From an optimization exercise on the open Yosys and OpenROAD flow, aimed at small area; shortcuts taken in it are not production practice. Where RTL was checked, it was by simulation tests only, not by an equivalence proof against the original. The series may have gaps, and a smaller design here may also do less where the tests do not look. For run 8, only the layout was checked, not whether the RTL still works. Power figures rest on the tool's default switching activity, not on a simulated workload.

==> design/flow/config.mk <==
export PLATFORM = sky130hd
export DESIGN_NAME = pcie_us_axi_dma_x64
export DESIGN_NICKNAME = pcie_us_axi_dma_x64
export VERILOG_FILES = /design/flow/design.v
export SDC_FILE = /design/flow/constraint.sdc
export NUM_CORES = 8
export LEC_CHECK = 0
export CAP_MARGIN = 20
export CORE_MARGIN = 2
export CORE_UTILIZATION = 50
export CTS_BUF_LIST = sky130_fd_sc_hd__clkbuf_16
export CTS_CLUSTER_DIAMETER = 90
export CTS_CLUSTER_SIZE = 20
export PLACE_DENSITY = 0.6
export SLEW_MARGIN = 20
==> design/flow/design.v <==
`timescale 1ns / 1ps
module pcie_us_axi_dma_rd #
(
    parameter AXIS_PCIE_DATA_WIDTH = 256,
    parameter AXIS_PCIE_KEEP_WIDTH = (AXIS_PCIE_DATA_WIDTH/32),
    parameter AXIS_PCIE_RC_USER_WIDTH = AXIS_PCIE_DATA_WIDTH < 512 ? 75 : 161,
    parameter AXIS_PCIE_RQ_USER_WIDTH = AXIS_PCIE_DATA_WIDTH < 512 ? 60 : 137,
    parameter RQ_SEQ_NUM_WIDTH = AXIS_PCIE_RQ_USER_WIDTH == 60 ? 4 : 6,
    parameter RQ_SEQ_NUM_ENABLE = 0,
    parameter AXI_DATA_WIDTH = AXIS_PCIE_DATA_WIDTH,
    parameter AXI_ADDR_WIDTH = 64,
    parameter AXI_STRB_WIDTH = (AXI_DATA_WIDTH/8),
    parameter AXI_ID_WIDTH = 8,
    parameter AXI_MAX_BURST_LEN = 256,
    parameter PCIE_ADDR_WIDTH = 64,
    parameter PCIE_TAG_COUNT = AXIS_PCIE_RQ_USER_WIDTH == 60 ? 64 : 256,
    parameter LEN_WIDTH = 20,
    parameter TAG_WIDTH = 8,
    parameter OP_TABLE_SIZE = (2**AXI_ID_WIDTH < PCIE_TAG_COUNT) ? 2**AXI_ID_WIDTH : PCIE_TAG_COUNT,
    parameter TX_LIMIT = 2**(RQ_SEQ_NUM_WIDTH-1),
    parameter TX_FC_ENABLE = 0
)
(
    input  wire                               clk,
    input  wire                               rst,
    input  wire [AXIS_PCIE_DATA_WIDTH-1:0]    s_axis_rc_tdata,
    input  wire [AXIS_PCIE_KEEP_WIDTH-1:0]    s_axis_rc_tkeep,
    input  wire                               s_axis_rc_tvalid,
    output wire                               s_axis_rc_tready,
    input  wire                               s_axis_rc_tlast,
    input  wire [AXIS_PCIE_RC_USER_WIDTH-1:0] s_axis_rc_tuser,
    output wire [AXIS_PCIE_DATA_WIDTH-1:0]    m_axis_rq_tdata,
    output wire [AXIS_PCIE_KEEP_WIDTH-1:0]    m_axis_rq_tkeep,
    output wire                               m_axis_rq_tvalid,
    input  wire                               m_axis_rq_tready,
    output wire                               m_axis_rq_tlast,
    output wire [AXIS_PCIE_RQ_USER_WIDTH-1:0] m_axis_rq_tuser,
    input  wire [RQ_SEQ_NUM_WIDTH-1:0]        s_axis_rq_seq_num_0,
    input  wire                               s_axis_rq_seq_num_valid_0,
    input  wire [RQ_SEQ_NUM_WIDTH-1:0]        s_axis_rq_seq_num_1,
    input  wire                               s_axis_rq_seq_num_valid_1,
    input  wire [7:0]                         pcie_tx_fc_nph_av,
    input  wire [PCIE_ADDR_WIDTH-1:0]         s_axis_read_desc_pcie_addr,
    input  wire [AXI_ADDR_WIDTH-1:0]          s_axis_read_desc_axi_addr,
    input  wire [LEN_WIDTH-1:0]               s_axis_read_desc_len,
    input  wire [TAG_WIDTH-1:0]               s_axis_read_desc_tag,
    input  wire                               s_axis_read_desc_valid,
    output wire                               s_axis_read_desc_ready,
    output wire [TAG_WIDTH-1:0]               m_axis_read_desc_status_tag,
    output wire                               m_axis_read_desc_status_valid,
    output wire [AXI_ID_WIDTH-1:0]            m_axi_awid,
    output wire [AXI_ADDR_WIDTH-1:0]          m_axi_awaddr,
    output wire [7:0]                         m_axi_awlen,
    output wire [2:0]                         m_axi_awsize,
    output wire [1:0]                         m_axi_awburst,
    output wire                               m_axi_awlock,
    output wire [3:0]                         m_axi_awcache,
    output wire [2:0]                         m_axi_awprot,
    output wire                               m_axi_awvalid,
    input  wire                               m_axi_awready,
    output wire [AXI_DATA_WIDTH-1:0]          m_axi_wdata,
    output wire [AXI_STRB_WIDTH-1:0]          m_axi_wstrb,
    output wire                               m_axi_wlast,
    output wire                               m_axi_wvalid,
    input  wire                               m_axi_wready,
    input  wire [AXI_ID_WIDTH-1:0]            m_axi_bid,
    input  wire [1:0]                         m_axi_bresp,
    input  wire                               m_axi_bvalid,
    output wire                               m_axi_bready,
    input  wire                               enable,
    input  wire                               ext_tag_enable,
    input  wire [15:0]                        requester_id,
    input  wire                               requester_id_enable,
    input  wire [2:0]                         max_read_request_size,
    output wire                               status_error_cor,
    output wire                               status_error_uncor
);
parameter AXI_WORD_WIDTH = AXI_STRB_WIDTH;
parameter AXI_WORD_SIZE = AXI_DATA_WIDTH/AXI_WORD_WIDTH;
parameter AXI_BURST_SIZE = $clog2(AXI_STRB_WIDTH);
parameter AXI_MAX_BURST_SIZE = AXI_MAX_BURST_LEN*AXI_WORD_WIDTH;
parameter AXIS_PCIE_WORD_WIDTH = AXIS_PCIE_KEEP_WIDTH;
parameter AXIS_PCIE_WORD_SIZE = AXIS_PCIE_DATA_WIDTH/AXIS_PCIE_WORD_WIDTH;
parameter OFFSET_WIDTH = $clog2(AXIS_PCIE_DATA_WIDTH/8);
parameter CYCLE_COUNT_WIDTH = 13-AXI_BURST_SIZE;
parameter PCIE_TAG_WIDTH = $clog2(PCIE_TAG_COUNT);
parameter PCIE_TAG_COUNT_1 = 2**PCIE_TAG_WIDTH > 32 ? 32 : 2**PCIE_TAG_WIDTH;
parameter PCIE_TAG_WIDTH_1 = $clog2(PCIE_TAG_COUNT_1);
parameter PCIE_TAG_COUNT_2 = 2**PCIE_TAG_WIDTH > 32 ? 2**PCIE_TAG_WIDTH-32 : 0;
parameter PCIE_TAG_WIDTH_2 = $clog2(PCIE_TAG_COUNT_2);
parameter OP_TAG_WIDTH = $clog2(OP_TABLE_SIZE);
parameter OP_TABLE_READ_COUNT_WIDTH = PCIE_TAG_WIDTH+1;
parameter OP_TABLE_WRITE_COUNT_WIDTH = LEN_WIDTH;
parameter INIT_COUNT_WIDTH = PCIE_TAG_WIDTH > OP_TAG_WIDTH ? PCIE_TAG_WIDTH : OP_TAG_WIDTH;
localparam [3:0]
    REQ_MEM_READ = 4'b0000,
    REQ_MEM_WRITE = 4'b0001,
    REQ_IO_READ = 4'b0010,
    REQ_IO_WRITE = 4'b0011,
    REQ_MEM_FETCH_ADD = 4'b0100,
    REQ_MEM_SWAP = 4'b0101,
    REQ_MEM_CAS = 4'b0110,
    REQ_MEM_READ_LOCKED = 4'b0111,
    REQ_CFG_READ_0 = 4'b1000,
    REQ_CFG_READ_1 = 4'b1001,
    REQ_CFG_WRITE_0 = 4'b1010,
    REQ_CFG_WRITE_1 = 4'b1011,
    REQ_MSG = 4'b1100,
    REQ_MSG_VENDOR = 4'b1101,
    REQ_MSG_ATS = 4'b1110;
localparam [2:0]
    CPL_STATUS_SC  = 3'b000,  
    CPL_STATUS_UR  = 3'b001,  
    CPL_STATUS_CRS = 3'b010,  
    CPL_STATUS_CA  = 3'b100;  
localparam [4:0]
    RC_ERROR_NORMAL_TERMINATION = 4'b0000,
    RC_ERROR_POISONED = 4'b0001,
    RC_ERROR_BAD_STATUS = 4'b0010,
    RC_ERROR_INVALID_LENGTH = 4'b0011,
    RC_ERROR_MISMATCH = 4'b0100,
    RC_ERROR_INVALID_ADDRESS = 4'b0101,
    RC_ERROR_INVALID_TAG = 4'b0110,
    RC_ERROR_TIMEOUT = 4'b1001,
    RC_ERROR_FLR = 4'b1000;
localparam [1:0]
    REQ_STATE_IDLE = 2'd0,
    REQ_STATE_START = 2'd1,
    REQ_STATE_HEADER = 2'd2;
reg [1:0] req_state_reg, req_state_next;
localparam [2:0]
    TLP_STATE_IDLE = 3'd0,
    TLP_STATE_HEADER = 3'd1,
    TLP_STATE_START = 3'd2,
    TLP_STATE_TRANSFER = 3'd3,
    TLP_STATE_DROP_TAG = 3'd4,
    TLP_STATE_WAIT_END = 3'd5;
reg [2:0] tlp_state_reg, tlp_state_next;
reg transfer_in_save;
reg [3:0] first_be;
reg [3:0] last_be;
reg [10:0] dword_count;
reg req_last_tlp;
reg [PCIE_ADDR_WIDTH-1:0] req_pcie_addr;
reg [INIT_COUNT_WIDTH-1:0] init_count_reg;
reg init_done_reg;
reg init_pcie_tag_reg;
reg init_op_tag_reg;
reg [PCIE_ADDR_WIDTH-1:0] req_pcie_addr_reg, req_pcie_addr_next;
reg [AXI_ADDR_WIDTH-1:0] req_axi_addr_reg, req_axi_addr_next;
reg [LEN_WIDTH-1:0] req_op_count_reg, req_op_count_next;
reg [12:0] req_tlp_count_reg, req_tlp_count_next;
reg [OP_TAG_WIDTH-1:0] req_op_tag_reg, req_op_tag_next;
reg [PCIE_TAG_WIDTH-1:0] req_pcie_tag_reg, req_pcie_tag_next;
reg req_pcie_tag_valid_reg, req_pcie_tag_valid_next;
reg [11:0] lower_addr_reg, lower_addr_next;
reg [12:0] byte_count_reg, byte_count_next;
reg [3:0] error_code_reg, error_code_next;
reg [AXI_ADDR_WIDTH-1:0] axi_addr_reg, axi_addr_next;
reg [9:0] op_dword_count_reg, op_dword_count_next;
reg [10:0] op_count_reg, op_count_next;
reg [10:0] tr_count_reg, tr_count_next;
reg [CYCLE_COUNT_WIDTH-1:0] input_cycle_count_reg, input_cycle_count_next;
reg [CYCLE_COUNT_WIDTH-1:0] output_cycle_count_reg, output_cycle_count_next;
reg input_active_reg, input_active_next;
reg bubble_cycle_reg, bubble_cycle_next;
reg first_cycle_reg, first_cycle_next;
reg last_cycle_reg, last_cycle_next;
reg [PCIE_TAG_WIDTH-1:0] pcie_tag_reg, pcie_tag_next;
reg [OP_TAG_WIDTH-1:0] op_tag_reg, op_tag_next;
reg final_cpl_reg, final_cpl_next;
reg finish_tag_reg, finish_tag_next;
reg [OFFSET_WIDTH-1:0] offset_reg, offset_next;
reg [OFFSET_WIDTH-1:0] first_cycle_offset_reg, first_cycle_offset_next;
reg [OFFSET_WIDTH-1:0] last_cycle_offset_reg, last_cycle_offset_next;
reg [127:0] tlp_header_data;
reg [AXIS_PCIE_RQ_USER_WIDTH-1:0] tlp_tuser;
wire [10:0] max_read_request_size_dw_reg = 11'd32 << (max_read_request_size > 5 ? 5 : max_read_request_size);
reg have_credit_reg;
reg [RQ_SEQ_NUM_WIDTH-1:0] active_tx_count_reg;
reg active_tx_count_av_reg;
reg inc_active_tx;
reg s_axis_rc_tready_reg, s_axis_rc_tready_next;
reg s_axis_read_desc_ready_reg, s_axis_read_desc_ready_next;
reg [TAG_WIDTH-1:0] m_axis_read_desc_status_tag_reg, m_axis_read_desc_status_tag_next;
reg m_axis_read_desc_status_valid_reg, m_axis_read_desc_status_valid_next;
reg [AXI_ID_WIDTH-1:0] m_axi_awid_reg, m_axi_awid_next;
reg [AXI_ADDR_WIDTH-1:0] m_axi_awaddr_reg, m_axi_awaddr_next;
reg [7:0] m_axi_awlen_reg, m_axi_awlen_next;
reg m_axi_awvalid_reg, m_axi_awvalid_next;
reg m_axi_bready_reg, m_axi_bready_next;
reg status_error_cor_reg, status_error_cor_next;
reg status_error_uncor_reg, status_error_uncor_next;
reg [AXIS_PCIE_DATA_WIDTH-1:0] save_axis_tdata_reg;
wire shift_axis_first = first_cycle_reg && !bubble_cycle_reg;
wire [AXI_DATA_WIDTH-1:0] shift_axis_tdata = {shift_axis_first ? save_axis_tdata_reg : s_axis_rc_tdata, shift_axis_first ? {AXIS_PCIE_DATA_WIDTH{1'b0}} : save_axis_tdata_reg} >> ((AXI_STRB_WIDTH-offset_reg)*AXI_WORD_SIZE);
reg  [AXIS_PCIE_DATA_WIDTH-1:0]    m_axis_rq_tdata_int;
reg  [AXIS_PCIE_KEEP_WIDTH-1:0]    m_axis_rq_tkeep_int;
reg                                m_axis_rq_tvalid_int;
reg                                m_axis_rq_tready_int_reg;
reg                                m_axis_rq_tlast_int;
reg  [AXIS_PCIE_RQ_USER_WIDTH-1:0] m_axis_rq_tuser_int;
wire                               m_axis_rq_tready_int_early;
reg  [AXI_DATA_WIDTH-1:0]  m_axi_wdata_int;
reg  [AXI_STRB_WIDTH-1:0]  m_axi_wstrb_int;
reg                        m_axi_wvalid_int;
reg                        m_axi_wready_int_reg;
reg                        m_axi_wlast_int;
wire                       m_axi_wready_int_early;
assign s_axis_rc_tready = s_axis_rc_tready_reg;
assign s_axis_read_desc_ready = s_axis_read_desc_ready_reg;
assign m_axis_read_desc_status_tag = m_axis_read_desc_status_tag_reg;
assign m_axis_read_desc_status_valid = m_axis_read_desc_status_valid_reg;
assign m_axi_awid = m_axi_awid_reg;
assign m_axi_awaddr = m_axi_awaddr_reg;
assign m_axi_awlen = m_axi_awlen_reg;
assign m_axi_awsize = $clog2(AXI_STRB_WIDTH);
assign m_axi_awburst = 2'b01;
assign m_axi_awlock = 1'b0;
assign m_axi_awcache = 4'b0011;
assign m_axi_awprot = 3'b010;
assign m_axi_awvalid = m_axi_awvalid_reg;
assign m_axi_bready = m_axi_bready_reg;
assign status_error_cor = status_error_cor_reg;
assign status_error_uncor = status_error_uncor_reg;
reg [PCIE_TAG_WIDTH-1:0] pcie_tag_table_start_ptr;
reg [AXI_ADDR_WIDTH-1:0] pcie_tag_table_start_axi_addr;
reg [OP_TAG_WIDTH-1:0] pcie_tag_table_start_op_tag;
reg pcie_tag_table_start_en;
reg [PCIE_TAG_WIDTH-1:0] pcie_tag_table_finish_ptr;
reg pcie_tag_table_finish_en;
reg [AXI_ADDR_WIDTH-1:0] pcie_tag_table_axi_addr[(2**PCIE_TAG_WIDTH)-1:0];
reg [OP_TAG_WIDTH-1:0] pcie_tag_table_op_tag[(2**PCIE_TAG_WIDTH)-1:0];
reg [(2**PCIE_TAG_WIDTH)-1:0] pcie_tag_table_active;
reg [PCIE_TAG_WIDTH-1:0] pcie_tag_fifo_wr_tag;
reg [PCIE_TAG_WIDTH_1-1:0] pcie_tag_fifo_1_head_reg, pcie_tag_fifo_1_tail_reg;
reg pcie_tag_fifo_1_valid_reg;
reg pcie_tag_fifo_1_we;
reg pcie_tag_fifo_1_pop;
reg [PCIE_TAG_WIDTH_2-1:0] pcie_tag_fifo_2_head_reg, pcie_tag_fifo_2_tail_reg;
reg pcie_tag_fifo_2_valid_reg;
reg pcie_tag_fifo_2_we;
reg pcie_tag_fifo_2_pop;
reg [PCIE_TAG_WIDTH-1:0] pcie_tag_link_wr_ptr;
reg pcie_tag_link_we;
reg [PCIE_TAG_WIDTH-1:0] pcie_tag_link_pend_ptr_reg;
reg [PCIE_TAG_WIDTH_1-1:0] pcie_tag_link_pend_data_reg;
reg pcie_tag_link_pend_valid_reg;
reg [PCIE_TAG_WIDTH-1:0] pcie_tag_op_wr_ptr;
reg [OP_TAG_WIDTH-1:0] pcie_tag_op_wr_data;
reg pcie_tag_op_we;
reg [OP_TAG_WIDTH-1:0] op_table_start_ptr;
reg [TAG_WIDTH-1:0] op_table_start_tag;
reg op_table_start_en;
reg [OP_TAG_WIDTH-1:0] op_table_write_start_ptr;
reg op_table_write_start_commit;
reg op_table_write_start_en;
reg [OP_TAG_WIDTH-1:0] op_table_write_finish_ptr;
reg op_table_write_finish_en;
reg op_read_done;
parameter WR_COUNT_WIDTH = 11;
localparam [WR_COUNT_WIDTH-1:0] WR_COUNT_ZERO = 11'b11111111111;
localparam [WR_COUNT_WIDTH-1:0] WR_COUNT_ONE = 11'b11111111110;
reg [TAG_WIDTH-1:0] op_table_tag [2**OP_TAG_WIDTH-1:0];
reg op_table_write_commit [2**OP_TAG_WIDTH-1:0];
reg [WR_COUNT_WIDTH-1:0] op_table_write_count [2**OP_TAG_WIDTH-1:0];
reg [OP_TAG_WIDTH-1:0] op_tag_fifo_head_reg, op_tag_fifo_tail_reg;
reg op_tag_fifo_valid_reg;
reg [OP_TAG_WIDTH-1:0] op_tag_fifo_wr_tag;
reg op_tag_fifo_we;
reg op_tag_fifo_pop;
reg op_tag_link_we;
integer i;
reg [2**PCIE_TAG_WIDTH-1:0] tag_rd_sel;
reg [AXI_ADDR_WIDTH-1:0] tag_rd_axi_addr;
reg [OP_TAG_WIDTH-1:0] tag_rd_op_tag;
reg tag_rd_active;
reg [2**OP_TAG_WIDTH-1:0] bid_rd_sel;
reg [TAG_WIDTH-1:0] bid_rd_tag;
reg bid_rd_commit;
reg bid_rd_count_one;
reg [2**OP_TAG_WIDTH-1:0] op_rd_sel;
reg [2**OP_TAG_WIDTH-1:0] op_tag_fifo_rd_sel;
reg [OP_TAG_WIDTH-1:0] op_tag_fifo_rd_link;
reg [2**PCIE_TAG_WIDTH-1:0] pcie_tag_fifo_rd_sel;
reg [PCIE_TAG_WIDTH_1-1:0] pcie_tag_fifo_rd_link;
integer k;
integer m;
reg wr_count_fwd, wr_count_back;
always @* begin
    tag_rd_sel = {{2**PCIE_TAG_WIDTH-1{1'b0}}, 1'b1} << s_axis_rc_tdata[PCIE_TAG_WIDTH-1:0];
    tag_rd_axi_addr = 0;
    tag_rd_op_tag = 0;
    tag_rd_active = 1'b0;
    for (k = 0; k < 2**PCIE_TAG_WIDTH; k = k + 1) begin
        tag_rd_axi_addr = tag_rd_axi_addr | (pcie_tag_table_axi_addr[k] & {AXI_ADDR_WIDTH{tag_rd_sel[k]}});
        tag_rd_op_tag = tag_rd_op_tag | (pcie_tag_table_op_tag[k] & {OP_TAG_WIDTH{tag_rd_sel[k]}});
        tag_rd_active = tag_rd_active | (pcie_tag_table_active[k] & tag_rd_sel[k]);
    end
    bid_rd_sel = {{2**OP_TAG_WIDTH-1{1'b0}}, 1'b1} << m_axi_bid[OP_TAG_WIDTH-1:0];
    op_rd_sel = {{2**OP_TAG_WIDTH-1{1'b0}}, 1'b1} << op_tag_reg;
    op_tag_fifo_rd_sel = {{2**OP_TAG_WIDTH-1{1'b0}}, 1'b1} << op_tag_fifo_head_reg;
    bid_rd_tag = 0;
    bid_rd_commit = 1'b0;
    bid_rd_count_one = 1'b0;
    op_tag_fifo_rd_link = 0;
    for (k = 0; k < 2**OP_TAG_WIDTH; k = k + 1) begin
        bid_rd_tag = bid_rd_tag | (op_table_tag[k] & {TAG_WIDTH{bid_rd_sel[k]}});
        bid_rd_commit = bid_rd_commit | (op_table_write_commit[k] & bid_rd_sel[k]);
        bid_rd_count_one = bid_rd_count_one | (op_table_write_count[k] == WR_COUNT_ONE && bid_rd_sel[k]);
        op_tag_fifo_rd_link = op_tag_fifo_rd_link | (op_table_tag[k][OP_TAG_WIDTH-1:0] & {OP_TAG_WIDTH{op_tag_fifo_rd_sel[k]}});
    end
    pcie_tag_fifo_rd_sel = {{2**PCIE_TAG_WIDTH-1{1'b0}}, 1'b1} << (pcie_tag_fifo_1_valid_reg ? {1'b0, pcie_tag_fifo_1_head_reg} : {1'b1, pcie_tag_fifo_2_head_reg});
    pcie_tag_fifo_rd_link = 0;
    for (k = 0; k < 2**PCIE_TAG_WIDTH; k = k + 1) begin
        pcie_tag_fifo_rd_link = pcie_tag_fifo_rd_link | (pcie_tag_table_op_tag[k][PCIE_TAG_WIDTH_1-1:0] & {PCIE_TAG_WIDTH_1{pcie_tag_fifo_rd_sel[k]}});
    end
    if (pcie_tag_link_pend_valid_reg && pcie_tag_link_pend_ptr_reg == (pcie_tag_fifo_1_valid_reg ? {1'b0, pcie_tag_fifo_1_head_reg} : {1'b1, pcie_tag_fifo_2_head_reg})) begin
        pcie_tag_fifo_rd_link = pcie_tag_link_pend_data_reg;
    end
end
always @* begin
    req_state_next = REQ_STATE_IDLE;
    s_axis_read_desc_ready_next = 1'b0;
    req_pcie_addr_next = req_pcie_addr_reg;
    req_axi_addr_next = req_axi_addr_reg;
    req_op_count_next = req_op_count_reg;
    req_tlp_count_next = req_tlp_count_reg;
    req_op_tag_next = req_op_tag_reg;
    req_pcie_tag_next = req_pcie_tag_reg;
    req_pcie_tag_valid_next = req_pcie_tag_valid_reg;
    inc_active_tx = 1'b0;
    op_table_start_ptr = op_tag_fifo_head_reg;
    op_table_start_tag = s_axis_read_desc_tag;
    op_table_start_en = 1'b0;
    op_tag_fifo_pop = 1'b0;
    if (req_op_count_reg + req_pcie_addr_reg[1:0] <= {max_read_request_size_dw_reg, 2'b00}) begin
        if (((req_pcie_addr_reg & 12'hfff) + (req_op_count_reg & 12'hfff)) >> 12 != 0 || req_op_count_reg >> 12 != 0) begin
            req_tlp_count_next = 13'h1000 - req_pcie_addr_reg[11:0];
            dword_count = 11'h400 - req_pcie_addr_reg[11:2];
            req_last_tlp = (((req_pcie_addr_reg & 12'hfff) + (req_op_count_reg & 12'hfff)) & 12'hfff) == 0;
            req_pcie_addr[PCIE_ADDR_WIDTH-1:12] = req_pcie_addr_reg[PCIE_ADDR_WIDTH-1:12]+1;
            req_pcie_addr[11:0] = 12'd0;
        end else begin
            req_tlp_count_next = req_op_count_reg;
            dword_count = (req_op_count_reg + req_pcie_addr_reg[1:0] + 3) >> 2;
            req_last_tlp = 1'b1;
            req_pcie_addr[PCIE_ADDR_WIDTH-1:12] = req_pcie_addr_reg[PCIE_ADDR_WIDTH-1:12];
            req_pcie_addr[11:0] = req_pcie_addr_reg[11:0] + req_op_count_reg;
        end
    end else begin
        if (((req_pcie_addr_reg & 12'hfff) + {max_read_request_size_dw_reg, 2'b00}) >> 12 != 0) begin
            req_tlp_count_next = 13'h1000 - req_pcie_addr_reg[11:0];
            dword_count = 11'h400 - req_pcie_addr_reg[11:2];
            req_last_tlp = 1'b0;
            req_pcie_addr[PCIE_ADDR_WIDTH-1:12] = req_pcie_addr_reg[PCIE_ADDR_WIDTH-1:12]+1;
            req_pcie_addr[11:0] = 12'd0;
        end else begin
            req_tlp_count_next = {max_read_request_size_dw_reg, 2'b00}-req_pcie_addr_reg[1:0];
            dword_count = max_read_request_size_dw_reg;
            req_last_tlp = 1'b0;
            req_pcie_addr[PCIE_ADDR_WIDTH-1:12] = req_pcie_addr_reg[PCIE_ADDR_WIDTH-1:12];
            req_pcie_addr[11:0] = {req_pcie_addr_reg[11:2] + max_read_request_size_dw_reg, 2'b00};
        end
    end
    pcie_tag_table_start_ptr = req_pcie_tag_reg;
    pcie_tag_table_start_axi_addr = req_axi_addr_reg + req_tlp_count_next;
    pcie_tag_table_start_op_tag = req_op_tag_reg;
    pcie_tag_table_start_en = 1'b0;
    first_be = 4'b1111 << req_pcie_addr_reg[1:0];
    last_be = 4'b1111 >> (3 - ((req_pcie_addr_reg[1:0] + req_tlp_count_next[1:0] - 1) & 3));
    tlp_header_data[1:0] = 2'b0;  
    tlp_header_data[63:2] = req_pcie_addr_reg[PCIE_ADDR_WIDTH-1:2];  
    tlp_header_data[74:64] = dword_count;  
    tlp_header_data[78:75] = REQ_MEM_READ;  
    tlp_header_data[79] = 1'b0;  
    tlp_header_data[95:80] = requester_id;
    tlp_header_data[103:96] = req_pcie_tag_reg;
    tlp_header_data[119:104] = 16'd0;  
    tlp_header_data[120] = requester_id_enable;
    tlp_header_data[123:121] = 3'b000;  
    tlp_header_data[126:124] = 3'b000;  
    tlp_header_data[127] = 1'b0;  
    if (AXIS_PCIE_DATA_WIDTH == 512) begin
        tlp_tuser[3:0] = dword_count == 1 ? first_be & last_be : first_be;  
        tlp_tuser[7:4] = 4'd0;  
        tlp_tuser[11:8] = dword_count == 1 ? 4'b0000 : last_be;  
        tlp_tuser[15:12] = 4'd0;  
        tlp_tuser[19:16] = 3'd0;  
        tlp_tuser[21:20] = 2'b01;  
        tlp_tuser[23:22] = 2'd0;  
        tlp_tuser[25:24] = 2'd0;  
        tlp_tuser[27:26] = 2'b01;  
        tlp_tuser[31:28]  = 4'd3;  
        tlp_tuser[35:32] = 4'd0;  
        tlp_tuser[36] = 1'b0;  
        tlp_tuser[38:37] = 2'b00;  
        tlp_tuser[42:39] = 4'b0000;  
        tlp_tuser[44:43] = 2'b00;  
        tlp_tuser[60:45] = 16'd0;  
        tlp_tuser[66:61] = 6'd0;  
        tlp_tuser[72:67] = 6'd0;  
        tlp_tuser[136:73] = 64'd0;  
    end else begin
        tlp_tuser[3:0] = dword_count == 1 ? first_be & last_be : first_be;  
        tlp_tuser[7:4] = dword_count == 1 ? 4'b0000 : last_be;  
        tlp_tuser[10:8] = 3'd0;  
        tlp_tuser[11] = 1'b0;  
        tlp_tuser[12] = 1'b0;  
        tlp_tuser[14:13] = 2'b00;  
        tlp_tuser[15] = 1'b0;  
        tlp_tuser[23:16] = 8'd0;  
        tlp_tuser[27:24] = 4'd0;  
        tlp_tuser[59:28] = 32'd0;  
        if (AXIS_PCIE_RQ_USER_WIDTH == 62) begin
            tlp_tuser[61:60] = 2'd0;  
        end
    end
    if (AXIS_PCIE_DATA_WIDTH == 512) begin
        m_axis_rq_tdata_int = tlp_header_data;
        m_axis_rq_tkeep_int = 16'b0000000000001111;
        m_axis_rq_tlast_int = 1'b1;
    end else if (AXIS_PCIE_DATA_WIDTH == 256) begin
        m_axis_rq_tdata_int = tlp_header_data;
        m_axis_rq_tkeep_int = 8'b00001111;
        m_axis_rq_tlast_int = 1'b1;
    end else if (AXIS_PCIE_DATA_WIDTH == 128) begin
        m_axis_rq_tdata_int = tlp_header_data;
        m_axis_rq_tkeep_int = 4'b1111;
        m_axis_rq_tlast_int = 1'b1;
    end else if (AXIS_PCIE_DATA_WIDTH == 64) begin
        m_axis_rq_tdata_int = tlp_header_data[63:0];
        m_axis_rq_tkeep_int = 2'b11;
        m_axis_rq_tlast_int = 1'b0;
    end
    m_axis_rq_tvalid_int = 1'b0;
    m_axis_rq_tuser_int = tlp_tuser;
    case (req_state_reg)
        REQ_STATE_IDLE: begin
            s_axis_read_desc_ready_next = init_done_reg && enable && op_tag_fifo_valid_reg;
            if (s_axis_read_desc_ready && s_axis_read_desc_valid) begin
                s_axis_read_desc_ready_next = 1'b0;
                req_pcie_addr_next = s_axis_read_desc_pcie_addr;
                req_axi_addr_next = s_axis_read_desc_axi_addr;
                req_op_count_next = s_axis_read_desc_len;
                req_op_tag_next = op_tag_fifo_head_reg;
                op_table_start_ptr = op_tag_fifo_head_reg;
                op_table_start_tag = s_axis_read_desc_tag;
                op_table_start_en = 1'b1;
                op_tag_fifo_pop = 1'b1;
                req_state_next = REQ_STATE_START;
            end else begin
                req_state_next = REQ_STATE_IDLE;
            end
        end
        REQ_STATE_START: begin
            if (m_axis_rq_tready_int_reg && req_pcie_tag_valid_reg && (!TX_FC_ENABLE || have_credit_reg) && (!RQ_SEQ_NUM_ENABLE || active_tx_count_av_reg)) begin
                m_axis_rq_tvalid_int = 1'b1;
                inc_active_tx = 1'b1;
                if (AXIS_PCIE_DATA_WIDTH > 64) begin
                    req_pcie_addr_next = req_pcie_addr;
                    req_axi_addr_next = req_axi_addr_reg + req_tlp_count_next;
                    req_op_count_next = req_op_count_reg - req_tlp_count_next;
                    pcie_tag_table_start_en = 1'b1;
                    req_pcie_tag_valid_next = 1'b0;
                    if (!req_last_tlp) begin
                        req_state_next = REQ_STATE_START;
                    end else begin
                        s_axis_read_desc_ready_next = init_done_reg && enable && op_tag_fifo_valid_reg;
                        req_state_next = REQ_STATE_IDLE;
                    end
                end else begin
                    req_state_next = REQ_STATE_HEADER;
                end
            end else begin
                req_state_next = REQ_STATE_START;
            end
        end
        REQ_STATE_HEADER: begin
            if (AXIS_PCIE_DATA_WIDTH == 64) begin
                m_axis_rq_tdata_int = tlp_header_data[127:64];
                m_axis_rq_tkeep_int = 2'b11;
                m_axis_rq_tlast_int = 1'b1;
                if (m_axis_rq_tready_int_reg && req_pcie_tag_valid_reg) begin
                    req_pcie_addr_next = req_pcie_addr;
                    req_axi_addr_next = req_axi_addr_reg + req_tlp_count_next;
                    req_op_count_next = req_op_count_reg - req_tlp_count_next;
                    m_axis_rq_tvalid_int = 1'b1;
                    pcie_tag_table_start_en = 1'b1;
                    req_pcie_tag_valid_next = 1'b0;
                    if (!req_last_tlp) begin
                        req_state_next = REQ_STATE_START;
                    end else begin
                        s_axis_read_desc_ready_next = init_done_reg && enable && op_tag_fifo_valid_reg;
                        req_state_next = REQ_STATE_IDLE;
                    end
                end else begin
                    req_state_next = REQ_STATE_HEADER;
                end
            end
        end
    endcase
    pcie_tag_fifo_1_pop = 1'b0;
    pcie_tag_fifo_2_pop = 1'b0;
    if (!req_pcie_tag_valid_next) begin
        if (pcie_tag_fifo_1_valid_reg) begin
            req_pcie_tag_next = {1'b0, pcie_tag_fifo_1_head_reg};
            req_pcie_tag_valid_next = 1'b1;
            pcie_tag_fifo_1_pop = 1'b1;
        end else if (PCIE_TAG_COUNT > 32 && ext_tag_enable && pcie_tag_fifo_2_valid_reg) begin
            req_pcie_tag_next = {1'b1, pcie_tag_fifo_2_head_reg};
            req_pcie_tag_valid_next = 1'b1;
            pcie_tag_fifo_2_pop = 1'b1;
        end
    end
end
integer j;
always @* begin
    op_read_done = !(req_state_reg != REQ_STATE_IDLE && req_op_tag_reg == op_tag_reg);
    for (j = 0; j < 2**PCIE_TAG_WIDTH; j = j + 1) begin
        if (pcie_tag_table_active[j] && pcie_tag_table_op_tag[j] == op_tag_reg && j != pcie_tag_reg) begin
            op_read_done = 1'b0;
        end
    end
end
always @* begin
    tlp_state_next = TLP_STATE_IDLE;
    transfer_in_save = 1'b0;
    s_axis_rc_tready_next = 1'b0;
    lower_addr_next = lower_addr_reg;
    byte_count_next = byte_count_reg;
    error_code_next = error_code_reg;
    axi_addr_next = axi_addr_reg;
    op_count_next = op_count_reg;
    tr_count_next = tr_count_reg;
    op_dword_count_next = op_dword_count_reg;
    input_cycle_count_next = input_cycle_count_reg;
    output_cycle_count_next = output_cycle_count_reg;
    input_active_next = input_active_reg;
    bubble_cycle_next = bubble_cycle_reg;
    first_cycle_next = first_cycle_reg;
    last_cycle_next = last_cycle_reg;
    pcie_tag_next = pcie_tag_reg;
    op_tag_next = op_tag_reg;
    final_cpl_next = final_cpl_reg;
    finish_tag_next = 1'b0;
    offset_next = offset_reg;
    first_cycle_offset_next = first_cycle_offset_reg;
    last_cycle_offset_next = last_cycle_offset_reg;
    m_axi_awid_next = m_axi_awid_reg;
    m_axi_awaddr_next = m_axi_awaddr_reg;
    m_axi_awlen_next = m_axi_awlen_reg;
    m_axi_awvalid_next = m_axi_awvalid_reg && !m_axi_awready;
    m_axi_bready_next = 1'b0;
    m_axi_wdata_int = shift_axis_tdata;
    m_axi_wstrb_int = {AXI_STRB_WIDTH{1'b1}};
    m_axi_wvalid_int = 1'b0;
    m_axi_wlast_int = 1'b0;
    status_error_cor_next = 1'b0;
    status_error_uncor_next = 1'b0;
    pcie_tag_table_finish_en = 1'b0;
    op_table_write_start_ptr = op_tag_reg;
    op_table_write_start_commit = 1'b0;
    op_table_write_start_en = 1'b0;
    case (tlp_state_reg)
        TLP_STATE_IDLE: begin
            if (AXIS_PCIE_DATA_WIDTH > 64) begin
                s_axis_rc_tready_next = 1'b0;
                if (init_done_reg && s_axis_rc_tvalid) begin
                    lower_addr_next = s_axis_rc_tdata[11:0];  
                    error_code_next = s_axis_rc_tdata[15:12];  
                    byte_count_next = s_axis_rc_tdata[28:16];  
                    op_dword_count_next = s_axis_rc_tdata[42:32];  
                    pcie_tag_next = s_axis_rc_tdata[71:64];  
                    if (byte_count_next > (op_dword_count_next << 2) - lower_addr_next[1:0]) begin
                        op_count_next = (op_dword_count_next << 2) - lower_addr_next[1:0];
                        final_cpl_next = 1'b0;
                    end else begin
                        op_count_next = byte_count_next;
                        final_cpl_next = 1'b1;
                    end
                    axi_addr_next = tag_rd_axi_addr - byte_count_next;
                    offset_next = axi_addr_next[OFFSET_WIDTH-1:0] - (12+lower_addr_next[1:0]);
                    bubble_cycle_next = axi_addr_next[OFFSET_WIDTH-1:0] < 12+lower_addr_next[1:0];
                    first_cycle_offset_next = axi_addr_next[OFFSET_WIDTH-1:0];
                    first_cycle_next = 1'b1;
                    if (1'b1) begin  
                        if ((axi_addr_next ^ (axi_addr_next + op_count_next)) & (1 << 12)) begin
                            tr_count_next = 13'h1000 - axi_addr_next[11:0];
                        end else begin
                            tr_count_next = op_count_next;
                        end
                    end else begin
                        if ((axi_addr_next ^ (axi_addr_next + AXI_MAX_BURST_SIZE)) & (1 << 12)) begin
                            tr_count_next = 13'h1000 - axi_addr_next[11:0];
                        end else begin
                            tr_count_next = AXI_MAX_BURST_SIZE - axi_addr_next[OFFSET_WIDTH-1:0];
                        end
                    end
                    op_tag_next = tag_rd_op_tag;
                    if (tag_rd_active && error_code_next == RC_ERROR_NORMAL_TERMINATION) begin
                        s_axis_rc_tready_next = !m_axi_awvalid || m_axi_awready;
                        tlp_state_next = TLP_STATE_START;
                    end else if (error_code_next == RC_ERROR_MISMATCH) begin
                        status_error_uncor_next = 1'b1;
                        s_axis_rc_tready_next = 1'b1;
                        tlp_state_next = TLP_STATE_WAIT_END;
                    end else if (!tag_rd_active || error_code_next == RC_ERROR_INVALID_TAG) begin
                        status_error_cor_next = 1'b1;
                        s_axis_rc_tready_next = 1'b1;
                        tlp_state_next = TLP_STATE_WAIT_END;
                    end else begin
                        case (error_code_next)
                            RC_ERROR_POISONED: status_error_cor_next = 1'b1;  
                            RC_ERROR_BAD_STATUS: status_error_cor_next = 1'b1;  
                            RC_ERROR_INVALID_LENGTH: status_error_cor_next = 1'b1;  
                            RC_ERROR_MISMATCH: status_error_uncor_next = 1'b1;  
                            RC_ERROR_INVALID_ADDRESS: status_error_cor_next = 1'b1;  
                            RC_ERROR_INVALID_TAG: status_error_cor_next = 1'b1;  
                            RC_ERROR_TIMEOUT: status_error_uncor_next = 1'b1;  
                            RC_ERROR_FLR: status_error_cor_next = 1'b1;  
                            default: status_error_uncor_next = 1'b1;
                        endcase
                        s_axis_rc_tready_next = 1'b1;
                        tlp_state_next = TLP_STATE_DROP_TAG;
                    end
                end else begin
                    s_axis_rc_tready_next = 1'b0;
                    tlp_state_next = TLP_STATE_IDLE;
                end
            end else begin
                s_axis_rc_tready_next = init_done_reg;
                if (s_axis_rc_tready && s_axis_rc_tvalid) begin
                    lower_addr_next = s_axis_rc_tdata[11:0];  
                    error_code_next = s_axis_rc_tdata[15:12];  
                    byte_count_next = s_axis_rc_tdata[28:16];  
                    op_dword_count_next = s_axis_rc_tdata[42:32];  
                    if (byte_count_next > (op_dword_count_next << 2) - lower_addr_next[1:0]) begin
                        op_count_next = (op_dword_count_next << 2) - lower_addr_next[1:0];
                        final_cpl_next = 1'b0;
                    end else begin
                        op_count_next = byte_count_next;
                        final_cpl_next = 1'b1;
                    end
                    if (s_axis_rc_tlast) begin
                        s_axis_rc_tready_next = init_done_reg;
                        tlp_state_next = TLP_STATE_IDLE;
                    end else begin
                        s_axis_rc_tready_next = 1'b0;
                        tlp_state_next = TLP_STATE_HEADER;
                    end
                end else begin
                    s_axis_rc_tready_next = init_done_reg;
                    tlp_state_next = TLP_STATE_IDLE;
                end
            end
        end
        TLP_STATE_HEADER: begin
            s_axis_rc_tready_next = 1'b0;
            if (s_axis_rc_tvalid) begin
                pcie_tag_next = s_axis_rc_tdata[7:0];  
                axi_addr_next = tag_rd_axi_addr - byte_count_reg;
                offset_next = axi_addr_next[OFFSET_WIDTH-1:0] - (4+lower_addr_reg[1:0]);
                bubble_cycle_next = axi_addr_next[OFFSET_WIDTH-1:0] < 4+lower_addr_reg[1:0];
                first_cycle_offset_next = axi_addr_next[OFFSET_WIDTH-1:0];
                first_cycle_next = 1'b1;
                if (1'b1) begin  
                    if ((axi_addr_next ^ (axi_addr_next + op_count_next)) & (1 << 12)) begin
                        tr_count_next = 13'h1000 - axi_addr_next[11:0];
                    end else begin
                        tr_count_next = op_count_next;
                    end
                end else begin
                    if ((axi_addr_next ^ (axi_addr_next + AXI_MAX_BURST_SIZE)) & (1 << 12)) begin
                        tr_count_next = 13'h1000 - axi_addr_next[11:0];
                    end else begin
                        tr_count_next = AXI_MAX_BURST_SIZE - axi_addr_next[OFFSET_WIDTH-1:0];
                    end
                end
                op_tag_next = tag_rd_op_tag;
                if (tag_rd_active && error_code_reg == RC_ERROR_NORMAL_TERMINATION) begin
                    s_axis_rc_tready_next = !m_axi_awvalid || m_axi_awready;
                    tlp_state_next = TLP_STATE_START;
                end else if (error_code_next == RC_ERROR_MISMATCH) begin
                    status_error_uncor_next = 1'b1;
                    s_axis_rc_tready_next = 1'b1;
                    tlp_state_next = TLP_STATE_WAIT_END;
                end else if (!tag_rd_active || error_code_next == RC_ERROR_INVALID_TAG) begin
                    status_error_cor_next = 1'b1;
                    s_axis_rc_tready_next = 1'b1;
                    tlp_state_next = TLP_STATE_WAIT_END;
                end else begin
                    case (error_code_next)
                        RC_ERROR_POISONED: status_error_cor_next = 1'b1;  
                        RC_ERROR_BAD_STATUS: status_error_cor_next = 1'b1;  
                        RC_ERROR_INVALID_LENGTH: status_error_cor_next = 1'b1;  
                        RC_ERROR_MISMATCH: status_error_uncor_next = 1'b1;  
                        RC_ERROR_INVALID_ADDRESS: status_error_cor_next = 1'b1;  
                        RC_ERROR_INVALID_TAG: status_error_cor_next = 1'b1;  
                        RC_ERROR_TIMEOUT: status_error_uncor_next = 1'b1;  
                        RC_ERROR_FLR: status_error_cor_next = 1'b1;  
                        default: status_error_uncor_next = 1'b1;
                    endcase
                    s_axis_rc_tready_next = 1'b1;
                    tlp_state_next = TLP_STATE_DROP_TAG;
                end
            end else begin
                tlp_state_next = TLP_STATE_HEADER;
            end
        end
        TLP_STATE_START: begin
            s_axis_rc_tready_next = !m_axi_awvalid || m_axi_awready;
            if (s_axis_rc_tready && s_axis_rc_tvalid) begin
                transfer_in_save = 1'b1;
                if (AXIS_PCIE_DATA_WIDTH == 64) begin
                    input_cycle_count_next = (tr_count_next + 4+lower_addr_reg[1:0] - 1) >> (AXI_BURST_SIZE);
                end else begin
                    input_cycle_count_next = (tr_count_next + 12+lower_addr_reg[1:0] - 1) >> (AXI_BURST_SIZE);
                end
                output_cycle_count_next = (tr_count_next + axi_addr_reg[OFFSET_WIDTH-1:0] - 1) >> (AXI_BURST_SIZE);
                last_cycle_offset_next = axi_addr_reg[OFFSET_WIDTH-1:0] + tr_count_next;
                last_cycle_next = output_cycle_count_next == 0;
                input_active_next = 1'b1;
                m_axi_awid_next = op_tag_reg;
                m_axi_awaddr_next = axi_addr_reg;
                m_axi_awlen_next = output_cycle_count_next;
                m_axi_awvalid_next = 1'b1;
                axi_addr_next = axi_addr_reg + tr_count_next;
                op_count_next = op_count_reg - tr_count_next;
                if (1'b1) begin  
                    if (((axi_addr_next & 12'hfff) + (op_count_next & 12'hfff)) >> 12 != 0) begin
                        tr_count_next = 13'h1000 - axi_addr_next[11:0];
                    end else begin
                        tr_count_next = op_count_next;
                    end
                end else begin
                    if (((axi_addr_next & 12'hfff) + AXI_MAX_BURST_SIZE) >> 12 != 0) begin
                        tr_count_next = 13'h1000 - axi_addr_next[11:0];
                    end else begin
                        tr_count_next = AXI_MAX_BURST_SIZE - axi_addr_next[OFFSET_WIDTH-1:0];
                    end
                end
                op_table_write_start_ptr = op_tag_reg;
                op_table_write_start_commit = op_count_next == 0 && final_cpl_reg && op_read_done;
                op_table_write_start_en = 1'b1;
                input_active_next = input_cycle_count_next != 0;
                input_cycle_count_next = input_cycle_count_next - 1;
                s_axis_rc_tready_next = m_axi_wready_int_early && input_active_next && bubble_cycle_reg && (!last_cycle_next || op_count_next == 0);
                tlp_state_next = TLP_STATE_TRANSFER;
            end else begin
                tlp_state_next = TLP_STATE_START;
            end
        end
        TLP_STATE_TRANSFER: begin
            s_axis_rc_tready_next = m_axi_wready_int_early && input_active_reg && !(first_cycle_reg && !bubble_cycle_reg) && (!last_cycle_reg || op_count_reg == 0 || !m_axi_awvalid || m_axi_awready);
            if (m_axi_wready_int_reg && ((s_axis_rc_tready && s_axis_rc_tvalid) || !input_active_reg || (first_cycle_reg && !bubble_cycle_reg)) && (!last_cycle_reg || op_count_reg == 0 || !m_axi_awvalid || m_axi_awready)) begin
                transfer_in_save = s_axis_rc_tready && s_axis_rc_tvalid;
                if (first_cycle_reg && !bubble_cycle_reg) begin
                    m_axi_wdata_int = shift_axis_tdata;
                end else begin
                    m_axi_wdata_int = shift_axis_tdata;
                end
                if (first_cycle_reg) begin
                    m_axi_wstrb_int = {AXI_STRB_WIDTH{1'b1}} << first_cycle_offset_reg;
                end else begin
                    m_axi_wstrb_int = {AXI_STRB_WIDTH{1'b1}};
                end
                if (input_active_reg && !(first_cycle_reg && !bubble_cycle_reg)) begin
                    input_cycle_count_next = input_cycle_count_reg - 1;
                    input_active_next = input_cycle_count_reg != 0;
                end
                output_cycle_count_next = output_cycle_count_reg - 1;
                last_cycle_next = output_cycle_count_next == 0;
                if (last_cycle_reg) begin
                    if (last_cycle_offset_reg != 0 && op_count_reg == 0) begin
                        m_axi_wstrb_int = m_axi_wstrb_int & {AXI_STRB_WIDTH{1'b1}} >> (AXI_STRB_WIDTH-last_cycle_offset_reg);
                    end
                    m_axi_wlast_int = 1'b1;
                end
                m_axi_wvalid_int = 1'b1;
                first_cycle_next = 1'b0;
                if (!last_cycle_reg) begin
                    s_axis_rc_tready_next = m_axi_wready_int_early && input_active_next && (!last_cycle_next || op_count_reg == 0 || !m_axi_awvalid || m_axi_awready);
                    tlp_state_next = TLP_STATE_TRANSFER;
                end else if (op_count_reg != 0) begin
                    bubble_cycle_next = 1'b0;
                    first_cycle_next = 1'b0;
                    input_cycle_count_next = (tr_count_next - offset_reg - 1) >> (AXI_BURST_SIZE);
                    output_cycle_count_next = (tr_count_next + axi_addr_reg[OFFSET_WIDTH-1:0] - 1) >> (AXI_BURST_SIZE);
                    last_cycle_offset_next = axi_addr_reg[OFFSET_WIDTH-1:0] + tr_count_next;
                    last_cycle_next = output_cycle_count_next == 0;
                    input_active_next = tr_count_next > offset_reg;
                    m_axi_awaddr_next = axi_addr_reg;
                    m_axi_awlen_next = output_cycle_count_next;
                    m_axi_awvalid_next = 1'b1;
                    axi_addr_next = axi_addr_reg + tr_count_next;
                    op_count_next = op_count_reg - tr_count_next;
                    if (1'b1) begin  
                        if (((axi_addr_next & 12'hfff) + (op_count_next & 12'hfff)) >> 12 != 0) begin
                            tr_count_next = 13'h1000 - axi_addr_next[11:0];
                        end else begin
                            tr_count_next = op_count_next;
                        end
                    end else begin
                        if (((axi_addr_next & 12'hfff) + AXI_MAX_BURST_SIZE) >> 12 != 0) begin
                            tr_count_next = 13'h1000 - axi_addr_next[11:0];
                        end else begin
                            tr_count_next = AXI_MAX_BURST_SIZE - axi_addr_next[OFFSET_WIDTH-1:0];
                        end
                    end
                    op_table_write_start_ptr = op_tag_reg;
                    op_table_write_start_commit = op_count_next == 0 && final_cpl_reg && op_read_done;
                    op_table_write_start_en = 1'b1;
                    s_axis_rc_tready_next = m_axi_wready_int_early && input_active_next && (!last_cycle_next || op_count_next == 0);
                    tlp_state_next = TLP_STATE_TRANSFER;
                end else begin
                    if (final_cpl_reg) begin
                        finish_tag_next = 1'b1;  
                        pcie_tag_table_finish_en = 1'b1;
                    end
                    if (AXIS_PCIE_DATA_WIDTH > 64) begin
                        s_axis_rc_tready_next = 1'b0;
                    end else begin
                        s_axis_rc_tready_next = init_done_reg;
                    end
                    tlp_state_next = TLP_STATE_IDLE;
                end
            end else begin
                tlp_state_next = TLP_STATE_TRANSFER;
            end
        end
        TLP_STATE_DROP_TAG: begin
            s_axis_rc_tready_next = 1'b1;
            finish_tag_next = 1'b1;
            pcie_tag_table_finish_en = 1'b1;
            op_table_write_start_ptr = op_tag_reg;
            op_table_write_start_commit = op_read_done;
            if (s_axis_rc_tready & s_axis_rc_tvalid) begin
                if (s_axis_rc_tlast) begin
                    if (AXIS_PCIE_DATA_WIDTH > 64) begin
                        s_axis_rc_tready_next = 1'b0;
                    end else begin
                        s_axis_rc_tready_next = init_done_reg;
                    end
                    tlp_state_next = TLP_STATE_IDLE;
                end else begin
                    tlp_state_next = TLP_STATE_WAIT_END;
                end
            end else begin
                tlp_state_next = TLP_STATE_WAIT_END;
            end
        end
        TLP_STATE_WAIT_END: begin
            s_axis_rc_tready_next = 1'b1;
            if (s_axis_rc_tready & s_axis_rc_tvalid) begin
                if (s_axis_rc_tlast) begin
                    if (AXIS_PCIE_DATA_WIDTH > 64) begin
                        s_axis_rc_tready_next = 1'b0;
                    end else begin
                        s_axis_rc_tready_next = init_done_reg;
                    end
                    tlp_state_next = TLP_STATE_IDLE;
                end else begin
                    tlp_state_next = TLP_STATE_WAIT_END;
                end
            end else begin
                tlp_state_next = TLP_STATE_WAIT_END;
            end
        end
    endcase
    pcie_tag_table_finish_ptr = pcie_tag_reg;
    pcie_tag_fifo_wr_tag = pcie_tag_reg;
    pcie_tag_fifo_1_we = 1'b0;
    pcie_tag_fifo_2_we = 1'b0;
    if (init_pcie_tag_reg) begin
        pcie_tag_fifo_wr_tag = init_count_reg;
        if (pcie_tag_fifo_wr_tag < PCIE_TAG_COUNT_1) begin
            pcie_tag_fifo_1_we = 1'b1;
        end else if (pcie_tag_fifo_wr_tag) begin
            pcie_tag_fifo_2_we = 1'b1;
        end
    end else if (finish_tag_reg) begin
        pcie_tag_fifo_wr_tag = pcie_tag_reg;
        if (pcie_tag_fifo_wr_tag < PCIE_TAG_COUNT_1) begin
            pcie_tag_fifo_1_we = 1'b1;
        end else begin
            pcie_tag_fifo_2_we = 1'b1;
        end
    end
    m_axis_read_desc_status_tag_next = bid_rd_tag;
    m_axis_read_desc_status_valid_next = 1'b0;
    m_axi_bready_next = 1'b1;
    op_table_write_finish_ptr = m_axi_bid;
    op_table_write_finish_en = 1'b0;
    op_tag_fifo_wr_tag = m_axi_bid;
    op_tag_fifo_we = 1'b0;
    if (init_op_tag_reg) begin
        op_tag_fifo_wr_tag = init_count_reg;
        op_tag_fifo_we = 1'b1;
    end else if (m_axi_bready && m_axi_bvalid) begin
        op_table_write_finish_ptr = m_axi_bid;
        op_table_write_finish_en = 1'b1;
        op_tag_fifo_wr_tag = m_axi_bid;
        m_axis_read_desc_status_tag_next = bid_rd_tag;
        if (bid_rd_commit && bid_rd_count_one) begin
            op_tag_fifo_we = 1'b1;
            m_axis_read_desc_status_valid_next = 1'b1;
        end
    end
end
always @(posedge clk) begin
    req_state_reg <= req_state_next;
    tlp_state_reg <= tlp_state_next;
    if (!init_done_reg) begin
        {init_done_reg, init_count_reg} <= init_count_reg + 1;
        init_pcie_tag_reg <= init_count_reg + 1 < 2**PCIE_TAG_WIDTH;
        init_op_tag_reg <= init_count_reg + 1 < 2**OP_TAG_WIDTH;
    end
    status_error_cor_reg <= status_error_cor_next;
    status_error_uncor_reg <= status_error_uncor_next;
    req_pcie_addr_reg <= req_pcie_addr_next;
    req_axi_addr_reg <= req_axi_addr_next;
    req_op_count_reg <= req_op_count_next;
    req_tlp_count_reg <= req_tlp_count_next;
    req_op_tag_reg <= req_op_tag_next;
    req_pcie_tag_reg <= req_pcie_tag_next;
    req_pcie_tag_valid_reg <= req_pcie_tag_valid_next;
    lower_addr_reg <= lower_addr_next;
    byte_count_reg <= byte_count_next;
    error_code_reg <= error_code_next;
    axi_addr_reg <= axi_addr_next;
    op_count_reg <= op_count_next;
    tr_count_reg <= tr_count_next;
    op_dword_count_reg <= op_dword_count_next;
    input_cycle_count_reg <= input_cycle_count_next;
    output_cycle_count_reg <= output_cycle_count_next;
    input_active_reg <= input_active_next;
    bubble_cycle_reg <= bubble_cycle_next;
    first_cycle_reg <= first_cycle_next;
    last_cycle_reg <= last_cycle_next;
    pcie_tag_reg <= pcie_tag_next;
    op_tag_reg <= op_tag_next;
    final_cpl_reg <= final_cpl_next;
    finish_tag_reg <= finish_tag_next;
    offset_reg <= offset_next;
    first_cycle_offset_reg <= first_cycle_offset_next;
    last_cycle_offset_reg <= last_cycle_offset_next;
    s_axis_rc_tready_reg <= s_axis_rc_tready_next;
    s_axis_read_desc_ready_reg <= s_axis_read_desc_ready_next;
    m_axis_read_desc_status_tag_reg <= m_axis_read_desc_status_tag_next;
    m_axis_read_desc_status_valid_reg <= m_axis_read_desc_status_valid_next;
    m_axi_awid_reg <= m_axi_awid_next;
    m_axi_awaddr_reg <= m_axi_awaddr_next;
    m_axi_awlen_reg <= m_axi_awlen_next;
    m_axi_awvalid_reg <= m_axi_awvalid_next;
    m_axi_bready_reg <= m_axi_bready_next;
    have_credit_reg <= pcie_tx_fc_nph_av > 4;
    if (inc_active_tx && !s_axis_rq_seq_num_valid_0 && !s_axis_rq_seq_num_valid_1) begin
        active_tx_count_reg <= active_tx_count_reg + 1;
        active_tx_count_av_reg <= active_tx_count_reg < (TX_LIMIT-1);
    end else if ((inc_active_tx && s_axis_rq_seq_num_valid_0 && s_axis_rq_seq_num_valid_1) || (!inc_active_tx && (s_axis_rq_seq_num_valid_0 ^ s_axis_rq_seq_num_valid_1))) begin
        active_tx_count_reg <= active_tx_count_reg - 1;
        active_tx_count_av_reg <= 1'b1;
    end else if (!inc_active_tx && s_axis_rq_seq_num_valid_0 && s_axis_rq_seq_num_valid_1) begin
        active_tx_count_reg <= active_tx_count_reg - 2;
        active_tx_count_av_reg <= 1'b1;
    end else begin
        active_tx_count_av_reg <= active_tx_count_reg < TX_LIMIT;
    end
    if (transfer_in_save) begin
        save_axis_tdata_reg <= s_axis_rc_tdata;
    end
    if (init_pcie_tag_reg) begin
        pcie_tag_table_active <= 0;
    end else begin
        if (pcie_tag_table_start_en) begin
            pcie_tag_table_axi_addr[pcie_tag_table_start_ptr] <= pcie_tag_table_start_axi_addr;
            pcie_tag_table_active[pcie_tag_table_start_ptr] <= 1'b1;
        end
        if (pcie_tag_table_finish_en) begin
            pcie_tag_table_active[pcie_tag_table_finish_ptr] <= 1'b0;
        end
    end
    pcie_tag_link_we = 1'b0;
    pcie_tag_link_wr_ptr = {1'b0, pcie_tag_fifo_1_tail_reg};
    if (pcie_tag_fifo_1_pop) begin
        if (pcie_tag_fifo_1_head_reg == pcie_tag_fifo_1_tail_reg) begin
            pcie_tag_fifo_1_valid_reg <= 1'b0;
        end else begin
            pcie_tag_fifo_1_head_reg <= pcie_tag_fifo_rd_link;
        end
    end
    if (pcie_tag_fifo_1_we) begin
        if (!pcie_tag_fifo_1_valid_reg || (pcie_tag_fifo_1_pop && pcie_tag_fifo_1_head_reg == pcie_tag_fifo_1_tail_reg)) begin
            pcie_tag_fifo_1_head_reg <= pcie_tag_fifo_wr_tag[PCIE_TAG_WIDTH_1-1:0];
        end else begin
            pcie_tag_link_we = 1'b1;
            pcie_tag_link_wr_ptr = {1'b0, pcie_tag_fifo_1_tail_reg};
        end
        pcie_tag_fifo_1_tail_reg <= pcie_tag_fifo_wr_tag[PCIE_TAG_WIDTH_1-1:0];
        pcie_tag_fifo_1_valid_reg <= 1'b1;
    end
    if (pcie_tag_fifo_2_pop) begin
        if (pcie_tag_fifo_2_head_reg == pcie_tag_fifo_2_tail_reg) begin
            pcie_tag_fifo_2_valid_reg <= 1'b0;
        end else begin
            pcie_tag_fifo_2_head_reg <= pcie_tag_fifo_rd_link;
        end
    end
    if (pcie_tag_fifo_2_we) begin
        if (!pcie_tag_fifo_2_valid_reg || (pcie_tag_fifo_2_pop && pcie_tag_fifo_2_head_reg == pcie_tag_fifo_2_tail_reg)) begin
            pcie_tag_fifo_2_head_reg <= pcie_tag_fifo_wr_tag[PCIE_TAG_WIDTH_2-1:0];
        end else begin
            pcie_tag_link_we = 1'b1;
            pcie_tag_link_wr_ptr = {1'b1, pcie_tag_fifo_2_tail_reg};
        end
        pcie_tag_fifo_2_tail_reg <= pcie_tag_fifo_wr_tag[PCIE_TAG_WIDTH_2-1:0];
        pcie_tag_fifo_2_valid_reg <= 1'b1;
    end
    if (!init_pcie_tag_reg && pcie_tag_table_start_en) begin
        pcie_tag_op_wr_ptr = pcie_tag_table_start_ptr;
        pcie_tag_op_wr_data = pcie_tag_table_start_op_tag;
        pcie_tag_op_we = 1'b1;
    end else if (pcie_tag_link_pend_valid_reg) begin
        pcie_tag_op_wr_ptr = pcie_tag_link_pend_ptr_reg;
        pcie_tag_op_wr_data = pcie_tag_link_pend_data_reg;
        pcie_tag_op_we = 1'b1;
    end else begin
        pcie_tag_op_wr_ptr = pcie_tag_link_wr_ptr;
        pcie_tag_op_wr_data = pcie_tag_fifo_wr_tag[PCIE_TAG_WIDTH_1-1:0];
        pcie_tag_op_we = pcie_tag_link_we;
    end
    if (pcie_tag_op_we) begin
        pcie_tag_table_op_tag[pcie_tag_op_wr_ptr] <= pcie_tag_op_wr_data;
    end
    if (pcie_tag_link_we && ((!init_pcie_tag_reg && pcie_tag_table_start_en) || pcie_tag_link_pend_valid_reg)) begin
        pcie_tag_link_pend_valid_reg <= 1'b1;
        pcie_tag_link_pend_ptr_reg <= pcie_tag_link_wr_ptr;
        pcie_tag_link_pend_data_reg <= pcie_tag_fifo_wr_tag[PCIE_TAG_WIDTH_1-1:0];
    end else if (init_pcie_tag_reg || !pcie_tag_table_start_en) begin
        pcie_tag_link_pend_valid_reg <= 1'b0;
    end
    if (op_table_start_en) begin
        op_table_tag[op_table_start_ptr] <= op_table_start_tag;
    end
    if (op_table_write_start_en) begin
        op_table_write_commit[op_table_write_start_ptr] <= op_table_write_start_commit;
    end else if (op_table_write_start_commit) begin
        op_table_write_commit[op_table_write_start_ptr] <= op_table_write_start_commit;
    end
    for (m = 0; m < 2**OP_TAG_WIDTH; m = m + 1) begin
        wr_count_fwd = !init_op_tag_reg && op_table_write_start_en && op_rd_sel[m] && !(op_table_write_finish_en && bid_rd_sel[m]);
        wr_count_back = init_op_tag_reg || (op_table_write_finish_en && bid_rd_sel[m] && !(op_table_write_start_en && op_rd_sel[m]));
        if (wr_count_fwd || wr_count_back) begin
            op_table_write_count[m] <= ({WR_COUNT_WIDTH{wr_count_fwd}} & {op_table_write_count[m][WR_COUNT_WIDTH-2:0], op_table_write_count[m][10] ^ op_table_write_count[m][8]})
                | ({WR_COUNT_WIDTH{wr_count_back}} & {init_op_tag_reg || (op_table_write_count[m][0] ^ op_table_write_count[m][9]), op_table_write_count[m][WR_COUNT_WIDTH-1:1]});
        end
    end
    op_tag_link_we = 1'b0;
    if (op_tag_fifo_pop) begin
        if (op_tag_fifo_head_reg == op_tag_fifo_tail_reg) begin
            op_tag_fifo_valid_reg <= 1'b0;
        end else begin
            op_tag_fifo_head_reg <= op_tag_fifo_rd_link;
        end
    end
    if (op_tag_fifo_we) begin
        if (!op_tag_fifo_valid_reg || (op_tag_fifo_pop && op_tag_fifo_head_reg == op_tag_fifo_tail_reg)) begin
            op_tag_fifo_head_reg <= op_tag_fifo_wr_tag;
        end else begin
            op_tag_link_we = 1'b1;
        end
        op_tag_fifo_tail_reg <= op_tag_fifo_wr_tag;
        op_tag_fifo_valid_reg <= 1'b1;
    end
    if (op_tag_link_we) begin
        op_table_tag[op_tag_fifo_tail_reg] <= op_tag_fifo_wr_tag;
    end
    if (rst) begin
        req_state_reg <= REQ_STATE_IDLE;
        tlp_state_reg <= TLP_STATE_IDLE;
        init_count_reg <= 0;
        init_done_reg <= 1'b0;
        init_pcie_tag_reg <= 1'b1;
        init_op_tag_reg <= 1'b1;
        req_pcie_tag_valid_reg <= 1'b0;
        finish_tag_reg <= 1'b0;
        s_axis_rc_tready_reg <= 1'b0;
        s_axis_read_desc_ready_reg <= 1'b0;
        m_axis_read_desc_status_valid_reg <= 1'b0;
        m_axi_awvalid_reg <= 1'b0;
        m_axi_bready_reg <= 1'b0;
        active_tx_count_reg <= {RQ_SEQ_NUM_WIDTH{1'b0}};
        active_tx_count_av_reg <= 1'b1;
        pcie_tag_fifo_1_valid_reg <= 1'b0;
        pcie_tag_fifo_2_valid_reg <= 1'b0;
        pcie_tag_link_pend_valid_reg <= 1'b0;
        op_tag_fifo_valid_reg <= 1'b0;
        status_error_cor_reg <= 1'b0;
        status_error_uncor_reg <= 1'b0;
    end
end
reg [AXIS_PCIE_DATA_WIDTH-1:0]    m_axis_rq_tdata_reg;
reg [AXIS_PCIE_KEEP_WIDTH-1:0]    m_axis_rq_tkeep_reg;
reg                               m_axis_rq_tvalid_reg, m_axis_rq_tvalid_next;
reg                               m_axis_rq_tlast_reg;
reg [AXIS_PCIE_RQ_USER_WIDTH-1:0] m_axis_rq_tuser_reg;
reg [AXIS_PCIE_DATA_WIDTH-1:0]    temp_m_axis_rq_tdata_reg;
reg [AXIS_PCIE_KEEP_WIDTH-1:0]    temp_m_axis_rq_tkeep_reg;
reg                               temp_m_axis_rq_tvalid_reg, temp_m_axis_rq_tvalid_next;
reg                               temp_m_axis_rq_tlast_reg;
reg [AXIS_PCIE_RQ_USER_WIDTH-1:0] temp_m_axis_rq_tuser_reg;
reg store_axis_rq_int_to_output;
reg store_axis_rq_int_to_temp;
reg store_axis_rq_temp_to_output;
assign m_axis_rq_tdata = m_axis_rq_tdata_reg;
assign m_axis_rq_tkeep = m_axis_rq_tkeep_reg;
assign m_axis_rq_tvalid = m_axis_rq_tvalid_reg;
assign m_axis_rq_tlast = m_axis_rq_tlast_reg;
assign m_axis_rq_tuser = m_axis_rq_tuser_reg;
assign m_axis_rq_tready_int_early = m_axis_rq_tready || (!temp_m_axis_rq_tvalid_reg && (!m_axis_rq_tvalid_reg || !m_axis_rq_tvalid_int));
always @* begin
    m_axis_rq_tvalid_next = m_axis_rq_tvalid_reg;
    temp_m_axis_rq_tvalid_next = temp_m_axis_rq_tvalid_reg;
    store_axis_rq_int_to_output = 1'b0;
    store_axis_rq_int_to_temp = 1'b0;
    store_axis_rq_temp_to_output = 1'b0;
    if (m_axis_rq_tready_int_reg) begin
        if (m_axis_rq_tready || !m_axis_rq_tvalid_reg) begin
            m_axis_rq_tvalid_next = m_axis_rq_tvalid_int;
            store_axis_rq_int_to_output = 1'b1;
        end else begin
            temp_m_axis_rq_tvalid_next = m_axis_rq_tvalid_int;
            store_axis_rq_int_to_temp = 1'b1;
        end
    end else if (m_axis_rq_tready) begin
        m_axis_rq_tvalid_next = temp_m_axis_rq_tvalid_reg;
        temp_m_axis_rq_tvalid_next = 1'b0;
        store_axis_rq_temp_to_output = 1'b1;
    end
end
always @(posedge clk) begin
    if (rst) begin
        m_axis_rq_tvalid_reg <= 1'b0;
        m_axis_rq_tready_int_reg <= 1'b0;
        temp_m_axis_rq_tvalid_reg <= 1'b0;
    end else begin
        m_axis_rq_tvalid_reg <= m_axis_rq_tvalid_next;
        m_axis_rq_tready_int_reg <= m_axis_rq_tready_int_early;
        temp_m_axis_rq_tvalid_reg <= temp_m_axis_rq_tvalid_next;
    end
    if (store_axis_rq_int_to_output) begin
        m_axis_rq_tdata_reg <= m_axis_rq_tdata_int;
        m_axis_rq_tkeep_reg <= m_axis_rq_tkeep_int;
        m_axis_rq_tlast_reg <= m_axis_rq_tlast_int;
        m_axis_rq_tuser_reg <= m_axis_rq_tuser_int;
    end else if (store_axis_rq_temp_to_output) begin
        m_axis_rq_tdata_reg <= temp_m_axis_rq_tdata_reg;
        m_axis_rq_tkeep_reg <= temp_m_axis_rq_tkeep_reg;
        m_axis_rq_tlast_reg <= temp_m_axis_rq_tlast_reg;
        m_axis_rq_tuser_reg <= temp_m_axis_rq_tuser_reg;
    end
    if (store_axis_rq_int_to_temp) begin
        temp_m_axis_rq_tdata_reg <= m_axis_rq_tdata_int;
        temp_m_axis_rq_tkeep_reg <= m_axis_rq_tkeep_int;
        temp_m_axis_rq_tlast_reg <= m_axis_rq_tlast_int;
        temp_m_axis_rq_tuser_reg <= m_axis_rq_tuser_int;
    end
end
reg [AXI_DATA_WIDTH-1:0] m_axi_wdata_reg;
reg [AXI_STRB_WIDTH-1:0] m_axi_wstrb_reg;
reg                      m_axi_wvalid_reg, m_axi_wvalid_next;
reg                      m_axi_wlast_reg;
reg [AXI_DATA_WIDTH-1:0] temp_m_axi_wdata_reg;
reg [AXI_STRB_WIDTH-1:0] temp_m_axi_wstrb_reg;
reg                      temp_m_axi_wvalid_reg, temp_m_axi_wvalid_next;
reg                      temp_m_axi_wlast_reg;
reg store_axi_w_int_to_output;
reg store_axi_w_int_to_temp;
reg store_axi_w_temp_to_output;
assign m_axi_wdata = m_axi_wdata_reg;
assign m_axi_wstrb = m_axi_wstrb_reg;
assign m_axi_wvalid = m_axi_wvalid_reg;
assign m_axi_wlast = m_axi_wlast_reg;
assign m_axi_wready_int_early = m_axi_wready || (!temp_m_axi_wvalid_reg && (!m_axi_wvalid_reg || !m_axi_wvalid_int));
always @* begin
    m_axi_wvalid_next = m_axi_wvalid_reg;
    temp_m_axi_wvalid_next = temp_m_axi_wvalid_reg;
    store_axi_w_int_to_output = 1'b0;
    store_axi_w_int_to_temp = 1'b0;
    store_axi_w_temp_to_output = 1'b0;
    if (m_axi_wready_int_reg) begin
        if (m_axi_wready || !m_axi_wvalid_reg) begin
            m_axi_wvalid_next = m_axi_wvalid_int;
            store_axi_w_int_to_output = 1'b1;
        end else begin
            temp_m_axi_wvalid_next = m_axi_wvalid_int;
            store_axi_w_int_to_temp = 1'b1;
        end
    end else if (m_axi_wready) begin
        m_axi_wvalid_next = temp_m_axi_wvalid_reg;
        temp_m_axi_wvalid_next = 1'b0;
        store_axi_w_temp_to_output = 1'b1;
    end
end
always @(posedge clk) begin
    if (rst) begin
        m_axi_wvalid_reg <= 1'b0;
        m_axi_wready_int_reg <= 1'b0;
        temp_m_axi_wvalid_reg <= 1'b0;
    end else begin
        m_axi_wvalid_reg <= m_axi_wvalid_next;
        m_axi_wready_int_reg <= m_axi_wready_int_early;
        temp_m_axi_wvalid_reg <= temp_m_axi_wvalid_next;
    end
    if (store_axi_w_int_to_output) begin
        m_axi_wdata_reg <= m_axi_wdata_int;
        m_axi_wstrb_reg <= m_axi_wstrb_int;
        m_axi_wlast_reg <= m_axi_wlast_int;
    end else if (store_axi_w_temp_to_output) begin
        m_axi_wdata_reg <= temp_m_axi_wdata_reg;
        m_axi_wstrb_reg <= temp_m_axi_wstrb_reg;
        m_axi_wlast_reg <= temp_m_axi_wlast_reg;
    end
    if (store_axi_w_int_to_temp) begin
        temp_m_axi_wdata_reg <= m_axi_wdata_int;
        temp_m_axi_wstrb_reg <= m_axi_wstrb_int;
        temp_m_axi_wlast_reg <= m_axi_wlast_int;
    end
end
endmodule
`timescale 1ns / 1ps
module pcie_us_axi_dma_wr #
(
    parameter AXIS_PCIE_DATA_WIDTH = 256,
    parameter AXIS_PCIE_KEEP_WIDTH = (AXIS_PCIE_DATA_WIDTH/32),
    parameter AXIS_PCIE_RQ_USER_WIDTH = AXIS_PCIE_DATA_WIDTH < 512 ? 60 : 137,
    parameter RQ_SEQ_NUM_WIDTH = AXIS_PCIE_RQ_USER_WIDTH == 60 ? 4 : 6,
    parameter RQ_SEQ_NUM_ENABLE = 0,
    parameter AXI_DATA_WIDTH = AXIS_PCIE_DATA_WIDTH,
    parameter AXI_ADDR_WIDTH = 64,
    parameter AXI_STRB_WIDTH = (AXI_DATA_WIDTH/8),
    parameter AXI_ID_WIDTH = 8,
    parameter AXI_MAX_BURST_LEN = 256,
    parameter PCIE_ADDR_WIDTH = 64,
    parameter LEN_WIDTH = 20,
    parameter TAG_WIDTH = 8,
    parameter OP_TABLE_SIZE = 2**(RQ_SEQ_NUM_WIDTH-1),
    parameter TX_LIMIT = 2**(RQ_SEQ_NUM_WIDTH-1),
    parameter TX_FC_ENABLE = 0
)
(
    input  wire                               clk,
    input  wire                               rst,
    input  wire [AXIS_PCIE_DATA_WIDTH-1:0]    s_axis_rq_tdata,
    input  wire [AXIS_PCIE_KEEP_WIDTH-1:0]    s_axis_rq_tkeep,
    input  wire                               s_axis_rq_tvalid,
    output wire                               s_axis_rq_tready,
    input  wire                               s_axis_rq_tlast,
    input  wire [AXIS_PCIE_RQ_USER_WIDTH-1:0] s_axis_rq_tuser,
    output wire [AXIS_PCIE_DATA_WIDTH-1:0]    m_axis_rq_tdata,
    output wire [AXIS_PCIE_KEEP_WIDTH-1:0]    m_axis_rq_tkeep,
    output wire                               m_axis_rq_tvalid,
    input  wire                               m_axis_rq_tready,
    output wire                               m_axis_rq_tlast,
    output wire [AXIS_PCIE_RQ_USER_WIDTH-1:0] m_axis_rq_tuser,
    input  wire [RQ_SEQ_NUM_WIDTH-1:0]        s_axis_rq_seq_num_0,
    input  wire                               s_axis_rq_seq_num_valid_0,
    input  wire [RQ_SEQ_NUM_WIDTH-1:0]        s_axis_rq_seq_num_1,
    input  wire                               s_axis_rq_seq_num_valid_1,
    output wire [RQ_SEQ_NUM_WIDTH-1:0]        m_axis_rq_seq_num_0,
    output wire                               m_axis_rq_seq_num_valid_0,
    output wire [RQ_SEQ_NUM_WIDTH-1:0]        m_axis_rq_seq_num_1,
    output wire                               m_axis_rq_seq_num_valid_1,
    input  wire [7:0]                         pcie_tx_fc_ph_av,
    input  wire [11:0]                        pcie_tx_fc_pd_av,
    input  wire [PCIE_ADDR_WIDTH-1:0]         s_axis_write_desc_pcie_addr,
    input  wire [AXI_ADDR_WIDTH-1:0]          s_axis_write_desc_axi_addr,
    input  wire [LEN_WIDTH-1:0]               s_axis_write_desc_len,
    input  wire [TAG_WIDTH-1:0]               s_axis_write_desc_tag,
    input  wire                               s_axis_write_desc_valid,
    output wire                               s_axis_write_desc_ready,
    output wire [TAG_WIDTH-1:0]               m_axis_write_desc_status_tag,
    output wire                               m_axis_write_desc_status_valid,
    output wire [AXI_ID_WIDTH-1:0]            m_axi_arid,
    output wire [AXI_ADDR_WIDTH-1:0]          m_axi_araddr,
    output wire [7:0]                         m_axi_arlen,
    output wire [2:0]                         m_axi_arsize,
    output wire [1:0]                         m_axi_arburst,
    output wire                               m_axi_arlock,
    output wire [3:0]                         m_axi_arcache,
    output wire [2:0]                         m_axi_arprot,
    output wire                               m_axi_arvalid,
    input  wire                               m_axi_arready,
    input  wire [AXI_ID_WIDTH-1:0]            m_axi_rid,
    input  wire [AXI_DATA_WIDTH-1:0]          m_axi_rdata,
    input  wire [1:0]                         m_axi_rresp,
    input  wire                               m_axi_rlast,
    input  wire                               m_axi_rvalid,
    output wire                               m_axi_rready,
    input  wire                               enable,
    input  wire [15:0]                        requester_id,
    input  wire                               requester_id_enable,
    input  wire [2:0]                         max_payload_size
);
parameter AXI_WORD_WIDTH = AXI_STRB_WIDTH;
parameter AXI_WORD_SIZE = AXI_DATA_WIDTH/AXI_WORD_WIDTH;
parameter AXI_BURST_SIZE = $clog2(AXI_STRB_WIDTH);
parameter AXI_MAX_BURST_SIZE = AXI_MAX_BURST_LEN*AXI_WORD_WIDTH;
parameter AXIS_PCIE_WORD_WIDTH = AXIS_PCIE_KEEP_WIDTH;
parameter AXIS_PCIE_WORD_SIZE = AXIS_PCIE_DATA_WIDTH/AXIS_PCIE_WORD_WIDTH;
parameter OFFSET_WIDTH = $clog2(AXI_DATA_WIDTH/8);
parameter WORD_LEN_WIDTH = LEN_WIDTH - $clog2(AXIS_PCIE_KEEP_WIDTH);
parameter CYCLE_COUNT_WIDTH = 13-AXI_BURST_SIZE;
parameter SEQ_NUM_MASK = {RQ_SEQ_NUM_WIDTH-1{1'b1}};
parameter SEQ_NUM_FLAG = {1'b1, {RQ_SEQ_NUM_WIDTH-1{1'b0}}};
parameter OP_TAG_WIDTH = $clog2(OP_TABLE_SIZE);
localparam [3:0]
    REQ_MEM_READ = 4'b0000,
    REQ_MEM_WRITE = 4'b0001,
    REQ_IO_READ = 4'b0010,
    REQ_IO_WRITE = 4'b0011,
    REQ_MEM_FETCH_ADD = 4'b0100,
    REQ_MEM_SWAP = 4'b0101,
    REQ_MEM_CAS = 4'b0110,
    REQ_MEM_READ_LOCKED = 4'b0111,
    REQ_CFG_READ_0 = 4'b1000,
    REQ_CFG_READ_1 = 4'b1001,
    REQ_CFG_WRITE_0 = 4'b1010,
    REQ_CFG_WRITE_1 = 4'b1011,
    REQ_MSG = 4'b1100,
    REQ_MSG_VENDOR = 4'b1101,
    REQ_MSG_ATS = 4'b1110;
localparam [2:0]
    CPL_STATUS_SC  = 3'b000,  
    CPL_STATUS_UR  = 3'b001,  
    CPL_STATUS_CRS = 3'b010,  
    CPL_STATUS_CA  = 3'b100;  
localparam [1:0]
    AXI_STATE_IDLE = 2'd0,
    AXI_STATE_START = 2'd1,
    AXI_STATE_REQ = 2'd2;
reg [1:0] axi_state_reg, axi_state_next;
localparam [2:0]
    TLP_STATE_IDLE = 3'd0,
    TLP_STATE_HEADER_1 = 3'd1,
    TLP_STATE_HEADER_2 = 3'd2,
    TLP_STATE_TRANSFER = 3'd3,
    TLP_STATE_PASSTHROUGH = 3'd4;
reg [2:0] tlp_state_reg, tlp_state_next;
reg transfer_in_save;
reg [12:0] tlp_count;
reg [10:0] dword_count;
reg last_tlp;
reg [PCIE_ADDR_WIDTH-1:0] pcie_addr;
reg [12:0] tr_count;
reg last_tr;
reg [AXI_ADDR_WIDTH-1:0] axi_addr;
reg [PCIE_ADDR_WIDTH-1:0] pcie_addr_reg, pcie_addr_next;
reg [AXI_ADDR_WIDTH-1:0] axi_addr_reg, axi_addr_next;
reg [LEN_WIDTH-1:0] op_count_reg, op_count_next;
reg [LEN_WIDTH-1:0] tr_count_reg, tr_count_next;
reg [12:0] tlp_count_reg, tlp_count_next;
reg [OFFSET_WIDTH-1:0] offset_reg, offset_next;
reg [9:0] dword_count_reg, dword_count_next;
reg [CYCLE_COUNT_WIDTH-1:0] input_cycle_count_reg, input_cycle_count_next;
reg input_active_reg, input_active_next;
reg bubble_cycle_reg, bubble_cycle_next;
reg last_cycle_reg, last_cycle_next;
reg [TAG_WIDTH-1:0] tlp_cmd_tag_reg, tlp_cmd_tag_next;
reg tlp_cmd_last_reg, tlp_cmd_last_next;
reg [127:0] tlp_header_data;
reg [AXIS_PCIE_RQ_USER_WIDTH-1:0] tlp_tuser;
wire [10:0] max_payload_size_dw_reg = 11'd32 << (max_payload_size > 5 ? 5 : max_payload_size);
reg have_credit_reg;
reg [RQ_SEQ_NUM_WIDTH-1:0] active_tx_count_reg;
reg active_tx_count_av_reg;
reg inc_active_tx;
reg s_axis_rq_tready_reg, s_axis_rq_tready_next;
reg s_axis_write_desc_ready_reg, s_axis_write_desc_ready_next;
reg [TAG_WIDTH-1:0] m_axis_write_desc_status_tag_reg, m_axis_write_desc_status_tag_next;
reg m_axis_write_desc_status_valid_reg, m_axis_write_desc_status_valid_next;
reg [AXI_ADDR_WIDTH-1:0] m_axi_araddr_reg, m_axi_araddr_next;
reg [7:0] m_axi_arlen_reg, m_axi_arlen_next;
reg m_axi_arvalid_reg, m_axi_arvalid_next;
reg m_axi_rready_reg, m_axi_rready_next;
reg [AXI_DATA_WIDTH-1:0] save_axi_rdata_reg;
wire [AXI_DATA_WIDTH-1:0] shift_axi_rdata = {m_axi_rdata, save_axi_rdata_reg} >> ((AXI_STRB_WIDTH-offset_reg)*AXI_WORD_SIZE);
reg  [AXIS_PCIE_DATA_WIDTH-1:0]    m_axis_rq_tdata_int;
reg  [AXIS_PCIE_KEEP_WIDTH-1:0]    m_axis_rq_tkeep_int;
reg                                m_axis_rq_tvalid_int;
reg                                m_axis_rq_tready_int_reg;
reg                                m_axis_rq_tlast_int;
reg  [AXIS_PCIE_RQ_USER_WIDTH-1:0] m_axis_rq_tuser_int;
wire                               m_axis_rq_tready_int_early;
assign s_axis_rq_tready = s_axis_rq_tready_reg;
assign m_axis_rq_seq_num_0 = s_axis_rq_seq_num_0 & SEQ_NUM_MASK;
assign m_axis_rq_seq_num_valid_0 = s_axis_rq_seq_num_valid_0 && (s_axis_rq_seq_num_0 & SEQ_NUM_FLAG);
assign m_axis_rq_seq_num_1 = s_axis_rq_seq_num_1 & SEQ_NUM_MASK;
assign m_axis_rq_seq_num_valid_1 = s_axis_rq_seq_num_valid_1 && (s_axis_rq_seq_num_1 & SEQ_NUM_FLAG);
wire axis_rq_seq_num_valid_0_int = s_axis_rq_seq_num_valid_0 && !(s_axis_rq_seq_num_0 & SEQ_NUM_FLAG);
wire axis_rq_seq_num_valid_1_int = s_axis_rq_seq_num_valid_1 && !(s_axis_rq_seq_num_1 & SEQ_NUM_FLAG);
assign s_axis_write_desc_ready = s_axis_write_desc_ready_reg;
assign m_axis_write_desc_status_tag = m_axis_write_desc_status_tag_reg;
assign m_axis_write_desc_status_valid = m_axis_write_desc_status_valid_reg;
assign m_axi_arid = {AXI_ID_WIDTH{1'b0}};
assign m_axi_araddr = m_axi_araddr_reg;
assign m_axi_arlen = m_axi_arlen_reg;
assign m_axi_arsize = AXI_BURST_SIZE;
assign m_axi_arburst = 2'b01;
assign m_axi_arlock = 1'b0;
assign m_axi_arcache = 4'b0011;
assign m_axi_arprot = 3'b010;
assign m_axi_arvalid = m_axi_arvalid_reg;
assign m_axi_rready = m_axi_rready_reg;
reg [OP_TAG_WIDTH+1-1:0] op_table_start_ptr_reg;
reg [PCIE_ADDR_WIDTH-1:0] op_table_start_pcie_addr;
reg [11:0] op_table_start_len;
reg [9:0] op_table_start_dword_len;
reg [CYCLE_COUNT_WIDTH-1:0] op_table_start_input_cycle_count;
reg [CYCLE_COUNT_WIDTH-1:0] op_table_start_output_cycle_count;
reg [OFFSET_WIDTH-1:0] op_table_start_offset;
reg op_table_start_bubble_cycle;
reg [TAG_WIDTH-1:0] op_table_start_tag;
reg op_table_start_last;
reg op_table_start_en;
reg [OP_TAG_WIDTH+1-1:0] op_table_tx_start_ptr_reg;
reg op_table_tx_start_en;
reg [OP_TAG_WIDTH+1-1:0] op_table_tx_finish_ptr_reg;
reg op_table_tx_finish_en;
reg [OP_TAG_WIDTH+1-1:0] op_table_finish_ptr_reg;
reg op_table_finish_en;
reg [2**OP_TAG_WIDTH-1:0] op_table_active;
reg [2**OP_TAG_WIDTH-1:0] op_table_tx_done;
reg [1:0] tlp_addr_reg, tlp_addr_next;
reg [1:0] tlp_len_reg, tlp_len_next;
reg [PCIE_ADDR_WIDTH-1:0] op_table_pcie_addr[2**OP_TAG_WIDTH-1:0];
reg [10:0] op_table_len[2**OP_TAG_WIDTH-1:0];
reg [OFFSET_WIDTH-1:0] op_table_axi_addr[2**OP_TAG_WIDTH-1:0];
wire [OP_TAG_WIDTH-1:0] op_table_rd_ptr = tlp_state_reg == TLP_STATE_HEADER_1 ? op_table_tx_start_ptr_reg[OP_TAG_WIDTH-1:0] - 1 : op_table_tx_start_ptr_reg[OP_TAG_WIDTH-1:0];
wire [PCIE_ADDR_WIDTH-1:0] rd_pcie_addr = op_table_pcie_addr[op_table_rd_ptr];
wire [10:0] rd_len = op_table_len[op_table_rd_ptr];
wire [OFFSET_WIDTH-1:0] rd_axi_addr = op_table_axi_addr[op_table_rd_ptr];
wire [11:0] rd_len_a = rd_len + rd_pcie_addr[1:0];
wire [9:0] rd_dword_len = (rd_len_a + 3) >> 2;
wire [11:0] rd_len_x = rd_len + rd_axi_addr - 1;
wire [CYCLE_COUNT_WIDTH-1:0] rd_input_cycle_count = rd_len_x >> AXI_BURST_SIZE;
wire rd_last_cycle = rd_len_a <= 8;
wire [OFFSET_WIDTH-1:0] rd_offset = rd_pcie_addr[1:0] - rd_axi_addr;
wire rd_bubble_cycle = rd_axi_addr > rd_pcie_addr[1:0];
reg [TAG_WIDTH-1:0] op_table_tag[2**OP_TAG_WIDTH-1:0];
reg op_table_last[2**OP_TAG_WIDTH-1:0];
integer i;
always @* begin
    axi_state_next = AXI_STATE_IDLE;
    s_axis_write_desc_ready_next = 1'b0;
    m_axi_araddr_next = m_axi_araddr_reg;
    m_axi_arlen_next = m_axi_arlen_reg;
    m_axi_arvalid_next = m_axi_arvalid_reg && !m_axi_arready;
    pcie_addr_next = pcie_addr_reg;
    axi_addr_next = axi_addr_reg;
    op_count_next = op_count_reg;
    tr_count_next = tr_count_reg;
    tlp_count_next = tlp_count_reg;
    tlp_cmd_tag_next = tlp_cmd_tag_reg;
    tlp_cmd_last_next = tlp_cmd_last_reg;
    if (op_count_reg <= {max_payload_size_dw_reg, 2'b00}-pcie_addr_reg[1:0]) begin
        if (((pcie_addr_reg & 12'hfff) + (op_count_reg & 12'hfff)) >> 12 != 0 || op_count_reg >> 12 != 0) begin
            tlp_count = 13'h1000 - pcie_addr_reg[11:0];
            dword_count = 11'h400 - pcie_addr_reg[11:2];
            last_tlp = (((pcie_addr_reg & 12'hfff) + (op_count_reg & 12'hfff)) & 12'hfff) == 0;
            pcie_addr[PCIE_ADDR_WIDTH-1:12] = pcie_addr_reg[PCIE_ADDR_WIDTH-1:12]+1;
            pcie_addr[11:0] = 12'd0;
        end else begin
            tlp_count = op_count_reg;
            dword_count = (op_count_reg + pcie_addr_reg[1:0] + 3) >> 2;
            last_tlp = 1'b1;
            pcie_addr[PCIE_ADDR_WIDTH-1:12] = pcie_addr_reg[PCIE_ADDR_WIDTH-1:12];
            pcie_addr[11:0] = pcie_addr_reg[11:0] + op_count_reg;
        end
    end else begin
        if (((pcie_addr_reg & 12'hfff) + {max_payload_size_dw_reg, 2'b00}) >> 12 != 0) begin
            tlp_count = 13'h1000 - pcie_addr_reg[11:0];
            dword_count = 11'h400 - pcie_addr_reg[11:2];
            last_tlp = 1'b0;
            pcie_addr[PCIE_ADDR_WIDTH-1:12] = pcie_addr_reg[PCIE_ADDR_WIDTH-1:12]+1;
            pcie_addr[11:0] = 12'd0;
        end else begin
            tlp_count = {max_payload_size_dw_reg, 2'b00}-pcie_addr_reg[1:0];
            dword_count = max_payload_size_dw_reg;
            last_tlp = 1'b0;
            pcie_addr[PCIE_ADDR_WIDTH-1:12] = pcie_addr_reg[PCIE_ADDR_WIDTH-1:12];
            pcie_addr[11:0] = {pcie_addr_reg[11:2] + max_payload_size_dw_reg, 2'b00};
        end
    end
    if (1'b1) begin  
        if (((axi_addr_reg & 12'hfff) + (tlp_count_reg & 12'hfff)) >> 12 != 0) begin
            tr_count = 13'h1000 - axi_addr_reg[11:0];
            last_tr = (((axi_addr_reg & 12'hfff) + (tlp_count_reg & 12'hfff)) & 12'hfff) == 0;
            axi_addr[AXI_ADDR_WIDTH-1:12] = axi_addr_reg[AXI_ADDR_WIDTH-1:12]+1;
            axi_addr[11:0] = 12'd0;
        end else begin
            tr_count = tlp_count_reg;
            last_tr = 1'b1;
            axi_addr[AXI_ADDR_WIDTH-1:12] = axi_addr_reg[AXI_ADDR_WIDTH-1:12];
            axi_addr[11:0] = axi_addr_reg[11:0] + tlp_count_reg;
        end
    end else begin
        if (((axi_addr_reg & 12'hfff) + AXI_MAX_BURST_SIZE) >> 12 != 0) begin
            tr_count = 13'h1000 - axi_addr_reg[11:0];
            last_tr = 1'b0;
            axi_addr[AXI_ADDR_WIDTH-1:12] = axi_addr_reg[AXI_ADDR_WIDTH-1:12]+1;
            axi_addr[11:0] = 12'd0;
        end else begin
            tr_count = AXI_MAX_BURST_SIZE-axi_addr_reg[1:0];
            last_tr = 1'b0;
            axi_addr[AXI_ADDR_WIDTH-1:12] = axi_addr_reg[AXI_ADDR_WIDTH-1:12];
            axi_addr[11:0] = {axi_addr_reg[11:2], 2'b00} + AXI_MAX_BURST_SIZE;
        end
    end
    op_table_start_pcie_addr = pcie_addr_reg;
    op_table_start_len = tlp_count;
    op_table_start_dword_len = dword_count;
    op_table_start_input_cycle_count = (tlp_count + axi_addr_reg[OFFSET_WIDTH-1:0] - 1) >> AXI_BURST_SIZE;
    if (AXIS_PCIE_DATA_WIDTH >= 256) begin
        op_table_start_output_cycle_count = (tlp_count + 16+pcie_addr_reg[1:0] - 1) >> AXI_BURST_SIZE;
    end else begin
        op_table_start_output_cycle_count = (tlp_count + pcie_addr_reg[1:0] - 1) >> AXI_BURST_SIZE;
    end
    if (AXIS_PCIE_DATA_WIDTH >= 256) begin
        op_table_start_offset = 16+pcie_addr_reg[1:0]-axi_addr_reg[OFFSET_WIDTH-1:0];
        op_table_start_bubble_cycle = axi_addr_reg[OFFSET_WIDTH-1:0] > 16+pcie_addr_reg[1:0];
    end else begin
        op_table_start_offset = pcie_addr_reg[1:0]-axi_addr_reg[OFFSET_WIDTH-1:0];
        op_table_start_bubble_cycle = axi_addr_reg[OFFSET_WIDTH-1:0] > pcie_addr_reg[1:0];
    end
    op_table_start_tag = tlp_cmd_tag_reg;
    op_table_start_last = last_tlp;
    op_table_start_en = 1'b0;
    case (axi_state_reg)
        AXI_STATE_IDLE: begin
            s_axis_write_desc_ready_next = !op_table_active[op_table_start_ptr_reg[OP_TAG_WIDTH-1:0]] && ($unsigned(op_table_start_ptr_reg - op_table_finish_ptr_reg) < 2**OP_TAG_WIDTH) && enable;
            pcie_addr_next = s_axis_write_desc_pcie_addr;
            axi_addr_next = s_axis_write_desc_axi_addr;
            op_count_next = s_axis_write_desc_len;
            if (s_axis_write_desc_ready & s_axis_write_desc_valid) begin
                s_axis_write_desc_ready_next = 1'b0;
                tlp_cmd_tag_next = s_axis_write_desc_tag;
                axi_state_next = AXI_STATE_START;
            end else begin
                axi_state_next = AXI_STATE_IDLE;
            end
        end
        AXI_STATE_START: begin
            tlp_count_next = tlp_count;
            op_table_start_pcie_addr = pcie_addr_reg;
            op_table_start_len = tlp_count;
            op_table_start_dword_len = dword_count;
            op_table_start_input_cycle_count = (tlp_count + axi_addr_reg[OFFSET_WIDTH-1:0] - 1) >> AXI_BURST_SIZE;
            if (AXIS_PCIE_DATA_WIDTH >= 256) begin
                op_table_start_output_cycle_count = (tlp_count + 16+pcie_addr_reg[1:0] - 1) >> AXI_BURST_SIZE;
            end else begin
                op_table_start_output_cycle_count = (tlp_count + pcie_addr_reg[1:0] - 1) >> AXI_BURST_SIZE;
            end
            if (AXIS_PCIE_DATA_WIDTH >= 256) begin
                op_table_start_offset = 16+pcie_addr_reg[1:0]-axi_addr_reg[OFFSET_WIDTH-1:0];
                op_table_start_bubble_cycle = axi_addr_reg[OFFSET_WIDTH-1:0] > 16+pcie_addr_reg[1:0];
            end else begin
                op_table_start_offset = pcie_addr_reg[1:0]-axi_addr_reg[OFFSET_WIDTH-1:0];
                op_table_start_bubble_cycle = axi_addr_reg[OFFSET_WIDTH-1:0] > pcie_addr_reg[1:0];
            end
            op_table_start_tag = tlp_cmd_tag_reg;
            op_table_start_last = last_tlp;
            if (!op_table_active[op_table_start_ptr_reg[OP_TAG_WIDTH-1:0]] && ($unsigned(op_table_start_ptr_reg - op_table_finish_ptr_reg) < 2**OP_TAG_WIDTH)) begin
                pcie_addr_next = pcie_addr;
                op_count_next = op_count_reg - tlp_count_next;
                tlp_cmd_last_next = last_tlp;
                op_table_start_en = 1'b1;
                axi_state_next = AXI_STATE_REQ;
            end else begin
                axi_state_next = AXI_STATE_START;
            end
        end
        AXI_STATE_REQ: begin
            if (!m_axi_arvalid) begin
                tr_count_next = tr_count;
                m_axi_araddr_next = axi_addr_reg;
                m_axi_arlen_next = (tr_count_next + axi_addr_reg[OFFSET_WIDTH-1:0] - 1) >> AXI_BURST_SIZE;
                m_axi_arvalid_next = 1;
                axi_addr_next = axi_addr;
                tlp_count_next = tlp_count_reg - tr_count_next;
                if (!last_tr) begin
                    axi_state_next = AXI_STATE_REQ;
                end else if (!tlp_cmd_last_reg) begin
                    axi_state_next = AXI_STATE_START;
                end else begin
                    s_axis_write_desc_ready_next = !op_table_active[op_table_start_ptr_reg[OP_TAG_WIDTH-1:0]] && ($unsigned(op_table_start_ptr_reg - op_table_finish_ptr_reg) < 2**OP_TAG_WIDTH) && enable;
                    axi_state_next = AXI_STATE_IDLE;
                end
            end else begin
                axi_state_next = AXI_STATE_REQ;
            end
        end
    endcase
end
wire [3:0] first_be = 4'b1111 << tlp_addr_reg;
wire [3:0] last_be = 4'b1111 >> (3 - ((tlp_addr_reg + tlp_len_reg - 1) & 3));
always @* begin
    tlp_state_next = TLP_STATE_IDLE;
    transfer_in_save = 1'b0;
    s_axis_rq_tready_next = 1'b0;
    m_axis_write_desc_status_tag_next = m_axis_write_desc_status_tag_reg;
    m_axis_write_desc_status_valid_next = 1'b0;
    m_axi_rready_next = 1'b0;
    tlp_addr_next = tlp_addr_reg;
    tlp_len_next = tlp_len_reg;
    dword_count_next = dword_count_reg;
    offset_next = offset_reg;
    input_cycle_count_next = input_cycle_count_reg;
    input_active_next = input_active_reg;
    bubble_cycle_next = bubble_cycle_reg;
    last_cycle_next = last_cycle_reg;
    op_table_tx_start_en = 1'b0;
    op_table_tx_finish_en = 1'b0;
    inc_active_tx = 1'b0;
    tlp_header_data[1:0] = 2'b0;  
    tlp_header_data[63:2] = rd_pcie_addr[PCIE_ADDR_WIDTH-1:2];  
    tlp_header_data[74:64] = dword_count_reg;  
    tlp_header_data[78:75] = REQ_MEM_WRITE;  
    tlp_header_data[79] = 1'b0;  
    tlp_header_data[95:80] = requester_id;
    tlp_header_data[103:96] = 8'd0;  
    tlp_header_data[119:104] = 16'd0;  
    tlp_header_data[120] = requester_id_enable;  
    tlp_header_data[123:121] = 3'b000;  
    tlp_header_data[126:124] = 3'b000;  
    tlp_header_data[127] = 1'b0;  
    if (AXIS_PCIE_DATA_WIDTH == 512) begin
        tlp_tuser[3:0] = dword_count_reg == 1 ? first_be & last_be : first_be;  
        tlp_tuser[7:4] = 4'd0;  
        tlp_tuser[11:8] = dword_count_reg == 1 ? 4'b0000 : last_be;  
        tlp_tuser[15:12] = 4'd0;  
        tlp_tuser[19:16] = 3'd0;  
        tlp_tuser[21:20] = 2'b01;  
        tlp_tuser[23:22] = 2'd0;  
        tlp_tuser[25:24] = 2'd0;  
        tlp_tuser[27:26] = 2'b01;  
        tlp_tuser[31:28]  = 4'd3;  
        tlp_tuser[35:32] = 4'd0;  
        tlp_tuser[36] = 1'b0;  
        tlp_tuser[38:37] = 2'b00;  
        tlp_tuser[42:39] = 4'b0000;  
        tlp_tuser[44:43] = 2'b00;  
        tlp_tuser[60:45] = 16'd0;  
        tlp_tuser[66:61] = op_table_tx_finish_ptr_reg[OP_TAG_WIDTH-1:0] & SEQ_NUM_MASK;  
        tlp_tuser[72:67] = 6'd0;  
        tlp_tuser[136:73] = 64'd0;  
    end else begin
        tlp_tuser[3:0] = dword_count_reg == 1 ? first_be & last_be : first_be;  
        tlp_tuser[7:4] = dword_count_reg == 1 ? 4'b0000 : last_be;  
        tlp_tuser[10:8] = 3'd0;  
        tlp_tuser[11] = 1'b0;  
        tlp_tuser[12] = 1'b0;  
        tlp_tuser[14:13] = 2'b00;  
        tlp_tuser[15] = 1'b0;  
        tlp_tuser[23:16] = 8'd0;  
        tlp_tuser[27:24] = op_table_tx_finish_ptr_reg[OP_TAG_WIDTH-1:0] & SEQ_NUM_MASK;  
        tlp_tuser[59:28] = 32'd0;  
        if (AXIS_PCIE_RQ_USER_WIDTH == 62) begin
            tlp_tuser[61:60] = (op_table_tx_finish_ptr_reg[OP_TAG_WIDTH-1:0] & SEQ_NUM_MASK) >> 4;  
        end
    end
    if (AXIS_PCIE_DATA_WIDTH == 512) begin
        m_axis_rq_tdata_int = tlp_header_data;
        m_axis_rq_tkeep_int = 16'b0000000000001111;
    end else if (AXIS_PCIE_DATA_WIDTH == 256) begin
        m_axis_rq_tdata_int = tlp_header_data;
        m_axis_rq_tkeep_int = 8'b00001111;
    end else if (AXIS_PCIE_DATA_WIDTH == 128) begin
        m_axis_rq_tdata_int = tlp_header_data;
        m_axis_rq_tkeep_int = 4'b1111;
    end else if (AXIS_PCIE_DATA_WIDTH == 64) begin
        m_axis_rq_tdata_int = tlp_header_data[63:0];
        m_axis_rq_tkeep_int = 2'b11;
    end
    m_axis_rq_tvalid_int = 1'b0;
    m_axis_rq_tlast_int = 1'b0;
    m_axis_rq_tuser_int = tlp_tuser;
    case (tlp_state_reg)
        TLP_STATE_IDLE: begin
            s_axis_rq_tready_next = m_axis_rq_tready_int_early;
            m_axis_rq_tdata_int = s_axis_rq_tdata;
            m_axis_rq_tkeep_int = s_axis_rq_tkeep;
            m_axis_rq_tvalid_int = s_axis_rq_tready && s_axis_rq_tvalid;
            m_axis_rq_tlast_int = s_axis_rq_tlast;
            m_axis_rq_tuser_int = s_axis_rq_tuser;
            if (AXIS_PCIE_DATA_WIDTH == 512) begin
                m_axis_rq_tuser_int[61+RQ_SEQ_NUM_WIDTH-1] = 1'b1;
            end else begin
                if (RQ_SEQ_NUM_WIDTH > 4) begin
                    m_axis_rq_tuser_int[60+RQ_SEQ_NUM_WIDTH-4-1] = 1'b1;
                end else begin
                    m_axis_rq_tuser_int[24+RQ_SEQ_NUM_WIDTH-1] = 1'b1;
                end
            end
            m_axi_rready_next = 1'b0;
            tlp_addr_next = rd_pcie_addr[1:0];
            tlp_len_next = rd_len[1:0];
            dword_count_next = rd_dword_len;
            offset_next = rd_offset;
            input_cycle_count_next = rd_input_cycle_count;
            input_active_next = 1'b1;
            bubble_cycle_next = rd_bubble_cycle;
            last_cycle_next = rd_last_cycle;
            if (s_axis_rq_tready && s_axis_rq_tvalid) begin
                if (s_axis_rq_tlast) begin
                    tlp_state_next = TLP_STATE_IDLE;
                end else begin
                    tlp_state_next = TLP_STATE_PASSTHROUGH;
                end
            end else if (op_table_active[op_table_tx_start_ptr_reg[OP_TAG_WIDTH-1:0]] && op_table_tx_start_ptr_reg != op_table_start_ptr_reg && (!TX_FC_ENABLE || have_credit_reg) && (!RQ_SEQ_NUM_ENABLE || active_tx_count_av_reg)) begin
                s_axis_rq_tready_next = 1'b0;
                op_table_tx_start_en = 1'b1;
                if (AXIS_PCIE_DATA_WIDTH >= 256) begin
                    m_axi_rready_next = m_axis_rq_tready_int_early;
                end else if (AXIS_PCIE_DATA_WIDTH == 128) begin
                    m_axi_rready_next = m_axis_rq_tready_int_early && bubble_cycle_next;
                end else begin
                    m_axi_rready_next = 1'b0;
                end
                tlp_state_next = TLP_STATE_HEADER_1;
            end else begin
                tlp_state_next = TLP_STATE_IDLE;
            end
        end
        TLP_STATE_HEADER_1: begin
            if (AXIS_PCIE_DATA_WIDTH >= 256) begin
                m_axi_rready_next = m_axis_rq_tready_int_early && input_active_reg;
                m_axis_rq_tdata_int[AXIS_PCIE_DATA_WIDTH-1:128] = shift_axi_rdata[AXIS_PCIE_DATA_WIDTH-1:128];
                if (dword_count_reg >= AXIS_PCIE_KEEP_WIDTH-4) begin
                    m_axis_rq_tkeep_int = {AXIS_PCIE_KEEP_WIDTH{1'b1}};
                end else begin
                    m_axis_rq_tkeep_int = {AXIS_PCIE_KEEP_WIDTH{1'b1}} >> (AXIS_PCIE_KEEP_WIDTH-4 - dword_count_reg);
                end
                if (m_axis_rq_tready_int_reg && ((m_axi_rready && m_axi_rvalid) || !input_active_reg)) begin
                    transfer_in_save = m_axi_rready && m_axi_rvalid;
                    if (bubble_cycle_reg) begin
                        if (input_active_reg) begin
                            input_cycle_count_next = input_cycle_count_reg - 1;
                            input_active_next = input_cycle_count_reg != 0;
                        end
                        bubble_cycle_next = 1'b0;
                        m_axi_rready_next = m_axis_rq_tready_int_early && input_active_next;
                        tlp_state_next = TLP_STATE_HEADER_1;
                    end else begin
                        dword_count_next = dword_count_reg - (AXIS_PCIE_KEEP_WIDTH-4);
                        if (input_active_reg) begin
                            input_cycle_count_next = input_cycle_count_reg - 1;
                            input_active_next = input_cycle_count_reg != 0;
                        end
                        last_cycle_next = dword_count_reg == 3 || dword_count_reg == 4;
                        m_axis_rq_tvalid_int = 1'b1;
                        inc_active_tx = 1'b1;
                        if (last_cycle_reg) begin
                            m_axis_rq_tlast_int = 1'b1;
                            op_table_tx_finish_en = 1'b1;
                            tlp_addr_next = rd_pcie_addr[1:0];
                            tlp_len_next = rd_len[1:0];
                            dword_count_next = rd_dword_len;
                            offset_next = rd_offset;
                            input_cycle_count_next = rd_input_cycle_count;
                            input_active_next = 1'b1;
                            bubble_cycle_next = rd_bubble_cycle;
                            last_cycle_next = rd_last_cycle;
                            if (op_table_active[op_table_tx_start_ptr_reg[OP_TAG_WIDTH-1:0]] && op_table_tx_start_ptr_reg != op_table_start_ptr_reg && !s_axis_rq_tvalid && (!TX_FC_ENABLE || have_credit_reg) && (!RQ_SEQ_NUM_ENABLE || active_tx_count_av_reg)) begin
                                op_table_tx_start_en = 1'b1;
                                if (AXIS_PCIE_DATA_WIDTH >= 256) begin
                                    m_axi_rready_next = m_axis_rq_tready_int_early;
                                end else if (AXIS_PCIE_DATA_WIDTH == 128) begin
                                    m_axi_rready_next = m_axis_rq_tready_int_early && bubble_cycle_next;
                                end else begin
                                    m_axi_rready_next = 1'b0;
                                end
                                tlp_state_next = TLP_STATE_HEADER_1;
                            end else begin
                                s_axis_rq_tready_next = m_axis_rq_tready_int_early;
                                m_axi_rready_next = 0;
                                tlp_state_next = TLP_STATE_IDLE;
                            end
                        end else begin
                            m_axi_rready_next = m_axis_rq_tready_int_early && input_active_next;
                            tlp_state_next = TLP_STATE_TRANSFER;
                        end
                    end
                end else begin
                    tlp_state_next = TLP_STATE_HEADER_1;
                end
            end else begin
                if (m_axis_rq_tready_int_reg) begin
                    m_axis_rq_tvalid_int = 1'b1;
                    inc_active_tx = 1'b1;
                    if (AXIS_PCIE_DATA_WIDTH == 128) begin
                        m_axi_rready_next = m_axis_rq_tready_int_early;
                        if ((m_axi_rready && m_axi_rvalid) && bubble_cycle_reg) begin
                            transfer_in_save = 1'b1;
                            if (input_active_reg) begin
                                input_cycle_count_next = input_cycle_count_reg - 1;
                                input_active_next = input_cycle_count_reg != 0;
                            end
                            bubble_cycle_next = 1'b0;
                            m_axi_rready_next = m_axis_rq_tready_int_early && input_active_next;
                        end
                        tlp_state_next = TLP_STATE_TRANSFER;
                    end else begin
                        m_axi_rready_next = m_axis_rq_tready_int_early && bubble_cycle_reg;
                        tlp_state_next = TLP_STATE_HEADER_2;
                    end
                end else begin
                    tlp_state_next = TLP_STATE_HEADER_1;
                end
            end
        end
        TLP_STATE_HEADER_2: begin
            if (AXIS_PCIE_DATA_WIDTH == 64) begin
                m_axis_rq_tdata_int = tlp_header_data[127:64];
                m_axis_rq_tkeep_int = 2'b11;
                if (m_axis_rq_tready_int_reg) begin
                    m_axis_rq_tvalid_int = 1'b1;
                    m_axi_rready_next = m_axis_rq_tready_int_early;
                    if ((m_axi_rready && m_axi_rvalid) && bubble_cycle_reg) begin
                        transfer_in_save = 1'b1;
                        if (input_active_reg) begin
                            input_cycle_count_next = input_cycle_count_reg - 1;
                            input_active_next = input_cycle_count_reg != 0;
                        end
                        bubble_cycle_next = 1'b0;
                        m_axi_rready_next = m_axis_rq_tready_int_early && input_active_next;
                    end
                    tlp_state_next = TLP_STATE_TRANSFER;
                end else begin
                    tlp_state_next = TLP_STATE_HEADER_2;
                end
            end
        end
        TLP_STATE_TRANSFER: begin
            m_axi_rready_next = m_axis_rq_tready_int_early && input_active_reg;
            m_axis_rq_tdata_int = shift_axi_rdata;
            if (dword_count_reg >= AXIS_PCIE_KEEP_WIDTH) begin
                m_axis_rq_tkeep_int = {AXIS_PCIE_KEEP_WIDTH{1'b1}};
            end else begin
                m_axis_rq_tkeep_int = {AXIS_PCIE_KEEP_WIDTH{1'b1}} >> (AXIS_PCIE_KEEP_WIDTH - dword_count_reg);
            end
            if (m_axis_rq_tready_int_reg && ((m_axi_rready && m_axi_rvalid) || !input_active_reg)) begin
                transfer_in_save = 1'b1;
                if (bubble_cycle_reg) begin
                    if (input_active_reg) begin
                        input_cycle_count_next = input_cycle_count_reg - 1;
                        input_active_next = input_cycle_count_reg != 0;
                    end
                    bubble_cycle_next = 1'b0;
                    m_axi_rready_next = m_axis_rq_tready_int_early && input_active_next;
                    tlp_state_next = TLP_STATE_TRANSFER;
                end else begin
                    dword_count_next = dword_count_reg - AXIS_PCIE_KEEP_WIDTH;
                    if (input_active_reg) begin
                        input_cycle_count_next = input_cycle_count_reg - 1;
                        input_active_next = input_cycle_count_reg != 0;
                    end
                    last_cycle_next = dword_count_reg == 3 || dword_count_reg == 4;
                    m_axis_rq_tvalid_int = 1'b1;
                    if (last_cycle_reg) begin
                        m_axis_rq_tlast_int = 1'b1;
                        op_table_tx_finish_en = 1'b1;
                        tlp_addr_next = rd_pcie_addr[1:0];
                        tlp_len_next = rd_len[1:0];
                        dword_count_next = rd_dword_len;
                        offset_next = rd_offset;
                        input_cycle_count_next = rd_input_cycle_count;
                        input_active_next = 1'b1;
                        bubble_cycle_next = rd_bubble_cycle;
                        last_cycle_next = rd_last_cycle;
                        if (op_table_active[op_table_tx_start_ptr_reg[OP_TAG_WIDTH-1:0]] && op_table_tx_start_ptr_reg != op_table_start_ptr_reg && !s_axis_rq_tvalid && (!TX_FC_ENABLE || have_credit_reg) && (!RQ_SEQ_NUM_ENABLE || active_tx_count_av_reg)) begin
                            op_table_tx_start_en = 1'b1;
                            if (AXIS_PCIE_DATA_WIDTH >= 256) begin
                                m_axi_rready_next = m_axis_rq_tready_int_early;
                            end else if (AXIS_PCIE_DATA_WIDTH == 128) begin
                                m_axi_rready_next = m_axis_rq_tready_int_early && bubble_cycle_next;
                            end else begin
                                m_axi_rready_next = 1'b0;
                            end
                            tlp_state_next = TLP_STATE_HEADER_1;
                        end else begin
                            s_axis_rq_tready_next = m_axis_rq_tready_int_early;
                            m_axi_rready_next = 0;
                            tlp_state_next = TLP_STATE_IDLE;
                        end
                    end else begin
                        m_axi_rready_next = m_axis_rq_tready_int_early && input_active_next;
                        tlp_state_next = TLP_STATE_TRANSFER;
                    end
                end
            end else begin
                tlp_state_next = TLP_STATE_TRANSFER;
            end
        end
        TLP_STATE_PASSTHROUGH: begin
            s_axis_rq_tready_next = m_axis_rq_tready_int_early;
            m_axis_rq_tdata_int = s_axis_rq_tdata;
            m_axis_rq_tkeep_int = s_axis_rq_tkeep;
            m_axis_rq_tvalid_int = s_axis_rq_tready && s_axis_rq_tvalid;
            m_axis_rq_tlast_int = s_axis_rq_tlast;
            m_axis_rq_tuser_int = s_axis_rq_tuser;
            if (AXIS_PCIE_DATA_WIDTH == 512) begin
                m_axis_rq_tuser_int[61+RQ_SEQ_NUM_WIDTH-1] = 1'b1;
            end else begin
                if (RQ_SEQ_NUM_WIDTH > 4) begin
                    m_axis_rq_tuser_int[60+RQ_SEQ_NUM_WIDTH-4-1] = 1'b1;
                end else begin
                    m_axis_rq_tuser_int[24+RQ_SEQ_NUM_WIDTH-1] = 1'b1;
                end
            end
            if (s_axis_rq_tready && s_axis_rq_tvalid && s_axis_rq_tlast) begin
                tlp_state_next = TLP_STATE_IDLE;
            end else begin
                tlp_state_next = TLP_STATE_PASSTHROUGH;
            end
        end
    endcase
    op_table_finish_en = 1'b0;
    if (op_table_active[op_table_finish_ptr_reg[OP_TAG_WIDTH-1:0]] && (!RQ_SEQ_NUM_ENABLE || op_table_tx_done[op_table_finish_ptr_reg[OP_TAG_WIDTH-1:0]]) && op_table_finish_ptr_reg != op_table_tx_finish_ptr_reg) begin
        op_table_finish_en = 1'b1;
        if (op_table_last[op_table_finish_ptr_reg[OP_TAG_WIDTH-1:0]]) begin
            m_axis_write_desc_status_tag_next = op_table_tag[op_table_finish_ptr_reg[OP_TAG_WIDTH-1:0]];
            m_axis_write_desc_status_valid_next = 1'b1;
        end
    end
end
always @(posedge clk) begin
    axi_state_reg <= axi_state_next;
    tlp_state_reg <= tlp_state_next;
    pcie_addr_reg <= pcie_addr_next;
    axi_addr_reg <= axi_addr_next;
    op_count_reg <= op_count_next;
    tr_count_reg <= tr_count_next;
    tlp_count_reg <= tlp_count_next;
    tlp_addr_reg <= tlp_addr_next;
    tlp_len_reg <= tlp_len_next;
    dword_count_reg <= dword_count_next;
    offset_reg <= offset_next;
    input_cycle_count_reg <= input_cycle_count_next;
    input_active_reg <= input_active_next;
    bubble_cycle_reg <= bubble_cycle_next;
    last_cycle_reg <= last_cycle_next;
    tlp_cmd_tag_reg <= tlp_cmd_tag_next;
    tlp_cmd_last_reg <= tlp_cmd_last_next;
    s_axis_rq_tready_reg <= s_axis_rq_tready_next;
    s_axis_write_desc_ready_reg <= s_axis_write_desc_ready_next;
    m_axis_write_desc_status_tag_reg <= m_axis_write_desc_status_tag_next;
    m_axis_write_desc_status_valid_reg <= m_axis_write_desc_status_valid_next;
    m_axi_araddr_reg <= m_axi_araddr_next;
    m_axi_arlen_reg <= m_axi_arlen_next;
    m_axi_arvalid_reg <= m_axi_arvalid_next;
    m_axi_rready_reg <= m_axi_rready_next;
    have_credit_reg <= (pcie_tx_fc_ph_av > 4) && (pcie_tx_fc_pd_av > (max_payload_size_dw_reg >> 1));
    if (active_tx_count_reg < TX_LIMIT && inc_active_tx && !axis_rq_seq_num_valid_0_int && !axis_rq_seq_num_valid_1_int) begin
        active_tx_count_reg <= active_tx_count_reg + 1;
        active_tx_count_av_reg <= active_tx_count_reg < (TX_LIMIT-1);
    end else if (active_tx_count_reg > 0 && ((inc_active_tx && axis_rq_seq_num_valid_0_int && axis_rq_seq_num_valid_1_int) || (!inc_active_tx && (axis_rq_seq_num_valid_0_int ^ axis_rq_seq_num_valid_1_int)))) begin
        active_tx_count_reg <= active_tx_count_reg - 1;
        active_tx_count_av_reg <= 1'b1;
    end else if (active_tx_count_reg > 1 && !inc_active_tx && axis_rq_seq_num_valid_0_int && axis_rq_seq_num_valid_1_int) begin
        active_tx_count_reg <= active_tx_count_reg - 2;
        active_tx_count_av_reg <= 1'b1;
    end else begin
        active_tx_count_av_reg <= active_tx_count_reg < TX_LIMIT;
    end
    if (op_table_start_en) begin
        op_table_start_ptr_reg <= op_table_start_ptr_reg + 1;
        op_table_active[op_table_start_ptr_reg[OP_TAG_WIDTH-1:0]] <= 1'b1;
        op_table_tx_done[op_table_start_ptr_reg[OP_TAG_WIDTH-1:0]] <= 1'b0;
        op_table_pcie_addr[op_table_start_ptr_reg[OP_TAG_WIDTH-1:0]] <= op_table_start_pcie_addr;
        op_table_len[op_table_start_ptr_reg[OP_TAG_WIDTH-1:0]] <= op_table_start_len;
        op_table_axi_addr[op_table_start_ptr_reg[OP_TAG_WIDTH-1:0]] <= axi_addr_reg[OFFSET_WIDTH-1:0];
        op_table_tag[op_table_start_ptr_reg[OP_TAG_WIDTH-1:0]] <= op_table_start_tag;
        op_table_last[op_table_start_ptr_reg[OP_TAG_WIDTH-1:0]] <= op_table_start_last;
    end
    if (op_table_tx_start_en) begin
        op_table_tx_start_ptr_reg <= op_table_tx_start_ptr_reg + 1;
    end
    if (op_table_tx_finish_en) begin
        op_table_tx_finish_ptr_reg <= op_table_tx_finish_ptr_reg + 1;
    end
    if (axis_rq_seq_num_valid_0_int) begin
        op_table_tx_done[s_axis_rq_seq_num_0[OP_TAG_WIDTH-1:0]] <= 1'b1;
    end
    if (axis_rq_seq_num_valid_1_int) begin
        op_table_tx_done[s_axis_rq_seq_num_1[OP_TAG_WIDTH-1:0]] <= 1'b1;
    end
    if (op_table_finish_en) begin
        op_table_finish_ptr_reg <= op_table_finish_ptr_reg + 1;
        op_table_active[op_table_finish_ptr_reg[OP_TAG_WIDTH-1:0]] <= 1'b0;
    end
    if (transfer_in_save) begin
        save_axi_rdata_reg <= m_axi_rdata;
    end
    if (rst) begin
        axi_state_reg <= AXI_STATE_IDLE;
        tlp_state_reg <= TLP_STATE_IDLE;
        s_axis_rq_tready_reg <= 1'b0;
        s_axis_write_desc_ready_reg <= 1'b0;
        m_axis_write_desc_status_valid_reg <= 1'b0;
        m_axi_arvalid_reg <= 1'b0;
        m_axi_rready_reg <= 1'b0;
        active_tx_count_reg <= {RQ_SEQ_NUM_WIDTH{1'b0}};
        active_tx_count_av_reg <= 1'b1;
        op_table_start_ptr_reg <= 0;
        op_table_tx_start_ptr_reg <= 0;
        op_table_tx_finish_ptr_reg <= 0;
        op_table_finish_ptr_reg <= 0;
        op_table_active <= 0;
    end
end
reg [AXIS_PCIE_DATA_WIDTH-1:0]    m_axis_rq_tdata_reg;
reg [AXIS_PCIE_KEEP_WIDTH-1:0]    m_axis_rq_tkeep_reg;
reg                               m_axis_rq_tvalid_reg, m_axis_rq_tvalid_next;
reg                               m_axis_rq_tlast_reg;
reg [AXIS_PCIE_RQ_USER_WIDTH-1:0] m_axis_rq_tuser_reg;
reg [AXIS_PCIE_DATA_WIDTH-1:0]    temp_m_axis_rq_tdata_reg;
reg [AXIS_PCIE_KEEP_WIDTH-1:0]    temp_m_axis_rq_tkeep_reg;
reg                               temp_m_axis_rq_tvalid_reg, temp_m_axis_rq_tvalid_next;
reg                               temp_m_axis_rq_tlast_reg;
reg [AXIS_PCIE_RQ_USER_WIDTH-1:0] temp_m_axis_rq_tuser_reg;
reg store_axis_rq_int_to_output;
reg store_axis_rq_int_to_temp;
reg store_axis_rq_temp_to_output;
assign m_axis_rq_tdata = m_axis_rq_tdata_reg;
assign m_axis_rq_tkeep = m_axis_rq_tkeep_reg;
assign m_axis_rq_tvalid = m_axis_rq_tvalid_reg;
assign m_axis_rq_tlast = m_axis_rq_tlast_reg;
assign m_axis_rq_tuser = m_axis_rq_tuser_reg;
assign m_axis_rq_tready_int_early = m_axis_rq_tready || (!temp_m_axis_rq_tvalid_reg && (!m_axis_rq_tvalid_reg || !m_axis_rq_tvalid_int));
always @* begin
    m_axis_rq_tvalid_next = m_axis_rq_tvalid_reg;
    temp_m_axis_rq_tvalid_next = temp_m_axis_rq_tvalid_reg;
    store_axis_rq_int_to_output = 1'b0;
    store_axis_rq_int_to_temp = 1'b0;
    store_axis_rq_temp_to_output = 1'b0;
    if (m_axis_rq_tready_int_reg) begin
        if (m_axis_rq_tready || !m_axis_rq_tvalid_reg) begin
            m_axis_rq_tvalid_next = m_axis_rq_tvalid_int;
            store_axis_rq_int_to_output = 1'b1;
        end else begin
            temp_m_axis_rq_tvalid_next = m_axis_rq_tvalid_int;
            store_axis_rq_int_to_temp = 1'b1;
        end
    end else if (m_axis_rq_tready) begin
        m_axis_rq_tvalid_next = temp_m_axis_rq_tvalid_reg;
        temp_m_axis_rq_tvalid_next = 1'b0;
        store_axis_rq_temp_to_output = 1'b1;
    end
end
always @(posedge clk) begin
    if (rst) begin
        m_axis_rq_tvalid_reg <= 1'b0;
        m_axis_rq_tready_int_reg <= 1'b0;
        temp_m_axis_rq_tvalid_reg <= 1'b0;
    end else begin
        m_axis_rq_tvalid_reg <= m_axis_rq_tvalid_next;
        m_axis_rq_tready_int_reg <= m_axis_rq_tready_int_early;
        temp_m_axis_rq_tvalid_reg <= temp_m_axis_rq_tvalid_next;
    end
    if (store_axis_rq_int_to_output) begin
        m_axis_rq_tdata_reg <= m_axis_rq_tdata_int;
        m_axis_rq_tkeep_reg <= m_axis_rq_tkeep_int;
        m_axis_rq_tlast_reg <= m_axis_rq_tlast_int;
        m_axis_rq_tuser_reg <= m_axis_rq_tuser_int;
    end else if (store_axis_rq_temp_to_output) begin
        m_axis_rq_tdata_reg <= temp_m_axis_rq_tdata_reg;
        m_axis_rq_tkeep_reg <= temp_m_axis_rq_tkeep_reg;
        m_axis_rq_tlast_reg <= temp_m_axis_rq_tlast_reg;
        m_axis_rq_tuser_reg <= temp_m_axis_rq_tuser_reg;
    end
    if (store_axis_rq_int_to_temp) begin
        temp_m_axis_rq_tdata_reg <= m_axis_rq_tdata_int;
        temp_m_axis_rq_tkeep_reg <= m_axis_rq_tkeep_int;
        temp_m_axis_rq_tlast_reg <= m_axis_rq_tlast_int;
        temp_m_axis_rq_tuser_reg <= m_axis_rq_tuser_int;
    end
end
endmodule
`timescale 1ns / 1ps
module pcie_us_axi_dma #
(
    parameter AXIS_PCIE_DATA_WIDTH = 256,
    parameter AXIS_PCIE_KEEP_WIDTH = (AXIS_PCIE_DATA_WIDTH/32),
    parameter AXIS_PCIE_RC_USER_WIDTH = AXIS_PCIE_DATA_WIDTH < 512 ? 75 : 161,
    parameter AXIS_PCIE_RQ_USER_WIDTH = AXIS_PCIE_DATA_WIDTH < 512 ? 60 : 137,
    parameter RQ_SEQ_NUM_WIDTH = AXIS_PCIE_RQ_USER_WIDTH == 60 ? 4 : 6,
    parameter RQ_SEQ_NUM_ENABLE = 0,
    parameter AXI_DATA_WIDTH = AXIS_PCIE_DATA_WIDTH,
    parameter AXI_ADDR_WIDTH = 64,
    parameter AXI_STRB_WIDTH = (AXI_DATA_WIDTH/8),
    parameter AXI_ID_WIDTH = 8,
    parameter AXI_MAX_BURST_LEN = 256,
    parameter PCIE_ADDR_WIDTH = 64,
    parameter PCIE_TAG_COUNT = AXIS_PCIE_RQ_USER_WIDTH == 60 ? 64 : 256,
    parameter LEN_WIDTH = 20,
    parameter TAG_WIDTH = 8,
    parameter READ_OP_TABLE_SIZE = (2**AXI_ID_WIDTH < PCIE_TAG_COUNT) ? 2**AXI_ID_WIDTH : PCIE_TAG_COUNT,
    parameter READ_TX_LIMIT = 2**(RQ_SEQ_NUM_WIDTH-1),
    parameter READ_TX_FC_ENABLE = 0,
    parameter WRITE_OP_TABLE_SIZE = 2**(RQ_SEQ_NUM_WIDTH-1),
    parameter WRITE_TX_LIMIT = 2**(RQ_SEQ_NUM_WIDTH-1),
    parameter WRITE_TX_FC_ENABLE = 0
)
(
    input  wire                               clk,
    input  wire                               rst,
    input  wire [AXIS_PCIE_DATA_WIDTH-1:0]    s_axis_rc_tdata,
    input  wire [AXIS_PCIE_KEEP_WIDTH-1:0]    s_axis_rc_tkeep,
    input  wire                               s_axis_rc_tvalid,
    output wire                               s_axis_rc_tready,
    input  wire                               s_axis_rc_tlast,
    input  wire [AXIS_PCIE_RC_USER_WIDTH-1:0] s_axis_rc_tuser,
    output wire [AXIS_PCIE_DATA_WIDTH-1:0]    m_axis_rq_tdata,
    output wire [AXIS_PCIE_KEEP_WIDTH-1:0]    m_axis_rq_tkeep,
    output wire                               m_axis_rq_tvalid,
    input  wire                               m_axis_rq_tready,
    output wire                               m_axis_rq_tlast,
    output wire [AXIS_PCIE_RQ_USER_WIDTH-1:0] m_axis_rq_tuser,
    input  wire [RQ_SEQ_NUM_WIDTH-1:0]        s_axis_rq_seq_num_0,
    input  wire                               s_axis_rq_seq_num_valid_0,
    input  wire [RQ_SEQ_NUM_WIDTH-1:0]        s_axis_rq_seq_num_1,
    input  wire                               s_axis_rq_seq_num_valid_1,
    input  wire [7:0]                         pcie_tx_fc_nph_av,
    input  wire [7:0]                         pcie_tx_fc_ph_av,
    input  wire [11:0]                        pcie_tx_fc_pd_av,
    input  wire [PCIE_ADDR_WIDTH-1:0]         s_axis_read_desc_pcie_addr,
    input  wire [AXI_ADDR_WIDTH-1:0]          s_axis_read_desc_axi_addr,
    input  wire [LEN_WIDTH-1:0]               s_axis_read_desc_len,
    input  wire [TAG_WIDTH-1:0]               s_axis_read_desc_tag,
    input  wire                               s_axis_read_desc_valid,
    output wire                               s_axis_read_desc_ready,
    output wire [TAG_WIDTH-1:0]               m_axis_read_desc_status_tag,
    output wire                               m_axis_read_desc_status_valid,
    input  wire [PCIE_ADDR_WIDTH-1:0]         s_axis_write_desc_pcie_addr,
    input  wire [AXI_ADDR_WIDTH-1:0]          s_axis_write_desc_axi_addr,
    input  wire [LEN_WIDTH-1:0]               s_axis_write_desc_len,
    input  wire [TAG_WIDTH-1:0]               s_axis_write_desc_tag,
    input  wire                               s_axis_write_desc_valid,
    output wire                               s_axis_write_desc_ready,
    output wire [TAG_WIDTH-1:0]               m_axis_write_desc_status_tag,
    output wire                               m_axis_write_desc_status_valid,
    output wire [AXI_ID_WIDTH-1:0]            m_axi_awid,
    output wire [AXI_ADDR_WIDTH-1:0]          m_axi_awaddr,
    output wire [7:0]                         m_axi_awlen,
    output wire [2:0]                         m_axi_awsize,
    output wire [1:0]                         m_axi_awburst,
    output wire                               m_axi_awlock,
    output wire [3:0]                         m_axi_awcache,
    output wire [2:0]                         m_axi_awprot,
    output wire                               m_axi_awvalid,
    input  wire                               m_axi_awready,
    output wire [AXI_DATA_WIDTH-1:0]          m_axi_wdata,
    output wire [AXI_STRB_WIDTH-1:0]          m_axi_wstrb,
    output wire                               m_axi_wlast,
    output wire                               m_axi_wvalid,
    input  wire                               m_axi_wready,
    input  wire [AXI_ID_WIDTH-1:0]            m_axi_bid,
    input  wire [1:0]                         m_axi_bresp,
    input  wire                               m_axi_bvalid,
    output wire                               m_axi_bready,
    output wire [AXI_ID_WIDTH-1:0]            m_axi_arid,
    output wire [AXI_ADDR_WIDTH-1:0]          m_axi_araddr,
    output wire [7:0]                         m_axi_arlen,
    output wire [2:0]                         m_axi_arsize,
    output wire [1:0]                         m_axi_arburst,
    output wire                               m_axi_arlock,
    output wire [3:0]                         m_axi_arcache,
    output wire [2:0]                         m_axi_arprot,
    output wire                               m_axi_arvalid,
    input  wire                               m_axi_arready,
    input  wire [AXI_ID_WIDTH-1:0]            m_axi_rid,
    input  wire [AXI_DATA_WIDTH-1:0]          m_axi_rdata,
    input  wire [1:0]                         m_axi_rresp,
    input  wire                               m_axi_rlast,
    input  wire                               m_axi_rvalid,
    output wire                               m_axi_rready,
    input  wire                               read_enable,
    input  wire                               write_enable,
    input  wire                               ext_tag_enable,
    input  wire [15:0]                        requester_id,
    input  wire                               requester_id_enable,
    input  wire [2:0]                         max_read_request_size,
    input  wire [2:0]                         max_payload_size,
    output wire                               status_error_cor,
    output wire                               status_error_uncor
);
wire [AXIS_PCIE_DATA_WIDTH-1:0]    axis_rq_tdata_read;
wire [AXIS_PCIE_KEEP_WIDTH-1:0]    axis_rq_tkeep_read;
wire                               axis_rq_tvalid_read;
wire                               axis_rq_tready_read;
wire                               axis_rq_tlast_read;
wire [AXIS_PCIE_RQ_USER_WIDTH-1:0] axis_rq_tuser_read;
wire [RQ_SEQ_NUM_WIDTH-1:0]        axis_rq_seq_num_read_0;
wire                               axis_rq_seq_num_valid_read_0;
wire [RQ_SEQ_NUM_WIDTH-1:0]        axis_rq_seq_num_read_1;
wire                               axis_rq_seq_num_valid_read_1;
pcie_us_axi_dma_rd #(
    .AXIS_PCIE_DATA_WIDTH(AXIS_PCIE_DATA_WIDTH),
    .AXIS_PCIE_KEEP_WIDTH(AXIS_PCIE_KEEP_WIDTH),
    .AXIS_PCIE_RC_USER_WIDTH(AXIS_PCIE_RC_USER_WIDTH),
    .AXIS_PCIE_RQ_USER_WIDTH(AXIS_PCIE_RQ_USER_WIDTH),
    .RQ_SEQ_NUM_WIDTH(RQ_SEQ_NUM_WIDTH),
    .RQ_SEQ_NUM_ENABLE(RQ_SEQ_NUM_ENABLE),
    .AXI_DATA_WIDTH(AXI_DATA_WIDTH),
    .AXI_ADDR_WIDTH(AXI_ADDR_WIDTH),
    .AXI_STRB_WIDTH(AXI_STRB_WIDTH),
    .AXI_ID_WIDTH(AXI_ID_WIDTH),
    .AXI_MAX_BURST_LEN(AXI_MAX_BURST_LEN),
    .PCIE_ADDR_WIDTH(PCIE_ADDR_WIDTH),
    .PCIE_TAG_COUNT(PCIE_TAG_COUNT),
    .LEN_WIDTH(LEN_WIDTH),
    .TAG_WIDTH(TAG_WIDTH),
    .OP_TABLE_SIZE(READ_OP_TABLE_SIZE),
    .TX_LIMIT(READ_TX_LIMIT),
    .TX_FC_ENABLE(READ_TX_FC_ENABLE)
)
pcie_us_axi_dma_rd_inst (
    .clk(clk),
    .rst(rst),
    .s_axis_rc_tdata(s_axis_rc_tdata),
    .s_axis_rc_tkeep(s_axis_rc_tkeep),
    .s_axis_rc_tvalid(s_axis_rc_tvalid),
    .s_axis_rc_tready(s_axis_rc_tready),
    .s_axis_rc_tlast(s_axis_rc_tlast),
    .s_axis_rc_tuser(s_axis_rc_tuser),
    .m_axis_rq_tdata(axis_rq_tdata_read),
    .m_axis_rq_tkeep(axis_rq_tkeep_read),
    .m_axis_rq_tvalid(axis_rq_tvalid_read),
    .m_axis_rq_tready(axis_rq_tready_read),
    .m_axis_rq_tlast(axis_rq_tlast_read),
    .m_axis_rq_tuser(axis_rq_tuser_read),
    .s_axis_rq_seq_num_0(axis_rq_seq_num_read_0),
    .s_axis_rq_seq_num_valid_0(axis_rq_seq_num_valid_read_0),
    .s_axis_rq_seq_num_1(axis_rq_seq_num_read_1),
    .s_axis_rq_seq_num_valid_1(axis_rq_seq_num_valid_read_1),
    .pcie_tx_fc_nph_av(pcie_tx_fc_nph_av),
    .s_axis_read_desc_pcie_addr(s_axis_read_desc_pcie_addr),
    .s_axis_read_desc_axi_addr(s_axis_read_desc_axi_addr),
    .s_axis_read_desc_len(s_axis_read_desc_len),
    .s_axis_read_desc_tag(s_axis_read_desc_tag),
    .s_axis_read_desc_valid(s_axis_read_desc_valid),
    .s_axis_read_desc_ready(s_axis_read_desc_ready),
    .m_axis_read_desc_status_tag(m_axis_read_desc_status_tag),
    .m_axis_read_desc_status_valid(m_axis_read_desc_status_valid),
    .m_axi_awid(m_axi_awid),
    .m_axi_awaddr(m_axi_awaddr),
    .m_axi_awlen(m_axi_awlen),
    .m_axi_awsize(m_axi_awsize),
    .m_axi_awburst(m_axi_awburst),
    .m_axi_awlock(m_axi_awlock),
    .m_axi_awcache(m_axi_awcache),
    .m_axi_awprot(m_axi_awprot),
    .m_axi_awvalid(m_axi_awvalid),
    .m_axi_awready(m_axi_awready),
    .m_axi_wdata(m_axi_wdata),
    .m_axi_wstrb(m_axi_wstrb),
    .m_axi_wlast(m_axi_wlast),
    .m_axi_wvalid(m_axi_wvalid),
    .m_axi_wready(m_axi_wready),
    .m_axi_bid(m_axi_bid),
    .m_axi_bresp(m_axi_bresp),
    .m_axi_bvalid(m_axi_bvalid),
    .m_axi_bready(m_axi_bready),
    .enable(read_enable),
    .ext_tag_enable(ext_tag_enable),
    .requester_id(requester_id),
    .requester_id_enable(requester_id_enable),
    .max_read_request_size(max_read_request_size),
    .status_error_cor(status_error_cor),
    .status_error_uncor(status_error_uncor)
);
pcie_us_axi_dma_wr #(
    .AXIS_PCIE_DATA_WIDTH(AXIS_PCIE_DATA_WIDTH),
    .AXIS_PCIE_KEEP_WIDTH(AXIS_PCIE_KEEP_WIDTH),
    .AXIS_PCIE_RQ_USER_WIDTH(AXIS_PCIE_RQ_USER_WIDTH),
    .RQ_SEQ_NUM_WIDTH(RQ_SEQ_NUM_WIDTH),
    .RQ_SEQ_NUM_ENABLE(RQ_SEQ_NUM_ENABLE),
    .AXI_DATA_WIDTH(AXI_DATA_WIDTH),
    .AXI_ADDR_WIDTH(AXI_ADDR_WIDTH),
    .AXI_STRB_WIDTH(AXI_STRB_WIDTH),
    .AXI_ID_WIDTH(AXI_ID_WIDTH),
    .AXI_MAX_BURST_LEN(AXI_MAX_BURST_LEN),
    .PCIE_ADDR_WIDTH(PCIE_ADDR_WIDTH),
    .LEN_WIDTH(LEN_WIDTH),
    .TAG_WIDTH(TAG_WIDTH),
    .OP_TABLE_SIZE(WRITE_OP_TABLE_SIZE),
    .TX_LIMIT(WRITE_TX_LIMIT),
    .TX_FC_ENABLE(WRITE_TX_FC_ENABLE)
)
pcie_us_axi_dma_wr_inst (
    .clk(clk),
    .rst(rst),
    .s_axis_rq_tdata(axis_rq_tdata_read),
    .s_axis_rq_tkeep(axis_rq_tkeep_read),
    .s_axis_rq_tvalid(axis_rq_tvalid_read),
    .s_axis_rq_tready(axis_rq_tready_read),
    .s_axis_rq_tlast(axis_rq_tlast_read),
    .s_axis_rq_tuser(axis_rq_tuser_read),
    .m_axis_rq_tdata(m_axis_rq_tdata),
    .m_axis_rq_tkeep(m_axis_rq_tkeep),
    .m_axis_rq_tvalid(m_axis_rq_tvalid),
    .m_axis_rq_tready(m_axis_rq_tready),
    .m_axis_rq_tlast(m_axis_rq_tlast),
    .m_axis_rq_tuser(m_axis_rq_tuser),
    .s_axis_rq_seq_num_0(s_axis_rq_seq_num_0),
    .s_axis_rq_seq_num_valid_0(s_axis_rq_seq_num_valid_0),
    .s_axis_rq_seq_num_1(s_axis_rq_seq_num_1),
    .s_axis_rq_seq_num_valid_1(s_axis_rq_seq_num_valid_1),
    .m_axis_rq_seq_num_0(axis_rq_seq_num_read_0),
    .m_axis_rq_seq_num_valid_0(axis_rq_seq_num_valid_read_0),
    .m_axis_rq_seq_num_1(axis_rq_seq_num_read_1),
    .m_axis_rq_seq_num_valid_1(axis_rq_seq_num_valid_read_1),
    .pcie_tx_fc_ph_av(pcie_tx_fc_ph_av),
    .pcie_tx_fc_pd_av(pcie_tx_fc_pd_av),
    .s_axis_write_desc_pcie_addr(s_axis_write_desc_pcie_addr),
    .s_axis_write_desc_axi_addr(s_axis_write_desc_axi_addr),
    .s_axis_write_desc_len(s_axis_write_desc_len),
    .s_axis_write_desc_tag(s_axis_write_desc_tag),
    .s_axis_write_desc_valid(s_axis_write_desc_valid),
    .s_axis_write_desc_ready(s_axis_write_desc_ready),
    .m_axis_write_desc_status_tag(m_axis_write_desc_status_tag),
    .m_axis_write_desc_status_valid(m_axis_write_desc_status_valid),
    .m_axi_arid(m_axi_arid),
    .m_axi_araddr(m_axi_araddr),
    .m_axi_arlen(m_axi_arlen),
    .m_axi_arsize(m_axi_arsize),
    .m_axi_arburst(m_axi_arburst),
    .m_axi_arlock(m_axi_arlock),
    .m_axi_arcache(m_axi_arcache),
    .m_axi_arprot(m_axi_arprot),
    .m_axi_arvalid(m_axi_arvalid),
    .m_axi_arready(m_axi_arready),
    .m_axi_rid(m_axi_rid),
    .m_axi_rdata(m_axi_rdata),
    .m_axi_rresp(m_axi_rresp),
    .m_axi_rlast(m_axi_rlast),
    .m_axi_rvalid(m_axi_rvalid),
    .m_axi_rready(m_axi_rready),
    .enable(write_enable),
    .requester_id(requester_id),
    .requester_id_enable(requester_id_enable),
    .max_payload_size(max_payload_size)
);
endmodule
`timescale 1ns / 1ps
module pcie_us_axi_dma_x64 (
    input  wire          clk,
    input  wire          rst,
    input  wire [63:0]   s_axis_rc_tdata,
    input  wire [1:0]    s_axis_rc_tkeep,
    input  wire          s_axis_rc_tvalid,
    output wire          s_axis_rc_tready,
    input  wire          s_axis_rc_tlast,
    input  wire [74:0]   s_axis_rc_tuser,
    output wire [63:0]   m_axis_rq_tdata,
    output wire [1:0]    m_axis_rq_tkeep,
    output wire          m_axis_rq_tvalid,
    input  wire          m_axis_rq_tready,
    output wire          m_axis_rq_tlast,
    output wire [59:0]   m_axis_rq_tuser,
    input  wire [63:0]   s_axis_read_desc_pcie_addr,
    input  wire [31:0]   s_axis_read_desc_axi_addr,
    input  wire [15:0]   s_axis_read_desc_len,
    input  wire [7:0]    s_axis_read_desc_tag,
    input  wire          s_axis_read_desc_valid,
    output wire          s_axis_read_desc_ready,
    output wire [7:0]    m_axis_read_desc_status_tag,
    output wire          m_axis_read_desc_status_valid,
    input  wire [63:0]   s_axis_write_desc_pcie_addr,
    input  wire [31:0]   s_axis_write_desc_axi_addr,
    input  wire [15:0]   s_axis_write_desc_len,
    input  wire [7:0]    s_axis_write_desc_tag,
    input  wire          s_axis_write_desc_valid,
    output wire          s_axis_write_desc_ready,
    output wire [7:0]    m_axis_write_desc_status_tag,
    output wire          m_axis_write_desc_status_valid,
    output wire [7:0]    m_axi_awid,
    output wire [31:0]   m_axi_awaddr,
    output wire [7:0]    m_axi_awlen,
    output wire [2:0]    m_axi_awsize,
    output wire [1:0]    m_axi_awburst,
    output wire          m_axi_awlock,
    output wire [3:0]    m_axi_awcache,
    output wire [2:0]    m_axi_awprot,
    output wire          m_axi_awvalid,
    input  wire          m_axi_awready,
    output wire [63:0]   m_axi_wdata,
    output wire [7:0]    m_axi_wstrb,
    output wire          m_axi_wlast,
    output wire          m_axi_wvalid,
    input  wire          m_axi_wready,
    input  wire [7:0]    m_axi_bid,
    input  wire [1:0]    m_axi_bresp,
    input  wire          m_axi_bvalid,
    output wire          m_axi_bready,
    output wire [7:0]    m_axi_arid,
    output wire [31:0]   m_axi_araddr,
    output wire [7:0]    m_axi_arlen,
    output wire [2:0]    m_axi_arsize,
    output wire [1:0]    m_axi_arburst,
    output wire          m_axi_arlock,
    output wire [3:0]    m_axi_arcache,
    output wire [2:0]    m_axi_arprot,
    output wire          m_axi_arvalid,
    input  wire          m_axi_arready,
    input  wire [7:0]    m_axi_rid,
    input  wire [63:0]   m_axi_rdata,
    input  wire [1:0]    m_axi_rresp,
    input  wire          m_axi_rlast,
    input  wire          m_axi_rvalid,
    output wire          m_axi_rready,
    input  wire          read_enable,
    input  wire          write_enable,
    input  wire          ext_tag_enable,
    input  wire [15:0]   requester_id,
    input  wire          requester_id_enable,
    input  wire [2:0]    max_read_request_size,
    input  wire [2:0]    max_payload_size,
    output wire          status_error_cor,
    output wire          status_error_uncor
);
pcie_us_axi_dma #(
    .AXIS_PCIE_DATA_WIDTH(64),
    .AXIS_PCIE_KEEP_WIDTH(2),
    .AXIS_PCIE_RC_USER_WIDTH(75),
    .AXIS_PCIE_RQ_USER_WIDTH(60),
    .RQ_SEQ_NUM_WIDTH(4),
    .RQ_SEQ_NUM_ENABLE(0),
    .AXI_DATA_WIDTH(64),
    .AXI_ADDR_WIDTH(32),
    .AXI_STRB_WIDTH(8),
    .AXI_ID_WIDTH(8),
    .AXI_MAX_BURST_LEN(256),
    .PCIE_ADDR_WIDTH(64),
    .PCIE_TAG_COUNT(64),
    .LEN_WIDTH(16),
    .TAG_WIDTH(8),
    .READ_TX_FC_ENABLE(0),
    .WRITE_TX_FC_ENABLE(0)
)
dma_inst (
    .clk(clk),
    .rst(rst),
    .s_axis_rc_tdata(s_axis_rc_tdata),
    .s_axis_rc_tkeep(s_axis_rc_tkeep),
    .s_axis_rc_tvalid(s_axis_rc_tvalid),
    .s_axis_rc_tready(s_axis_rc_tready),
    .s_axis_rc_tlast(s_axis_rc_tlast),
    .s_axis_rc_tuser(s_axis_rc_tuser),
    .m_axis_rq_tdata(m_axis_rq_tdata),
    .m_axis_rq_tkeep(m_axis_rq_tkeep),
    .m_axis_rq_tvalid(m_axis_rq_tvalid),
    .m_axis_rq_tready(m_axis_rq_tready),
    .m_axis_rq_tlast(m_axis_rq_tlast),
    .m_axis_rq_tuser(m_axis_rq_tuser),
    .s_axis_rq_seq_num_0(4'd0),
    .s_axis_rq_seq_num_valid_0(1'b0),
    .s_axis_rq_seq_num_1(4'd0),
    .s_axis_rq_seq_num_valid_1(1'b0),
    .pcie_tx_fc_nph_av(8'd0),
    .pcie_tx_fc_ph_av(8'd0),
    .pcie_tx_fc_pd_av(12'd0),
    .s_axis_read_desc_pcie_addr(s_axis_read_desc_pcie_addr),
    .s_axis_read_desc_axi_addr(s_axis_read_desc_axi_addr),
    .s_axis_read_desc_len(s_axis_read_desc_len),
    .s_axis_read_desc_tag(s_axis_read_desc_tag),
    .s_axis_read_desc_valid(s_axis_read_desc_valid),
    .s_axis_read_desc_ready(s_axis_read_desc_ready),
    .m_axis_read_desc_status_tag(m_axis_read_desc_status_tag),
    .m_axis_read_desc_status_valid(m_axis_read_desc_status_valid),
    .s_axis_write_desc_pcie_addr(s_axis_write_desc_pcie_addr),
    .s_axis_write_desc_axi_addr(s_axis_write_desc_axi_addr),
    .s_axis_write_desc_len(s_axis_write_desc_len),
    .s_axis_write_desc_tag(s_axis_write_desc_tag),
    .s_axis_write_desc_valid(s_axis_write_desc_valid),
    .s_axis_write_desc_ready(s_axis_write_desc_ready),
    .m_axis_write_desc_status_tag(m_axis_write_desc_status_tag),
    .m_axis_write_desc_status_valid(m_axis_write_desc_status_valid),
    .m_axi_awid(m_axi_awid),
    .m_axi_awaddr(m_axi_awaddr),
    .m_axi_awlen(m_axi_awlen),
    .m_axi_awsize(m_axi_awsize),
    .m_axi_awburst(m_axi_awburst),
    .m_axi_awlock(m_axi_awlock),
    .m_axi_awcache(m_axi_awcache),
    .m_axi_awprot(m_axi_awprot),
    .m_axi_awvalid(m_axi_awvalid),
    .m_axi_awready(m_axi_awready),
    .m_axi_wdata(m_axi_wdata),
    .m_axi_wstrb(m_axi_wstrb),
    .m_axi_wlast(m_axi_wlast),
    .m_axi_wvalid(m_axi_wvalid),
    .m_axi_wready(m_axi_wready),
    .m_axi_bid(m_axi_bid),
    .m_axi_bresp(m_axi_bresp),
    .m_axi_bvalid(m_axi_bvalid),
    .m_axi_bready(m_axi_bready),
    .m_axi_arid(m_axi_arid),
    .m_axi_araddr(m_axi_araddr),
    .m_axi_arlen(m_axi_arlen),
    .m_axi_arsize(m_axi_arsize),
    .m_axi_arburst(m_axi_arburst),
    .m_axi_arlock(m_axi_arlock),
    .m_axi_arcache(m_axi_arcache),
    .m_axi_arprot(m_axi_arprot),
    .m_axi_arvalid(m_axi_arvalid),
    .m_axi_arready(m_axi_arready),
    .m_axi_rid(m_axi_rid),
    .m_axi_rdata(m_axi_rdata),
    .m_axi_rresp(m_axi_rresp),
    .m_axi_rlast(m_axi_rlast),
    .m_axi_rvalid(m_axi_rvalid),
    .m_axi_rready(m_axi_rready),
    .read_enable(read_enable),
    .write_enable(write_enable),
    .ext_tag_enable(ext_tag_enable),
    .requester_id(requester_id),
    .requester_id_enable(requester_id_enable),
    .max_read_request_size(max_read_request_size),
    .max_payload_size(max_payload_size),
    .status_error_cor(status_error_cor),
    .status_error_uncor(status_error_uncor)
);
endmodule
==> design/flow/flow/run.sh <==
#!/bin/bash
# Layout: the standard flow (standard.sh: unchanged synthesis, floorplan, power
# grid, placement, clock tree, routing), with two ORFS settings passed through the
# environment:
#  - BUFFER_PORTS_ARGS: every input and output port still gets its own buffer, but a
#    buf_1 instead of the default cell;
#  - MAX_REPAIR_ANTENNAS_ITER_DRT: more rounds of antenna repair after detailed
#    routing (10 instead of 5) before giving up.
# make's output goes to standard.log in this folder; each tool's full log is under
# orfs/logs/.
set -euo pipefail
export BUFFER_PORTS_ARGS="-buffer_cell sky130_fd_sc_hd__buf_1"
export MAX_REPAIR_ANTENNAS_ITER_DRT=10
bash standard.sh > standard.log 2>&1
==> design/flow/standard.sh <==
#!/bin/bash
# synth_recipe.tcl (not shown) runs the flow's synth.tcl, then flattens the netlist and writes it again
# the make line also repeats each setting of config.mk as NAME=value (left out here)
make -C /OpenROAD-flow-scripts/flow DESIGN_CONFIG=/design/flow/config.mk WORK_HOME=/design/flow/orfs CLKGATE_MAP_FILE= SYNTH_SCRIPT=/design/flow/synth_recipe.tcl "${@:-finish}"
==> design/flow/constraint.sdc <==
create_clock -name core_clock -period 10.0 [get_ports {clk}]
set_input_delay 2.0000 -clock core_clock [delete_from_list [all_inputs] [get_ports {clk}]]
set_output_delay 2.0000 -clock core_clock [all_outputs]
set_load 0.01 [all_outputs]
**Run 1: clock wiring as the flow saved it**

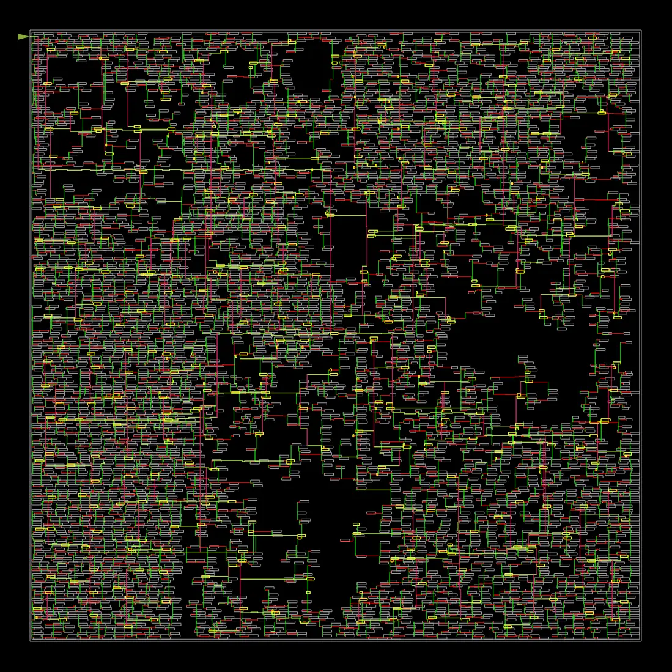
clock buffers: 337
clock latency (worst-skew pair): 1.12 ns

**Run 1: the routed nets**

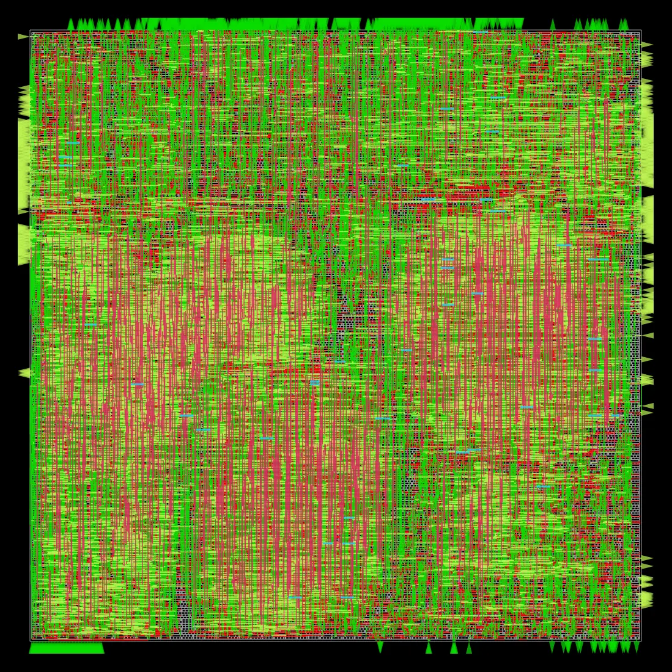
GR Util All Layers: 44.0%
routed len/inst: 43.5 um

**Run 1: routed metal, one colour a layer**

Scale: 1 px per um.
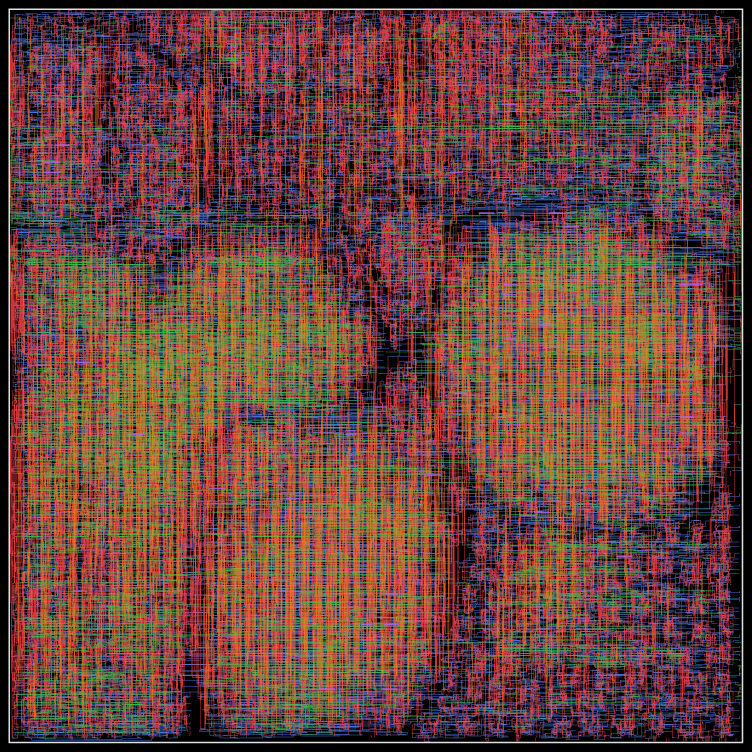
met2: in red, wire length 513 mm. met5: in purple, wire length 527 um. met4: in orange, wire length 111 mm. met3: in green, wire length 157 mm. met1: in blue, wire length 436 mm.

**Run 1: PDN straps and rails**

Scale: 0.5 px per um. Pins as bars on the die edge.
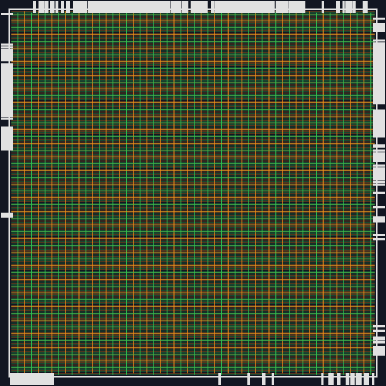
VDD: in orange. VSS: in green.
53 straps on met4. 268 met1 rails follow the rows. The core has 267 rows.
Die W: 732 um
worst vdd ir: 0.000199 V

==> impl_metrics.csv, run 1 <==
group,metric,value,unit
outcome,status,"no timing/DRC/antenna violations",
power,powerDensity,163,nW/um^2
critical_path,arrival,9.31,ns
grt,antenna_found_initial,143,
synthesis,synthCells,20400,
cells_and_area,drive_gt1_share,11.3,%
cells_and_area,nFillCells,43500,
power,p_sw_share,27.2,%
synthesis,synth-seq-cells,5675,
cts,cts_buffer_depth,4,
critical_path,path_buf_inv,1,
critical_path,path_class,"reg -> reg",
sta,period_share,85.2,%
synthesis,ys_types,101,
sta,setup_viol,0,
cells_and_area,regArea,168000,um^2
synthesis,synth_warnings,3,
cts,cts_tree,"built",
floorplanning,die-area,536000,um^2
critical_path,critPathLaunchType,"flip-flop",
cts,post_cts_buffers,0,
grt,overflow,0,
critical_path,cp_slowest_cell,"o41a_1",
flow_run,maxCapViolCount,0,
critical_path,cp_top_family,"compound AO/OA/AOI/OAI gates",
synthesis,synth_edf_count,5385,
sta,hold_viol,0,
power,pwr-share-comb,12.3,%
placed_design,io_buffers,678,
sta,fmax,117,MHz
cells_and_area,reg.largest.list,"dma_inst.pcie_us_axi_dma_rd_inst.pcie_tag_table_axi_addr (2048), dma_inst.pcie_us_axi_dma_rd_inst.op_table_write_count (704)",
critical_path,crit_required,10.79,ns
synthesis,syn-cell-area,265000,um^2
cells_and_area,regMostFlops,"dma_inst.pcie_us_axi_dma_rd_inst.pcie_tag_table_axi_addr",
cells_and_area,multi_input_area,92800,um^2
power,seq_power_share,56.7,%
grt,grt_pass1_wl,1620000,um
critical_path,cp.depth,22,
placed_design,place_hpwl,834000,um
critical_path,rr_worst_depth,22,
cts,cts-root-buf,"clkbuf_16",
cts,cts_hold_buf,0,
critical_path,slowest_delay,0.84,ns
cells_and_area,mostFrequentLayoutCell,"edfxtp_1",
power,p_int,34.4,mW
power,p_sw,12.8,mW
sta,relSlewSlack,7.07,%
drt,viasPerCell,7.19,
cts,cts.sinks,5675,
cells_and_area,final_area,289000,um^2
drt,dr.pass1.iters,9,
critical_path,worstPathMaxFanout,64,
floorplanning,boundaryPins,855,
sta,final_max_slew_viol_count,0,
sta,min_period,8.52,ns
critical_path,crit_chain,"ha_1 -> fa_1 -> a21o_1 -> a21oi_1 -> o21ai_0 -> nand4_1 -> nand4_1 -> nand2_1 -> nand2_1 -> a21o_1 -> ha_4 -> fa_2 -> a21o_1 -> a21oi_1 -> nor2b_1 -> o21a_1 -> o41ai_1 -> o21ai_0 -> o41a_1 -> nand4_1 -> xnor2_2 -> buf_4",
synthesis,seq_area_frac_synth,63.2,%
hold_path,holdCritPathClass,"reg -> reg",
## run 1: worst max-delay path by stage
stage,startpoint,endpoint,slack [ns]
6_report,flip-flop,flip-flop,1.48
5_1_grt,flip-flop,flip-flop,1.08
4_1_cts,flip-flop,flip-flop,1.61
3_5_place_dp,max_read_request_size[0],flip-flop,0.71
3_3_place_gp,max_read_request_size[0],flip-flop,0.79
2_1_floorplan,max_read_request_size[0],flip-flop,0.45
## run 1: area by class of cell
cell class                 count  share of cell area [%]
clock inverter               134                   0.436
tap                         6994                    3.03
inverter                     365                   0.476
clock buffer                 337                    2.92
timing repair buffer        1422                    2.93
antenna                       94                  0.0814
sequential                  5675                    58.0
multi-input combinational  13000                    32.1
## run 1: power by group through the flow
stage	sequential, mW	combinational [mW]	clock [mW]
6_report	26.7	5.80	14.6
5_1_grt	26.8	6.05	15.4
3_3_place_gp	27.3	5.53	0
3_5_place_dp	27.3	5.56	0
4_1_cts	26.7	5.59	14.6
2_1_floorplan	27.1	3.33	0
## run 1: cells in the mapped netlist (33+ instances only)
library cell	count	share of area (%)
buf_1	195	0.28
inv_1	360	0.51
clkbuf_1	1061	1.5
o2111ai_1	37	0.12
a32oi_1	46	0.15
a31oi_1	96	0.23
o21ai_0	605	1.1
and3_1	124	0.29
o21a_1	55	0.16
nor3_1	297	0.56
nand3_1	1108	2.1
or4_1	43	0.12
o22ai_1	102	0.24
a211oi_1	193	0.55
and2_1	87	0.21
nand4_1	543	1.3
xor2_1	523	1.7
or3_1	64	0.15
nor2_1	1097	1.6
nor2b_1	146	0.34
nand2b_1	57	0.13
a21oi_1	632	1.2
or2_2	132	0.31
mux2i_1	527	2.0
a22o_1	1121	3.7
buf_4	97	0.27
dfxtp_1	290	2.2
mux4_2	221	1.9
a221oi_1	82	0.27
nand2_1	1389	2.0
a21o_1	99	0.28
a22oi_1	1283	3.6
xnor2_1	456	1.5
buf_2	70	0.13
nor4_1	348	0.82
o211ai_1	69	0.20
mux2_2	360	1.5
nor3b_1	33	0.094
edfxtp_1	5385	61
o31ai_1	38	0.11
ha_1	319	1.5
nand4b_1	76	0.25
## run 1: metrics by stage
step                hold WS, ns  cells  total power, mW  setup slack, ns
CTS                       0.479  27900             47.0             1.61
global route              0.499  27900             48.2             1.08
detailed placement        0.464  27400             32.8            0.712
finish                    0.485  28000             47.2             1.48
global placement          0.456  27400             32.8            0.794
floorplan                 0.406  20400             30.4            0.448
## run 1: per-layer routing
metal  wire [um]  global-route usage (%)  vias to the layer above
met2      513000                    63.7                    15800
met5         527                       0                        -
met1      436000                    56.1                   101000
met4      111000                    31.9                       82
met3      157000                    13.7                     3891
li1            -                       -                    80300
## run 1: cells by family after synthesis
| family | after synthesis | synth area share, % |
|---|---|---|
| AOI/OAI and AO/OA | 4722 | 12.9 |
| xor gates and xnor gates | 979 | 3.24 |
| adders and majority gates | 336 | 1.64 |
| buffers and inverters | 1792 | 2.72 |
| DFF | 5675 | 63.2 |
| muxes | 1109 | 5.41 |
| other | 2 | 0.00284 |
| and+or+nand+nor | 5743 | 10.9 |
**Run 1: cell classes on the final placement**

Scale: 1 px per um. Fill, decap, tap and diode cells in grey.
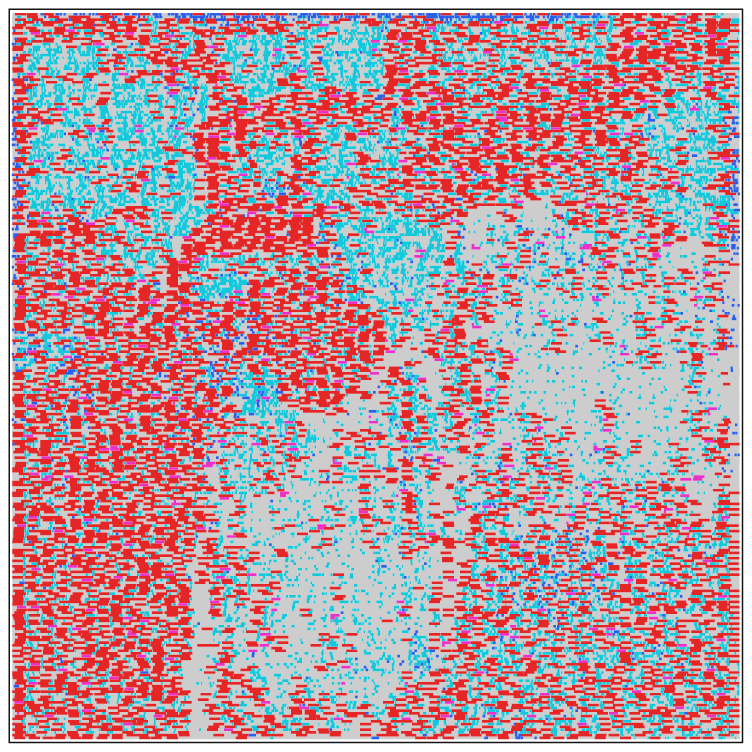

==> inputs of run 2 (changes only) <==
==> design/flow/flow/run.sh (replaced) <==
#!/bin/bash
# Layout: the standard flow (standard.sh: unchanged synthesis, floorplan, power
# grid, placement, clock tree, routing), with two ORFS settings passed through the
# environment:
#  - BUFFER_PORTS_ARGS: every input and output port still gets its own buffer, but a
#    buf_2 instead of the default cell;
#  - MAX_REPAIR_ANTENNAS_ITER_DRT: more rounds of antenna repair after detailed
#    routing (10 instead of 5) before giving up.
# make's output goes to standard.log in this folder; each tool's full log is under
# orfs/logs/.
set -euo pipefail
export BUFFER_PORTS_ARGS="-buffer_cell sky130_fd_sc_hd__buf_2"
export MAX_REPAIR_ANTENNAS_ITER_DRT=10
bash standard.sh > standard.log 2>&1
**Run 2: cell classes on the final placement**

Scale: 1 px per um. Fill, decap, tap and diode cells in grey.
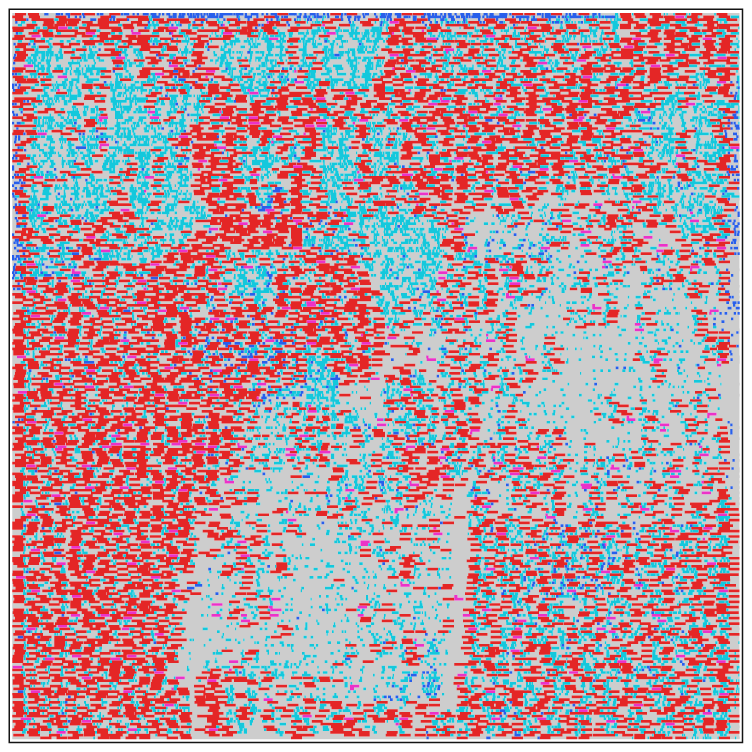
clock drivers and dummy loads: in magenta, cells 467. other buffers and delay cells: in blue, cells 1400. all other logic: in cyan, cells 13341. flip-flops: in red, cells 5675.
Core Util, Final: 54.8%
core area: 528000 um^2

**Run 2: clock wires, drivers and flops**

Scale: 1 px per um.
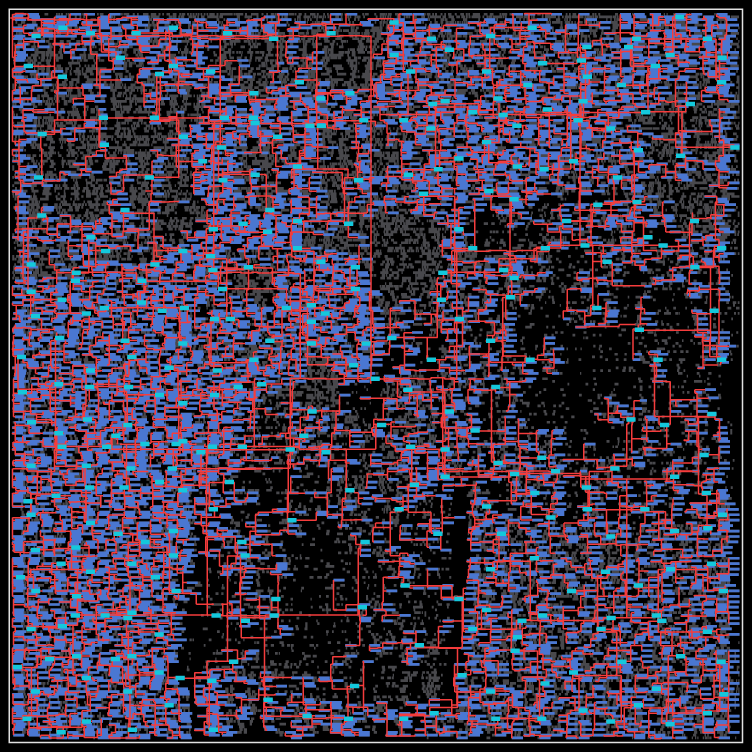
flip-flops: in blue, count 5675. cells driving clock nets: in cyan, count 334. clock wires: in red, length 64.8 mm.
Position of the flops: spread over the die.

==> run 2 against run 1 <==
Still clean on timing, DRC and antenna. Routed wire length about the same. Design area up 0.21%. Sequential power about the same. Setup slack worse by 0.21 ns. Cell count down 0.11%. Utilization up 0.12 points. Highest routed layer unchanged.
==> impl_metrics.csv, run 2 <==
group,metric,value,unit
grt,antenna_found_initial,171,
critical_path,crit_required,10.79,ns
cts,clk_pin_slew_worst_paths,0.09,ns
flow_run,maxCapViolCount,0,
synthesis,synth_common_cells,"edfxtp_1 (5385), nand2_1 (1389), a22oi_1 (1283), a22o_1 (1121), nand3_1 (1108)",
grt,grt_pass1_vias,183000,
synthesis,synth_edf_count,5385,
grt,grt_start_max_net_pins,174,
drt,topRoutingLayerUsed,"met5",
sta,rsz0062_at_grt,"no",
synthesis,synth_warnings,3,
placed_design,finalWeightedCongestion,1.11,
sta,setup_tns,0,ns
hold_path,whs_path_depth,0,
sta,fmax,115,MHz
synthesis,synth.avg_cell_area,13.0,um^2
placed_design,placed_cells_incl_taps,27400,
drt,route.detailed.drc,0,
sta,hold_viol,0,
synthesis,synth-seq-cells,5675,
sta,final_max_slew_viol_count,0,
drt,wl_per_cell,43.5,um
drt,totalWireLength,1220000,um
drt,met3_length,158000,um
sta,fin_ws,1.27,ns
critical_path,arrival,9.51,ns
cells_and_area,reg.largest.list,"dma_inst.pcie_us_axi_dma_rd_inst.pcie_tag_table_axi_addr (2048), dma_inst.pcie_us_axi_dma_rd_inst.op_table_write_count (704)",
placed_design,io_buffers,678,
cts,cts_buffer_depth,4,
synthesis,seq_area_frac_synth,63.2,%
cts,cts.sinks,5675,
cells_and_area,layout_common_cells,"edfxtp_1 (5385), nand2_1 (1378), a22oi_1 (1282), a22o_1 (1121), nand3_1 (1104)",
drt,dr_wl_met2,512000,um
critical_path,endpoint_kind,"flip-flop",
cts,cts_hold_buf,0,
synthesis,ys_types,101,
placed_design,place_hpwl,831000,um
floorplanning,fp.dieW,732,um
drt,ant_nets,0,
synthesis,yosys.area.top_type,"edfxtp_1",
sta,min_period,8.73,ns
floorplanning,die_h,732,um
drt,vias,201000,
placed_design,pre_cts_ws,0.456,ns
hold_path,holdCritPathClass,"reg -> reg",
drt,dr.pass1.iters,9,
power,vdd_drop_max,0.000175,V
cts,cts_tree,"built",
drt,m1WireLength,439000,um
synthesis,synth_most_common_cell,"edfxtp_1",
cts,post_cts_buffers,0,
synthesis,async_flop_share,0,%
critical_path,cp_slowest_cell,"o41a_1",
synthesis,synthTopCellsByArea,"edfxtp_1 (61%), a22o_1 (3.7%), a22oi_1 (3.6%)",
outcome,status,"no timing/DRC/antenna violations",
cts,cts_max_level,5,
critical_path,critPathLaunchType,"flip-flop",
floorplanning,row_count,267,
cells_and_area,largest_reg_flops,2048,
drt,drt_iter0_markers,33900,
grt,grt_pass1_wl,1620000,um
sta,clock_skew,0.135,ns
cells_and_area,fin_nets,21600,
sta,relSlewSlack,6.61,%
synthesis,synth_top_area_share,61.0,%
grt,gr-usage-all-layers,44.0,%
cells_and_area,regMostFlops,"dma_inst.pcie_us_axi_dma_rd_inst.pcie_tag_table_axi_addr",
drt,viasPerCell,7.20,
cells_and_area,drive_gt1_share,14.4,%
critical_path,path_class,"reg -> reg",
floorplanning,boundaryPins,855,
synthesis,ys.flop_type,"edfxtp_1",
critical_path,worstPathMaxFanout,65,
cts,clk-insertion-delay-late,1.16,ns
cts,ctsResizeCount,0,
cells_and_area,mostFrequentLayoutCell,"edfxtp_1",
power,powerDensity,163,nW/um^2
grt,overflow,0,
synthesis,syn-cell-area,265000,um^2
cells_and_area,stdcell_count,28000,
synthesis,synthCells,20400,
sta,setup_viol,0,
sta,worst_hold_slack,0.483,ns
critical_path,rr_worst_depth,27,
sta,worst-slew-pin-transition,1.40,ns
cts,cts_buffers,334,
floorplanning,initial_core_util,50.2,%
critical_path,path_common_cell,"a21o_1",
sta,period_share,87.3,%
power,leakagePower,97.2,nW
cells_and_area,area_delta_synth_final,9.26,%
power,p_total,47.1,mW
cts,cts-root-buf,"clkbuf_16",
critical_path,slowest_delay,0.71,ns
floorplanning,die-area,536000,um^2
## run 2: cell count changes in the layout (fill, tap and decap cells not counted), sizes merged
cell      previous run  this run
diode               94        90
bufinv               3         1
inv                455       446
buf               1409      1399
clkbuf             350       338
clkinvlp             2         6
clkinv              39        42
## run 2: cell families (layout without fill, tap and decap cells)
logic type / Yosys count / in the layout / share of synthesized area (%)
compound gates: 4722 / 4722 / 12.9
xor+xnor: 979 / 979 / 3.24
fa+ha+maj: 336 / 336 / 1.64
buf+inv: 1792 / 2232 / 2.72
flops: 5675 / 5675 / 63.2
mux: 1109 / 1109 / 5.41
other cells: 2 / 177 / 0.00284
simple gates: 5743 / 5743 / 10.9
## run 2: cell type report
type | count | area [um^2]
fill | 43400 | 239000
multi-input combinational | 13000 | 92800
timing repair buffer | 1400 | 9160
antenna | 90 | 225
clock inverter | 130 | 1140
clock buffer | 337 | 8430
sequential | 5675 | 168000
inverter | 365 | 1380
tap | 6994 | 8750
## run 2: path summary, 6_finish.rpt
path | startpoint | to | slack (ns)
min | dma_inst.pcie_us_axi_dma_wr_inst.axi_addr_reg[31]$_DFFE_PP_ | flip-flop | 0.48
max reg2reg | flip-flop | flip-flop | 1.27
max | flip-flop | flip-flop | 1.27
min reg2reg | dma_inst.pcie_us_axi_dma_wr_inst.axi_addr_reg[31]$_DFFE_PP_ | flip-flop | 0.48
## run 2: per-layer routing
layer,global-route usage (%),vias up
li1,-,80300
met1,57.3,101000
met2,63.4,16000
met3,13.2,3746
met4,30.4,110
met5,0.160,-
## run 2: critical path: cells and delay by family (launching register included)
kind | cells | cell delay (ns)
adder cells (fa/ha/maj) | 4 | 1.23
AO/OA/AOI/OAI | 9 | 3.17
AND/OR/NAND/NOR | 8 | 2.11
multiplexers | 1 | 0.35
flip-flops | 1 | 0.63
buffers and inverters | 3 | 0.62
XOR/XNOR | 2 | 0.29
## run 2: metrics by stage
step | utilization (%) | instance area, um^2
after floorplan | - | 265000
after global placement | 52.9 | 279000
after detailed placement | 52.9 | 279000
after CTS | 54.7 | 289000
after global routing | 54.8 | 289000
final | 54.8 | 289000
## run 2: report_power, final
group	internal (mW)	switching (mW)
Clock	6.22	8.31
Sequential	26.3	0.427
Combinational	1.79	4.06
Total	34.3	12.8
**Run 2: the routed nets**

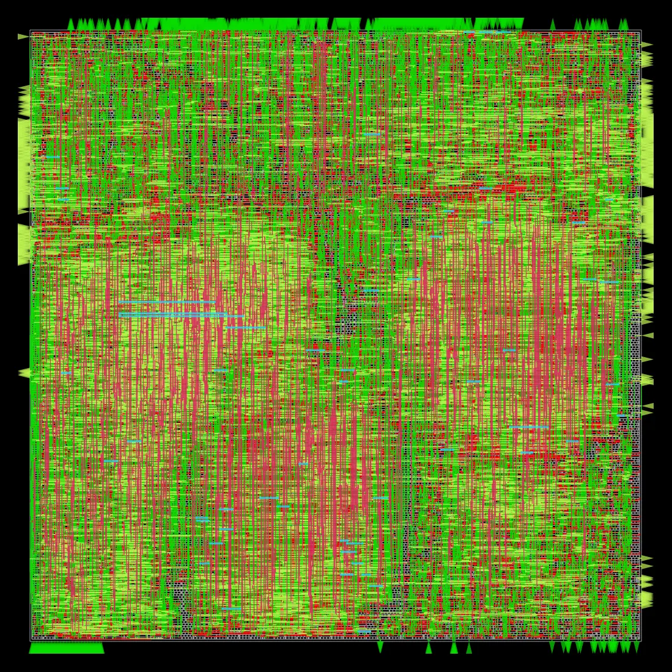

==> inputs of run 3 (changes only) <==
--- a/design/flow/design.v
+++ b/design/flow/design.v
@@ -727,19 +727,7 @@
                 m_axi_awvalid_next = 1'b1;
                 axi_addr_next = axi_addr_reg + tr_count_next;
                 op_count_next = op_count_reg - tr_count_next;
-                if (1'b1) begin  
-                    if (((axi_addr_next & 12'hfff) + (op_count_next & 12'hfff)) >> 12 != 0) begin
-                        tr_count_next = 13'h1000 - axi_addr_next[11:0];
-                    end else begin
-                        tr_count_next = op_count_next;
-                    end
-                end else begin
-                    if (((axi_addr_next & 12'hfff) + AXI_MAX_BURST_SIZE) >> 12 != 0) begin
-                        tr_count_next = 13'h1000 - axi_addr_next[11:0];
-                    end else begin
-                        tr_count_next = AXI_MAX_BURST_SIZE - axi_addr_next[OFFSET_WIDTH-1:0];
-                    end
-                end
+                tr_count_next = op_count_next;
                 op_table_write_start_ptr = op_tag_reg;
                 op_table_write_start_commit = op_count_next == 0 && final_cpl_reg && op_read_done;
                 op_table_write_start_en = 1'b1;
@@ -795,19 +783,7 @@
                     m_axi_awvalid_next = 1'b1;
                     axi_addr_next = axi_addr_reg + tr_count_next;
                     op_count_next = op_count_reg - tr_count_next;
-                    if (1'b1) begin  
-                        if (((axi_addr_next & 12'hfff) + (op_count_next & 12'hfff)) >> 12 != 0) begin
-                            tr_count_next = 13'h1000 - axi_addr_next[11:0];
-                        end else begin
-                            tr_count_next = op_count_next;
-                        end
-                    end else begin
-                        if (((axi_addr_next & 12'hfff) + AXI_MAX_BURST_SIZE) >> 12 != 0) begin
-                            tr_count_next = 13'h1000 - axi_addr_next[11:0];
-                        end else begin
-                            tr_count_next = AXI_MAX_BURST_SIZE - axi_addr_next[OFFSET_WIDTH-1:0];
-                        end
-                    end
+                    tr_count_next = op_count_next;
                     op_table_write_start_ptr = op_tag_reg;
                     op_table_write_start_commit = op_count_next == 0 && final_cpl_reg && op_read_done;
                     op_table_write_start_en = 1'b1;
==> design/flow/flow/run.sh (replaced) <==
#!/bin/bash
# Layout: the standard flow (standard.sh: unchanged synthesis, floorplan, power
# grid, placement, clock tree, routing), with two ORFS settings passed through the
# environment:
#  - BUFFER_PORTS_ARGS: every input and output port still gets its own buffer, but a
#    buf_1 instead of the default cell;
#  - MAX_REPAIR_ANTENNAS_ITER_DRT: more rounds of antenna repair after detailed
#    routing (10 instead of 5) before giving up.
# make's output goes to standard.log in this folder; each tool's full log is under
# orfs/logs/.
set -euo pipefail
export BUFFER_PORTS_ARGS="-buffer_cell sky130_fd_sc_hd__buf_1"
export MAX_REPAIR_ANTENNAS_ITER_DRT=10
bash standard.sh > standard.log 2>&1
**Run 3: the routed nets**

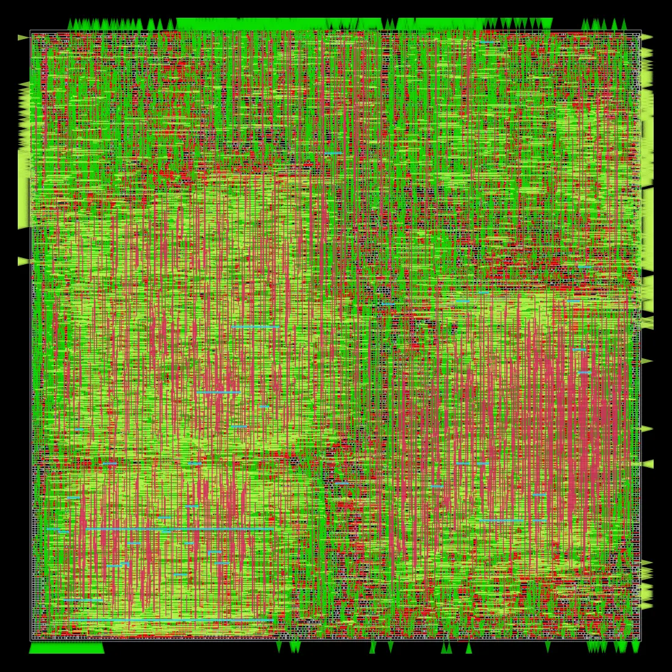
final wirelength: 1200000 um
GR Util All Layers: 43.7%
metal2 WL: 499000 um

**Run 3: cell classes on the final placement**

Scale: 1 px per um. Fill, decap, tap and diode cells in grey.
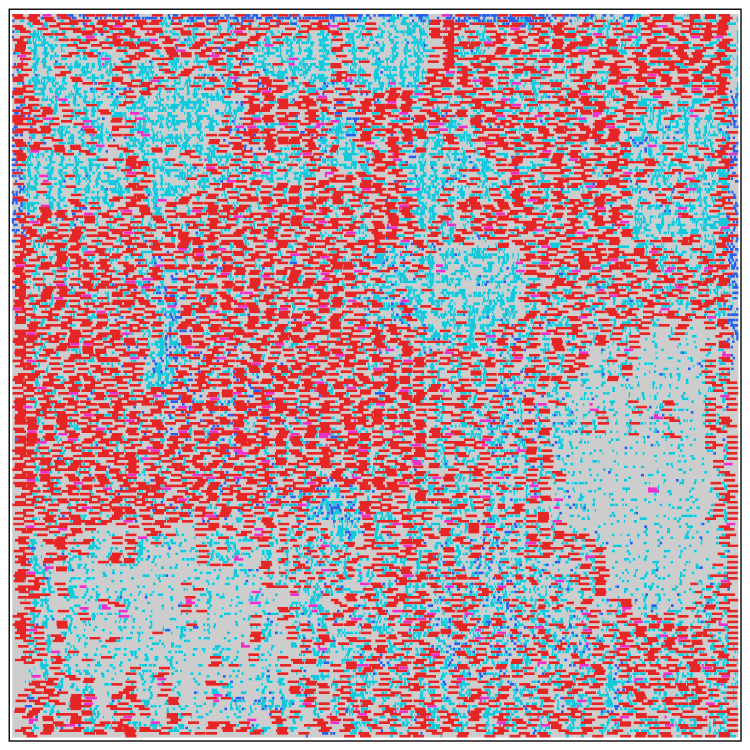
other buffers and delay cells: in blue, cells 1510. clock drivers and dummy loads: in magenta, cells 497. all other logic: in cyan, cells 13176. flip-flops: in red, cells 5675.

==> run 3 against run 2 <==
Still clean on timing, DRC and antenna. Non-clock buffer count grew 110. Combinational power rose by 5.6%. Via count barely moved. Design area decreased by 0.22%. First-iteration DRC count is 0.92% higher. Setup slack worse by 0.021 ns. Critical path type unchanged. Largest cell class unchanged.
==> impl_metrics.csv, run 3 <==
group,metric,value,unit
cts,cts_max_level,5,
cells_and_area,nFillCells,43900,
floorplanning,core_area,525000,um^2
sta,worst-slew-pin-transition,1.45,ns
drt,viasPerCell,7.20,
synthesis,synth_edf_count,5385,
hold_path,holdCritPathClass,"reg -> reg",
placed_design,finalWeightedCongestion,1.12,
floorplanning,initial_core_util,50.2,%
grt,grt_pass1_wl,1590000,um
sta,final_max_slew_viol_count,0,
cts,cts_tree,"built",
drt,ant_nets,0,
flow_run,maxCapViolCount,0,
hold_path,hp-start,"dma_inst.pcie_us_axi_dma_rd_inst.axi_addr_reg[25]$_DFFE_PP_",
drt,vias,201000,
critical_path,endpoint_kind,"flip-flop",
cts,cts-root-buf,"clkbuf_16",
drt,drt_iter0_markers,34200,
sta,relSlewSlack,3.52,%
cts,clk-insertion-delay-late,1.10,ns
critical_path,arrival,9.48,ns
placed_design,io_buffers,678,
cells_and_area,largest_reg_flops,2048,
synthesis,synth_top_area_share,61.3,%
critical_path,crit_required,10.73,ns
synthesis,synth_common_cells,"edfxtp_1 (5385), nand2_1 (1292), a22oi_1 (1191), a22o_1 (1132), nor2_1 (1063)",
cts,ctsResizeCount,0,
critical_path,rr_worst_depth,28,
sta,hold_viol,0,
cells_and_area,layout_common_cells,"edfxtp_1 (5385), nand2_1 (1283), a22oi_1 (1191), a22o_1 (1132), nand3_1 (1012)",
floorplanning,boundaryPins,855,
critical_path,worstPathMaxFanout,64,
drt,wl_per_cell,43.0,um
synthesis,yosys.area.top_type,"edfxtp_1",
critical_path,cp_slowest_cell,"o41ai_1",
synthesis,synth_warnings,3,
cells_and_area,reg.largest.list,"dma_inst.pcie_us_axi_dma_rd_inst.pcie_tag_table_axi_addr (2048), dma_inst.pcie_us_axi_dma_rd_inst.op_table_write_count (704)",
grt,antenna_found_initial,160,
placed_design,place_hpwl,817000,um
cts,clk_pin_slew_worst_paths,0.08,ns
sta,setup_tns,0,ns
synthesis,synth.avg_cell_area,13.1,um^2
cts,post_cts_buffers,0,
floorplanning,die_h,730,um
synthesis,ys_types,102,
synthesis,seq_area_frac_synth,63.5,%
cts,cts_buffer_depth,4,
critical_path,critPathLaunchType,"flip-flop",
sta,rsz0062_at_grt,"no",
grt,grt_pass1_vias,181000,
sta,min_period,8.75,ns
floorplanning,row_count,266,
cells_and_area,mostFrequentLayoutCell,"edfxtp_1",
outcome,status,"no timing/DRC/antenna violations",
## run 3: routing by layer
metal  up-vias  GRT usage (%)  part of all wire [%]
met4        78           28.1                   8.1
met2     15900           62.1                    42
met1    102000           57.7                    37
met3      3483           14.0                    14
met5         -          0.899                 0.092
li1      79900              -                     -
## run 3: cells by family after synthesis
kind of cell	Yosys count	share of synthesized area (%)
flip-flops	5675	63.5
XOR/XNOR	970	3.23
adder cells (fa/ha/maj)	327	1.60
other	2	0.00285
buffers and inverters	1807	2.73
AO/OA/AOI/OAI	4903	13.4
multiplexers	1146	5.53
AND/OR/NAND/NOR	5346	10.0
## run 3: worst max-delay path, delay by kind of cell, from the launching register on
family | cells | cell delay [ns]
DFF | 1 | 0.56
AOI/OAI and AO/OA | 11 | 3.55
adders and majority gates | 3 | 1.05
xor gates and xnor gates | 1 | 0.17
buffers and inverters | 4 | 1.02
and+or+nand+nor | 9 | 2.04
## run 3: power breakdown
group / switching, mW / internal, mW
Sequential: 0.371 / 26.3
Clock: 8.31 / 6.29
Combinational: 4.30 / 1.88
## run 3: layout make-up
cell class                 count  area (um^2)  share of cell area (%)
multi-input combinational  12800        92000                    31.9
sequential                  5675       168000                    58.0
timing repair buffer        1510         9090                    3.15
tap                         6968         8720                    3.02
clock buffer                 337         8430                    2.92
antenna                       98          245                  0.0849
inverter                     397         1490                   0.517
clock inverter               160         1250                   0.435
## run 3: through the flow
step / instances / hold WS [ns] / area (um^2) / util (%) / total power [mW]
2_1_floorplan: 20300 / 0.406 / 264000 / - / 30.6
3_3_place_gp: 27300 / 0.439 / 278000 / 53.0 / 33.0
3_5_place_dp: 27300 / 0.440 / 279000 / 53.0 / 33.1
4_1_cts: 27800 / 0.459 / 288000 / 54.9 / 47.2
5_1_grt: 27900 / 0.470 / 289000 / 54.9 / 48.4
6_report: 27900 / 0.459 / 289000 / 55.0 / 47.4
## run 3: worst max path at each step
stage	from	endpoint	slack, ns
final	flip-flop	flip-flop	1.25
after CTS	flip-flop	flip-flop	1.13
after global placement	max_read_request_size[1]	flip-flop	0.51
after global routing	flip-flop	flip-flop	0.63
after floorplan	max_payload_size[2]	dma_inst.pcie_us_axi_dma_wr_inst.pcie_addr_reg[12]$_DFFE_PP_	0.51
after detailed placement	max_read_request_size[1]	flip-flop	0.37
**Run 3: routed metal, one colour a layer**

Scale: 1 px per um.
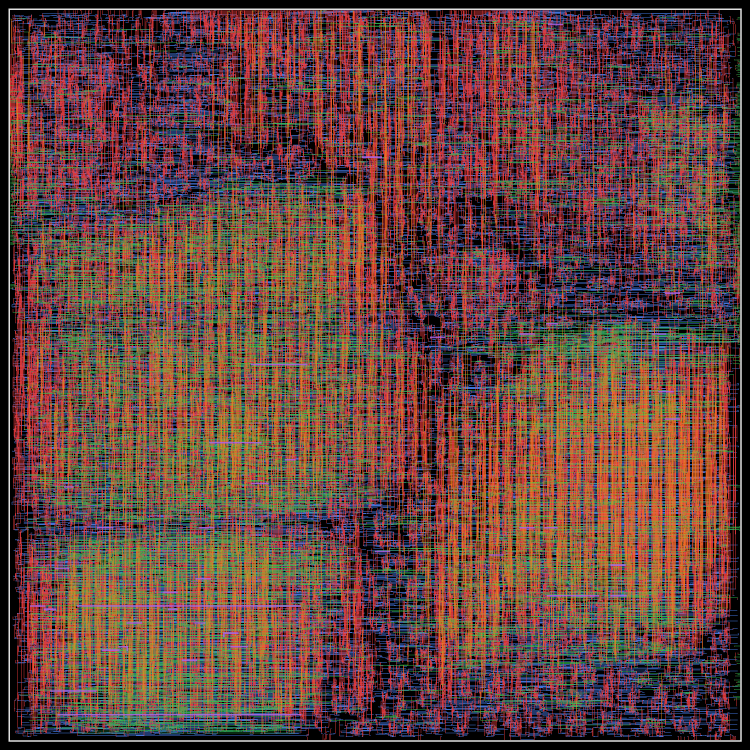

==> inputs of run 4 (changes only) <==
--- a/design/flow/config.mk
+++ b/design/flow/config.mk
@@ -5,11 +5,11 @@
 export SDC_FILE = /design/flow/constraint.sdc
 export NUM_CORES = 8
 export LEC_CHECK = 0
-export CAP_MARGIN = 20
+export CAP_MARGIN = 30
 export CORE_MARGIN = 2
 export CORE_UTILIZATION = 50
 export CTS_BUF_LIST = sky130_fd_sc_hd__clkbuf_16
 export CTS_CLUSTER_DIAMETER = 90
 export CTS_CLUSTER_SIZE = 20
 export PLACE_DENSITY = 0.6
-export SLEW_MARGIN = 20
+export SLEW_MARGIN = 30
**Run 4: routed metal, one colour a layer**

Scale: 1 px per um.
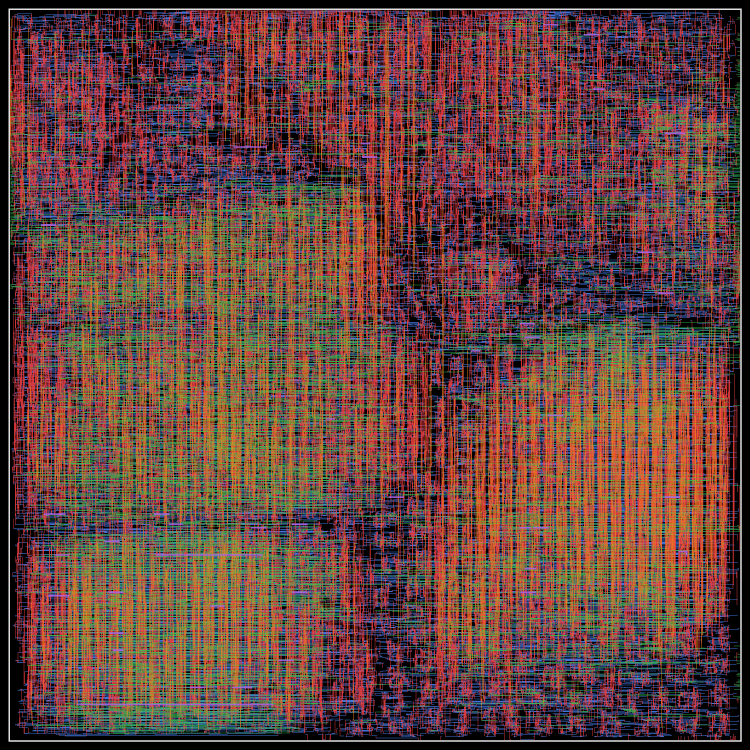
met2: in red, wire length 498 mm. met3: in green, wire length 162 mm. met1: in blue, wire length 440 mm. met5: in purple, wire length 846 um. met4: in orange, wire length 94.3 mm.

**Run 4: the routed nets**

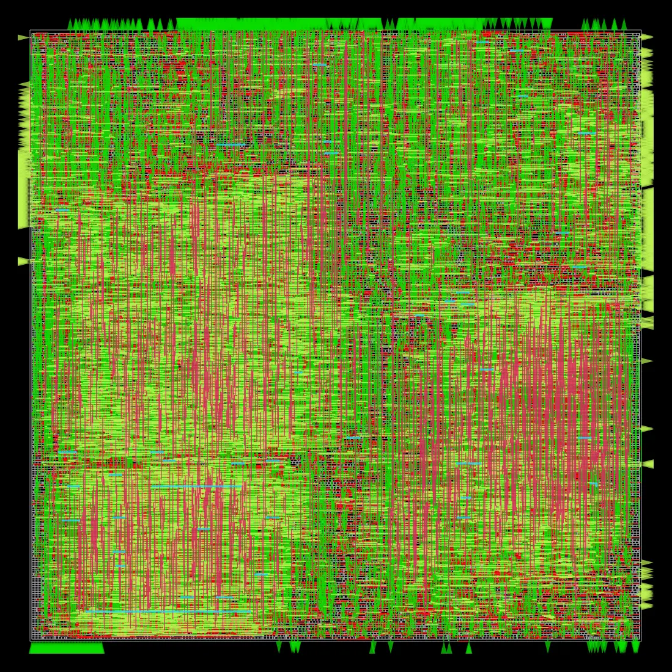
length of routed met3 wiring: 162000 um
GR Util All Layers: 43.5%

==> run 4 against run 3 <==
Non-clock buffer count up 20. Global-route usage down 0.11 points. Setup slack better by 0.17 ns. Still clean on timing, DRC and antenna. Largest power group unchanged. Via count down 0.59%. Worst hold slack worse by 0.0024 ns.
==> impl_metrics.csv, run 4 <==
group,metric,value,unit
cells_and_area,layout_common_cells,"edfxtp_1 (5385), nand2_1 (1279), a22oi_1 (1191), a22o_1 (1132), nand3_1 (1007)",
power,leakagePower,96.2,nW
cts,cts_buffer_depth,4,
cts,ctsResizeCount,0,
cts,clk-insertion-delay-late,1.11,ns
cells_and_area,largest_reg_flops,2048,
cts,cts-root-buf,"clkbuf_16",
sta,min_period,8.58,ns
placed_design,finalWeightedCongestion,1.12,
cts,cts.sinks,5675,
drt,viasPerCell,7.16,
synthesis,seq_area_frac_synth,63.5,%
synthesis,syn-cell-area,264000,um^2
floorplanning,boundaryPins,855,
grt,grt_pass1_wl,1590000,um
critical_path,path_class,"reg -> reg",
floorplanning,die-area,533000,um^2
synthesis,synth_common_cells,"edfxtp_1 (5385), nand2_1 (1292), a22oi_1 (1191), a22o_1 (1132), nor2_1 (1063)",
cells_and_area,multi_input_area,92300,um^2
sta,clock_skew,0.123,ns
critical_path,path_buf_inv,4,
cells_and_area,reg.largest.list,"dma_inst.pcie_us_axi_dma_rd_inst.pcie_tag_table_axi_addr (2048), dma_inst.pcie_us_axi_dma_rd_inst.op_table_write_count (704)",
synthesis,ys.flop_type,"edfxtp_1",
cts,cts_buffers,332,
cells_and_area,area_delta_synth_final,9.80,%
sta,relSlewSlack,12.4,%
synthesis,synth_most_common_cell,"edfxtp_1",
power,powerDensity,164,nW/um^2
cells_and_area,regMostFlops,"dma_inst.pcie_us_axi_dma_rd_inst.pcie_tag_table_axi_addr",
hold_path,whs_path_depth,0,
cts,cts_hold_buf,0,
power,clkPwrFrac,30.7,%
synthesis,synth_warnings,3,
floorplanning,fp.dieW,730,um
synthesis,yosys.area.top_type,"edfxtp_1",
power,vdd_drop_max,0.000179,V
placed_design,place_hpwl,818000,um
critical_path,cp_top_family,"compound AO/OA/AOI/OAI gates",
power,pwr-share-comb,13.1,%
critical_path,path_common_cell,"nand2_1",
cts,clk_pin_slew_worst_paths,0.09,ns
critical_path,arrival,9.37,ns
sta,hold_viol,0,
grt,grt_start_max_net_pins,160,
sta,period_share,85.8,%
synthesis,synth.avg_cell_area,13.1,um^2
synthesis,synth_top_area_share,61.3,%
drt,wl_per_cell,42.8,um
critical_path,r2r_setup_slack,1.42,ns
floorplanning,core_area,525000,um^2
synthesis,synthTopCellsByArea,"edfxtp_1 (61%), a22o_1 (3.8%), a22oi_1 (3.4%)",
power,p_sw,12.9,mW
drt,route.detailed.drc,0,
synthesis,ys_types,102,
cells_and_area,regArea,168000,um^2
cells_and_area,drive_gt1_share,11.7,%
floorplanning,die_h,730,um
sta,setup_viol,0,
hold_path,hp-start,"dma_inst.pcie_us_axi_dma_rd_inst.axi_addr_reg[25]$_DFFE_PP_",
sta,fmax,117,MHz
critical_path,worstPathMaxFanout,64,
floorplanning,row_count,266,
outcome,status,"no timing/DRC/antenna violations",
flow_run,maxCapViolCount,0,
critical_path,endpoint_kind,"flip-flop",
critical_path,critPathLaunchType,"flip-flop",
power,p_int,34.5,mW
synthesis,synth_edf_count,5385,
cells_and_area,stdcell_count,27900,
drt,dr.pass1.iters,9,
drt,drt_iter0_markers,33100,
sta,worst-slew-pin-transition,1.30,ns
cells_and_area,mostFrequentLayoutCell,"edfxtp_1",
cells_and_area,fin_nets,21500,
floorplanning,initial_core_util,50.2,%
power,seq_power_share,56.2,%
drt,totalWireLength,1200000,um
power,p_sw_share,27.3,%
critical_path,rr_worst_depth,28,
sta,rsz0062_at_grt,"no",
cts,cts_max_level,5,
sta,setup_tns,0,ns
cts,post_cts_buffers,0,
cells_and_area,nFillCells,43600,
drt,vias,200000,
grt,antenna_found_initial,131,
synthesis,async_flop_share,0,%
grt,grt_pass1_vias,181000,
critical_path,slowest_delay,0.61,ns
synthesis,synthCells,20200,
hold_path,holdCritPathClass,"reg -> reg",
critical_path,cp_slowest_cell,"o41ai_1",
synthesis,synth-seq-cells,5675,
cts,cts_tree,"built",
placed_design,io_buffers,678,
grt,overflow,0,
power,p_total,47.4,mW
sta,final_max_slew_viol_count,0,
[run 4: cell counts after synthesis]
Identical to the previous run, type by type.
[run 4: worst max path at each step]
stage	cells after the start	to	startpoint	slack [ns]
after CTS	27	flip-flop	flip-flop	1.22
after global placement	24	flip-flop	max_read_request_size[1]	0.51
final	28	flip-flop	flip-flop	1.42
after floorplan	14	dma_inst.pcie_us_axi_dma_wr_inst.pcie_addr_reg[12]$_DFFE_PP_	max_payload_size[2]	0.51
after detailed placement	24	flip-flop	max_read_request_size[1]	0.44
after global routing	28	flip-flop	flip-flop	0.68
[run 4: cell type report]
type | instances | share of cell area, %
sequential | 5675 | 57.9
multi-input combinational | 12800 | 31.9
timing repair buffer | 1530 | 3.33
tap | 6968 | 3.01
clock buffer | 335 | 2.90
inverter | 397 | 0.516
clock inverter | 151 | 0.444
antenna | 100 | 0.0864
[run 4: logic make-up after synthesis]
family,share of synthesized area (%)
AO/OA/AOI/OAI,13.4
XOR/XNOR,3.23
adder cells (fa/ha/maj),1.60
buffers and inverters,2.73
flip-flops,63.5
multiplexers,5.53
other,0.00285
AND/OR/NAND/NOR,10.0
[run 4: layer usage]
metal | global-route usage [%] | vias to the layer above | wire length [um] | part of all wire, %
met1 | 57.3 | 101000 | 440000 | 37
met3 | 14.7 | 3394 | 162000 | 14
li1 | - | 79900 | - | -
met2 | 61.8 | 15500 | 498000 | 42
met4 | 27.8 | 84 | 94300 | 7.9
met5 | 0.494 | - | 846 | 0.071
[run 4: power groups by stage]
stage | combinational, mW | clock [mW] | sequential, mW
4_1_cts | 5.97 | 14.6 | 26.6
6_report | 6.20 | 14.6 | 26.6
3_5_place_dp | 5.94 | 0 | 27.2
2_1_floorplan | 3.58 | 0 | 27.0
5_1_grt | 6.46 | 15.3 | 26.7
3_3_place_gp | 5.89 | 0 | 27.2
[run 4: worst register-to-register path, delay by kind of cell, from the launching register on]
family / cells / cell delay [ns]
flip-flops: 1 / 0.56
XOR/XNOR: 1 / 0.16
AO/OA/AOI/OAI: 11 / 3.48
buffers and inverters: 4 / 1.03
adder cells (fa/ha/maj): 3 / 1.05
AND/OR/NAND/NOR: 9 / 1.98
[run 4: stage by stage]
stage / hold slack, ns / setup WS, ns / util, % / instance area [um^2]
after floorplan: 0.406 / 0.511 / - / 264000
after global placement: 0.439 / 0.508 / 53.0 / 278000
after detailed placement: 0.440 / 0.442 / 53.2 / 279000
after CTS: 0.455 / 1.22 / 55.0 / 289000
after global routing: 0.471 / 0.676 / 55.1 / 289000
final: 0.457 / 1.42 / 55.1 / 290000
**Run 4: clock wiring as the flow saved it**

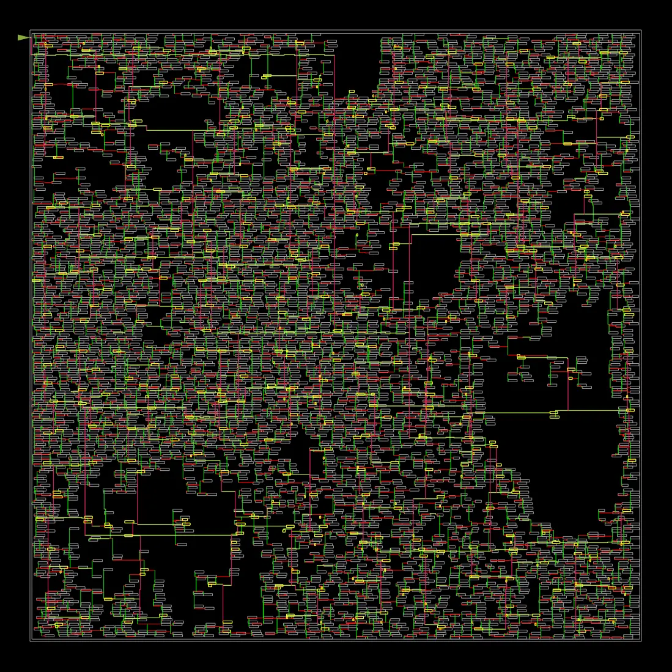

==> inputs of run 5 (changes only) <==
==> design/flow/config.mk (replaced) <==
export PLATFORM = sky130hd
export DESIGN_NAME = pcie_us_axi_dma_x64
export DESIGN_NICKNAME = pcie_us_axi_dma_x64
export VERILOG_FILES = /design/flow/design.v
export SDC_FILE = /design/flow/constraint.sdc
export NUM_CORES = 8
export LEC_CHECK = 0
export CAP_MARGIN = 20
export CORE_MARGIN = 2
export CORE_UTILIZATION = 50
export CTS_BUF_LIST = sky130_fd_sc_hd__clkbuf_16
export CTS_CLUSTER_DIAMETER = 100
export CTS_CLUSTER_SIZE = 24
export PLACE_DENSITY = 0.6
export SLEW_MARGIN = 20
**Run 5: clock wiring as the flow saved it**

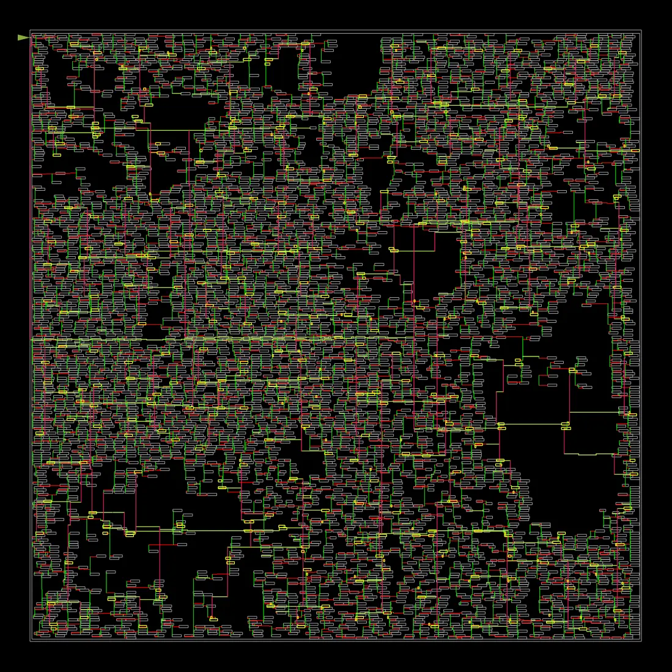
clk pwr: 13.5 mW
Seq cells: 5675
clock latency (worst-skew pair): 1.09 ns
worst clock skew: 0.0977 ns

==> run 5 against run 4 <==
Still clean. Clock skew down 0.025 ns. Design area fell by 0.73%. Worst hold slack worse by 0.012 ns. First-iteration DRC count grew 3.2%. Maximum frequency shrank 2.7%. Register-to-register slack lost 0.23 ns. Count of clock-buffer cells in the layout is 46 lower. Via count grew 0.21%. Sequential cell count unchanged. Largest power group unchanged.
==> impl_metrics.csv, run 5 <==
group,metric,value,unit
critical_path,critPathLaunchType,"flip-flop",
floorplanning,die-area,533000,um^2
synthesis,synth_top_area_share,61.3,%
critical_path,slowest_delay,0.65,ns
power,clkPwrFrac,29.1,%
drt,ant_nets,0,
floorplanning,fp.dieW,730,um
outcome,status,"no timing/DRC/antenna violations",
sta,final_max_slew_viol_count,0,
sta,fmax,113,MHz
power,p_int,33.6,mW
placed_design,finalWeightedCongestion,1.12,
sta,worst_hold_slack,0.445,ns
power,seq_power_share,57.5,%
critical_path,cp_slowest_cell,"o41ai_1",
grt,grt_start_max_net_pins,160,
cts,post_cts_buffers,0,
cts,cts_tree,"built",
grt,gr-usage-all-layers,43.6,%
hold_path,holdCritPathClass,"reg -> reg",
synthesis,async_flop_share,0,%
critical_path,path_buf_inv,4,
floorplanning,initial_core_util,50.2,%
synthesis,synth.avg_cell_area,13.1,um^2
synthesis,synthCells,20200,
floorplanning,core_area,525000,um^2
power,vdd_drop_max,0.000228,V
drt,drt_iter0_markers,34100,
cells_and_area,area_delta_synth_final,8.99,%
cts,cts_buffer_depth,4,
critical_path,worstPathMaxFanout,64,
drt,dr.pass1.iters,12,
sta,min_period,8.82,ns
placed_design,io_buffers,678,
critical_path,path_common_cell,"nand2_1",
synthesis,ys_types,102,
floorplanning,die_h,730,um
grt,overflow,0,
cells_and_area,layout_common_cells,"edfxtp_1 (5385), nand2_1 (1283), a22oi_1 (1191), a22o_1 (1132), nand3_1 (1011)",
cts,clk_pin_slew_worst_paths,0.10,ns
cells_and_area,largest_reg_flops,2048,
synthesis,syn-cell-area,264000,um^2
synthesis,seq_area_frac_synth,63.5,%
cells_and_area,mostFrequentLayoutCell,"edfxtp_1",
synthesis,synth-seq-cells,5675,
synthesis,synth_common_cells,"edfxtp_1 (5385), nand2_1 (1292), a22oi_1 (1191), a22o_1 (1132), nor2_1 (1063)",
sta,setup_viol,0,
synthesis,ys.flop_type,"edfxtp_1",
flow_run,maxCapViolCount,0,
sta,period_share,88.2,%
synthesis,synthTopCellsByArea,"edfxtp_1 (61%), a22o_1 (3.8%), a22oi_1 (3.4%)",
sta,relSlewSlack,7.69,%
cts,cts_max_level,5,
cts,cts_hold_buf,0,
grt,grt_pass1_vias,181000,
drt,viasPerCell,7.19,
cells_and_area,regMostFlops,"dma_inst.pcie_us_axi_dma_rd_inst.pcie_tag_table_axi_addr",
grt,grt_pass1_wl,1590000,um
cts,cts_buffers,285,
cells_and_area,reg.largest.list,"dma_inst.pcie_us_axi_dma_rd_inst.pcie_tag_table_axi_addr (2048), dma_inst.pcie_us_axi_dma_rd_inst.op_table_write_count (704)",
sta,rsz0062_at_grt,"no",
synthesis,yosys.area.top_type,"edfxtp_1",
power,p_sw,12.7,mW
critical_path,cp_top_family,"compound AO/OA/AOI/OAI gates",
drt,route.detailed.drc,0,
floorplanning,boundaryPins,855,
drt,totalWireLength,1200000,um
drt,wl_per_cell,43.0,um
power,powerDensity,161,nW/um^2
power,p_sw_share,27.4,%
cells_and_area,post-route-util,54.7,%
sta,hold_viol,0,
critical_path,crit_required,10.74,ns
cells_and_area,drive_gt1_share,11.2,%
grt,antenna_found_initial,155,
cts,cts.sinks,5675,
synthesis,synth_warnings,3,
cts,cts-root-buf,"clkbuf_16",
cts,ctsResizeCount,0,
power,pwr-share-comb,13.3,%
floorplanning,row_count,266,
critical_path,endpoint_kind,"flip-flop",
power,leakagePower,95.2,nW
synthesis,synth_most_common_cell,"edfxtp_1",
synthesis,synth_edf_count,5385,
critical_path,arrival,9.55,ns
sta,setup_tns,0,ns
sta,worst-slew-pin-transition,1.38,ns
**Run 5: cell classes on the final placement**

Scale: 1 px per um. Fill, decap, tap and diode cells in grey.
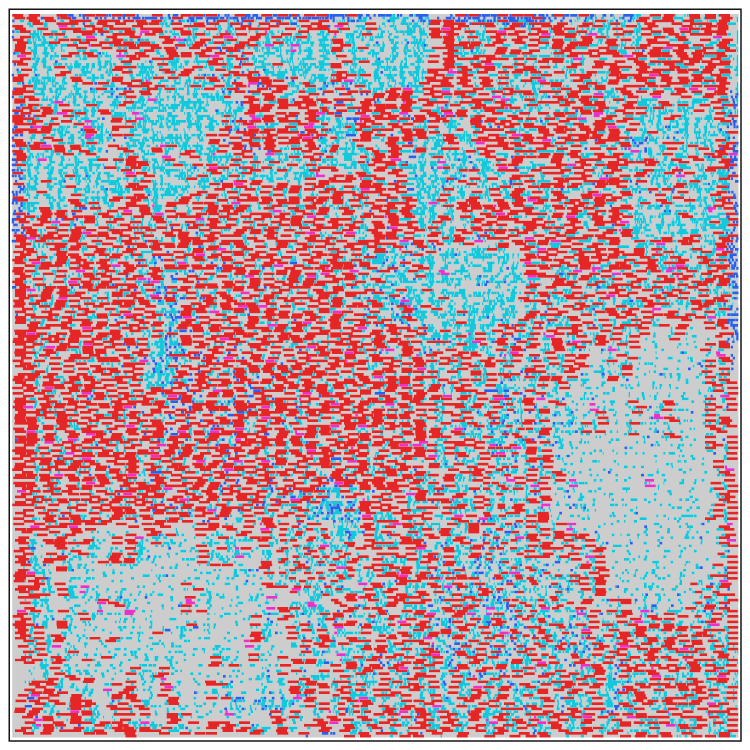
clock drivers and dummy loads: in magenta, cells 426. flip-flops: in red, cells 5675. all other logic: in cyan, cells 13176. other buffers and delay cells: in blue, cells 1513.

run 5: area by class of cell:
class	instances	area [um^2]
diodes	95	238
clock buffers	289	7230
clock inverters	137	1090
fillers	44000	238000
inverters	397	1490
multi-input cells	12800	92000
flip-flops and latches	5675	168000
well taps	6968	8720
repair buffers	1513	9140
run 5: cells by family (layout without fill, tap and decap cells):
| logic type | after synthesis | in the layout | share of synthesized area, % |
|---|---|---|---|
| buffers and inverters | 1807 | 2336 | 2.73 |
| DFF | 5675 | 5675 | 63.5 |
| xor gates and xnor gates | 970 | 970 | 3.23 |
| AOI/OAI and AO/OA | 4903 | 4903 | 13.4 |
| muxes | 1146 | 1146 | 5.53 |
| other | 2 | 182 | 0.00285 |
| adders and majority gates | 327 | 327 | 1.60 |
| and+or+nand+nor | 5346 | 5346 | 10.0 |
run 5: routing by layer:
metal | global-route usage [%] | wire, um | up-vias | share of wire [%]
met5 | 0.692 | 1160 | - | 0.097
met2 | 62.0 | 498000 | 15500 | 42
met3 | 13.8 | 159000 | 3485 | 13
met4 | 28.2 | 98100 | 106 | 8.2
met1 | 57.7 | 442000 | 102000 | 37
li1 | - | - | 79700 | -
run 5: path summary, 6_finish.rpt:
check | start | to | slack (ns) | cells after the start
worst max-delay path | flip-flop | flip-flop | 1.18 | 28
worst min-delay path | dma_inst.pcie_us_axi_dma_rd_inst.axi_addr_reg[25]$_DFFE_PP_ | flip-flop | 0.45 | 0
worst max register to register | flip-flop | flip-flop | 1.18 | 28
worst min register to register | dma_inst.pcie_us_axi_dma_rd_inst.axi_addr_reg[25]$_DFFE_PP_ | flip-flop | 0.45 | 0
run 5: power groups by stage:
stage	Clock [mW]	Sequential, mW	Combinational (mW)
2_1_floorplan	0	27.0	3.58
3_3_place_gp	0	27.2	5.89
3_5_place_dp	0	27.2	5.91
4_1_cts	13.5	26.6	5.94
5_1_grt	14.2	26.7	6.43
6_report	13.5	26.6	6.17
run 5: worst register-to-register path: cells and delay by family (launching register included):
kind	cells	cell delay (ns)
compound gates	11	3.61
xor+xnor	1	0.17
fa+ha+maj	3	1.05
buf+inv	4	1.03
flops	1	0.56
simple gates	9	2.04
run 5: per-stage QoR:
step | cell area [um^2] | power (mW) | setup slack (ns) | instances
final | 287000 | 46.3 | 1.18 | 27900
after global routing | 287000 | 47.3 | 0.605 | 27800
after CTS | 287000 | 46.1 | 1.09 | 27700
after detailed placement | 279000 | 33.1 | 0.366 | 27300
after global placement | 278000 | 33.0 | 0.508 | 27300
after floorplan | 264000 | 30.6 | 0.511 | 20300
**Run 5: PDN straps and rails**

Scale: 0.5 px per um. Pins as bars on the die edge.
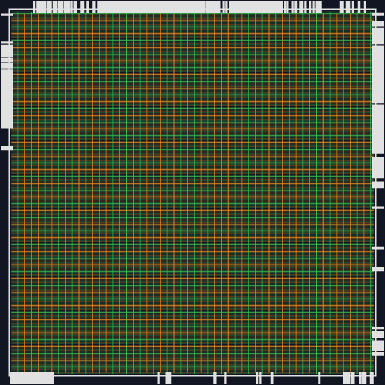

==> inputs of run 6 (changes only) <==
--- a/design/flow/design.v
+++ b/design/flow/design.v
@@ -286,7 +286,7 @@
 reg [PCIE_TAG_WIDTH_1-1:0] pcie_tag_fifo_rd_link;
 integer k;
 integer m;
-reg wr_count_fwd, wr_count_back;
+reg wr_count_fwd, wr_count_back, wr_count_alloc, wr_count_link;
 always @* begin
     tag_rd_sel = {{2**PCIE_TAG_WIDTH-1{1'b0}}, 1'b1} << s_axis_rc_tdata[PCIE_TAG_WIDTH-1:0];
     tag_rd_axi_addr = 0;
@@ -308,7 +308,7 @@
         bid_rd_tag = bid_rd_tag | (op_table_tag[k] & {TAG_WIDTH{bid_rd_sel[k]}});
         bid_rd_commit = bid_rd_commit | (op_table_write_commit[k] & bid_rd_sel[k]);
         bid_rd_count_one = bid_rd_count_one | (op_table_write_count[k] == WR_COUNT_ONE && bid_rd_sel[k]);
-        op_tag_fifo_rd_link = op_tag_fifo_rd_link | (op_table_tag[k][OP_TAG_WIDTH-1:0] & {OP_TAG_WIDTH{op_tag_fifo_rd_sel[k]}});
+        op_tag_fifo_rd_link = op_tag_fifo_rd_link | (op_table_write_count[k][OP_TAG_WIDTH-1:0] & {OP_TAG_WIDTH{op_tag_fifo_rd_sel[k]}});
     end
     pcie_tag_fifo_rd_sel = {{2**PCIE_TAG_WIDTH-1{1'b0}}, 1'b1} << (pcie_tag_fifo_1_valid_reg ? {1'b0, pcie_tag_fifo_1_head_reg} : {1'b1, pcie_tag_fifo_2_head_reg});
     pcie_tag_fifo_rd_link = 0;
@@ -1024,14 +1024,6 @@
     end else if (op_table_write_start_commit) begin
         op_table_write_commit[op_table_write_start_ptr] <= op_table_write_start_commit;
     end
-    for (m = 0; m < 2**OP_TAG_WIDTH; m = m + 1) begin
-        wr_count_fwd = !init_op_tag_reg && op_table_write_start_en && op_rd_sel[m] && !(op_table_write_finish_en && bid_rd_sel[m]);
-        wr_count_back = init_op_tag_reg || (op_table_write_finish_en && bid_rd_sel[m] && !(op_table_write_start_en && op_rd_sel[m]));
-        if (wr_count_fwd || wr_count_back) begin
-            op_table_write_count[m] <= ({WR_COUNT_WIDTH{wr_count_fwd}} & {op_table_write_count[m][WR_COUNT_WIDTH-2:0], op_table_write_count[m][10] ^ op_table_write_count[m][8]})
-                | ({WR_COUNT_WIDTH{wr_count_back}} & {init_op_tag_reg || (op_table_write_count[m][0] ^ op_table_write_count[m][9]), op_table_write_count[m][WR_COUNT_WIDTH-1:1]});
-        end
-    end
     op_tag_link_we = 1'b0;
     if (op_tag_fifo_pop) begin
         if (op_tag_fifo_head_reg == op_tag_fifo_tail_reg) begin
@@ -1049,8 +1041,17 @@
         op_tag_fifo_tail_reg <= op_tag_fifo_wr_tag;
         op_tag_fifo_valid_reg <= 1'b1;
     end
-    if (op_tag_link_we) begin
-        op_table_tag[op_tag_fifo_tail_reg] <= op_tag_fifo_wr_tag;
+    for (m = 0; m < 2**OP_TAG_WIDTH; m = m + 1) begin
+        wr_count_fwd = op_table_write_start_en && op_rd_sel[m] && !(op_table_write_finish_en && bid_rd_sel[m]);
+        wr_count_back = op_table_write_finish_en && bid_rd_sel[m] && !(op_table_write_start_en && op_rd_sel[m]);
+        wr_count_alloc = op_table_start_en && op_tag_fifo_rd_sel[m];
+        wr_count_link = op_tag_link_we && op_tag_fifo_tail_reg == m;
+        if (wr_count_fwd || wr_count_back || wr_count_alloc || wr_count_link) begin
+            op_table_write_count[m] <= ({WR_COUNT_WIDTH{wr_count_fwd}} & {op_table_write_count[m][WR_COUNT_WIDTH-2:0], op_table_write_count[m][10] ^ op_table_write_count[m][8]})
+                | ({WR_COUNT_WIDTH{wr_count_back}} & {op_table_write_count[m][0] ^ op_table_write_count[m][9], op_table_write_count[m][WR_COUNT_WIDTH-1:1]})
+                | {WR_COUNT_WIDTH{wr_count_alloc}}
+                | ({WR_COUNT_WIDTH{wr_count_link}} & op_tag_fifo_wr_tag);
+        end
     end
     if (rst) begin
         req_state_reg <= REQ_STATE_IDLE;
--- a/design/flow/config.mk
+++ b/design/flow/config.mk
@@ -9,7 +9,7 @@
 export CORE_MARGIN = 2
 export CORE_UTILIZATION = 50
 export CTS_BUF_LIST = sky130_fd_sc_hd__clkbuf_16
-export CTS_CLUSTER_DIAMETER = 100
-export CTS_CLUSTER_SIZE = 24
+export CTS_CLUSTER_DIAMETER = 90
+export CTS_CLUSTER_SIZE = 20
 export PLACE_DENSITY = 0.6
 export SLEW_MARGIN = 20
**Run 6: PDN straps and rails**

Scale: 0.5 px per um. Pins as bars on the die edge.
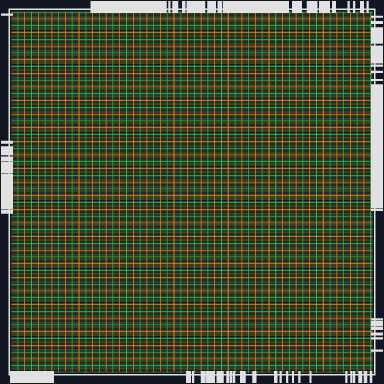
VSS: in green. VDD: in orange.
53 straps on met5. 53 straps on met4. 855 signal pins sit on the boundary. 266 met1 rails follow the rows.

==> run 6 against run 5 <==
Register-to-register slack lost 0.20 ns. Sequential cell count did not move. Combinational power down 28%. Total power is 0.98% lower. Count of clock-buffer cells in the layout up 46. Via count shrank 0.91%. Routed wire length grew 2.8%. Clock power grew 9%. Die area down 0.65%. Critical path type is now in -> reg. Largest cell class unchanged. Highest routed layer unchanged.
==> impl_metrics.csv, run 6 <==
group,metric,value,unit
placed_design,finalWeightedCongestion,1.05,
floorplanning,fp.dieW,728,um
cts,post_cts_buffers,0,
outcome,status,"no timing/DRC/antenna violations",
critical_path,critPathLaunchType,"primary input",
sta,period_share,91.7,%
drt,viasPerCell,7.22,
synthesis,synthTopCellsByArea,"edfxtp_1 (63%), a22oi_1 (3.4%), ha_1 (2.1%)",
drt,dr_wl_met2,519000,um
floorplanning,die_h,728,um
placed_design,pre_cts_ws,0.146,ns
cells_and_area,mostFrequentLayoutCell,"edfxtp_1",
hold_path,holdCritPathClass,"reg -> reg",
cts,clk_pin_slew_worst_paths,0.08,ns
synthesis,synthCells,19600,
sta,worst_hold_slack,0.481,ns
cells_and_area,final_area,288000,um^2
grt,grt_pass1_vias,180000,
drt,route.detailed.drc,0,
cts,cts-root-buf,"clkbuf_16",
critical_path,arrival,10.00,ns
cells_and_area,area_delta_synth_final,9.81,%
flow_run,maxCapViolCount,0,
cells_and_area,fin_nets,21200,
cells_and_area,regMostFlops,"dma_inst.pcie_us_axi_dma_rd_inst.pcie_tag_table_axi_addr",
synthesis,seq_area_frac_synth,64.4,%
floorplanning,initial_core_util,50.3,%
power,leakagePower,94.2,nW
power,vdd_drop_max,0.000181,V
floorplanning,row_count,265,
sta,setup_tns,0,ns
cells_and_area,layout_common_cells,"edfxtp_1 (5513), nand2_1 (1303), a22oi_1 (1180), nor2_1 (877), buf_4 (828)",
cells_and_area,multi_input_area,88900,um^2
grt,antenna_found_initial,195,
sta,fin_ws,0.826,ns
drt,met3_length,159000,um
critical_path,crit_required,10.82,ns
synthesis,synth_most_common_cell,"edfxtp_1",
synthesis,ys.flop_type,"edfxtp_1",
placed_design,place_area,277000,um^2
cts,cts_max_level,5,
cells_and_area,largest_reg_flops,2048,
synthesis,ys_types,100,
drt,m1WireLength,433000,um
sta,hold_viol,0,
sta,setup_viol,0,
sta,worst-slew-pin-transition,1.33,ns
cells_and_area,reg.largest.list,"dma_inst.pcie_us_axi_dma_rd_inst.pcie_tag_table_axi_addr (2048), dma_inst.pcie_us_axi_dma_rd_inst.op_table_write_count (704)",
synthesis,synth_common_cells,"edfxtp_1 (5513), nand2_1 (1308), a22oi_1 (1180), nor2_1 (1062), clkbuf_1 (957)",
sta,rsz0062_at_grt,"no",
synthesis,synth_warnings,3,
synthesis,synth.avg_cell_area,13.4,um^2
cts,cts_buffers,334,
sta,final_max_slew_viol_count,0,
sta,relSlewSlack,10.8,%
floorplanning,core_area,521000,um^2
synthesis,synth_top_area_share,63.2,%
critical_path,path_class,"in -> reg",
placed_design,place_hpwl,864000,um
power,powerDensity,159,nW/um^2
floorplanning,boundaryPins,855,
drt,ant_nets,0,
drt,dr.pass1.iters,6,
synthesis,synth_edf_count,5513,
cts,cts.sinks,5675,
cts,ctsResizeCount,0,
synthesis,synth-seq-cells,5675,
synthesis,async_flop_share,0,%
sta,min_period,9.17,ns
grt,grt_pass1_wl,1620000,um
cells_and_area,regArea,169000,um^2
drt,topRoutingLayerUsed,"met5",
synthesis,yosys.area.top_type,"edfxtp_1",
synthesis,syn-cell-area,262000,um^2
critical_path,endpoint_kind,"flip-flop",
sta,fmax,109,MHz
cells_and_area,nFillCells,43100,
drt,drt_iter0_markers,34200,
power,p_total,45.8,mW
floorplanning,die-area,530000,um^2
cells_and_area,drive_gt1_share,11.4,%
critical_path,worstPathMaxFanout,5,
cts,clk-insertion-delay-late,1.11,ns
grt,overflow,0,
**Run 6: routed metal, one colour a layer**

Scale: 1 px per um.
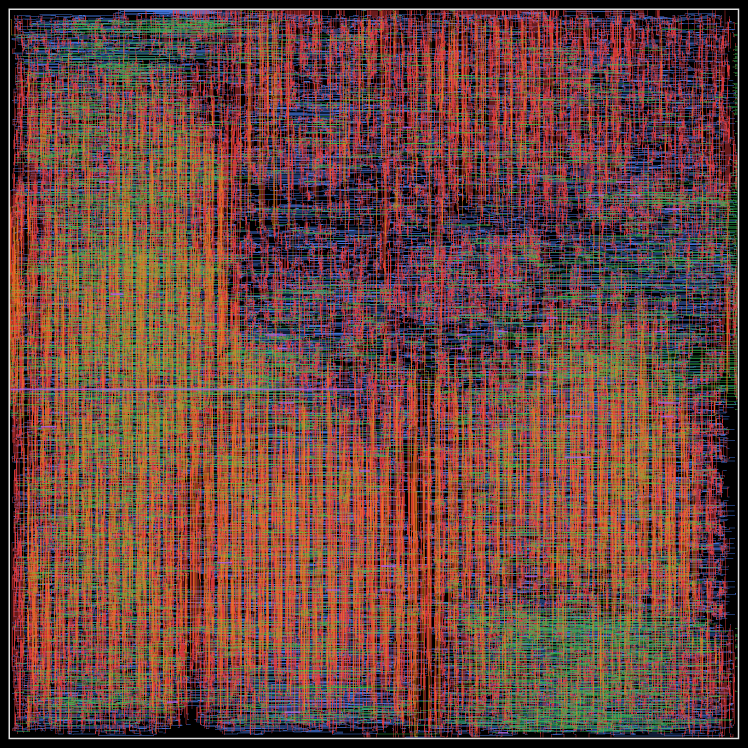
met5: in purple, wire length 754 um. met2: in red, wire length 519 mm. met4: in orange, wire length 120 mm. met3: in green, wire length 159 mm. met1: in blue, wire length 433 mm.
routed len/inst: 44.8 um
GR Util All Layers: 45.2%
final wirelength: 1230000 um
vias post-DR: 199k

run 6: power by group:
group	leakage [nW]	total (mW)	internal, mW	switching [mW]
clock network	5.01	14.7	6.32	8.34
registers	50.4	26.7	26.3	0.398
logic	38.8	4.47	1.30	3.18
run 6: area by class of cell:
class / instances / area share, %
sequential: 5675 / 58.7
multi-input combinational: 12200 / 30.9
timing repair buffer: 1536 / 3.27
tap: 6942 / 3.02
clock buffer: 335 / 2.91
inverter: 474 / 0.620
clock inverter: 144 / 0.450
antenna: 194 / 0.169
run 6: per-stage QoR:
| stage | instances | util, % |
|---|---|---|
| after floorplan | 19600 | - |
| after global placement | 26800 | 53.2 |
| after detailed placement | 26800 | 53.2 |
| after CTS | 27300 | 55.1 |
| after global routing | 27400 | 55.1 |
| final | 27500 | 55.2 |
run 6: routing by layer:
layer | global-route usage, % | vias up
met2 | 64.9 | 16100
met4 | 35.1 | 68
met1 | 57.5 | 100000
met3 | 13.1 | 3919
li1 | - | 78400
met5 | 1.27 | -
run 6: worst max-delay path: stages:
cell and delay, ns:
buf_1 0.49, inv_1 0.21, ha_2 0.37, nand3b_1 0.39, buf_4 0.24, nor2_4 0.07
a22o_1 0.31, a221oi_1 0.65, nand3_1 0.21, nor2_1 0.39, nand3_1 0.67, ha_1 0.55
nor2b_1 0.13, o21a_1 0.17, o21ai_0 0.33, a211oi_1 0.17, or3_1 0.43, a41oi_1 0.48
nand3_1 0.51, nor4_4 0.55, nand4_1 0.19, xnor2_1 0.17, mux2_2 0.29
run 6: final timing paths:
path / from / end / slack [ns] / cells past startpoint
hold / removal: dma_inst.pcie_us_axi_dma_rd_inst.axi_addr_reg[9]$_DFFE_PP_ / flip-flop / 0.48 / 0
setup / recovery: s_axis_rc_tdata[1] / dma_inst.pcie_us_axi_dma_rd_inst.axi_addr_reg[31]$_DFFE_PP_ / 0.83 / 23
setup reg to reg: flip-flop / flip-flop / 0.98 / 27
hold reg to reg: dma_inst.pcie_us_axi_dma_rd_inst.axi_addr_reg[9]$_DFFE_PP_ / flip-flop / 0.48 / 0
run 6: logic make-up after synthesis:
group,Yosys count,share of synthesized area (%)
compound gates,4663,12.7
xor+xnor,991,3.31
fa+ha+maj,455,2.22
buf+inv,1782,2.72
flops,5675,64.4
mux,1025,5.22
other cells,2,0.00287
simple gates,4966,9.38
**Run 6: clock wires, drivers and flops**

Scale: 1 px per um.
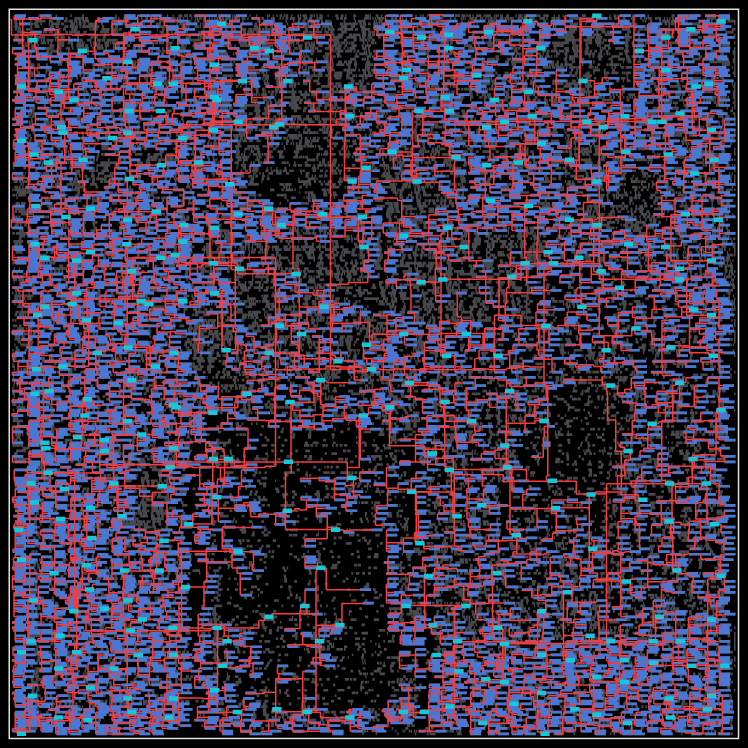

==> inputs of run 7 (changes only) <==
--- a/design/flow/config.mk
+++ b/design/flow/config.mk
@@ -9,7 +9,7 @@
 export CORE_MARGIN = 2
 export CORE_UTILIZATION = 50
 export CTS_BUF_LIST = sky130_fd_sc_hd__clkbuf_16
-export CTS_CLUSTER_DIAMETER = 90
-export CTS_CLUSTER_SIZE = 20
+export CTS_CLUSTER_DIAMETER = 100
+export CTS_CLUSTER_SIZE = 24
 export PLACE_DENSITY = 0.6
 export SLEW_MARGIN = 20
**Run 7: clock wires, drivers and flops**

Scale: 1 px per um.
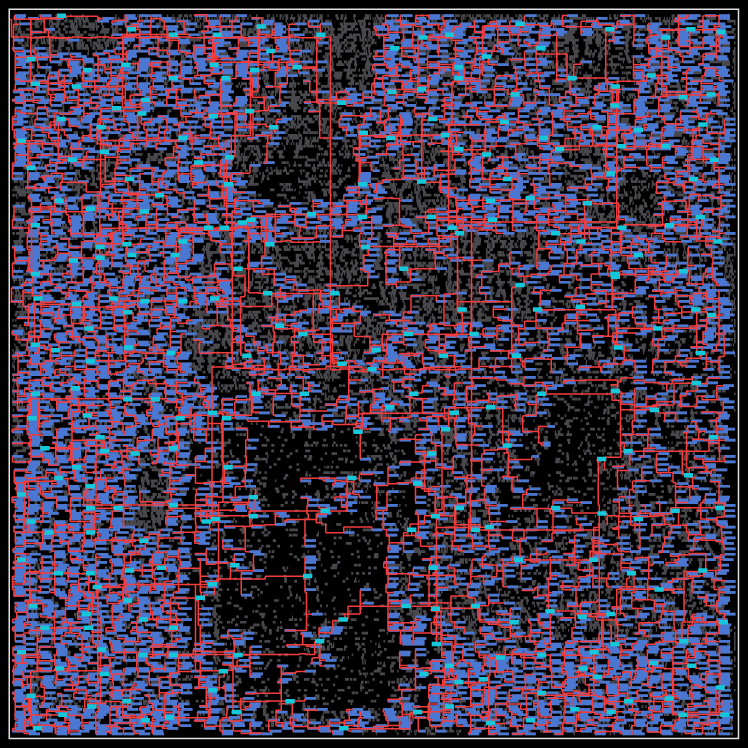
flip-flops: in blue, count 5675. clock wires: in red, length 63.6 mm. cells driving clock nets: in cyan, count 289.
There are 290 routed clock nets. Position of the flops: spread over the die.
clock latency (worst-skew pair): 1.07 ns
clk pwr: 13.7 mW

**Run 7: routed metal, one colour a layer**

Scale: 1 px per um.
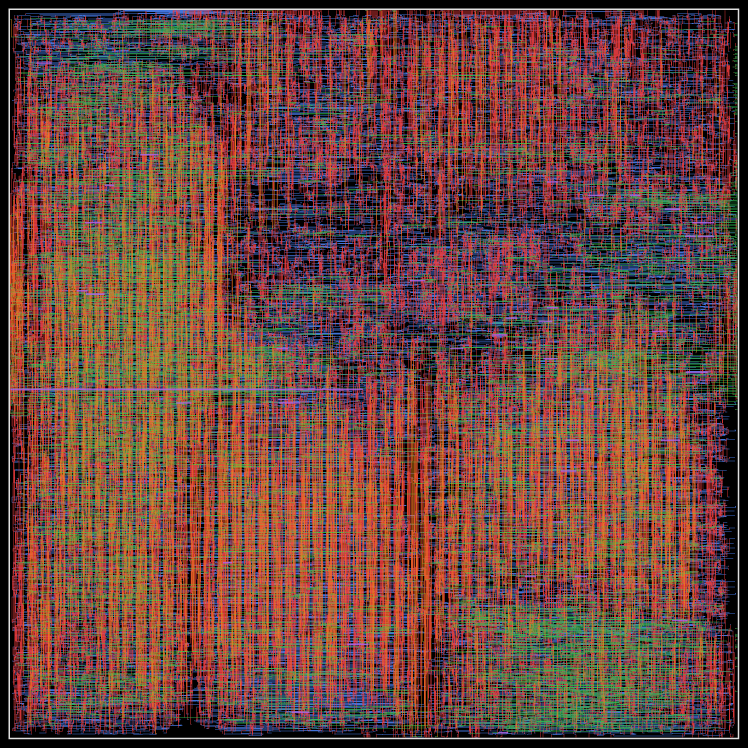
met3: in green, wire length 159 mm. met4: in orange, wire length 117 mm. met1: in blue, wire length 434 mm. met5: in purple, wire length 852 um. met2: in red, wire length 519 mm.

==> run 7 against run 6 <==
Combinational power is essentially flat. Clock skew hardly changed. Area after synthesis unchanged. Setup slack got worse by 0.17 ns. Register-to-register slack barely moved. Sequential share of layout area is 0.24 points higher. Non-clock buffer count shrank 1. Sequential cell count stayed put.
==> impl_metrics.csv, run 7 <==
group,metric,value,unit
sta,relSlewSlack,6.59,%
sta,period_share,93.5,%
cts,post_cts_buffers,0,
grt,grt_start_max_net_pins,159,
drt,vias,198000,
critical_path,path_class,"in -> reg",
cells_and_area,fin_nets,21100,
power,powerDensity,157,nW/um^2
sta,worst-slew-pin-transition,1.40,ns
grt,grt_pass1_vias,180000,
critical_path,critPathLaunchType,"primary input",
critical_path,crit_chain,"buf_1 -> inv_1 -> ha_2 -> nand3b_1 -> buf_4 -> nor2_4 -> a22o_1 -> a221oi_1 -> nand3_1 -> nor2_1 -> nand3_1 -> ha_1 -> nor2b_1 -> o21a_1 -> o21ai_0 -> a211oi_1 -> or3_1 -> a41oi_1 -> nand3_1 -> nor4_4 -> nand4_1 -> xnor2_1 -> mux2_2",
critical_path,r2r_setup_slack,0.98,ns
cts,cts_hold_buf,0,
synthesis,seq_area_frac_synth,64.4,%
critical_path,cp-startpoint,"s_axis_rc_tdata[1]",
critical_path,arrival,10.16,ns
floorplanning,die_h,728,um
floorplanning,fp.dieW,728,um
cells_and_area,mostFrequentLayoutCell,"edfxtp_1",
critical_path,cp.depth,23,
cts,cts-root-buf,"clkbuf_16",
critical_path,crit_required,10.81,ns
grt,overflow,0,
synthesis,synth_top_area_share,63.2,%
sta,setup_tns,0,ns
floorplanning,core_area,521000,um^2
grt,grt_pass1_wl,1620000,um
cts,cts_max_level,5,
placed_design,placed_cells_incl_taps,26800,
floorplanning,row_count,265,
cells_and_area,reg.largest.list,"dma_inst.pcie_us_axi_dma_rd_inst.pcie_tag_table_axi_addr (2048), dma_inst.pcie_us_axi_dma_rd_inst.op_table_write_count (704)",
cells_and_area,nFillCells,43100,
outcome,status,"no timing/DRC/antenna violations",
drt,wl_per_cell,44.9,um
cts,cts.sinks,5675,
cts,cts_buffers,289,
placed_design,place_area,277000,um^2
synthesis,synth_warnings,3,
critical_path,path_buf_inv,3,
power,leakagePower,93.5,nW
drt,route.detailed.drc,0,
hold_path,holdCritPathClass,"reg -> reg",
critical_path,cp_slowest_cell,"nand3_1",
cts,ctsResizeCount,0,
synthesis,syn-cell-area,262000,um^2
grt,gr-usage-all-layers,45.1,%
drt,ant_nets,0,
flow_run,maxCapViolCount,0,
cts,cts_tree,"built",
synthesis,yosys.area.top_type,"edfxtp_1",
critical_path,crit_path_end,"dma_inst.pcie_us_axi_dma_rd_inst.axi_addr_reg[31]$_DFFE_PP_",
sta,rsz0062_at_grt,"no",
cells_and_area,drive_gt1_share,11.3,%
drt,drt_iter0_markers,34400,
critical_path,rr_worst_depth,27,
synthesis,synthTopCellsByArea,"edfxtp_1 (63%), a22oi_1 (3.4%), ha_1 (2.1%)",
sta,setup_viol,0,
grt,antenna_found_initial,194,
sta,fmax,107,MHz
floorplanning,boundaryPins,855,
power,vdd_drop_max,0.000181,V
synthesis,synth-seq-cells,5675,
synthesis,synth_edf_count,5513,
cts,cts_buffer_depth,4,
critical_path,worstPathMaxFanout,5,
synthesis,synth_common_cells,"edfxtp_1 (5513), nand2_1 (1308), a22oi_1 (1180), nor2_1 (1062), clkbuf_1 (957)",
cells_and_area,final_area,287000,um^2
sta,clock_skew,0.0845,ns
cells_and_area,stdcell_count,27400,
sta,final_max_slew_viol_count,0,
placed_design,finalWeightedCongestion,1.05,
sta,worst_hold_slack,0.473,ns
drt,dr.pass1.iters,9,
critical_path,path_common_cell,"nand3_1",
synthesis,synth.avg_cell_area,13.4,um^2
drt,totalWireLength,1230000,um
critical_path,slowest_delay,0.69,ns
floorplanning,initial_core_util,50.3,%
synthesis,ys_types,100,
cells_and_area,area_delta_synth_final,9.37,%
floorplanning,die-area,530000,um^2
placed_design,io_buffers,678,
sta,hold_viol,0,
drt,viasPerCell,7.22,
synthesis,synthCells,19600,
cts,clk_pin_slew_worst_paths,0.10,ns
synthesis,async_flop_share,0,%
cells_and_area,layout_common_cells,"edfxtp_1 (5513), nand2_1 (1303), a22oi_1 (1180), nor2_1 (877), buf_4 (828)",
sta,min_period,9.35,ns
critical_path,cp_top_family,"simple AND/OR/NAND/NOR gates",
cells_and_area,largest_reg_flops,2048,
synthesis,ys.flop_type,"edfxtp_1",
synthesis,synth_most_common_cell,"edfxtp_1",
placed_design,place_hpwl,864000,um
critical_path,endpoint_kind,"flip-flop",
cells_and_area,regMostFlops,"dma_inst.pcie_us_axi_dma_rd_inst.pcie_tag_table_axi_addr",
## run 7: cell counts after synthesis
Identical to the previous run, type by type.
## run 7: layout make-up
cell class | count | area (um^2) | area share (%)
antenna | 174 | 435 | 0.152
multi-input combinational | 12200 | 88900 | 31.0
timing repair buffer | 1535 | 9390 | 3.28
sequential | 5675 | 169000 | 58.9
clock buffer | 295 | 7380 | 2.58
clock inverter | 115 | 1170 | 0.408
tap | 6942 | 8690 | 3.03
inverter | 474 | 1780 | 0.622
## run 7: logic make-up after synthesis
logic type / after synthesis / share of synthesized area [%]
XOR/XNOR: 991 / 3.31
AND/OR/NAND/NOR: 4966 / 9.38
multiplexers: 1025 / 5.22
AO/OA/AOI/OAI: 4663 / 12.7
buffers and inverters: 1782 / 2.72
other: 2 / 0.00287
adder cells (fa/ha/maj): 455 / 2.22
flip-flops: 5675 / 64.4
## run 7: power by group
part	internal [mW]	leakage [nW]	total [mW]	switching [mW]
Clock	5.56	4.34	13.7	8.19
Sequential	26.3	50.4	26.7	0.398
Combinational	1.30	38.8	4.47	3.18
Total	33.2	93.5	44.9	11.8
## run 7: worst min-delay path by stage
| stage | start | to | slack, ns | depth (start not counted) |
|---|---|---|---|---|
| after floorplan | flip-flop | dma_inst.pcie_us_axi_dma_rd_inst.req_op_tag_reg[0]$_DFFE_PP_ | 0.41 | 0 |
| after global placement | dma_inst.pcie_us_axi_dma_rd_inst.axi_addr_reg[8]$_DFFE_PP_ | flip-flop | 0.45 | 0 |
| after global routing | dma_inst.pcie_us_axi_dma_rd_inst.axi_addr_reg[8]$_DFFE_PP_ | flip-flop | 0.48 | 0 |
| after CTS | dma_inst.pcie_us_axi_dma_rd_inst.axi_addr_reg[8]$_DFFE_PP_ | flip-flop | 0.48 | 0 |
| final | dma_inst.pcie_us_axi_dma_rd_inst.axi_addr_reg[8]$_DFFE_PP_ | flip-flop | 0.47 | 0 |
| after detailed placement | dma_inst.pcie_us_axi_dma_rd_inst.axi_addr_reg[3]$_DFFE_PP_ | flip-flop | 0.45 | 0 |
## run 7: per-stage QoR
step / utilization (%) / setup WS, ns / power, mW
after floorplan: - / 0.183 / 29.4
after global placement: 53.2 / 0.184 / 31.5
after detailed placement: 53.2 / 0.146 / 31.5
after CTS: 54.9 / 1.15 / 44.7
after global routing: 54.9 / 0.579 / 45.8
final: 55.0 / 0.651 / 44.9
## run 7: layer usage
layer	wire length, um	vias up	global-route usage (%)	part of all wire [%]
li1	-	78200	-	-
met3	159000	3813	13.5	13
met5	852	-	0.943	0.069
met2	519000	15900	65.0	42
met1	434000	99900	57.2	35
met4	117000	80	34.6	9.5
**Run 7: the routed nets**

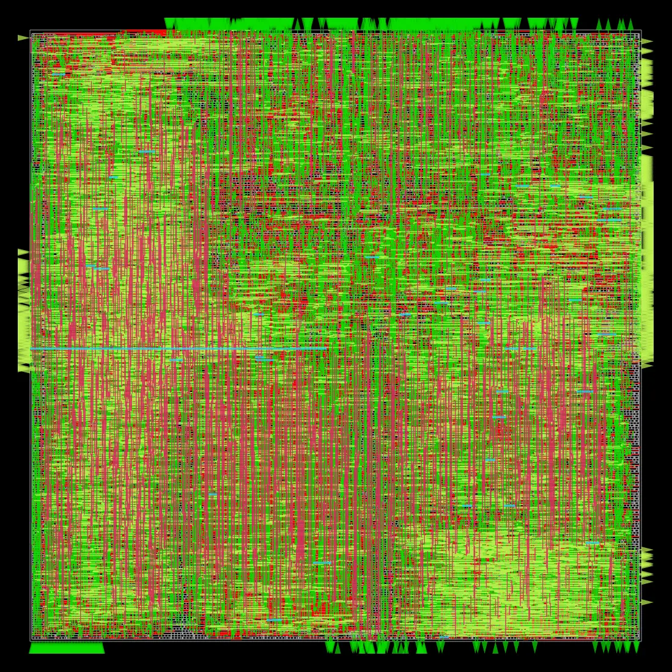

## Run 8: large edit since run 7, in outline
design/flow/design.v: 2513 -> 2480 lines; modules unchanged: 2
  pcie_us_axi_dma_rd: edited, 1207 -> 1168 lines
  pcie_us_axi_dma_wr: edited, 858 -> 864 lines
==> design/flow/run.sh (new file) <==
#!/bin/bash
# synth_recipe.tcl (not shown) runs the flow's synth.tcl, then flattens the netlist and writes it again
# the make line also repeats each setting of config.mk as NAME=value (left out here)
make -C /OpenROAD-flow-scripts/flow DESIGN_CONFIG=/design/flow/config.mk WORK_HOME=/design/flow/orfs CLKGATE_MAP_FILE= SYNTH_SCRIPT=/design/flow/synth_recipe.tcl finish
==> design/flow/config.mk (replaced) <==
export PLATFORM = sky130hd
export DESIGN_NAME = pcie_us_axi_dma_x64
export DESIGN_NICKNAME = pcie_us_axi_dma_x64
export VERILOG_FILES = /design/flow/design.v
export SDC_FILE = /design/flow/constraint.sdc
export NUM_CORES = 8
export LEC_CHECK = 0
export CAP_MARGIN = 20
export CORE_MARGIN = 2
export CORE_UTILIZATION = 40
export SLEW_MARGIN = 20
removed: design/flow/flow/run.sh
removed: design/flow/standard.sh
**Run 8: the routed nets**

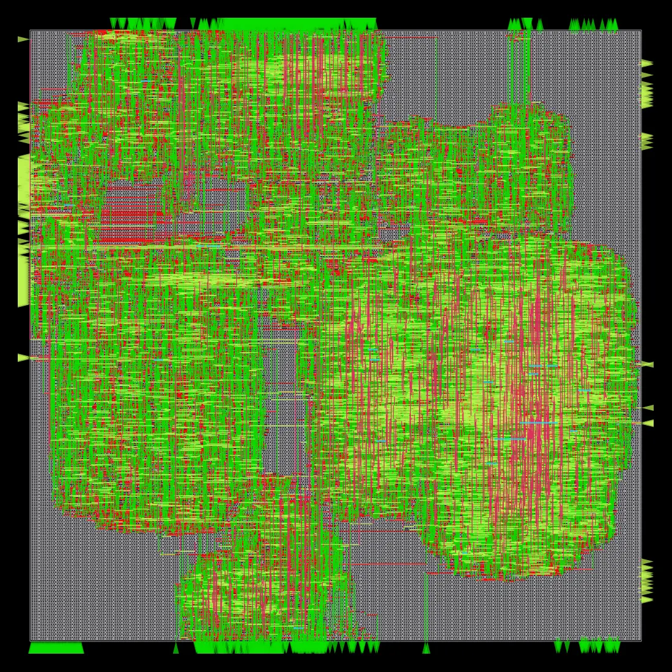
routed len/inst: 33.3 um
GR Util All Layers: 24.6%
M1 WL: 509000 um
final wirelength: 1330000 um
vias post-DR: 248k

**Run 8: routed metal, one colour a layer**

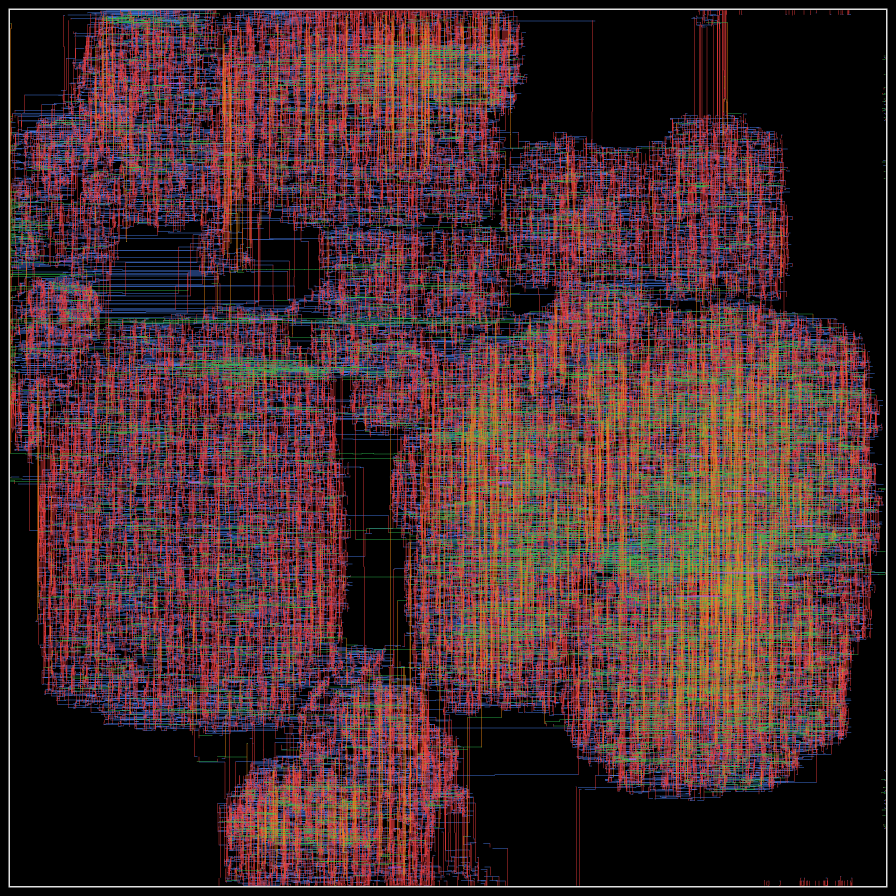
met3: in green, wire length 137 mm. met4: in orange, wire length 69.9 mm. met2: in red, wire length 613 mm. met5: in purple, wire length 378 um. met1: in blue, wire length 509 mm.

==> run 8 against run 7 <==
Die area grew 97%. Cell count grew 46%. Largest cell class unchanged. Non-clock buffer count shrank 52. Routed wire length grew 8.0%.
==> impl_metrics.csv, run 8 <==
group,metric,value,unit
power,p_sw_share,23.7,%
cts,cts.sinks,9367,
critical_path,crit_required,10.92,ns
cells_and_area,multi_input_area,130000,um^2
cells_and_area,drive_gt1_share,23.4,%
sta,rsz0062_at_grt,"no",
synthesis,yosys.area.top_type,"edfxtp_1",
cts,clk_pin_slew_worst_paths,0.06,ns
placed_design,io_buffers,678,
power,p_int,67.9,mW
synthesis,seq_area_frac_synth,67.3,%
grt,antenna_found_initial,99,
synthesis,syn-cell-area,415000,um^2
power,pwr-share-comb,8.2,%
sta,worst_hold_slack,0.460,ns
hold_path,whs_path_depth,1,
critical_path,rr_worst_depth,25,
critical_path,critPathLaunchType,"flip-flop",
flow_run,maxCapViolCount,0,
cts,ctsResizeCount,0,
drt,ant_nets,0,
cells_and_area,layout_common_cells,"edfxtp_1 (9163), mux4_2 (2575), nor2_1 (1530), nand2_1 (1205), clkbuf_16 (976)",
placed_design,place_hpwl,839000,um
cells_and_area,regMostFlops,"dma_inst.pcie_us_axi_dma_rd_inst.pcie_tag_table_axi_addr",
cts,cts_max_level,6,
cts,clk-insertion-delay-late,1.25,ns
cells_and_area,reg.largest.list,"dma_inst.pcie_us_axi_dma_rd_inst.pcie_tag_table_axi_addr (2048), dma_inst.pcie_us_axi_dma_rd_inst.op_table_write_count_finish (1024), dma_inst.pcie_us_axi_dma_rd_inst.op_table_write_count_start (1024)",
drt,drt_iter0_markers,32200,
sta,clock_skew,0.127,ns
cts,cts_tree,"built",
cells_and_area,regArea,279000,um^2
cells_and_area,area_delta_synth_final,14.4,%
floorplanning,initial_core_util,40.1,%
grt,overflow,0,
synthesis,synthTopCellsByArea,"edfxtp_1 (66%), mux4_2 (14%), mux2_2 (1.9%)",
drt,route.detailed.drc,0,
synthesis,synth_warnings,2,
sta,worst-slew-pin-transition,1.34,ns
synthesis,synth_top_area_share,66.3,%
critical_path,path_class,"reg -> reg",
synthesis,ys.flop_type,"edfxtp_1",
floorplanning,die-area,1050000,um^2
cells_and_area,largest_reg_flops,2048,
sta,setup_viol,0,
cells_and_area,mostFrequentLayoutCell,"edfxtp_1",
cells_and_area,fin_nets,26200,
outcome,status,"no timing/DRC/antenna violations",
synthesis,synthCells,24400,
cells_and_area,stdcell_count,39900,
critical_path,endpoint_kind,"flip-flop",
synthesis,synth_most_common_cell,"edfxtp_1",
synthesis,synth_common_cells,"edfxtp_1 (9163), mux4_2 (2575), nor2_1 (1770), nand2_1 (1219), clkbuf_1 (1013)",
power,leakagePower,155,nW
hold_path,holdCritPathClass,"reg -> reg",
floorplanning,row_count,374,
critical_path,arrival,9.51,ns
critical_path,r2r_setup_slack,1.41,ns
sta,relSlewSlack,9.43,%
sta,min_period,8.59,ns
synthesis,async_flop_share,0,%
power,vdd_drop_max,0.000197,V
placed_design,place_area,442000,um^2
floorplanning,fp.dieW,1020,um
grt,grt_pass1_wl,1850000,um
placed_design,placed_cells_incl_taps,38000,
grt,grt_start_max_net_pins,169,
floorplanning,boundaryPins,855,
grt,grt_pass1_vias,243000,
synthesis,synth_edf_count,9163,
power,seq_power_share,50.2,%
cells_and_area,final_area,474000,um^2
synthesis,synth.avg_cell_area,17.0,um^2
cts,cts-root-buf,"clkbuf_16",
power,clkPwrFrac,41.6,%
sta,hold_viol,0,
cts,post_cts_buffers,0,
cells_and_area,post-route-util,45.8,%
power,p_sw,21.1,mW
critical_path,worstPathMaxFanout,29,
drt,dr.pass1.iters,10,
cts,cts_buffers,970,
floorplanning,die_h,1020,um
floorplanning,core_area,1040000,um^2
cts,cts_buffer_depth,5,
cts,cts_hold_buf,0,
drt,viasPerCell,6.21,
power,powerDensity,188,nW/um^2
sta,fmax,116,MHz
sta,period_share,85.9,%
synthesis,synth-seq-cells,9367,
placed_design,finalWeightedCongestion,0.933,
synthesis,ys_types,94,
sta,final_max_slew_viol_count,0,
cells_and_area,nFillCells,88000,
[run 8: final timing paths]
path	start	endpoint
setup / recovery	dma_inst.pcie_us_axi_dma_wr_inst.pcie_addr_reg[1]$_DFFE_PP_	flip-flop
hold / removal	flip-flop	flip-flop
setup reg to reg	dma_inst.pcie_us_axi_dma_wr_inst.pcie_addr_reg[1]$_DFFE_PP_	flip-flop
hold reg to reg	flip-flop	flip-flop
[run 8: worst max-delay path, cell delays in order (launching register included)]
cell	delay, ns
edfxtp_1	0.70
inv_1	0.25
ha_1	0.45
nor4_1	0.43
nor2b_1	0.26
nor2b_1	0.23
nand2b_1	0.13
ha_1	0.31
a21o_1	0.18
a21o_1	0.18
a21oi_1	0.23
nand2_1	0.16
o31ai_4	0.23
buf_4	0.32
nand2_1	0.54
a211oi_1	0.41
o22ai_1	0.29
ha_1	0.40
inv_1	0.04
ha_1	0.26
inv_1	0.04
o41ai_1	0.75
a31oi_1	0.26
o21ai_0	0.47
a21oi_1	0.16
xnor2_1	0.60
[run 8: layout make-up]
cell class / instances / area share (%)
antenna: 69 / 0.0364
clock buffer: 1151 / 5.31
clock inverter: 651 / 1.52
inverter: 343 / 0.276
multi-input combinational: 13100 / 27.5
sequential: 9367 / 58.9
tap: 13700 / 3.62
timing repair buffer: 1483 / 2.89
[run 8: cells by family (layout without fill, tap and decap cells)]
family	count (synthesis)	in the layout	share of synthesized area [%]
AO/OA/AOI/OAI	3726	3726	6.04
XOR/XNOR	597	597	1.26
adder cells (fa/ha/maj)	394	394	1.22
buffers and inverters	1983	3628	1.99
flip-flops	9367	9367	67.3
multiplexers	3885	3885	17.3
other	2	153	0.00181
AND/OR/NAND/NOR	4446	4446	4.83
[run 8: routing by layer]
metal	vias to the layer above	wire length [um]	GRT usage, %
met1	130000	509000	32.7
met5	-	378	0
met3	2889	137000	5.85
met2	14100	613000	38.5
li1	101000	-	-
met4	42	69900	11.3
[run 8: power by group through the flow]
stage               sequential (mW)  clock [mW]  combinational [mW]
floorplan                      45.3           0                4.48
global placement               45.5           0                7.13
detailed placement             45.5           0                7.23
CTS                            44.7        37.5                7.27
global route                   44.7        38.9                7.85
finish                         44.7        37.0                7.32
[run 8: through the flow]
step                      setup TNS [ns]  power, mW  worst slack [ns]
after detailed placement               0       52.8             0.791
after CTS                              0       89.4              1.45
after global placement                 0       52.6             0.459
after global routing                   0       91.5             0.611
after floorplan                  -100.33       49.7            -0.461
final                                  0       89.0              1.41

-- separate check: timing with driven ports --
The results above use ideal ports. As a check the final layouts listed here were re-extracted and re-timed, cells and wires unchanged.
Step 1: set_driving_cell puts a clkbuf_16 on clk and a buf_2 on each other input, an assumption about the parent block.
Step 2 times the ports against the registers' clock, not the clock port: input delays grow and output delays shrink by t, the midpoint of the rising clock arrivals with the driver on.
Slacks: ideal ports / drivers / drivers and shift; pairs: ideal ports / drivers.
run | t, ns | setup slack, ns | worst setup path at the end
run 1 | 1.212 | 1.481 / 1.481 / 0.271 | input to register
run 2 | 1.239 | 1.274 / 1.274 / 0.165 | input to register
run 3 | 1.203 | 1.253 / 1.253 / 0.265 | input to register
run 4 | 1.196 | 1.419 / 1.419 / 0.457 | input to register
run 5 | 1.179 | 1.185 / 1.185 / 0.250 | input to register
run 6 | 1.205 | 0.826 / 0.940 / -0.265 | input to register
run 7 | 1.181 | 0.651 / 0.764 / -0.417 | input to register
run 8 | 1.325 | 1.408 / 1.408 / 0.822 | input to register
Met with ideal ports but missed after step 2: setup timing in run 6 and run 7. For run 1, which loses most, drivers alone change the setup slack by 0.000 ns; drivers and shift together by -1.210 ns.
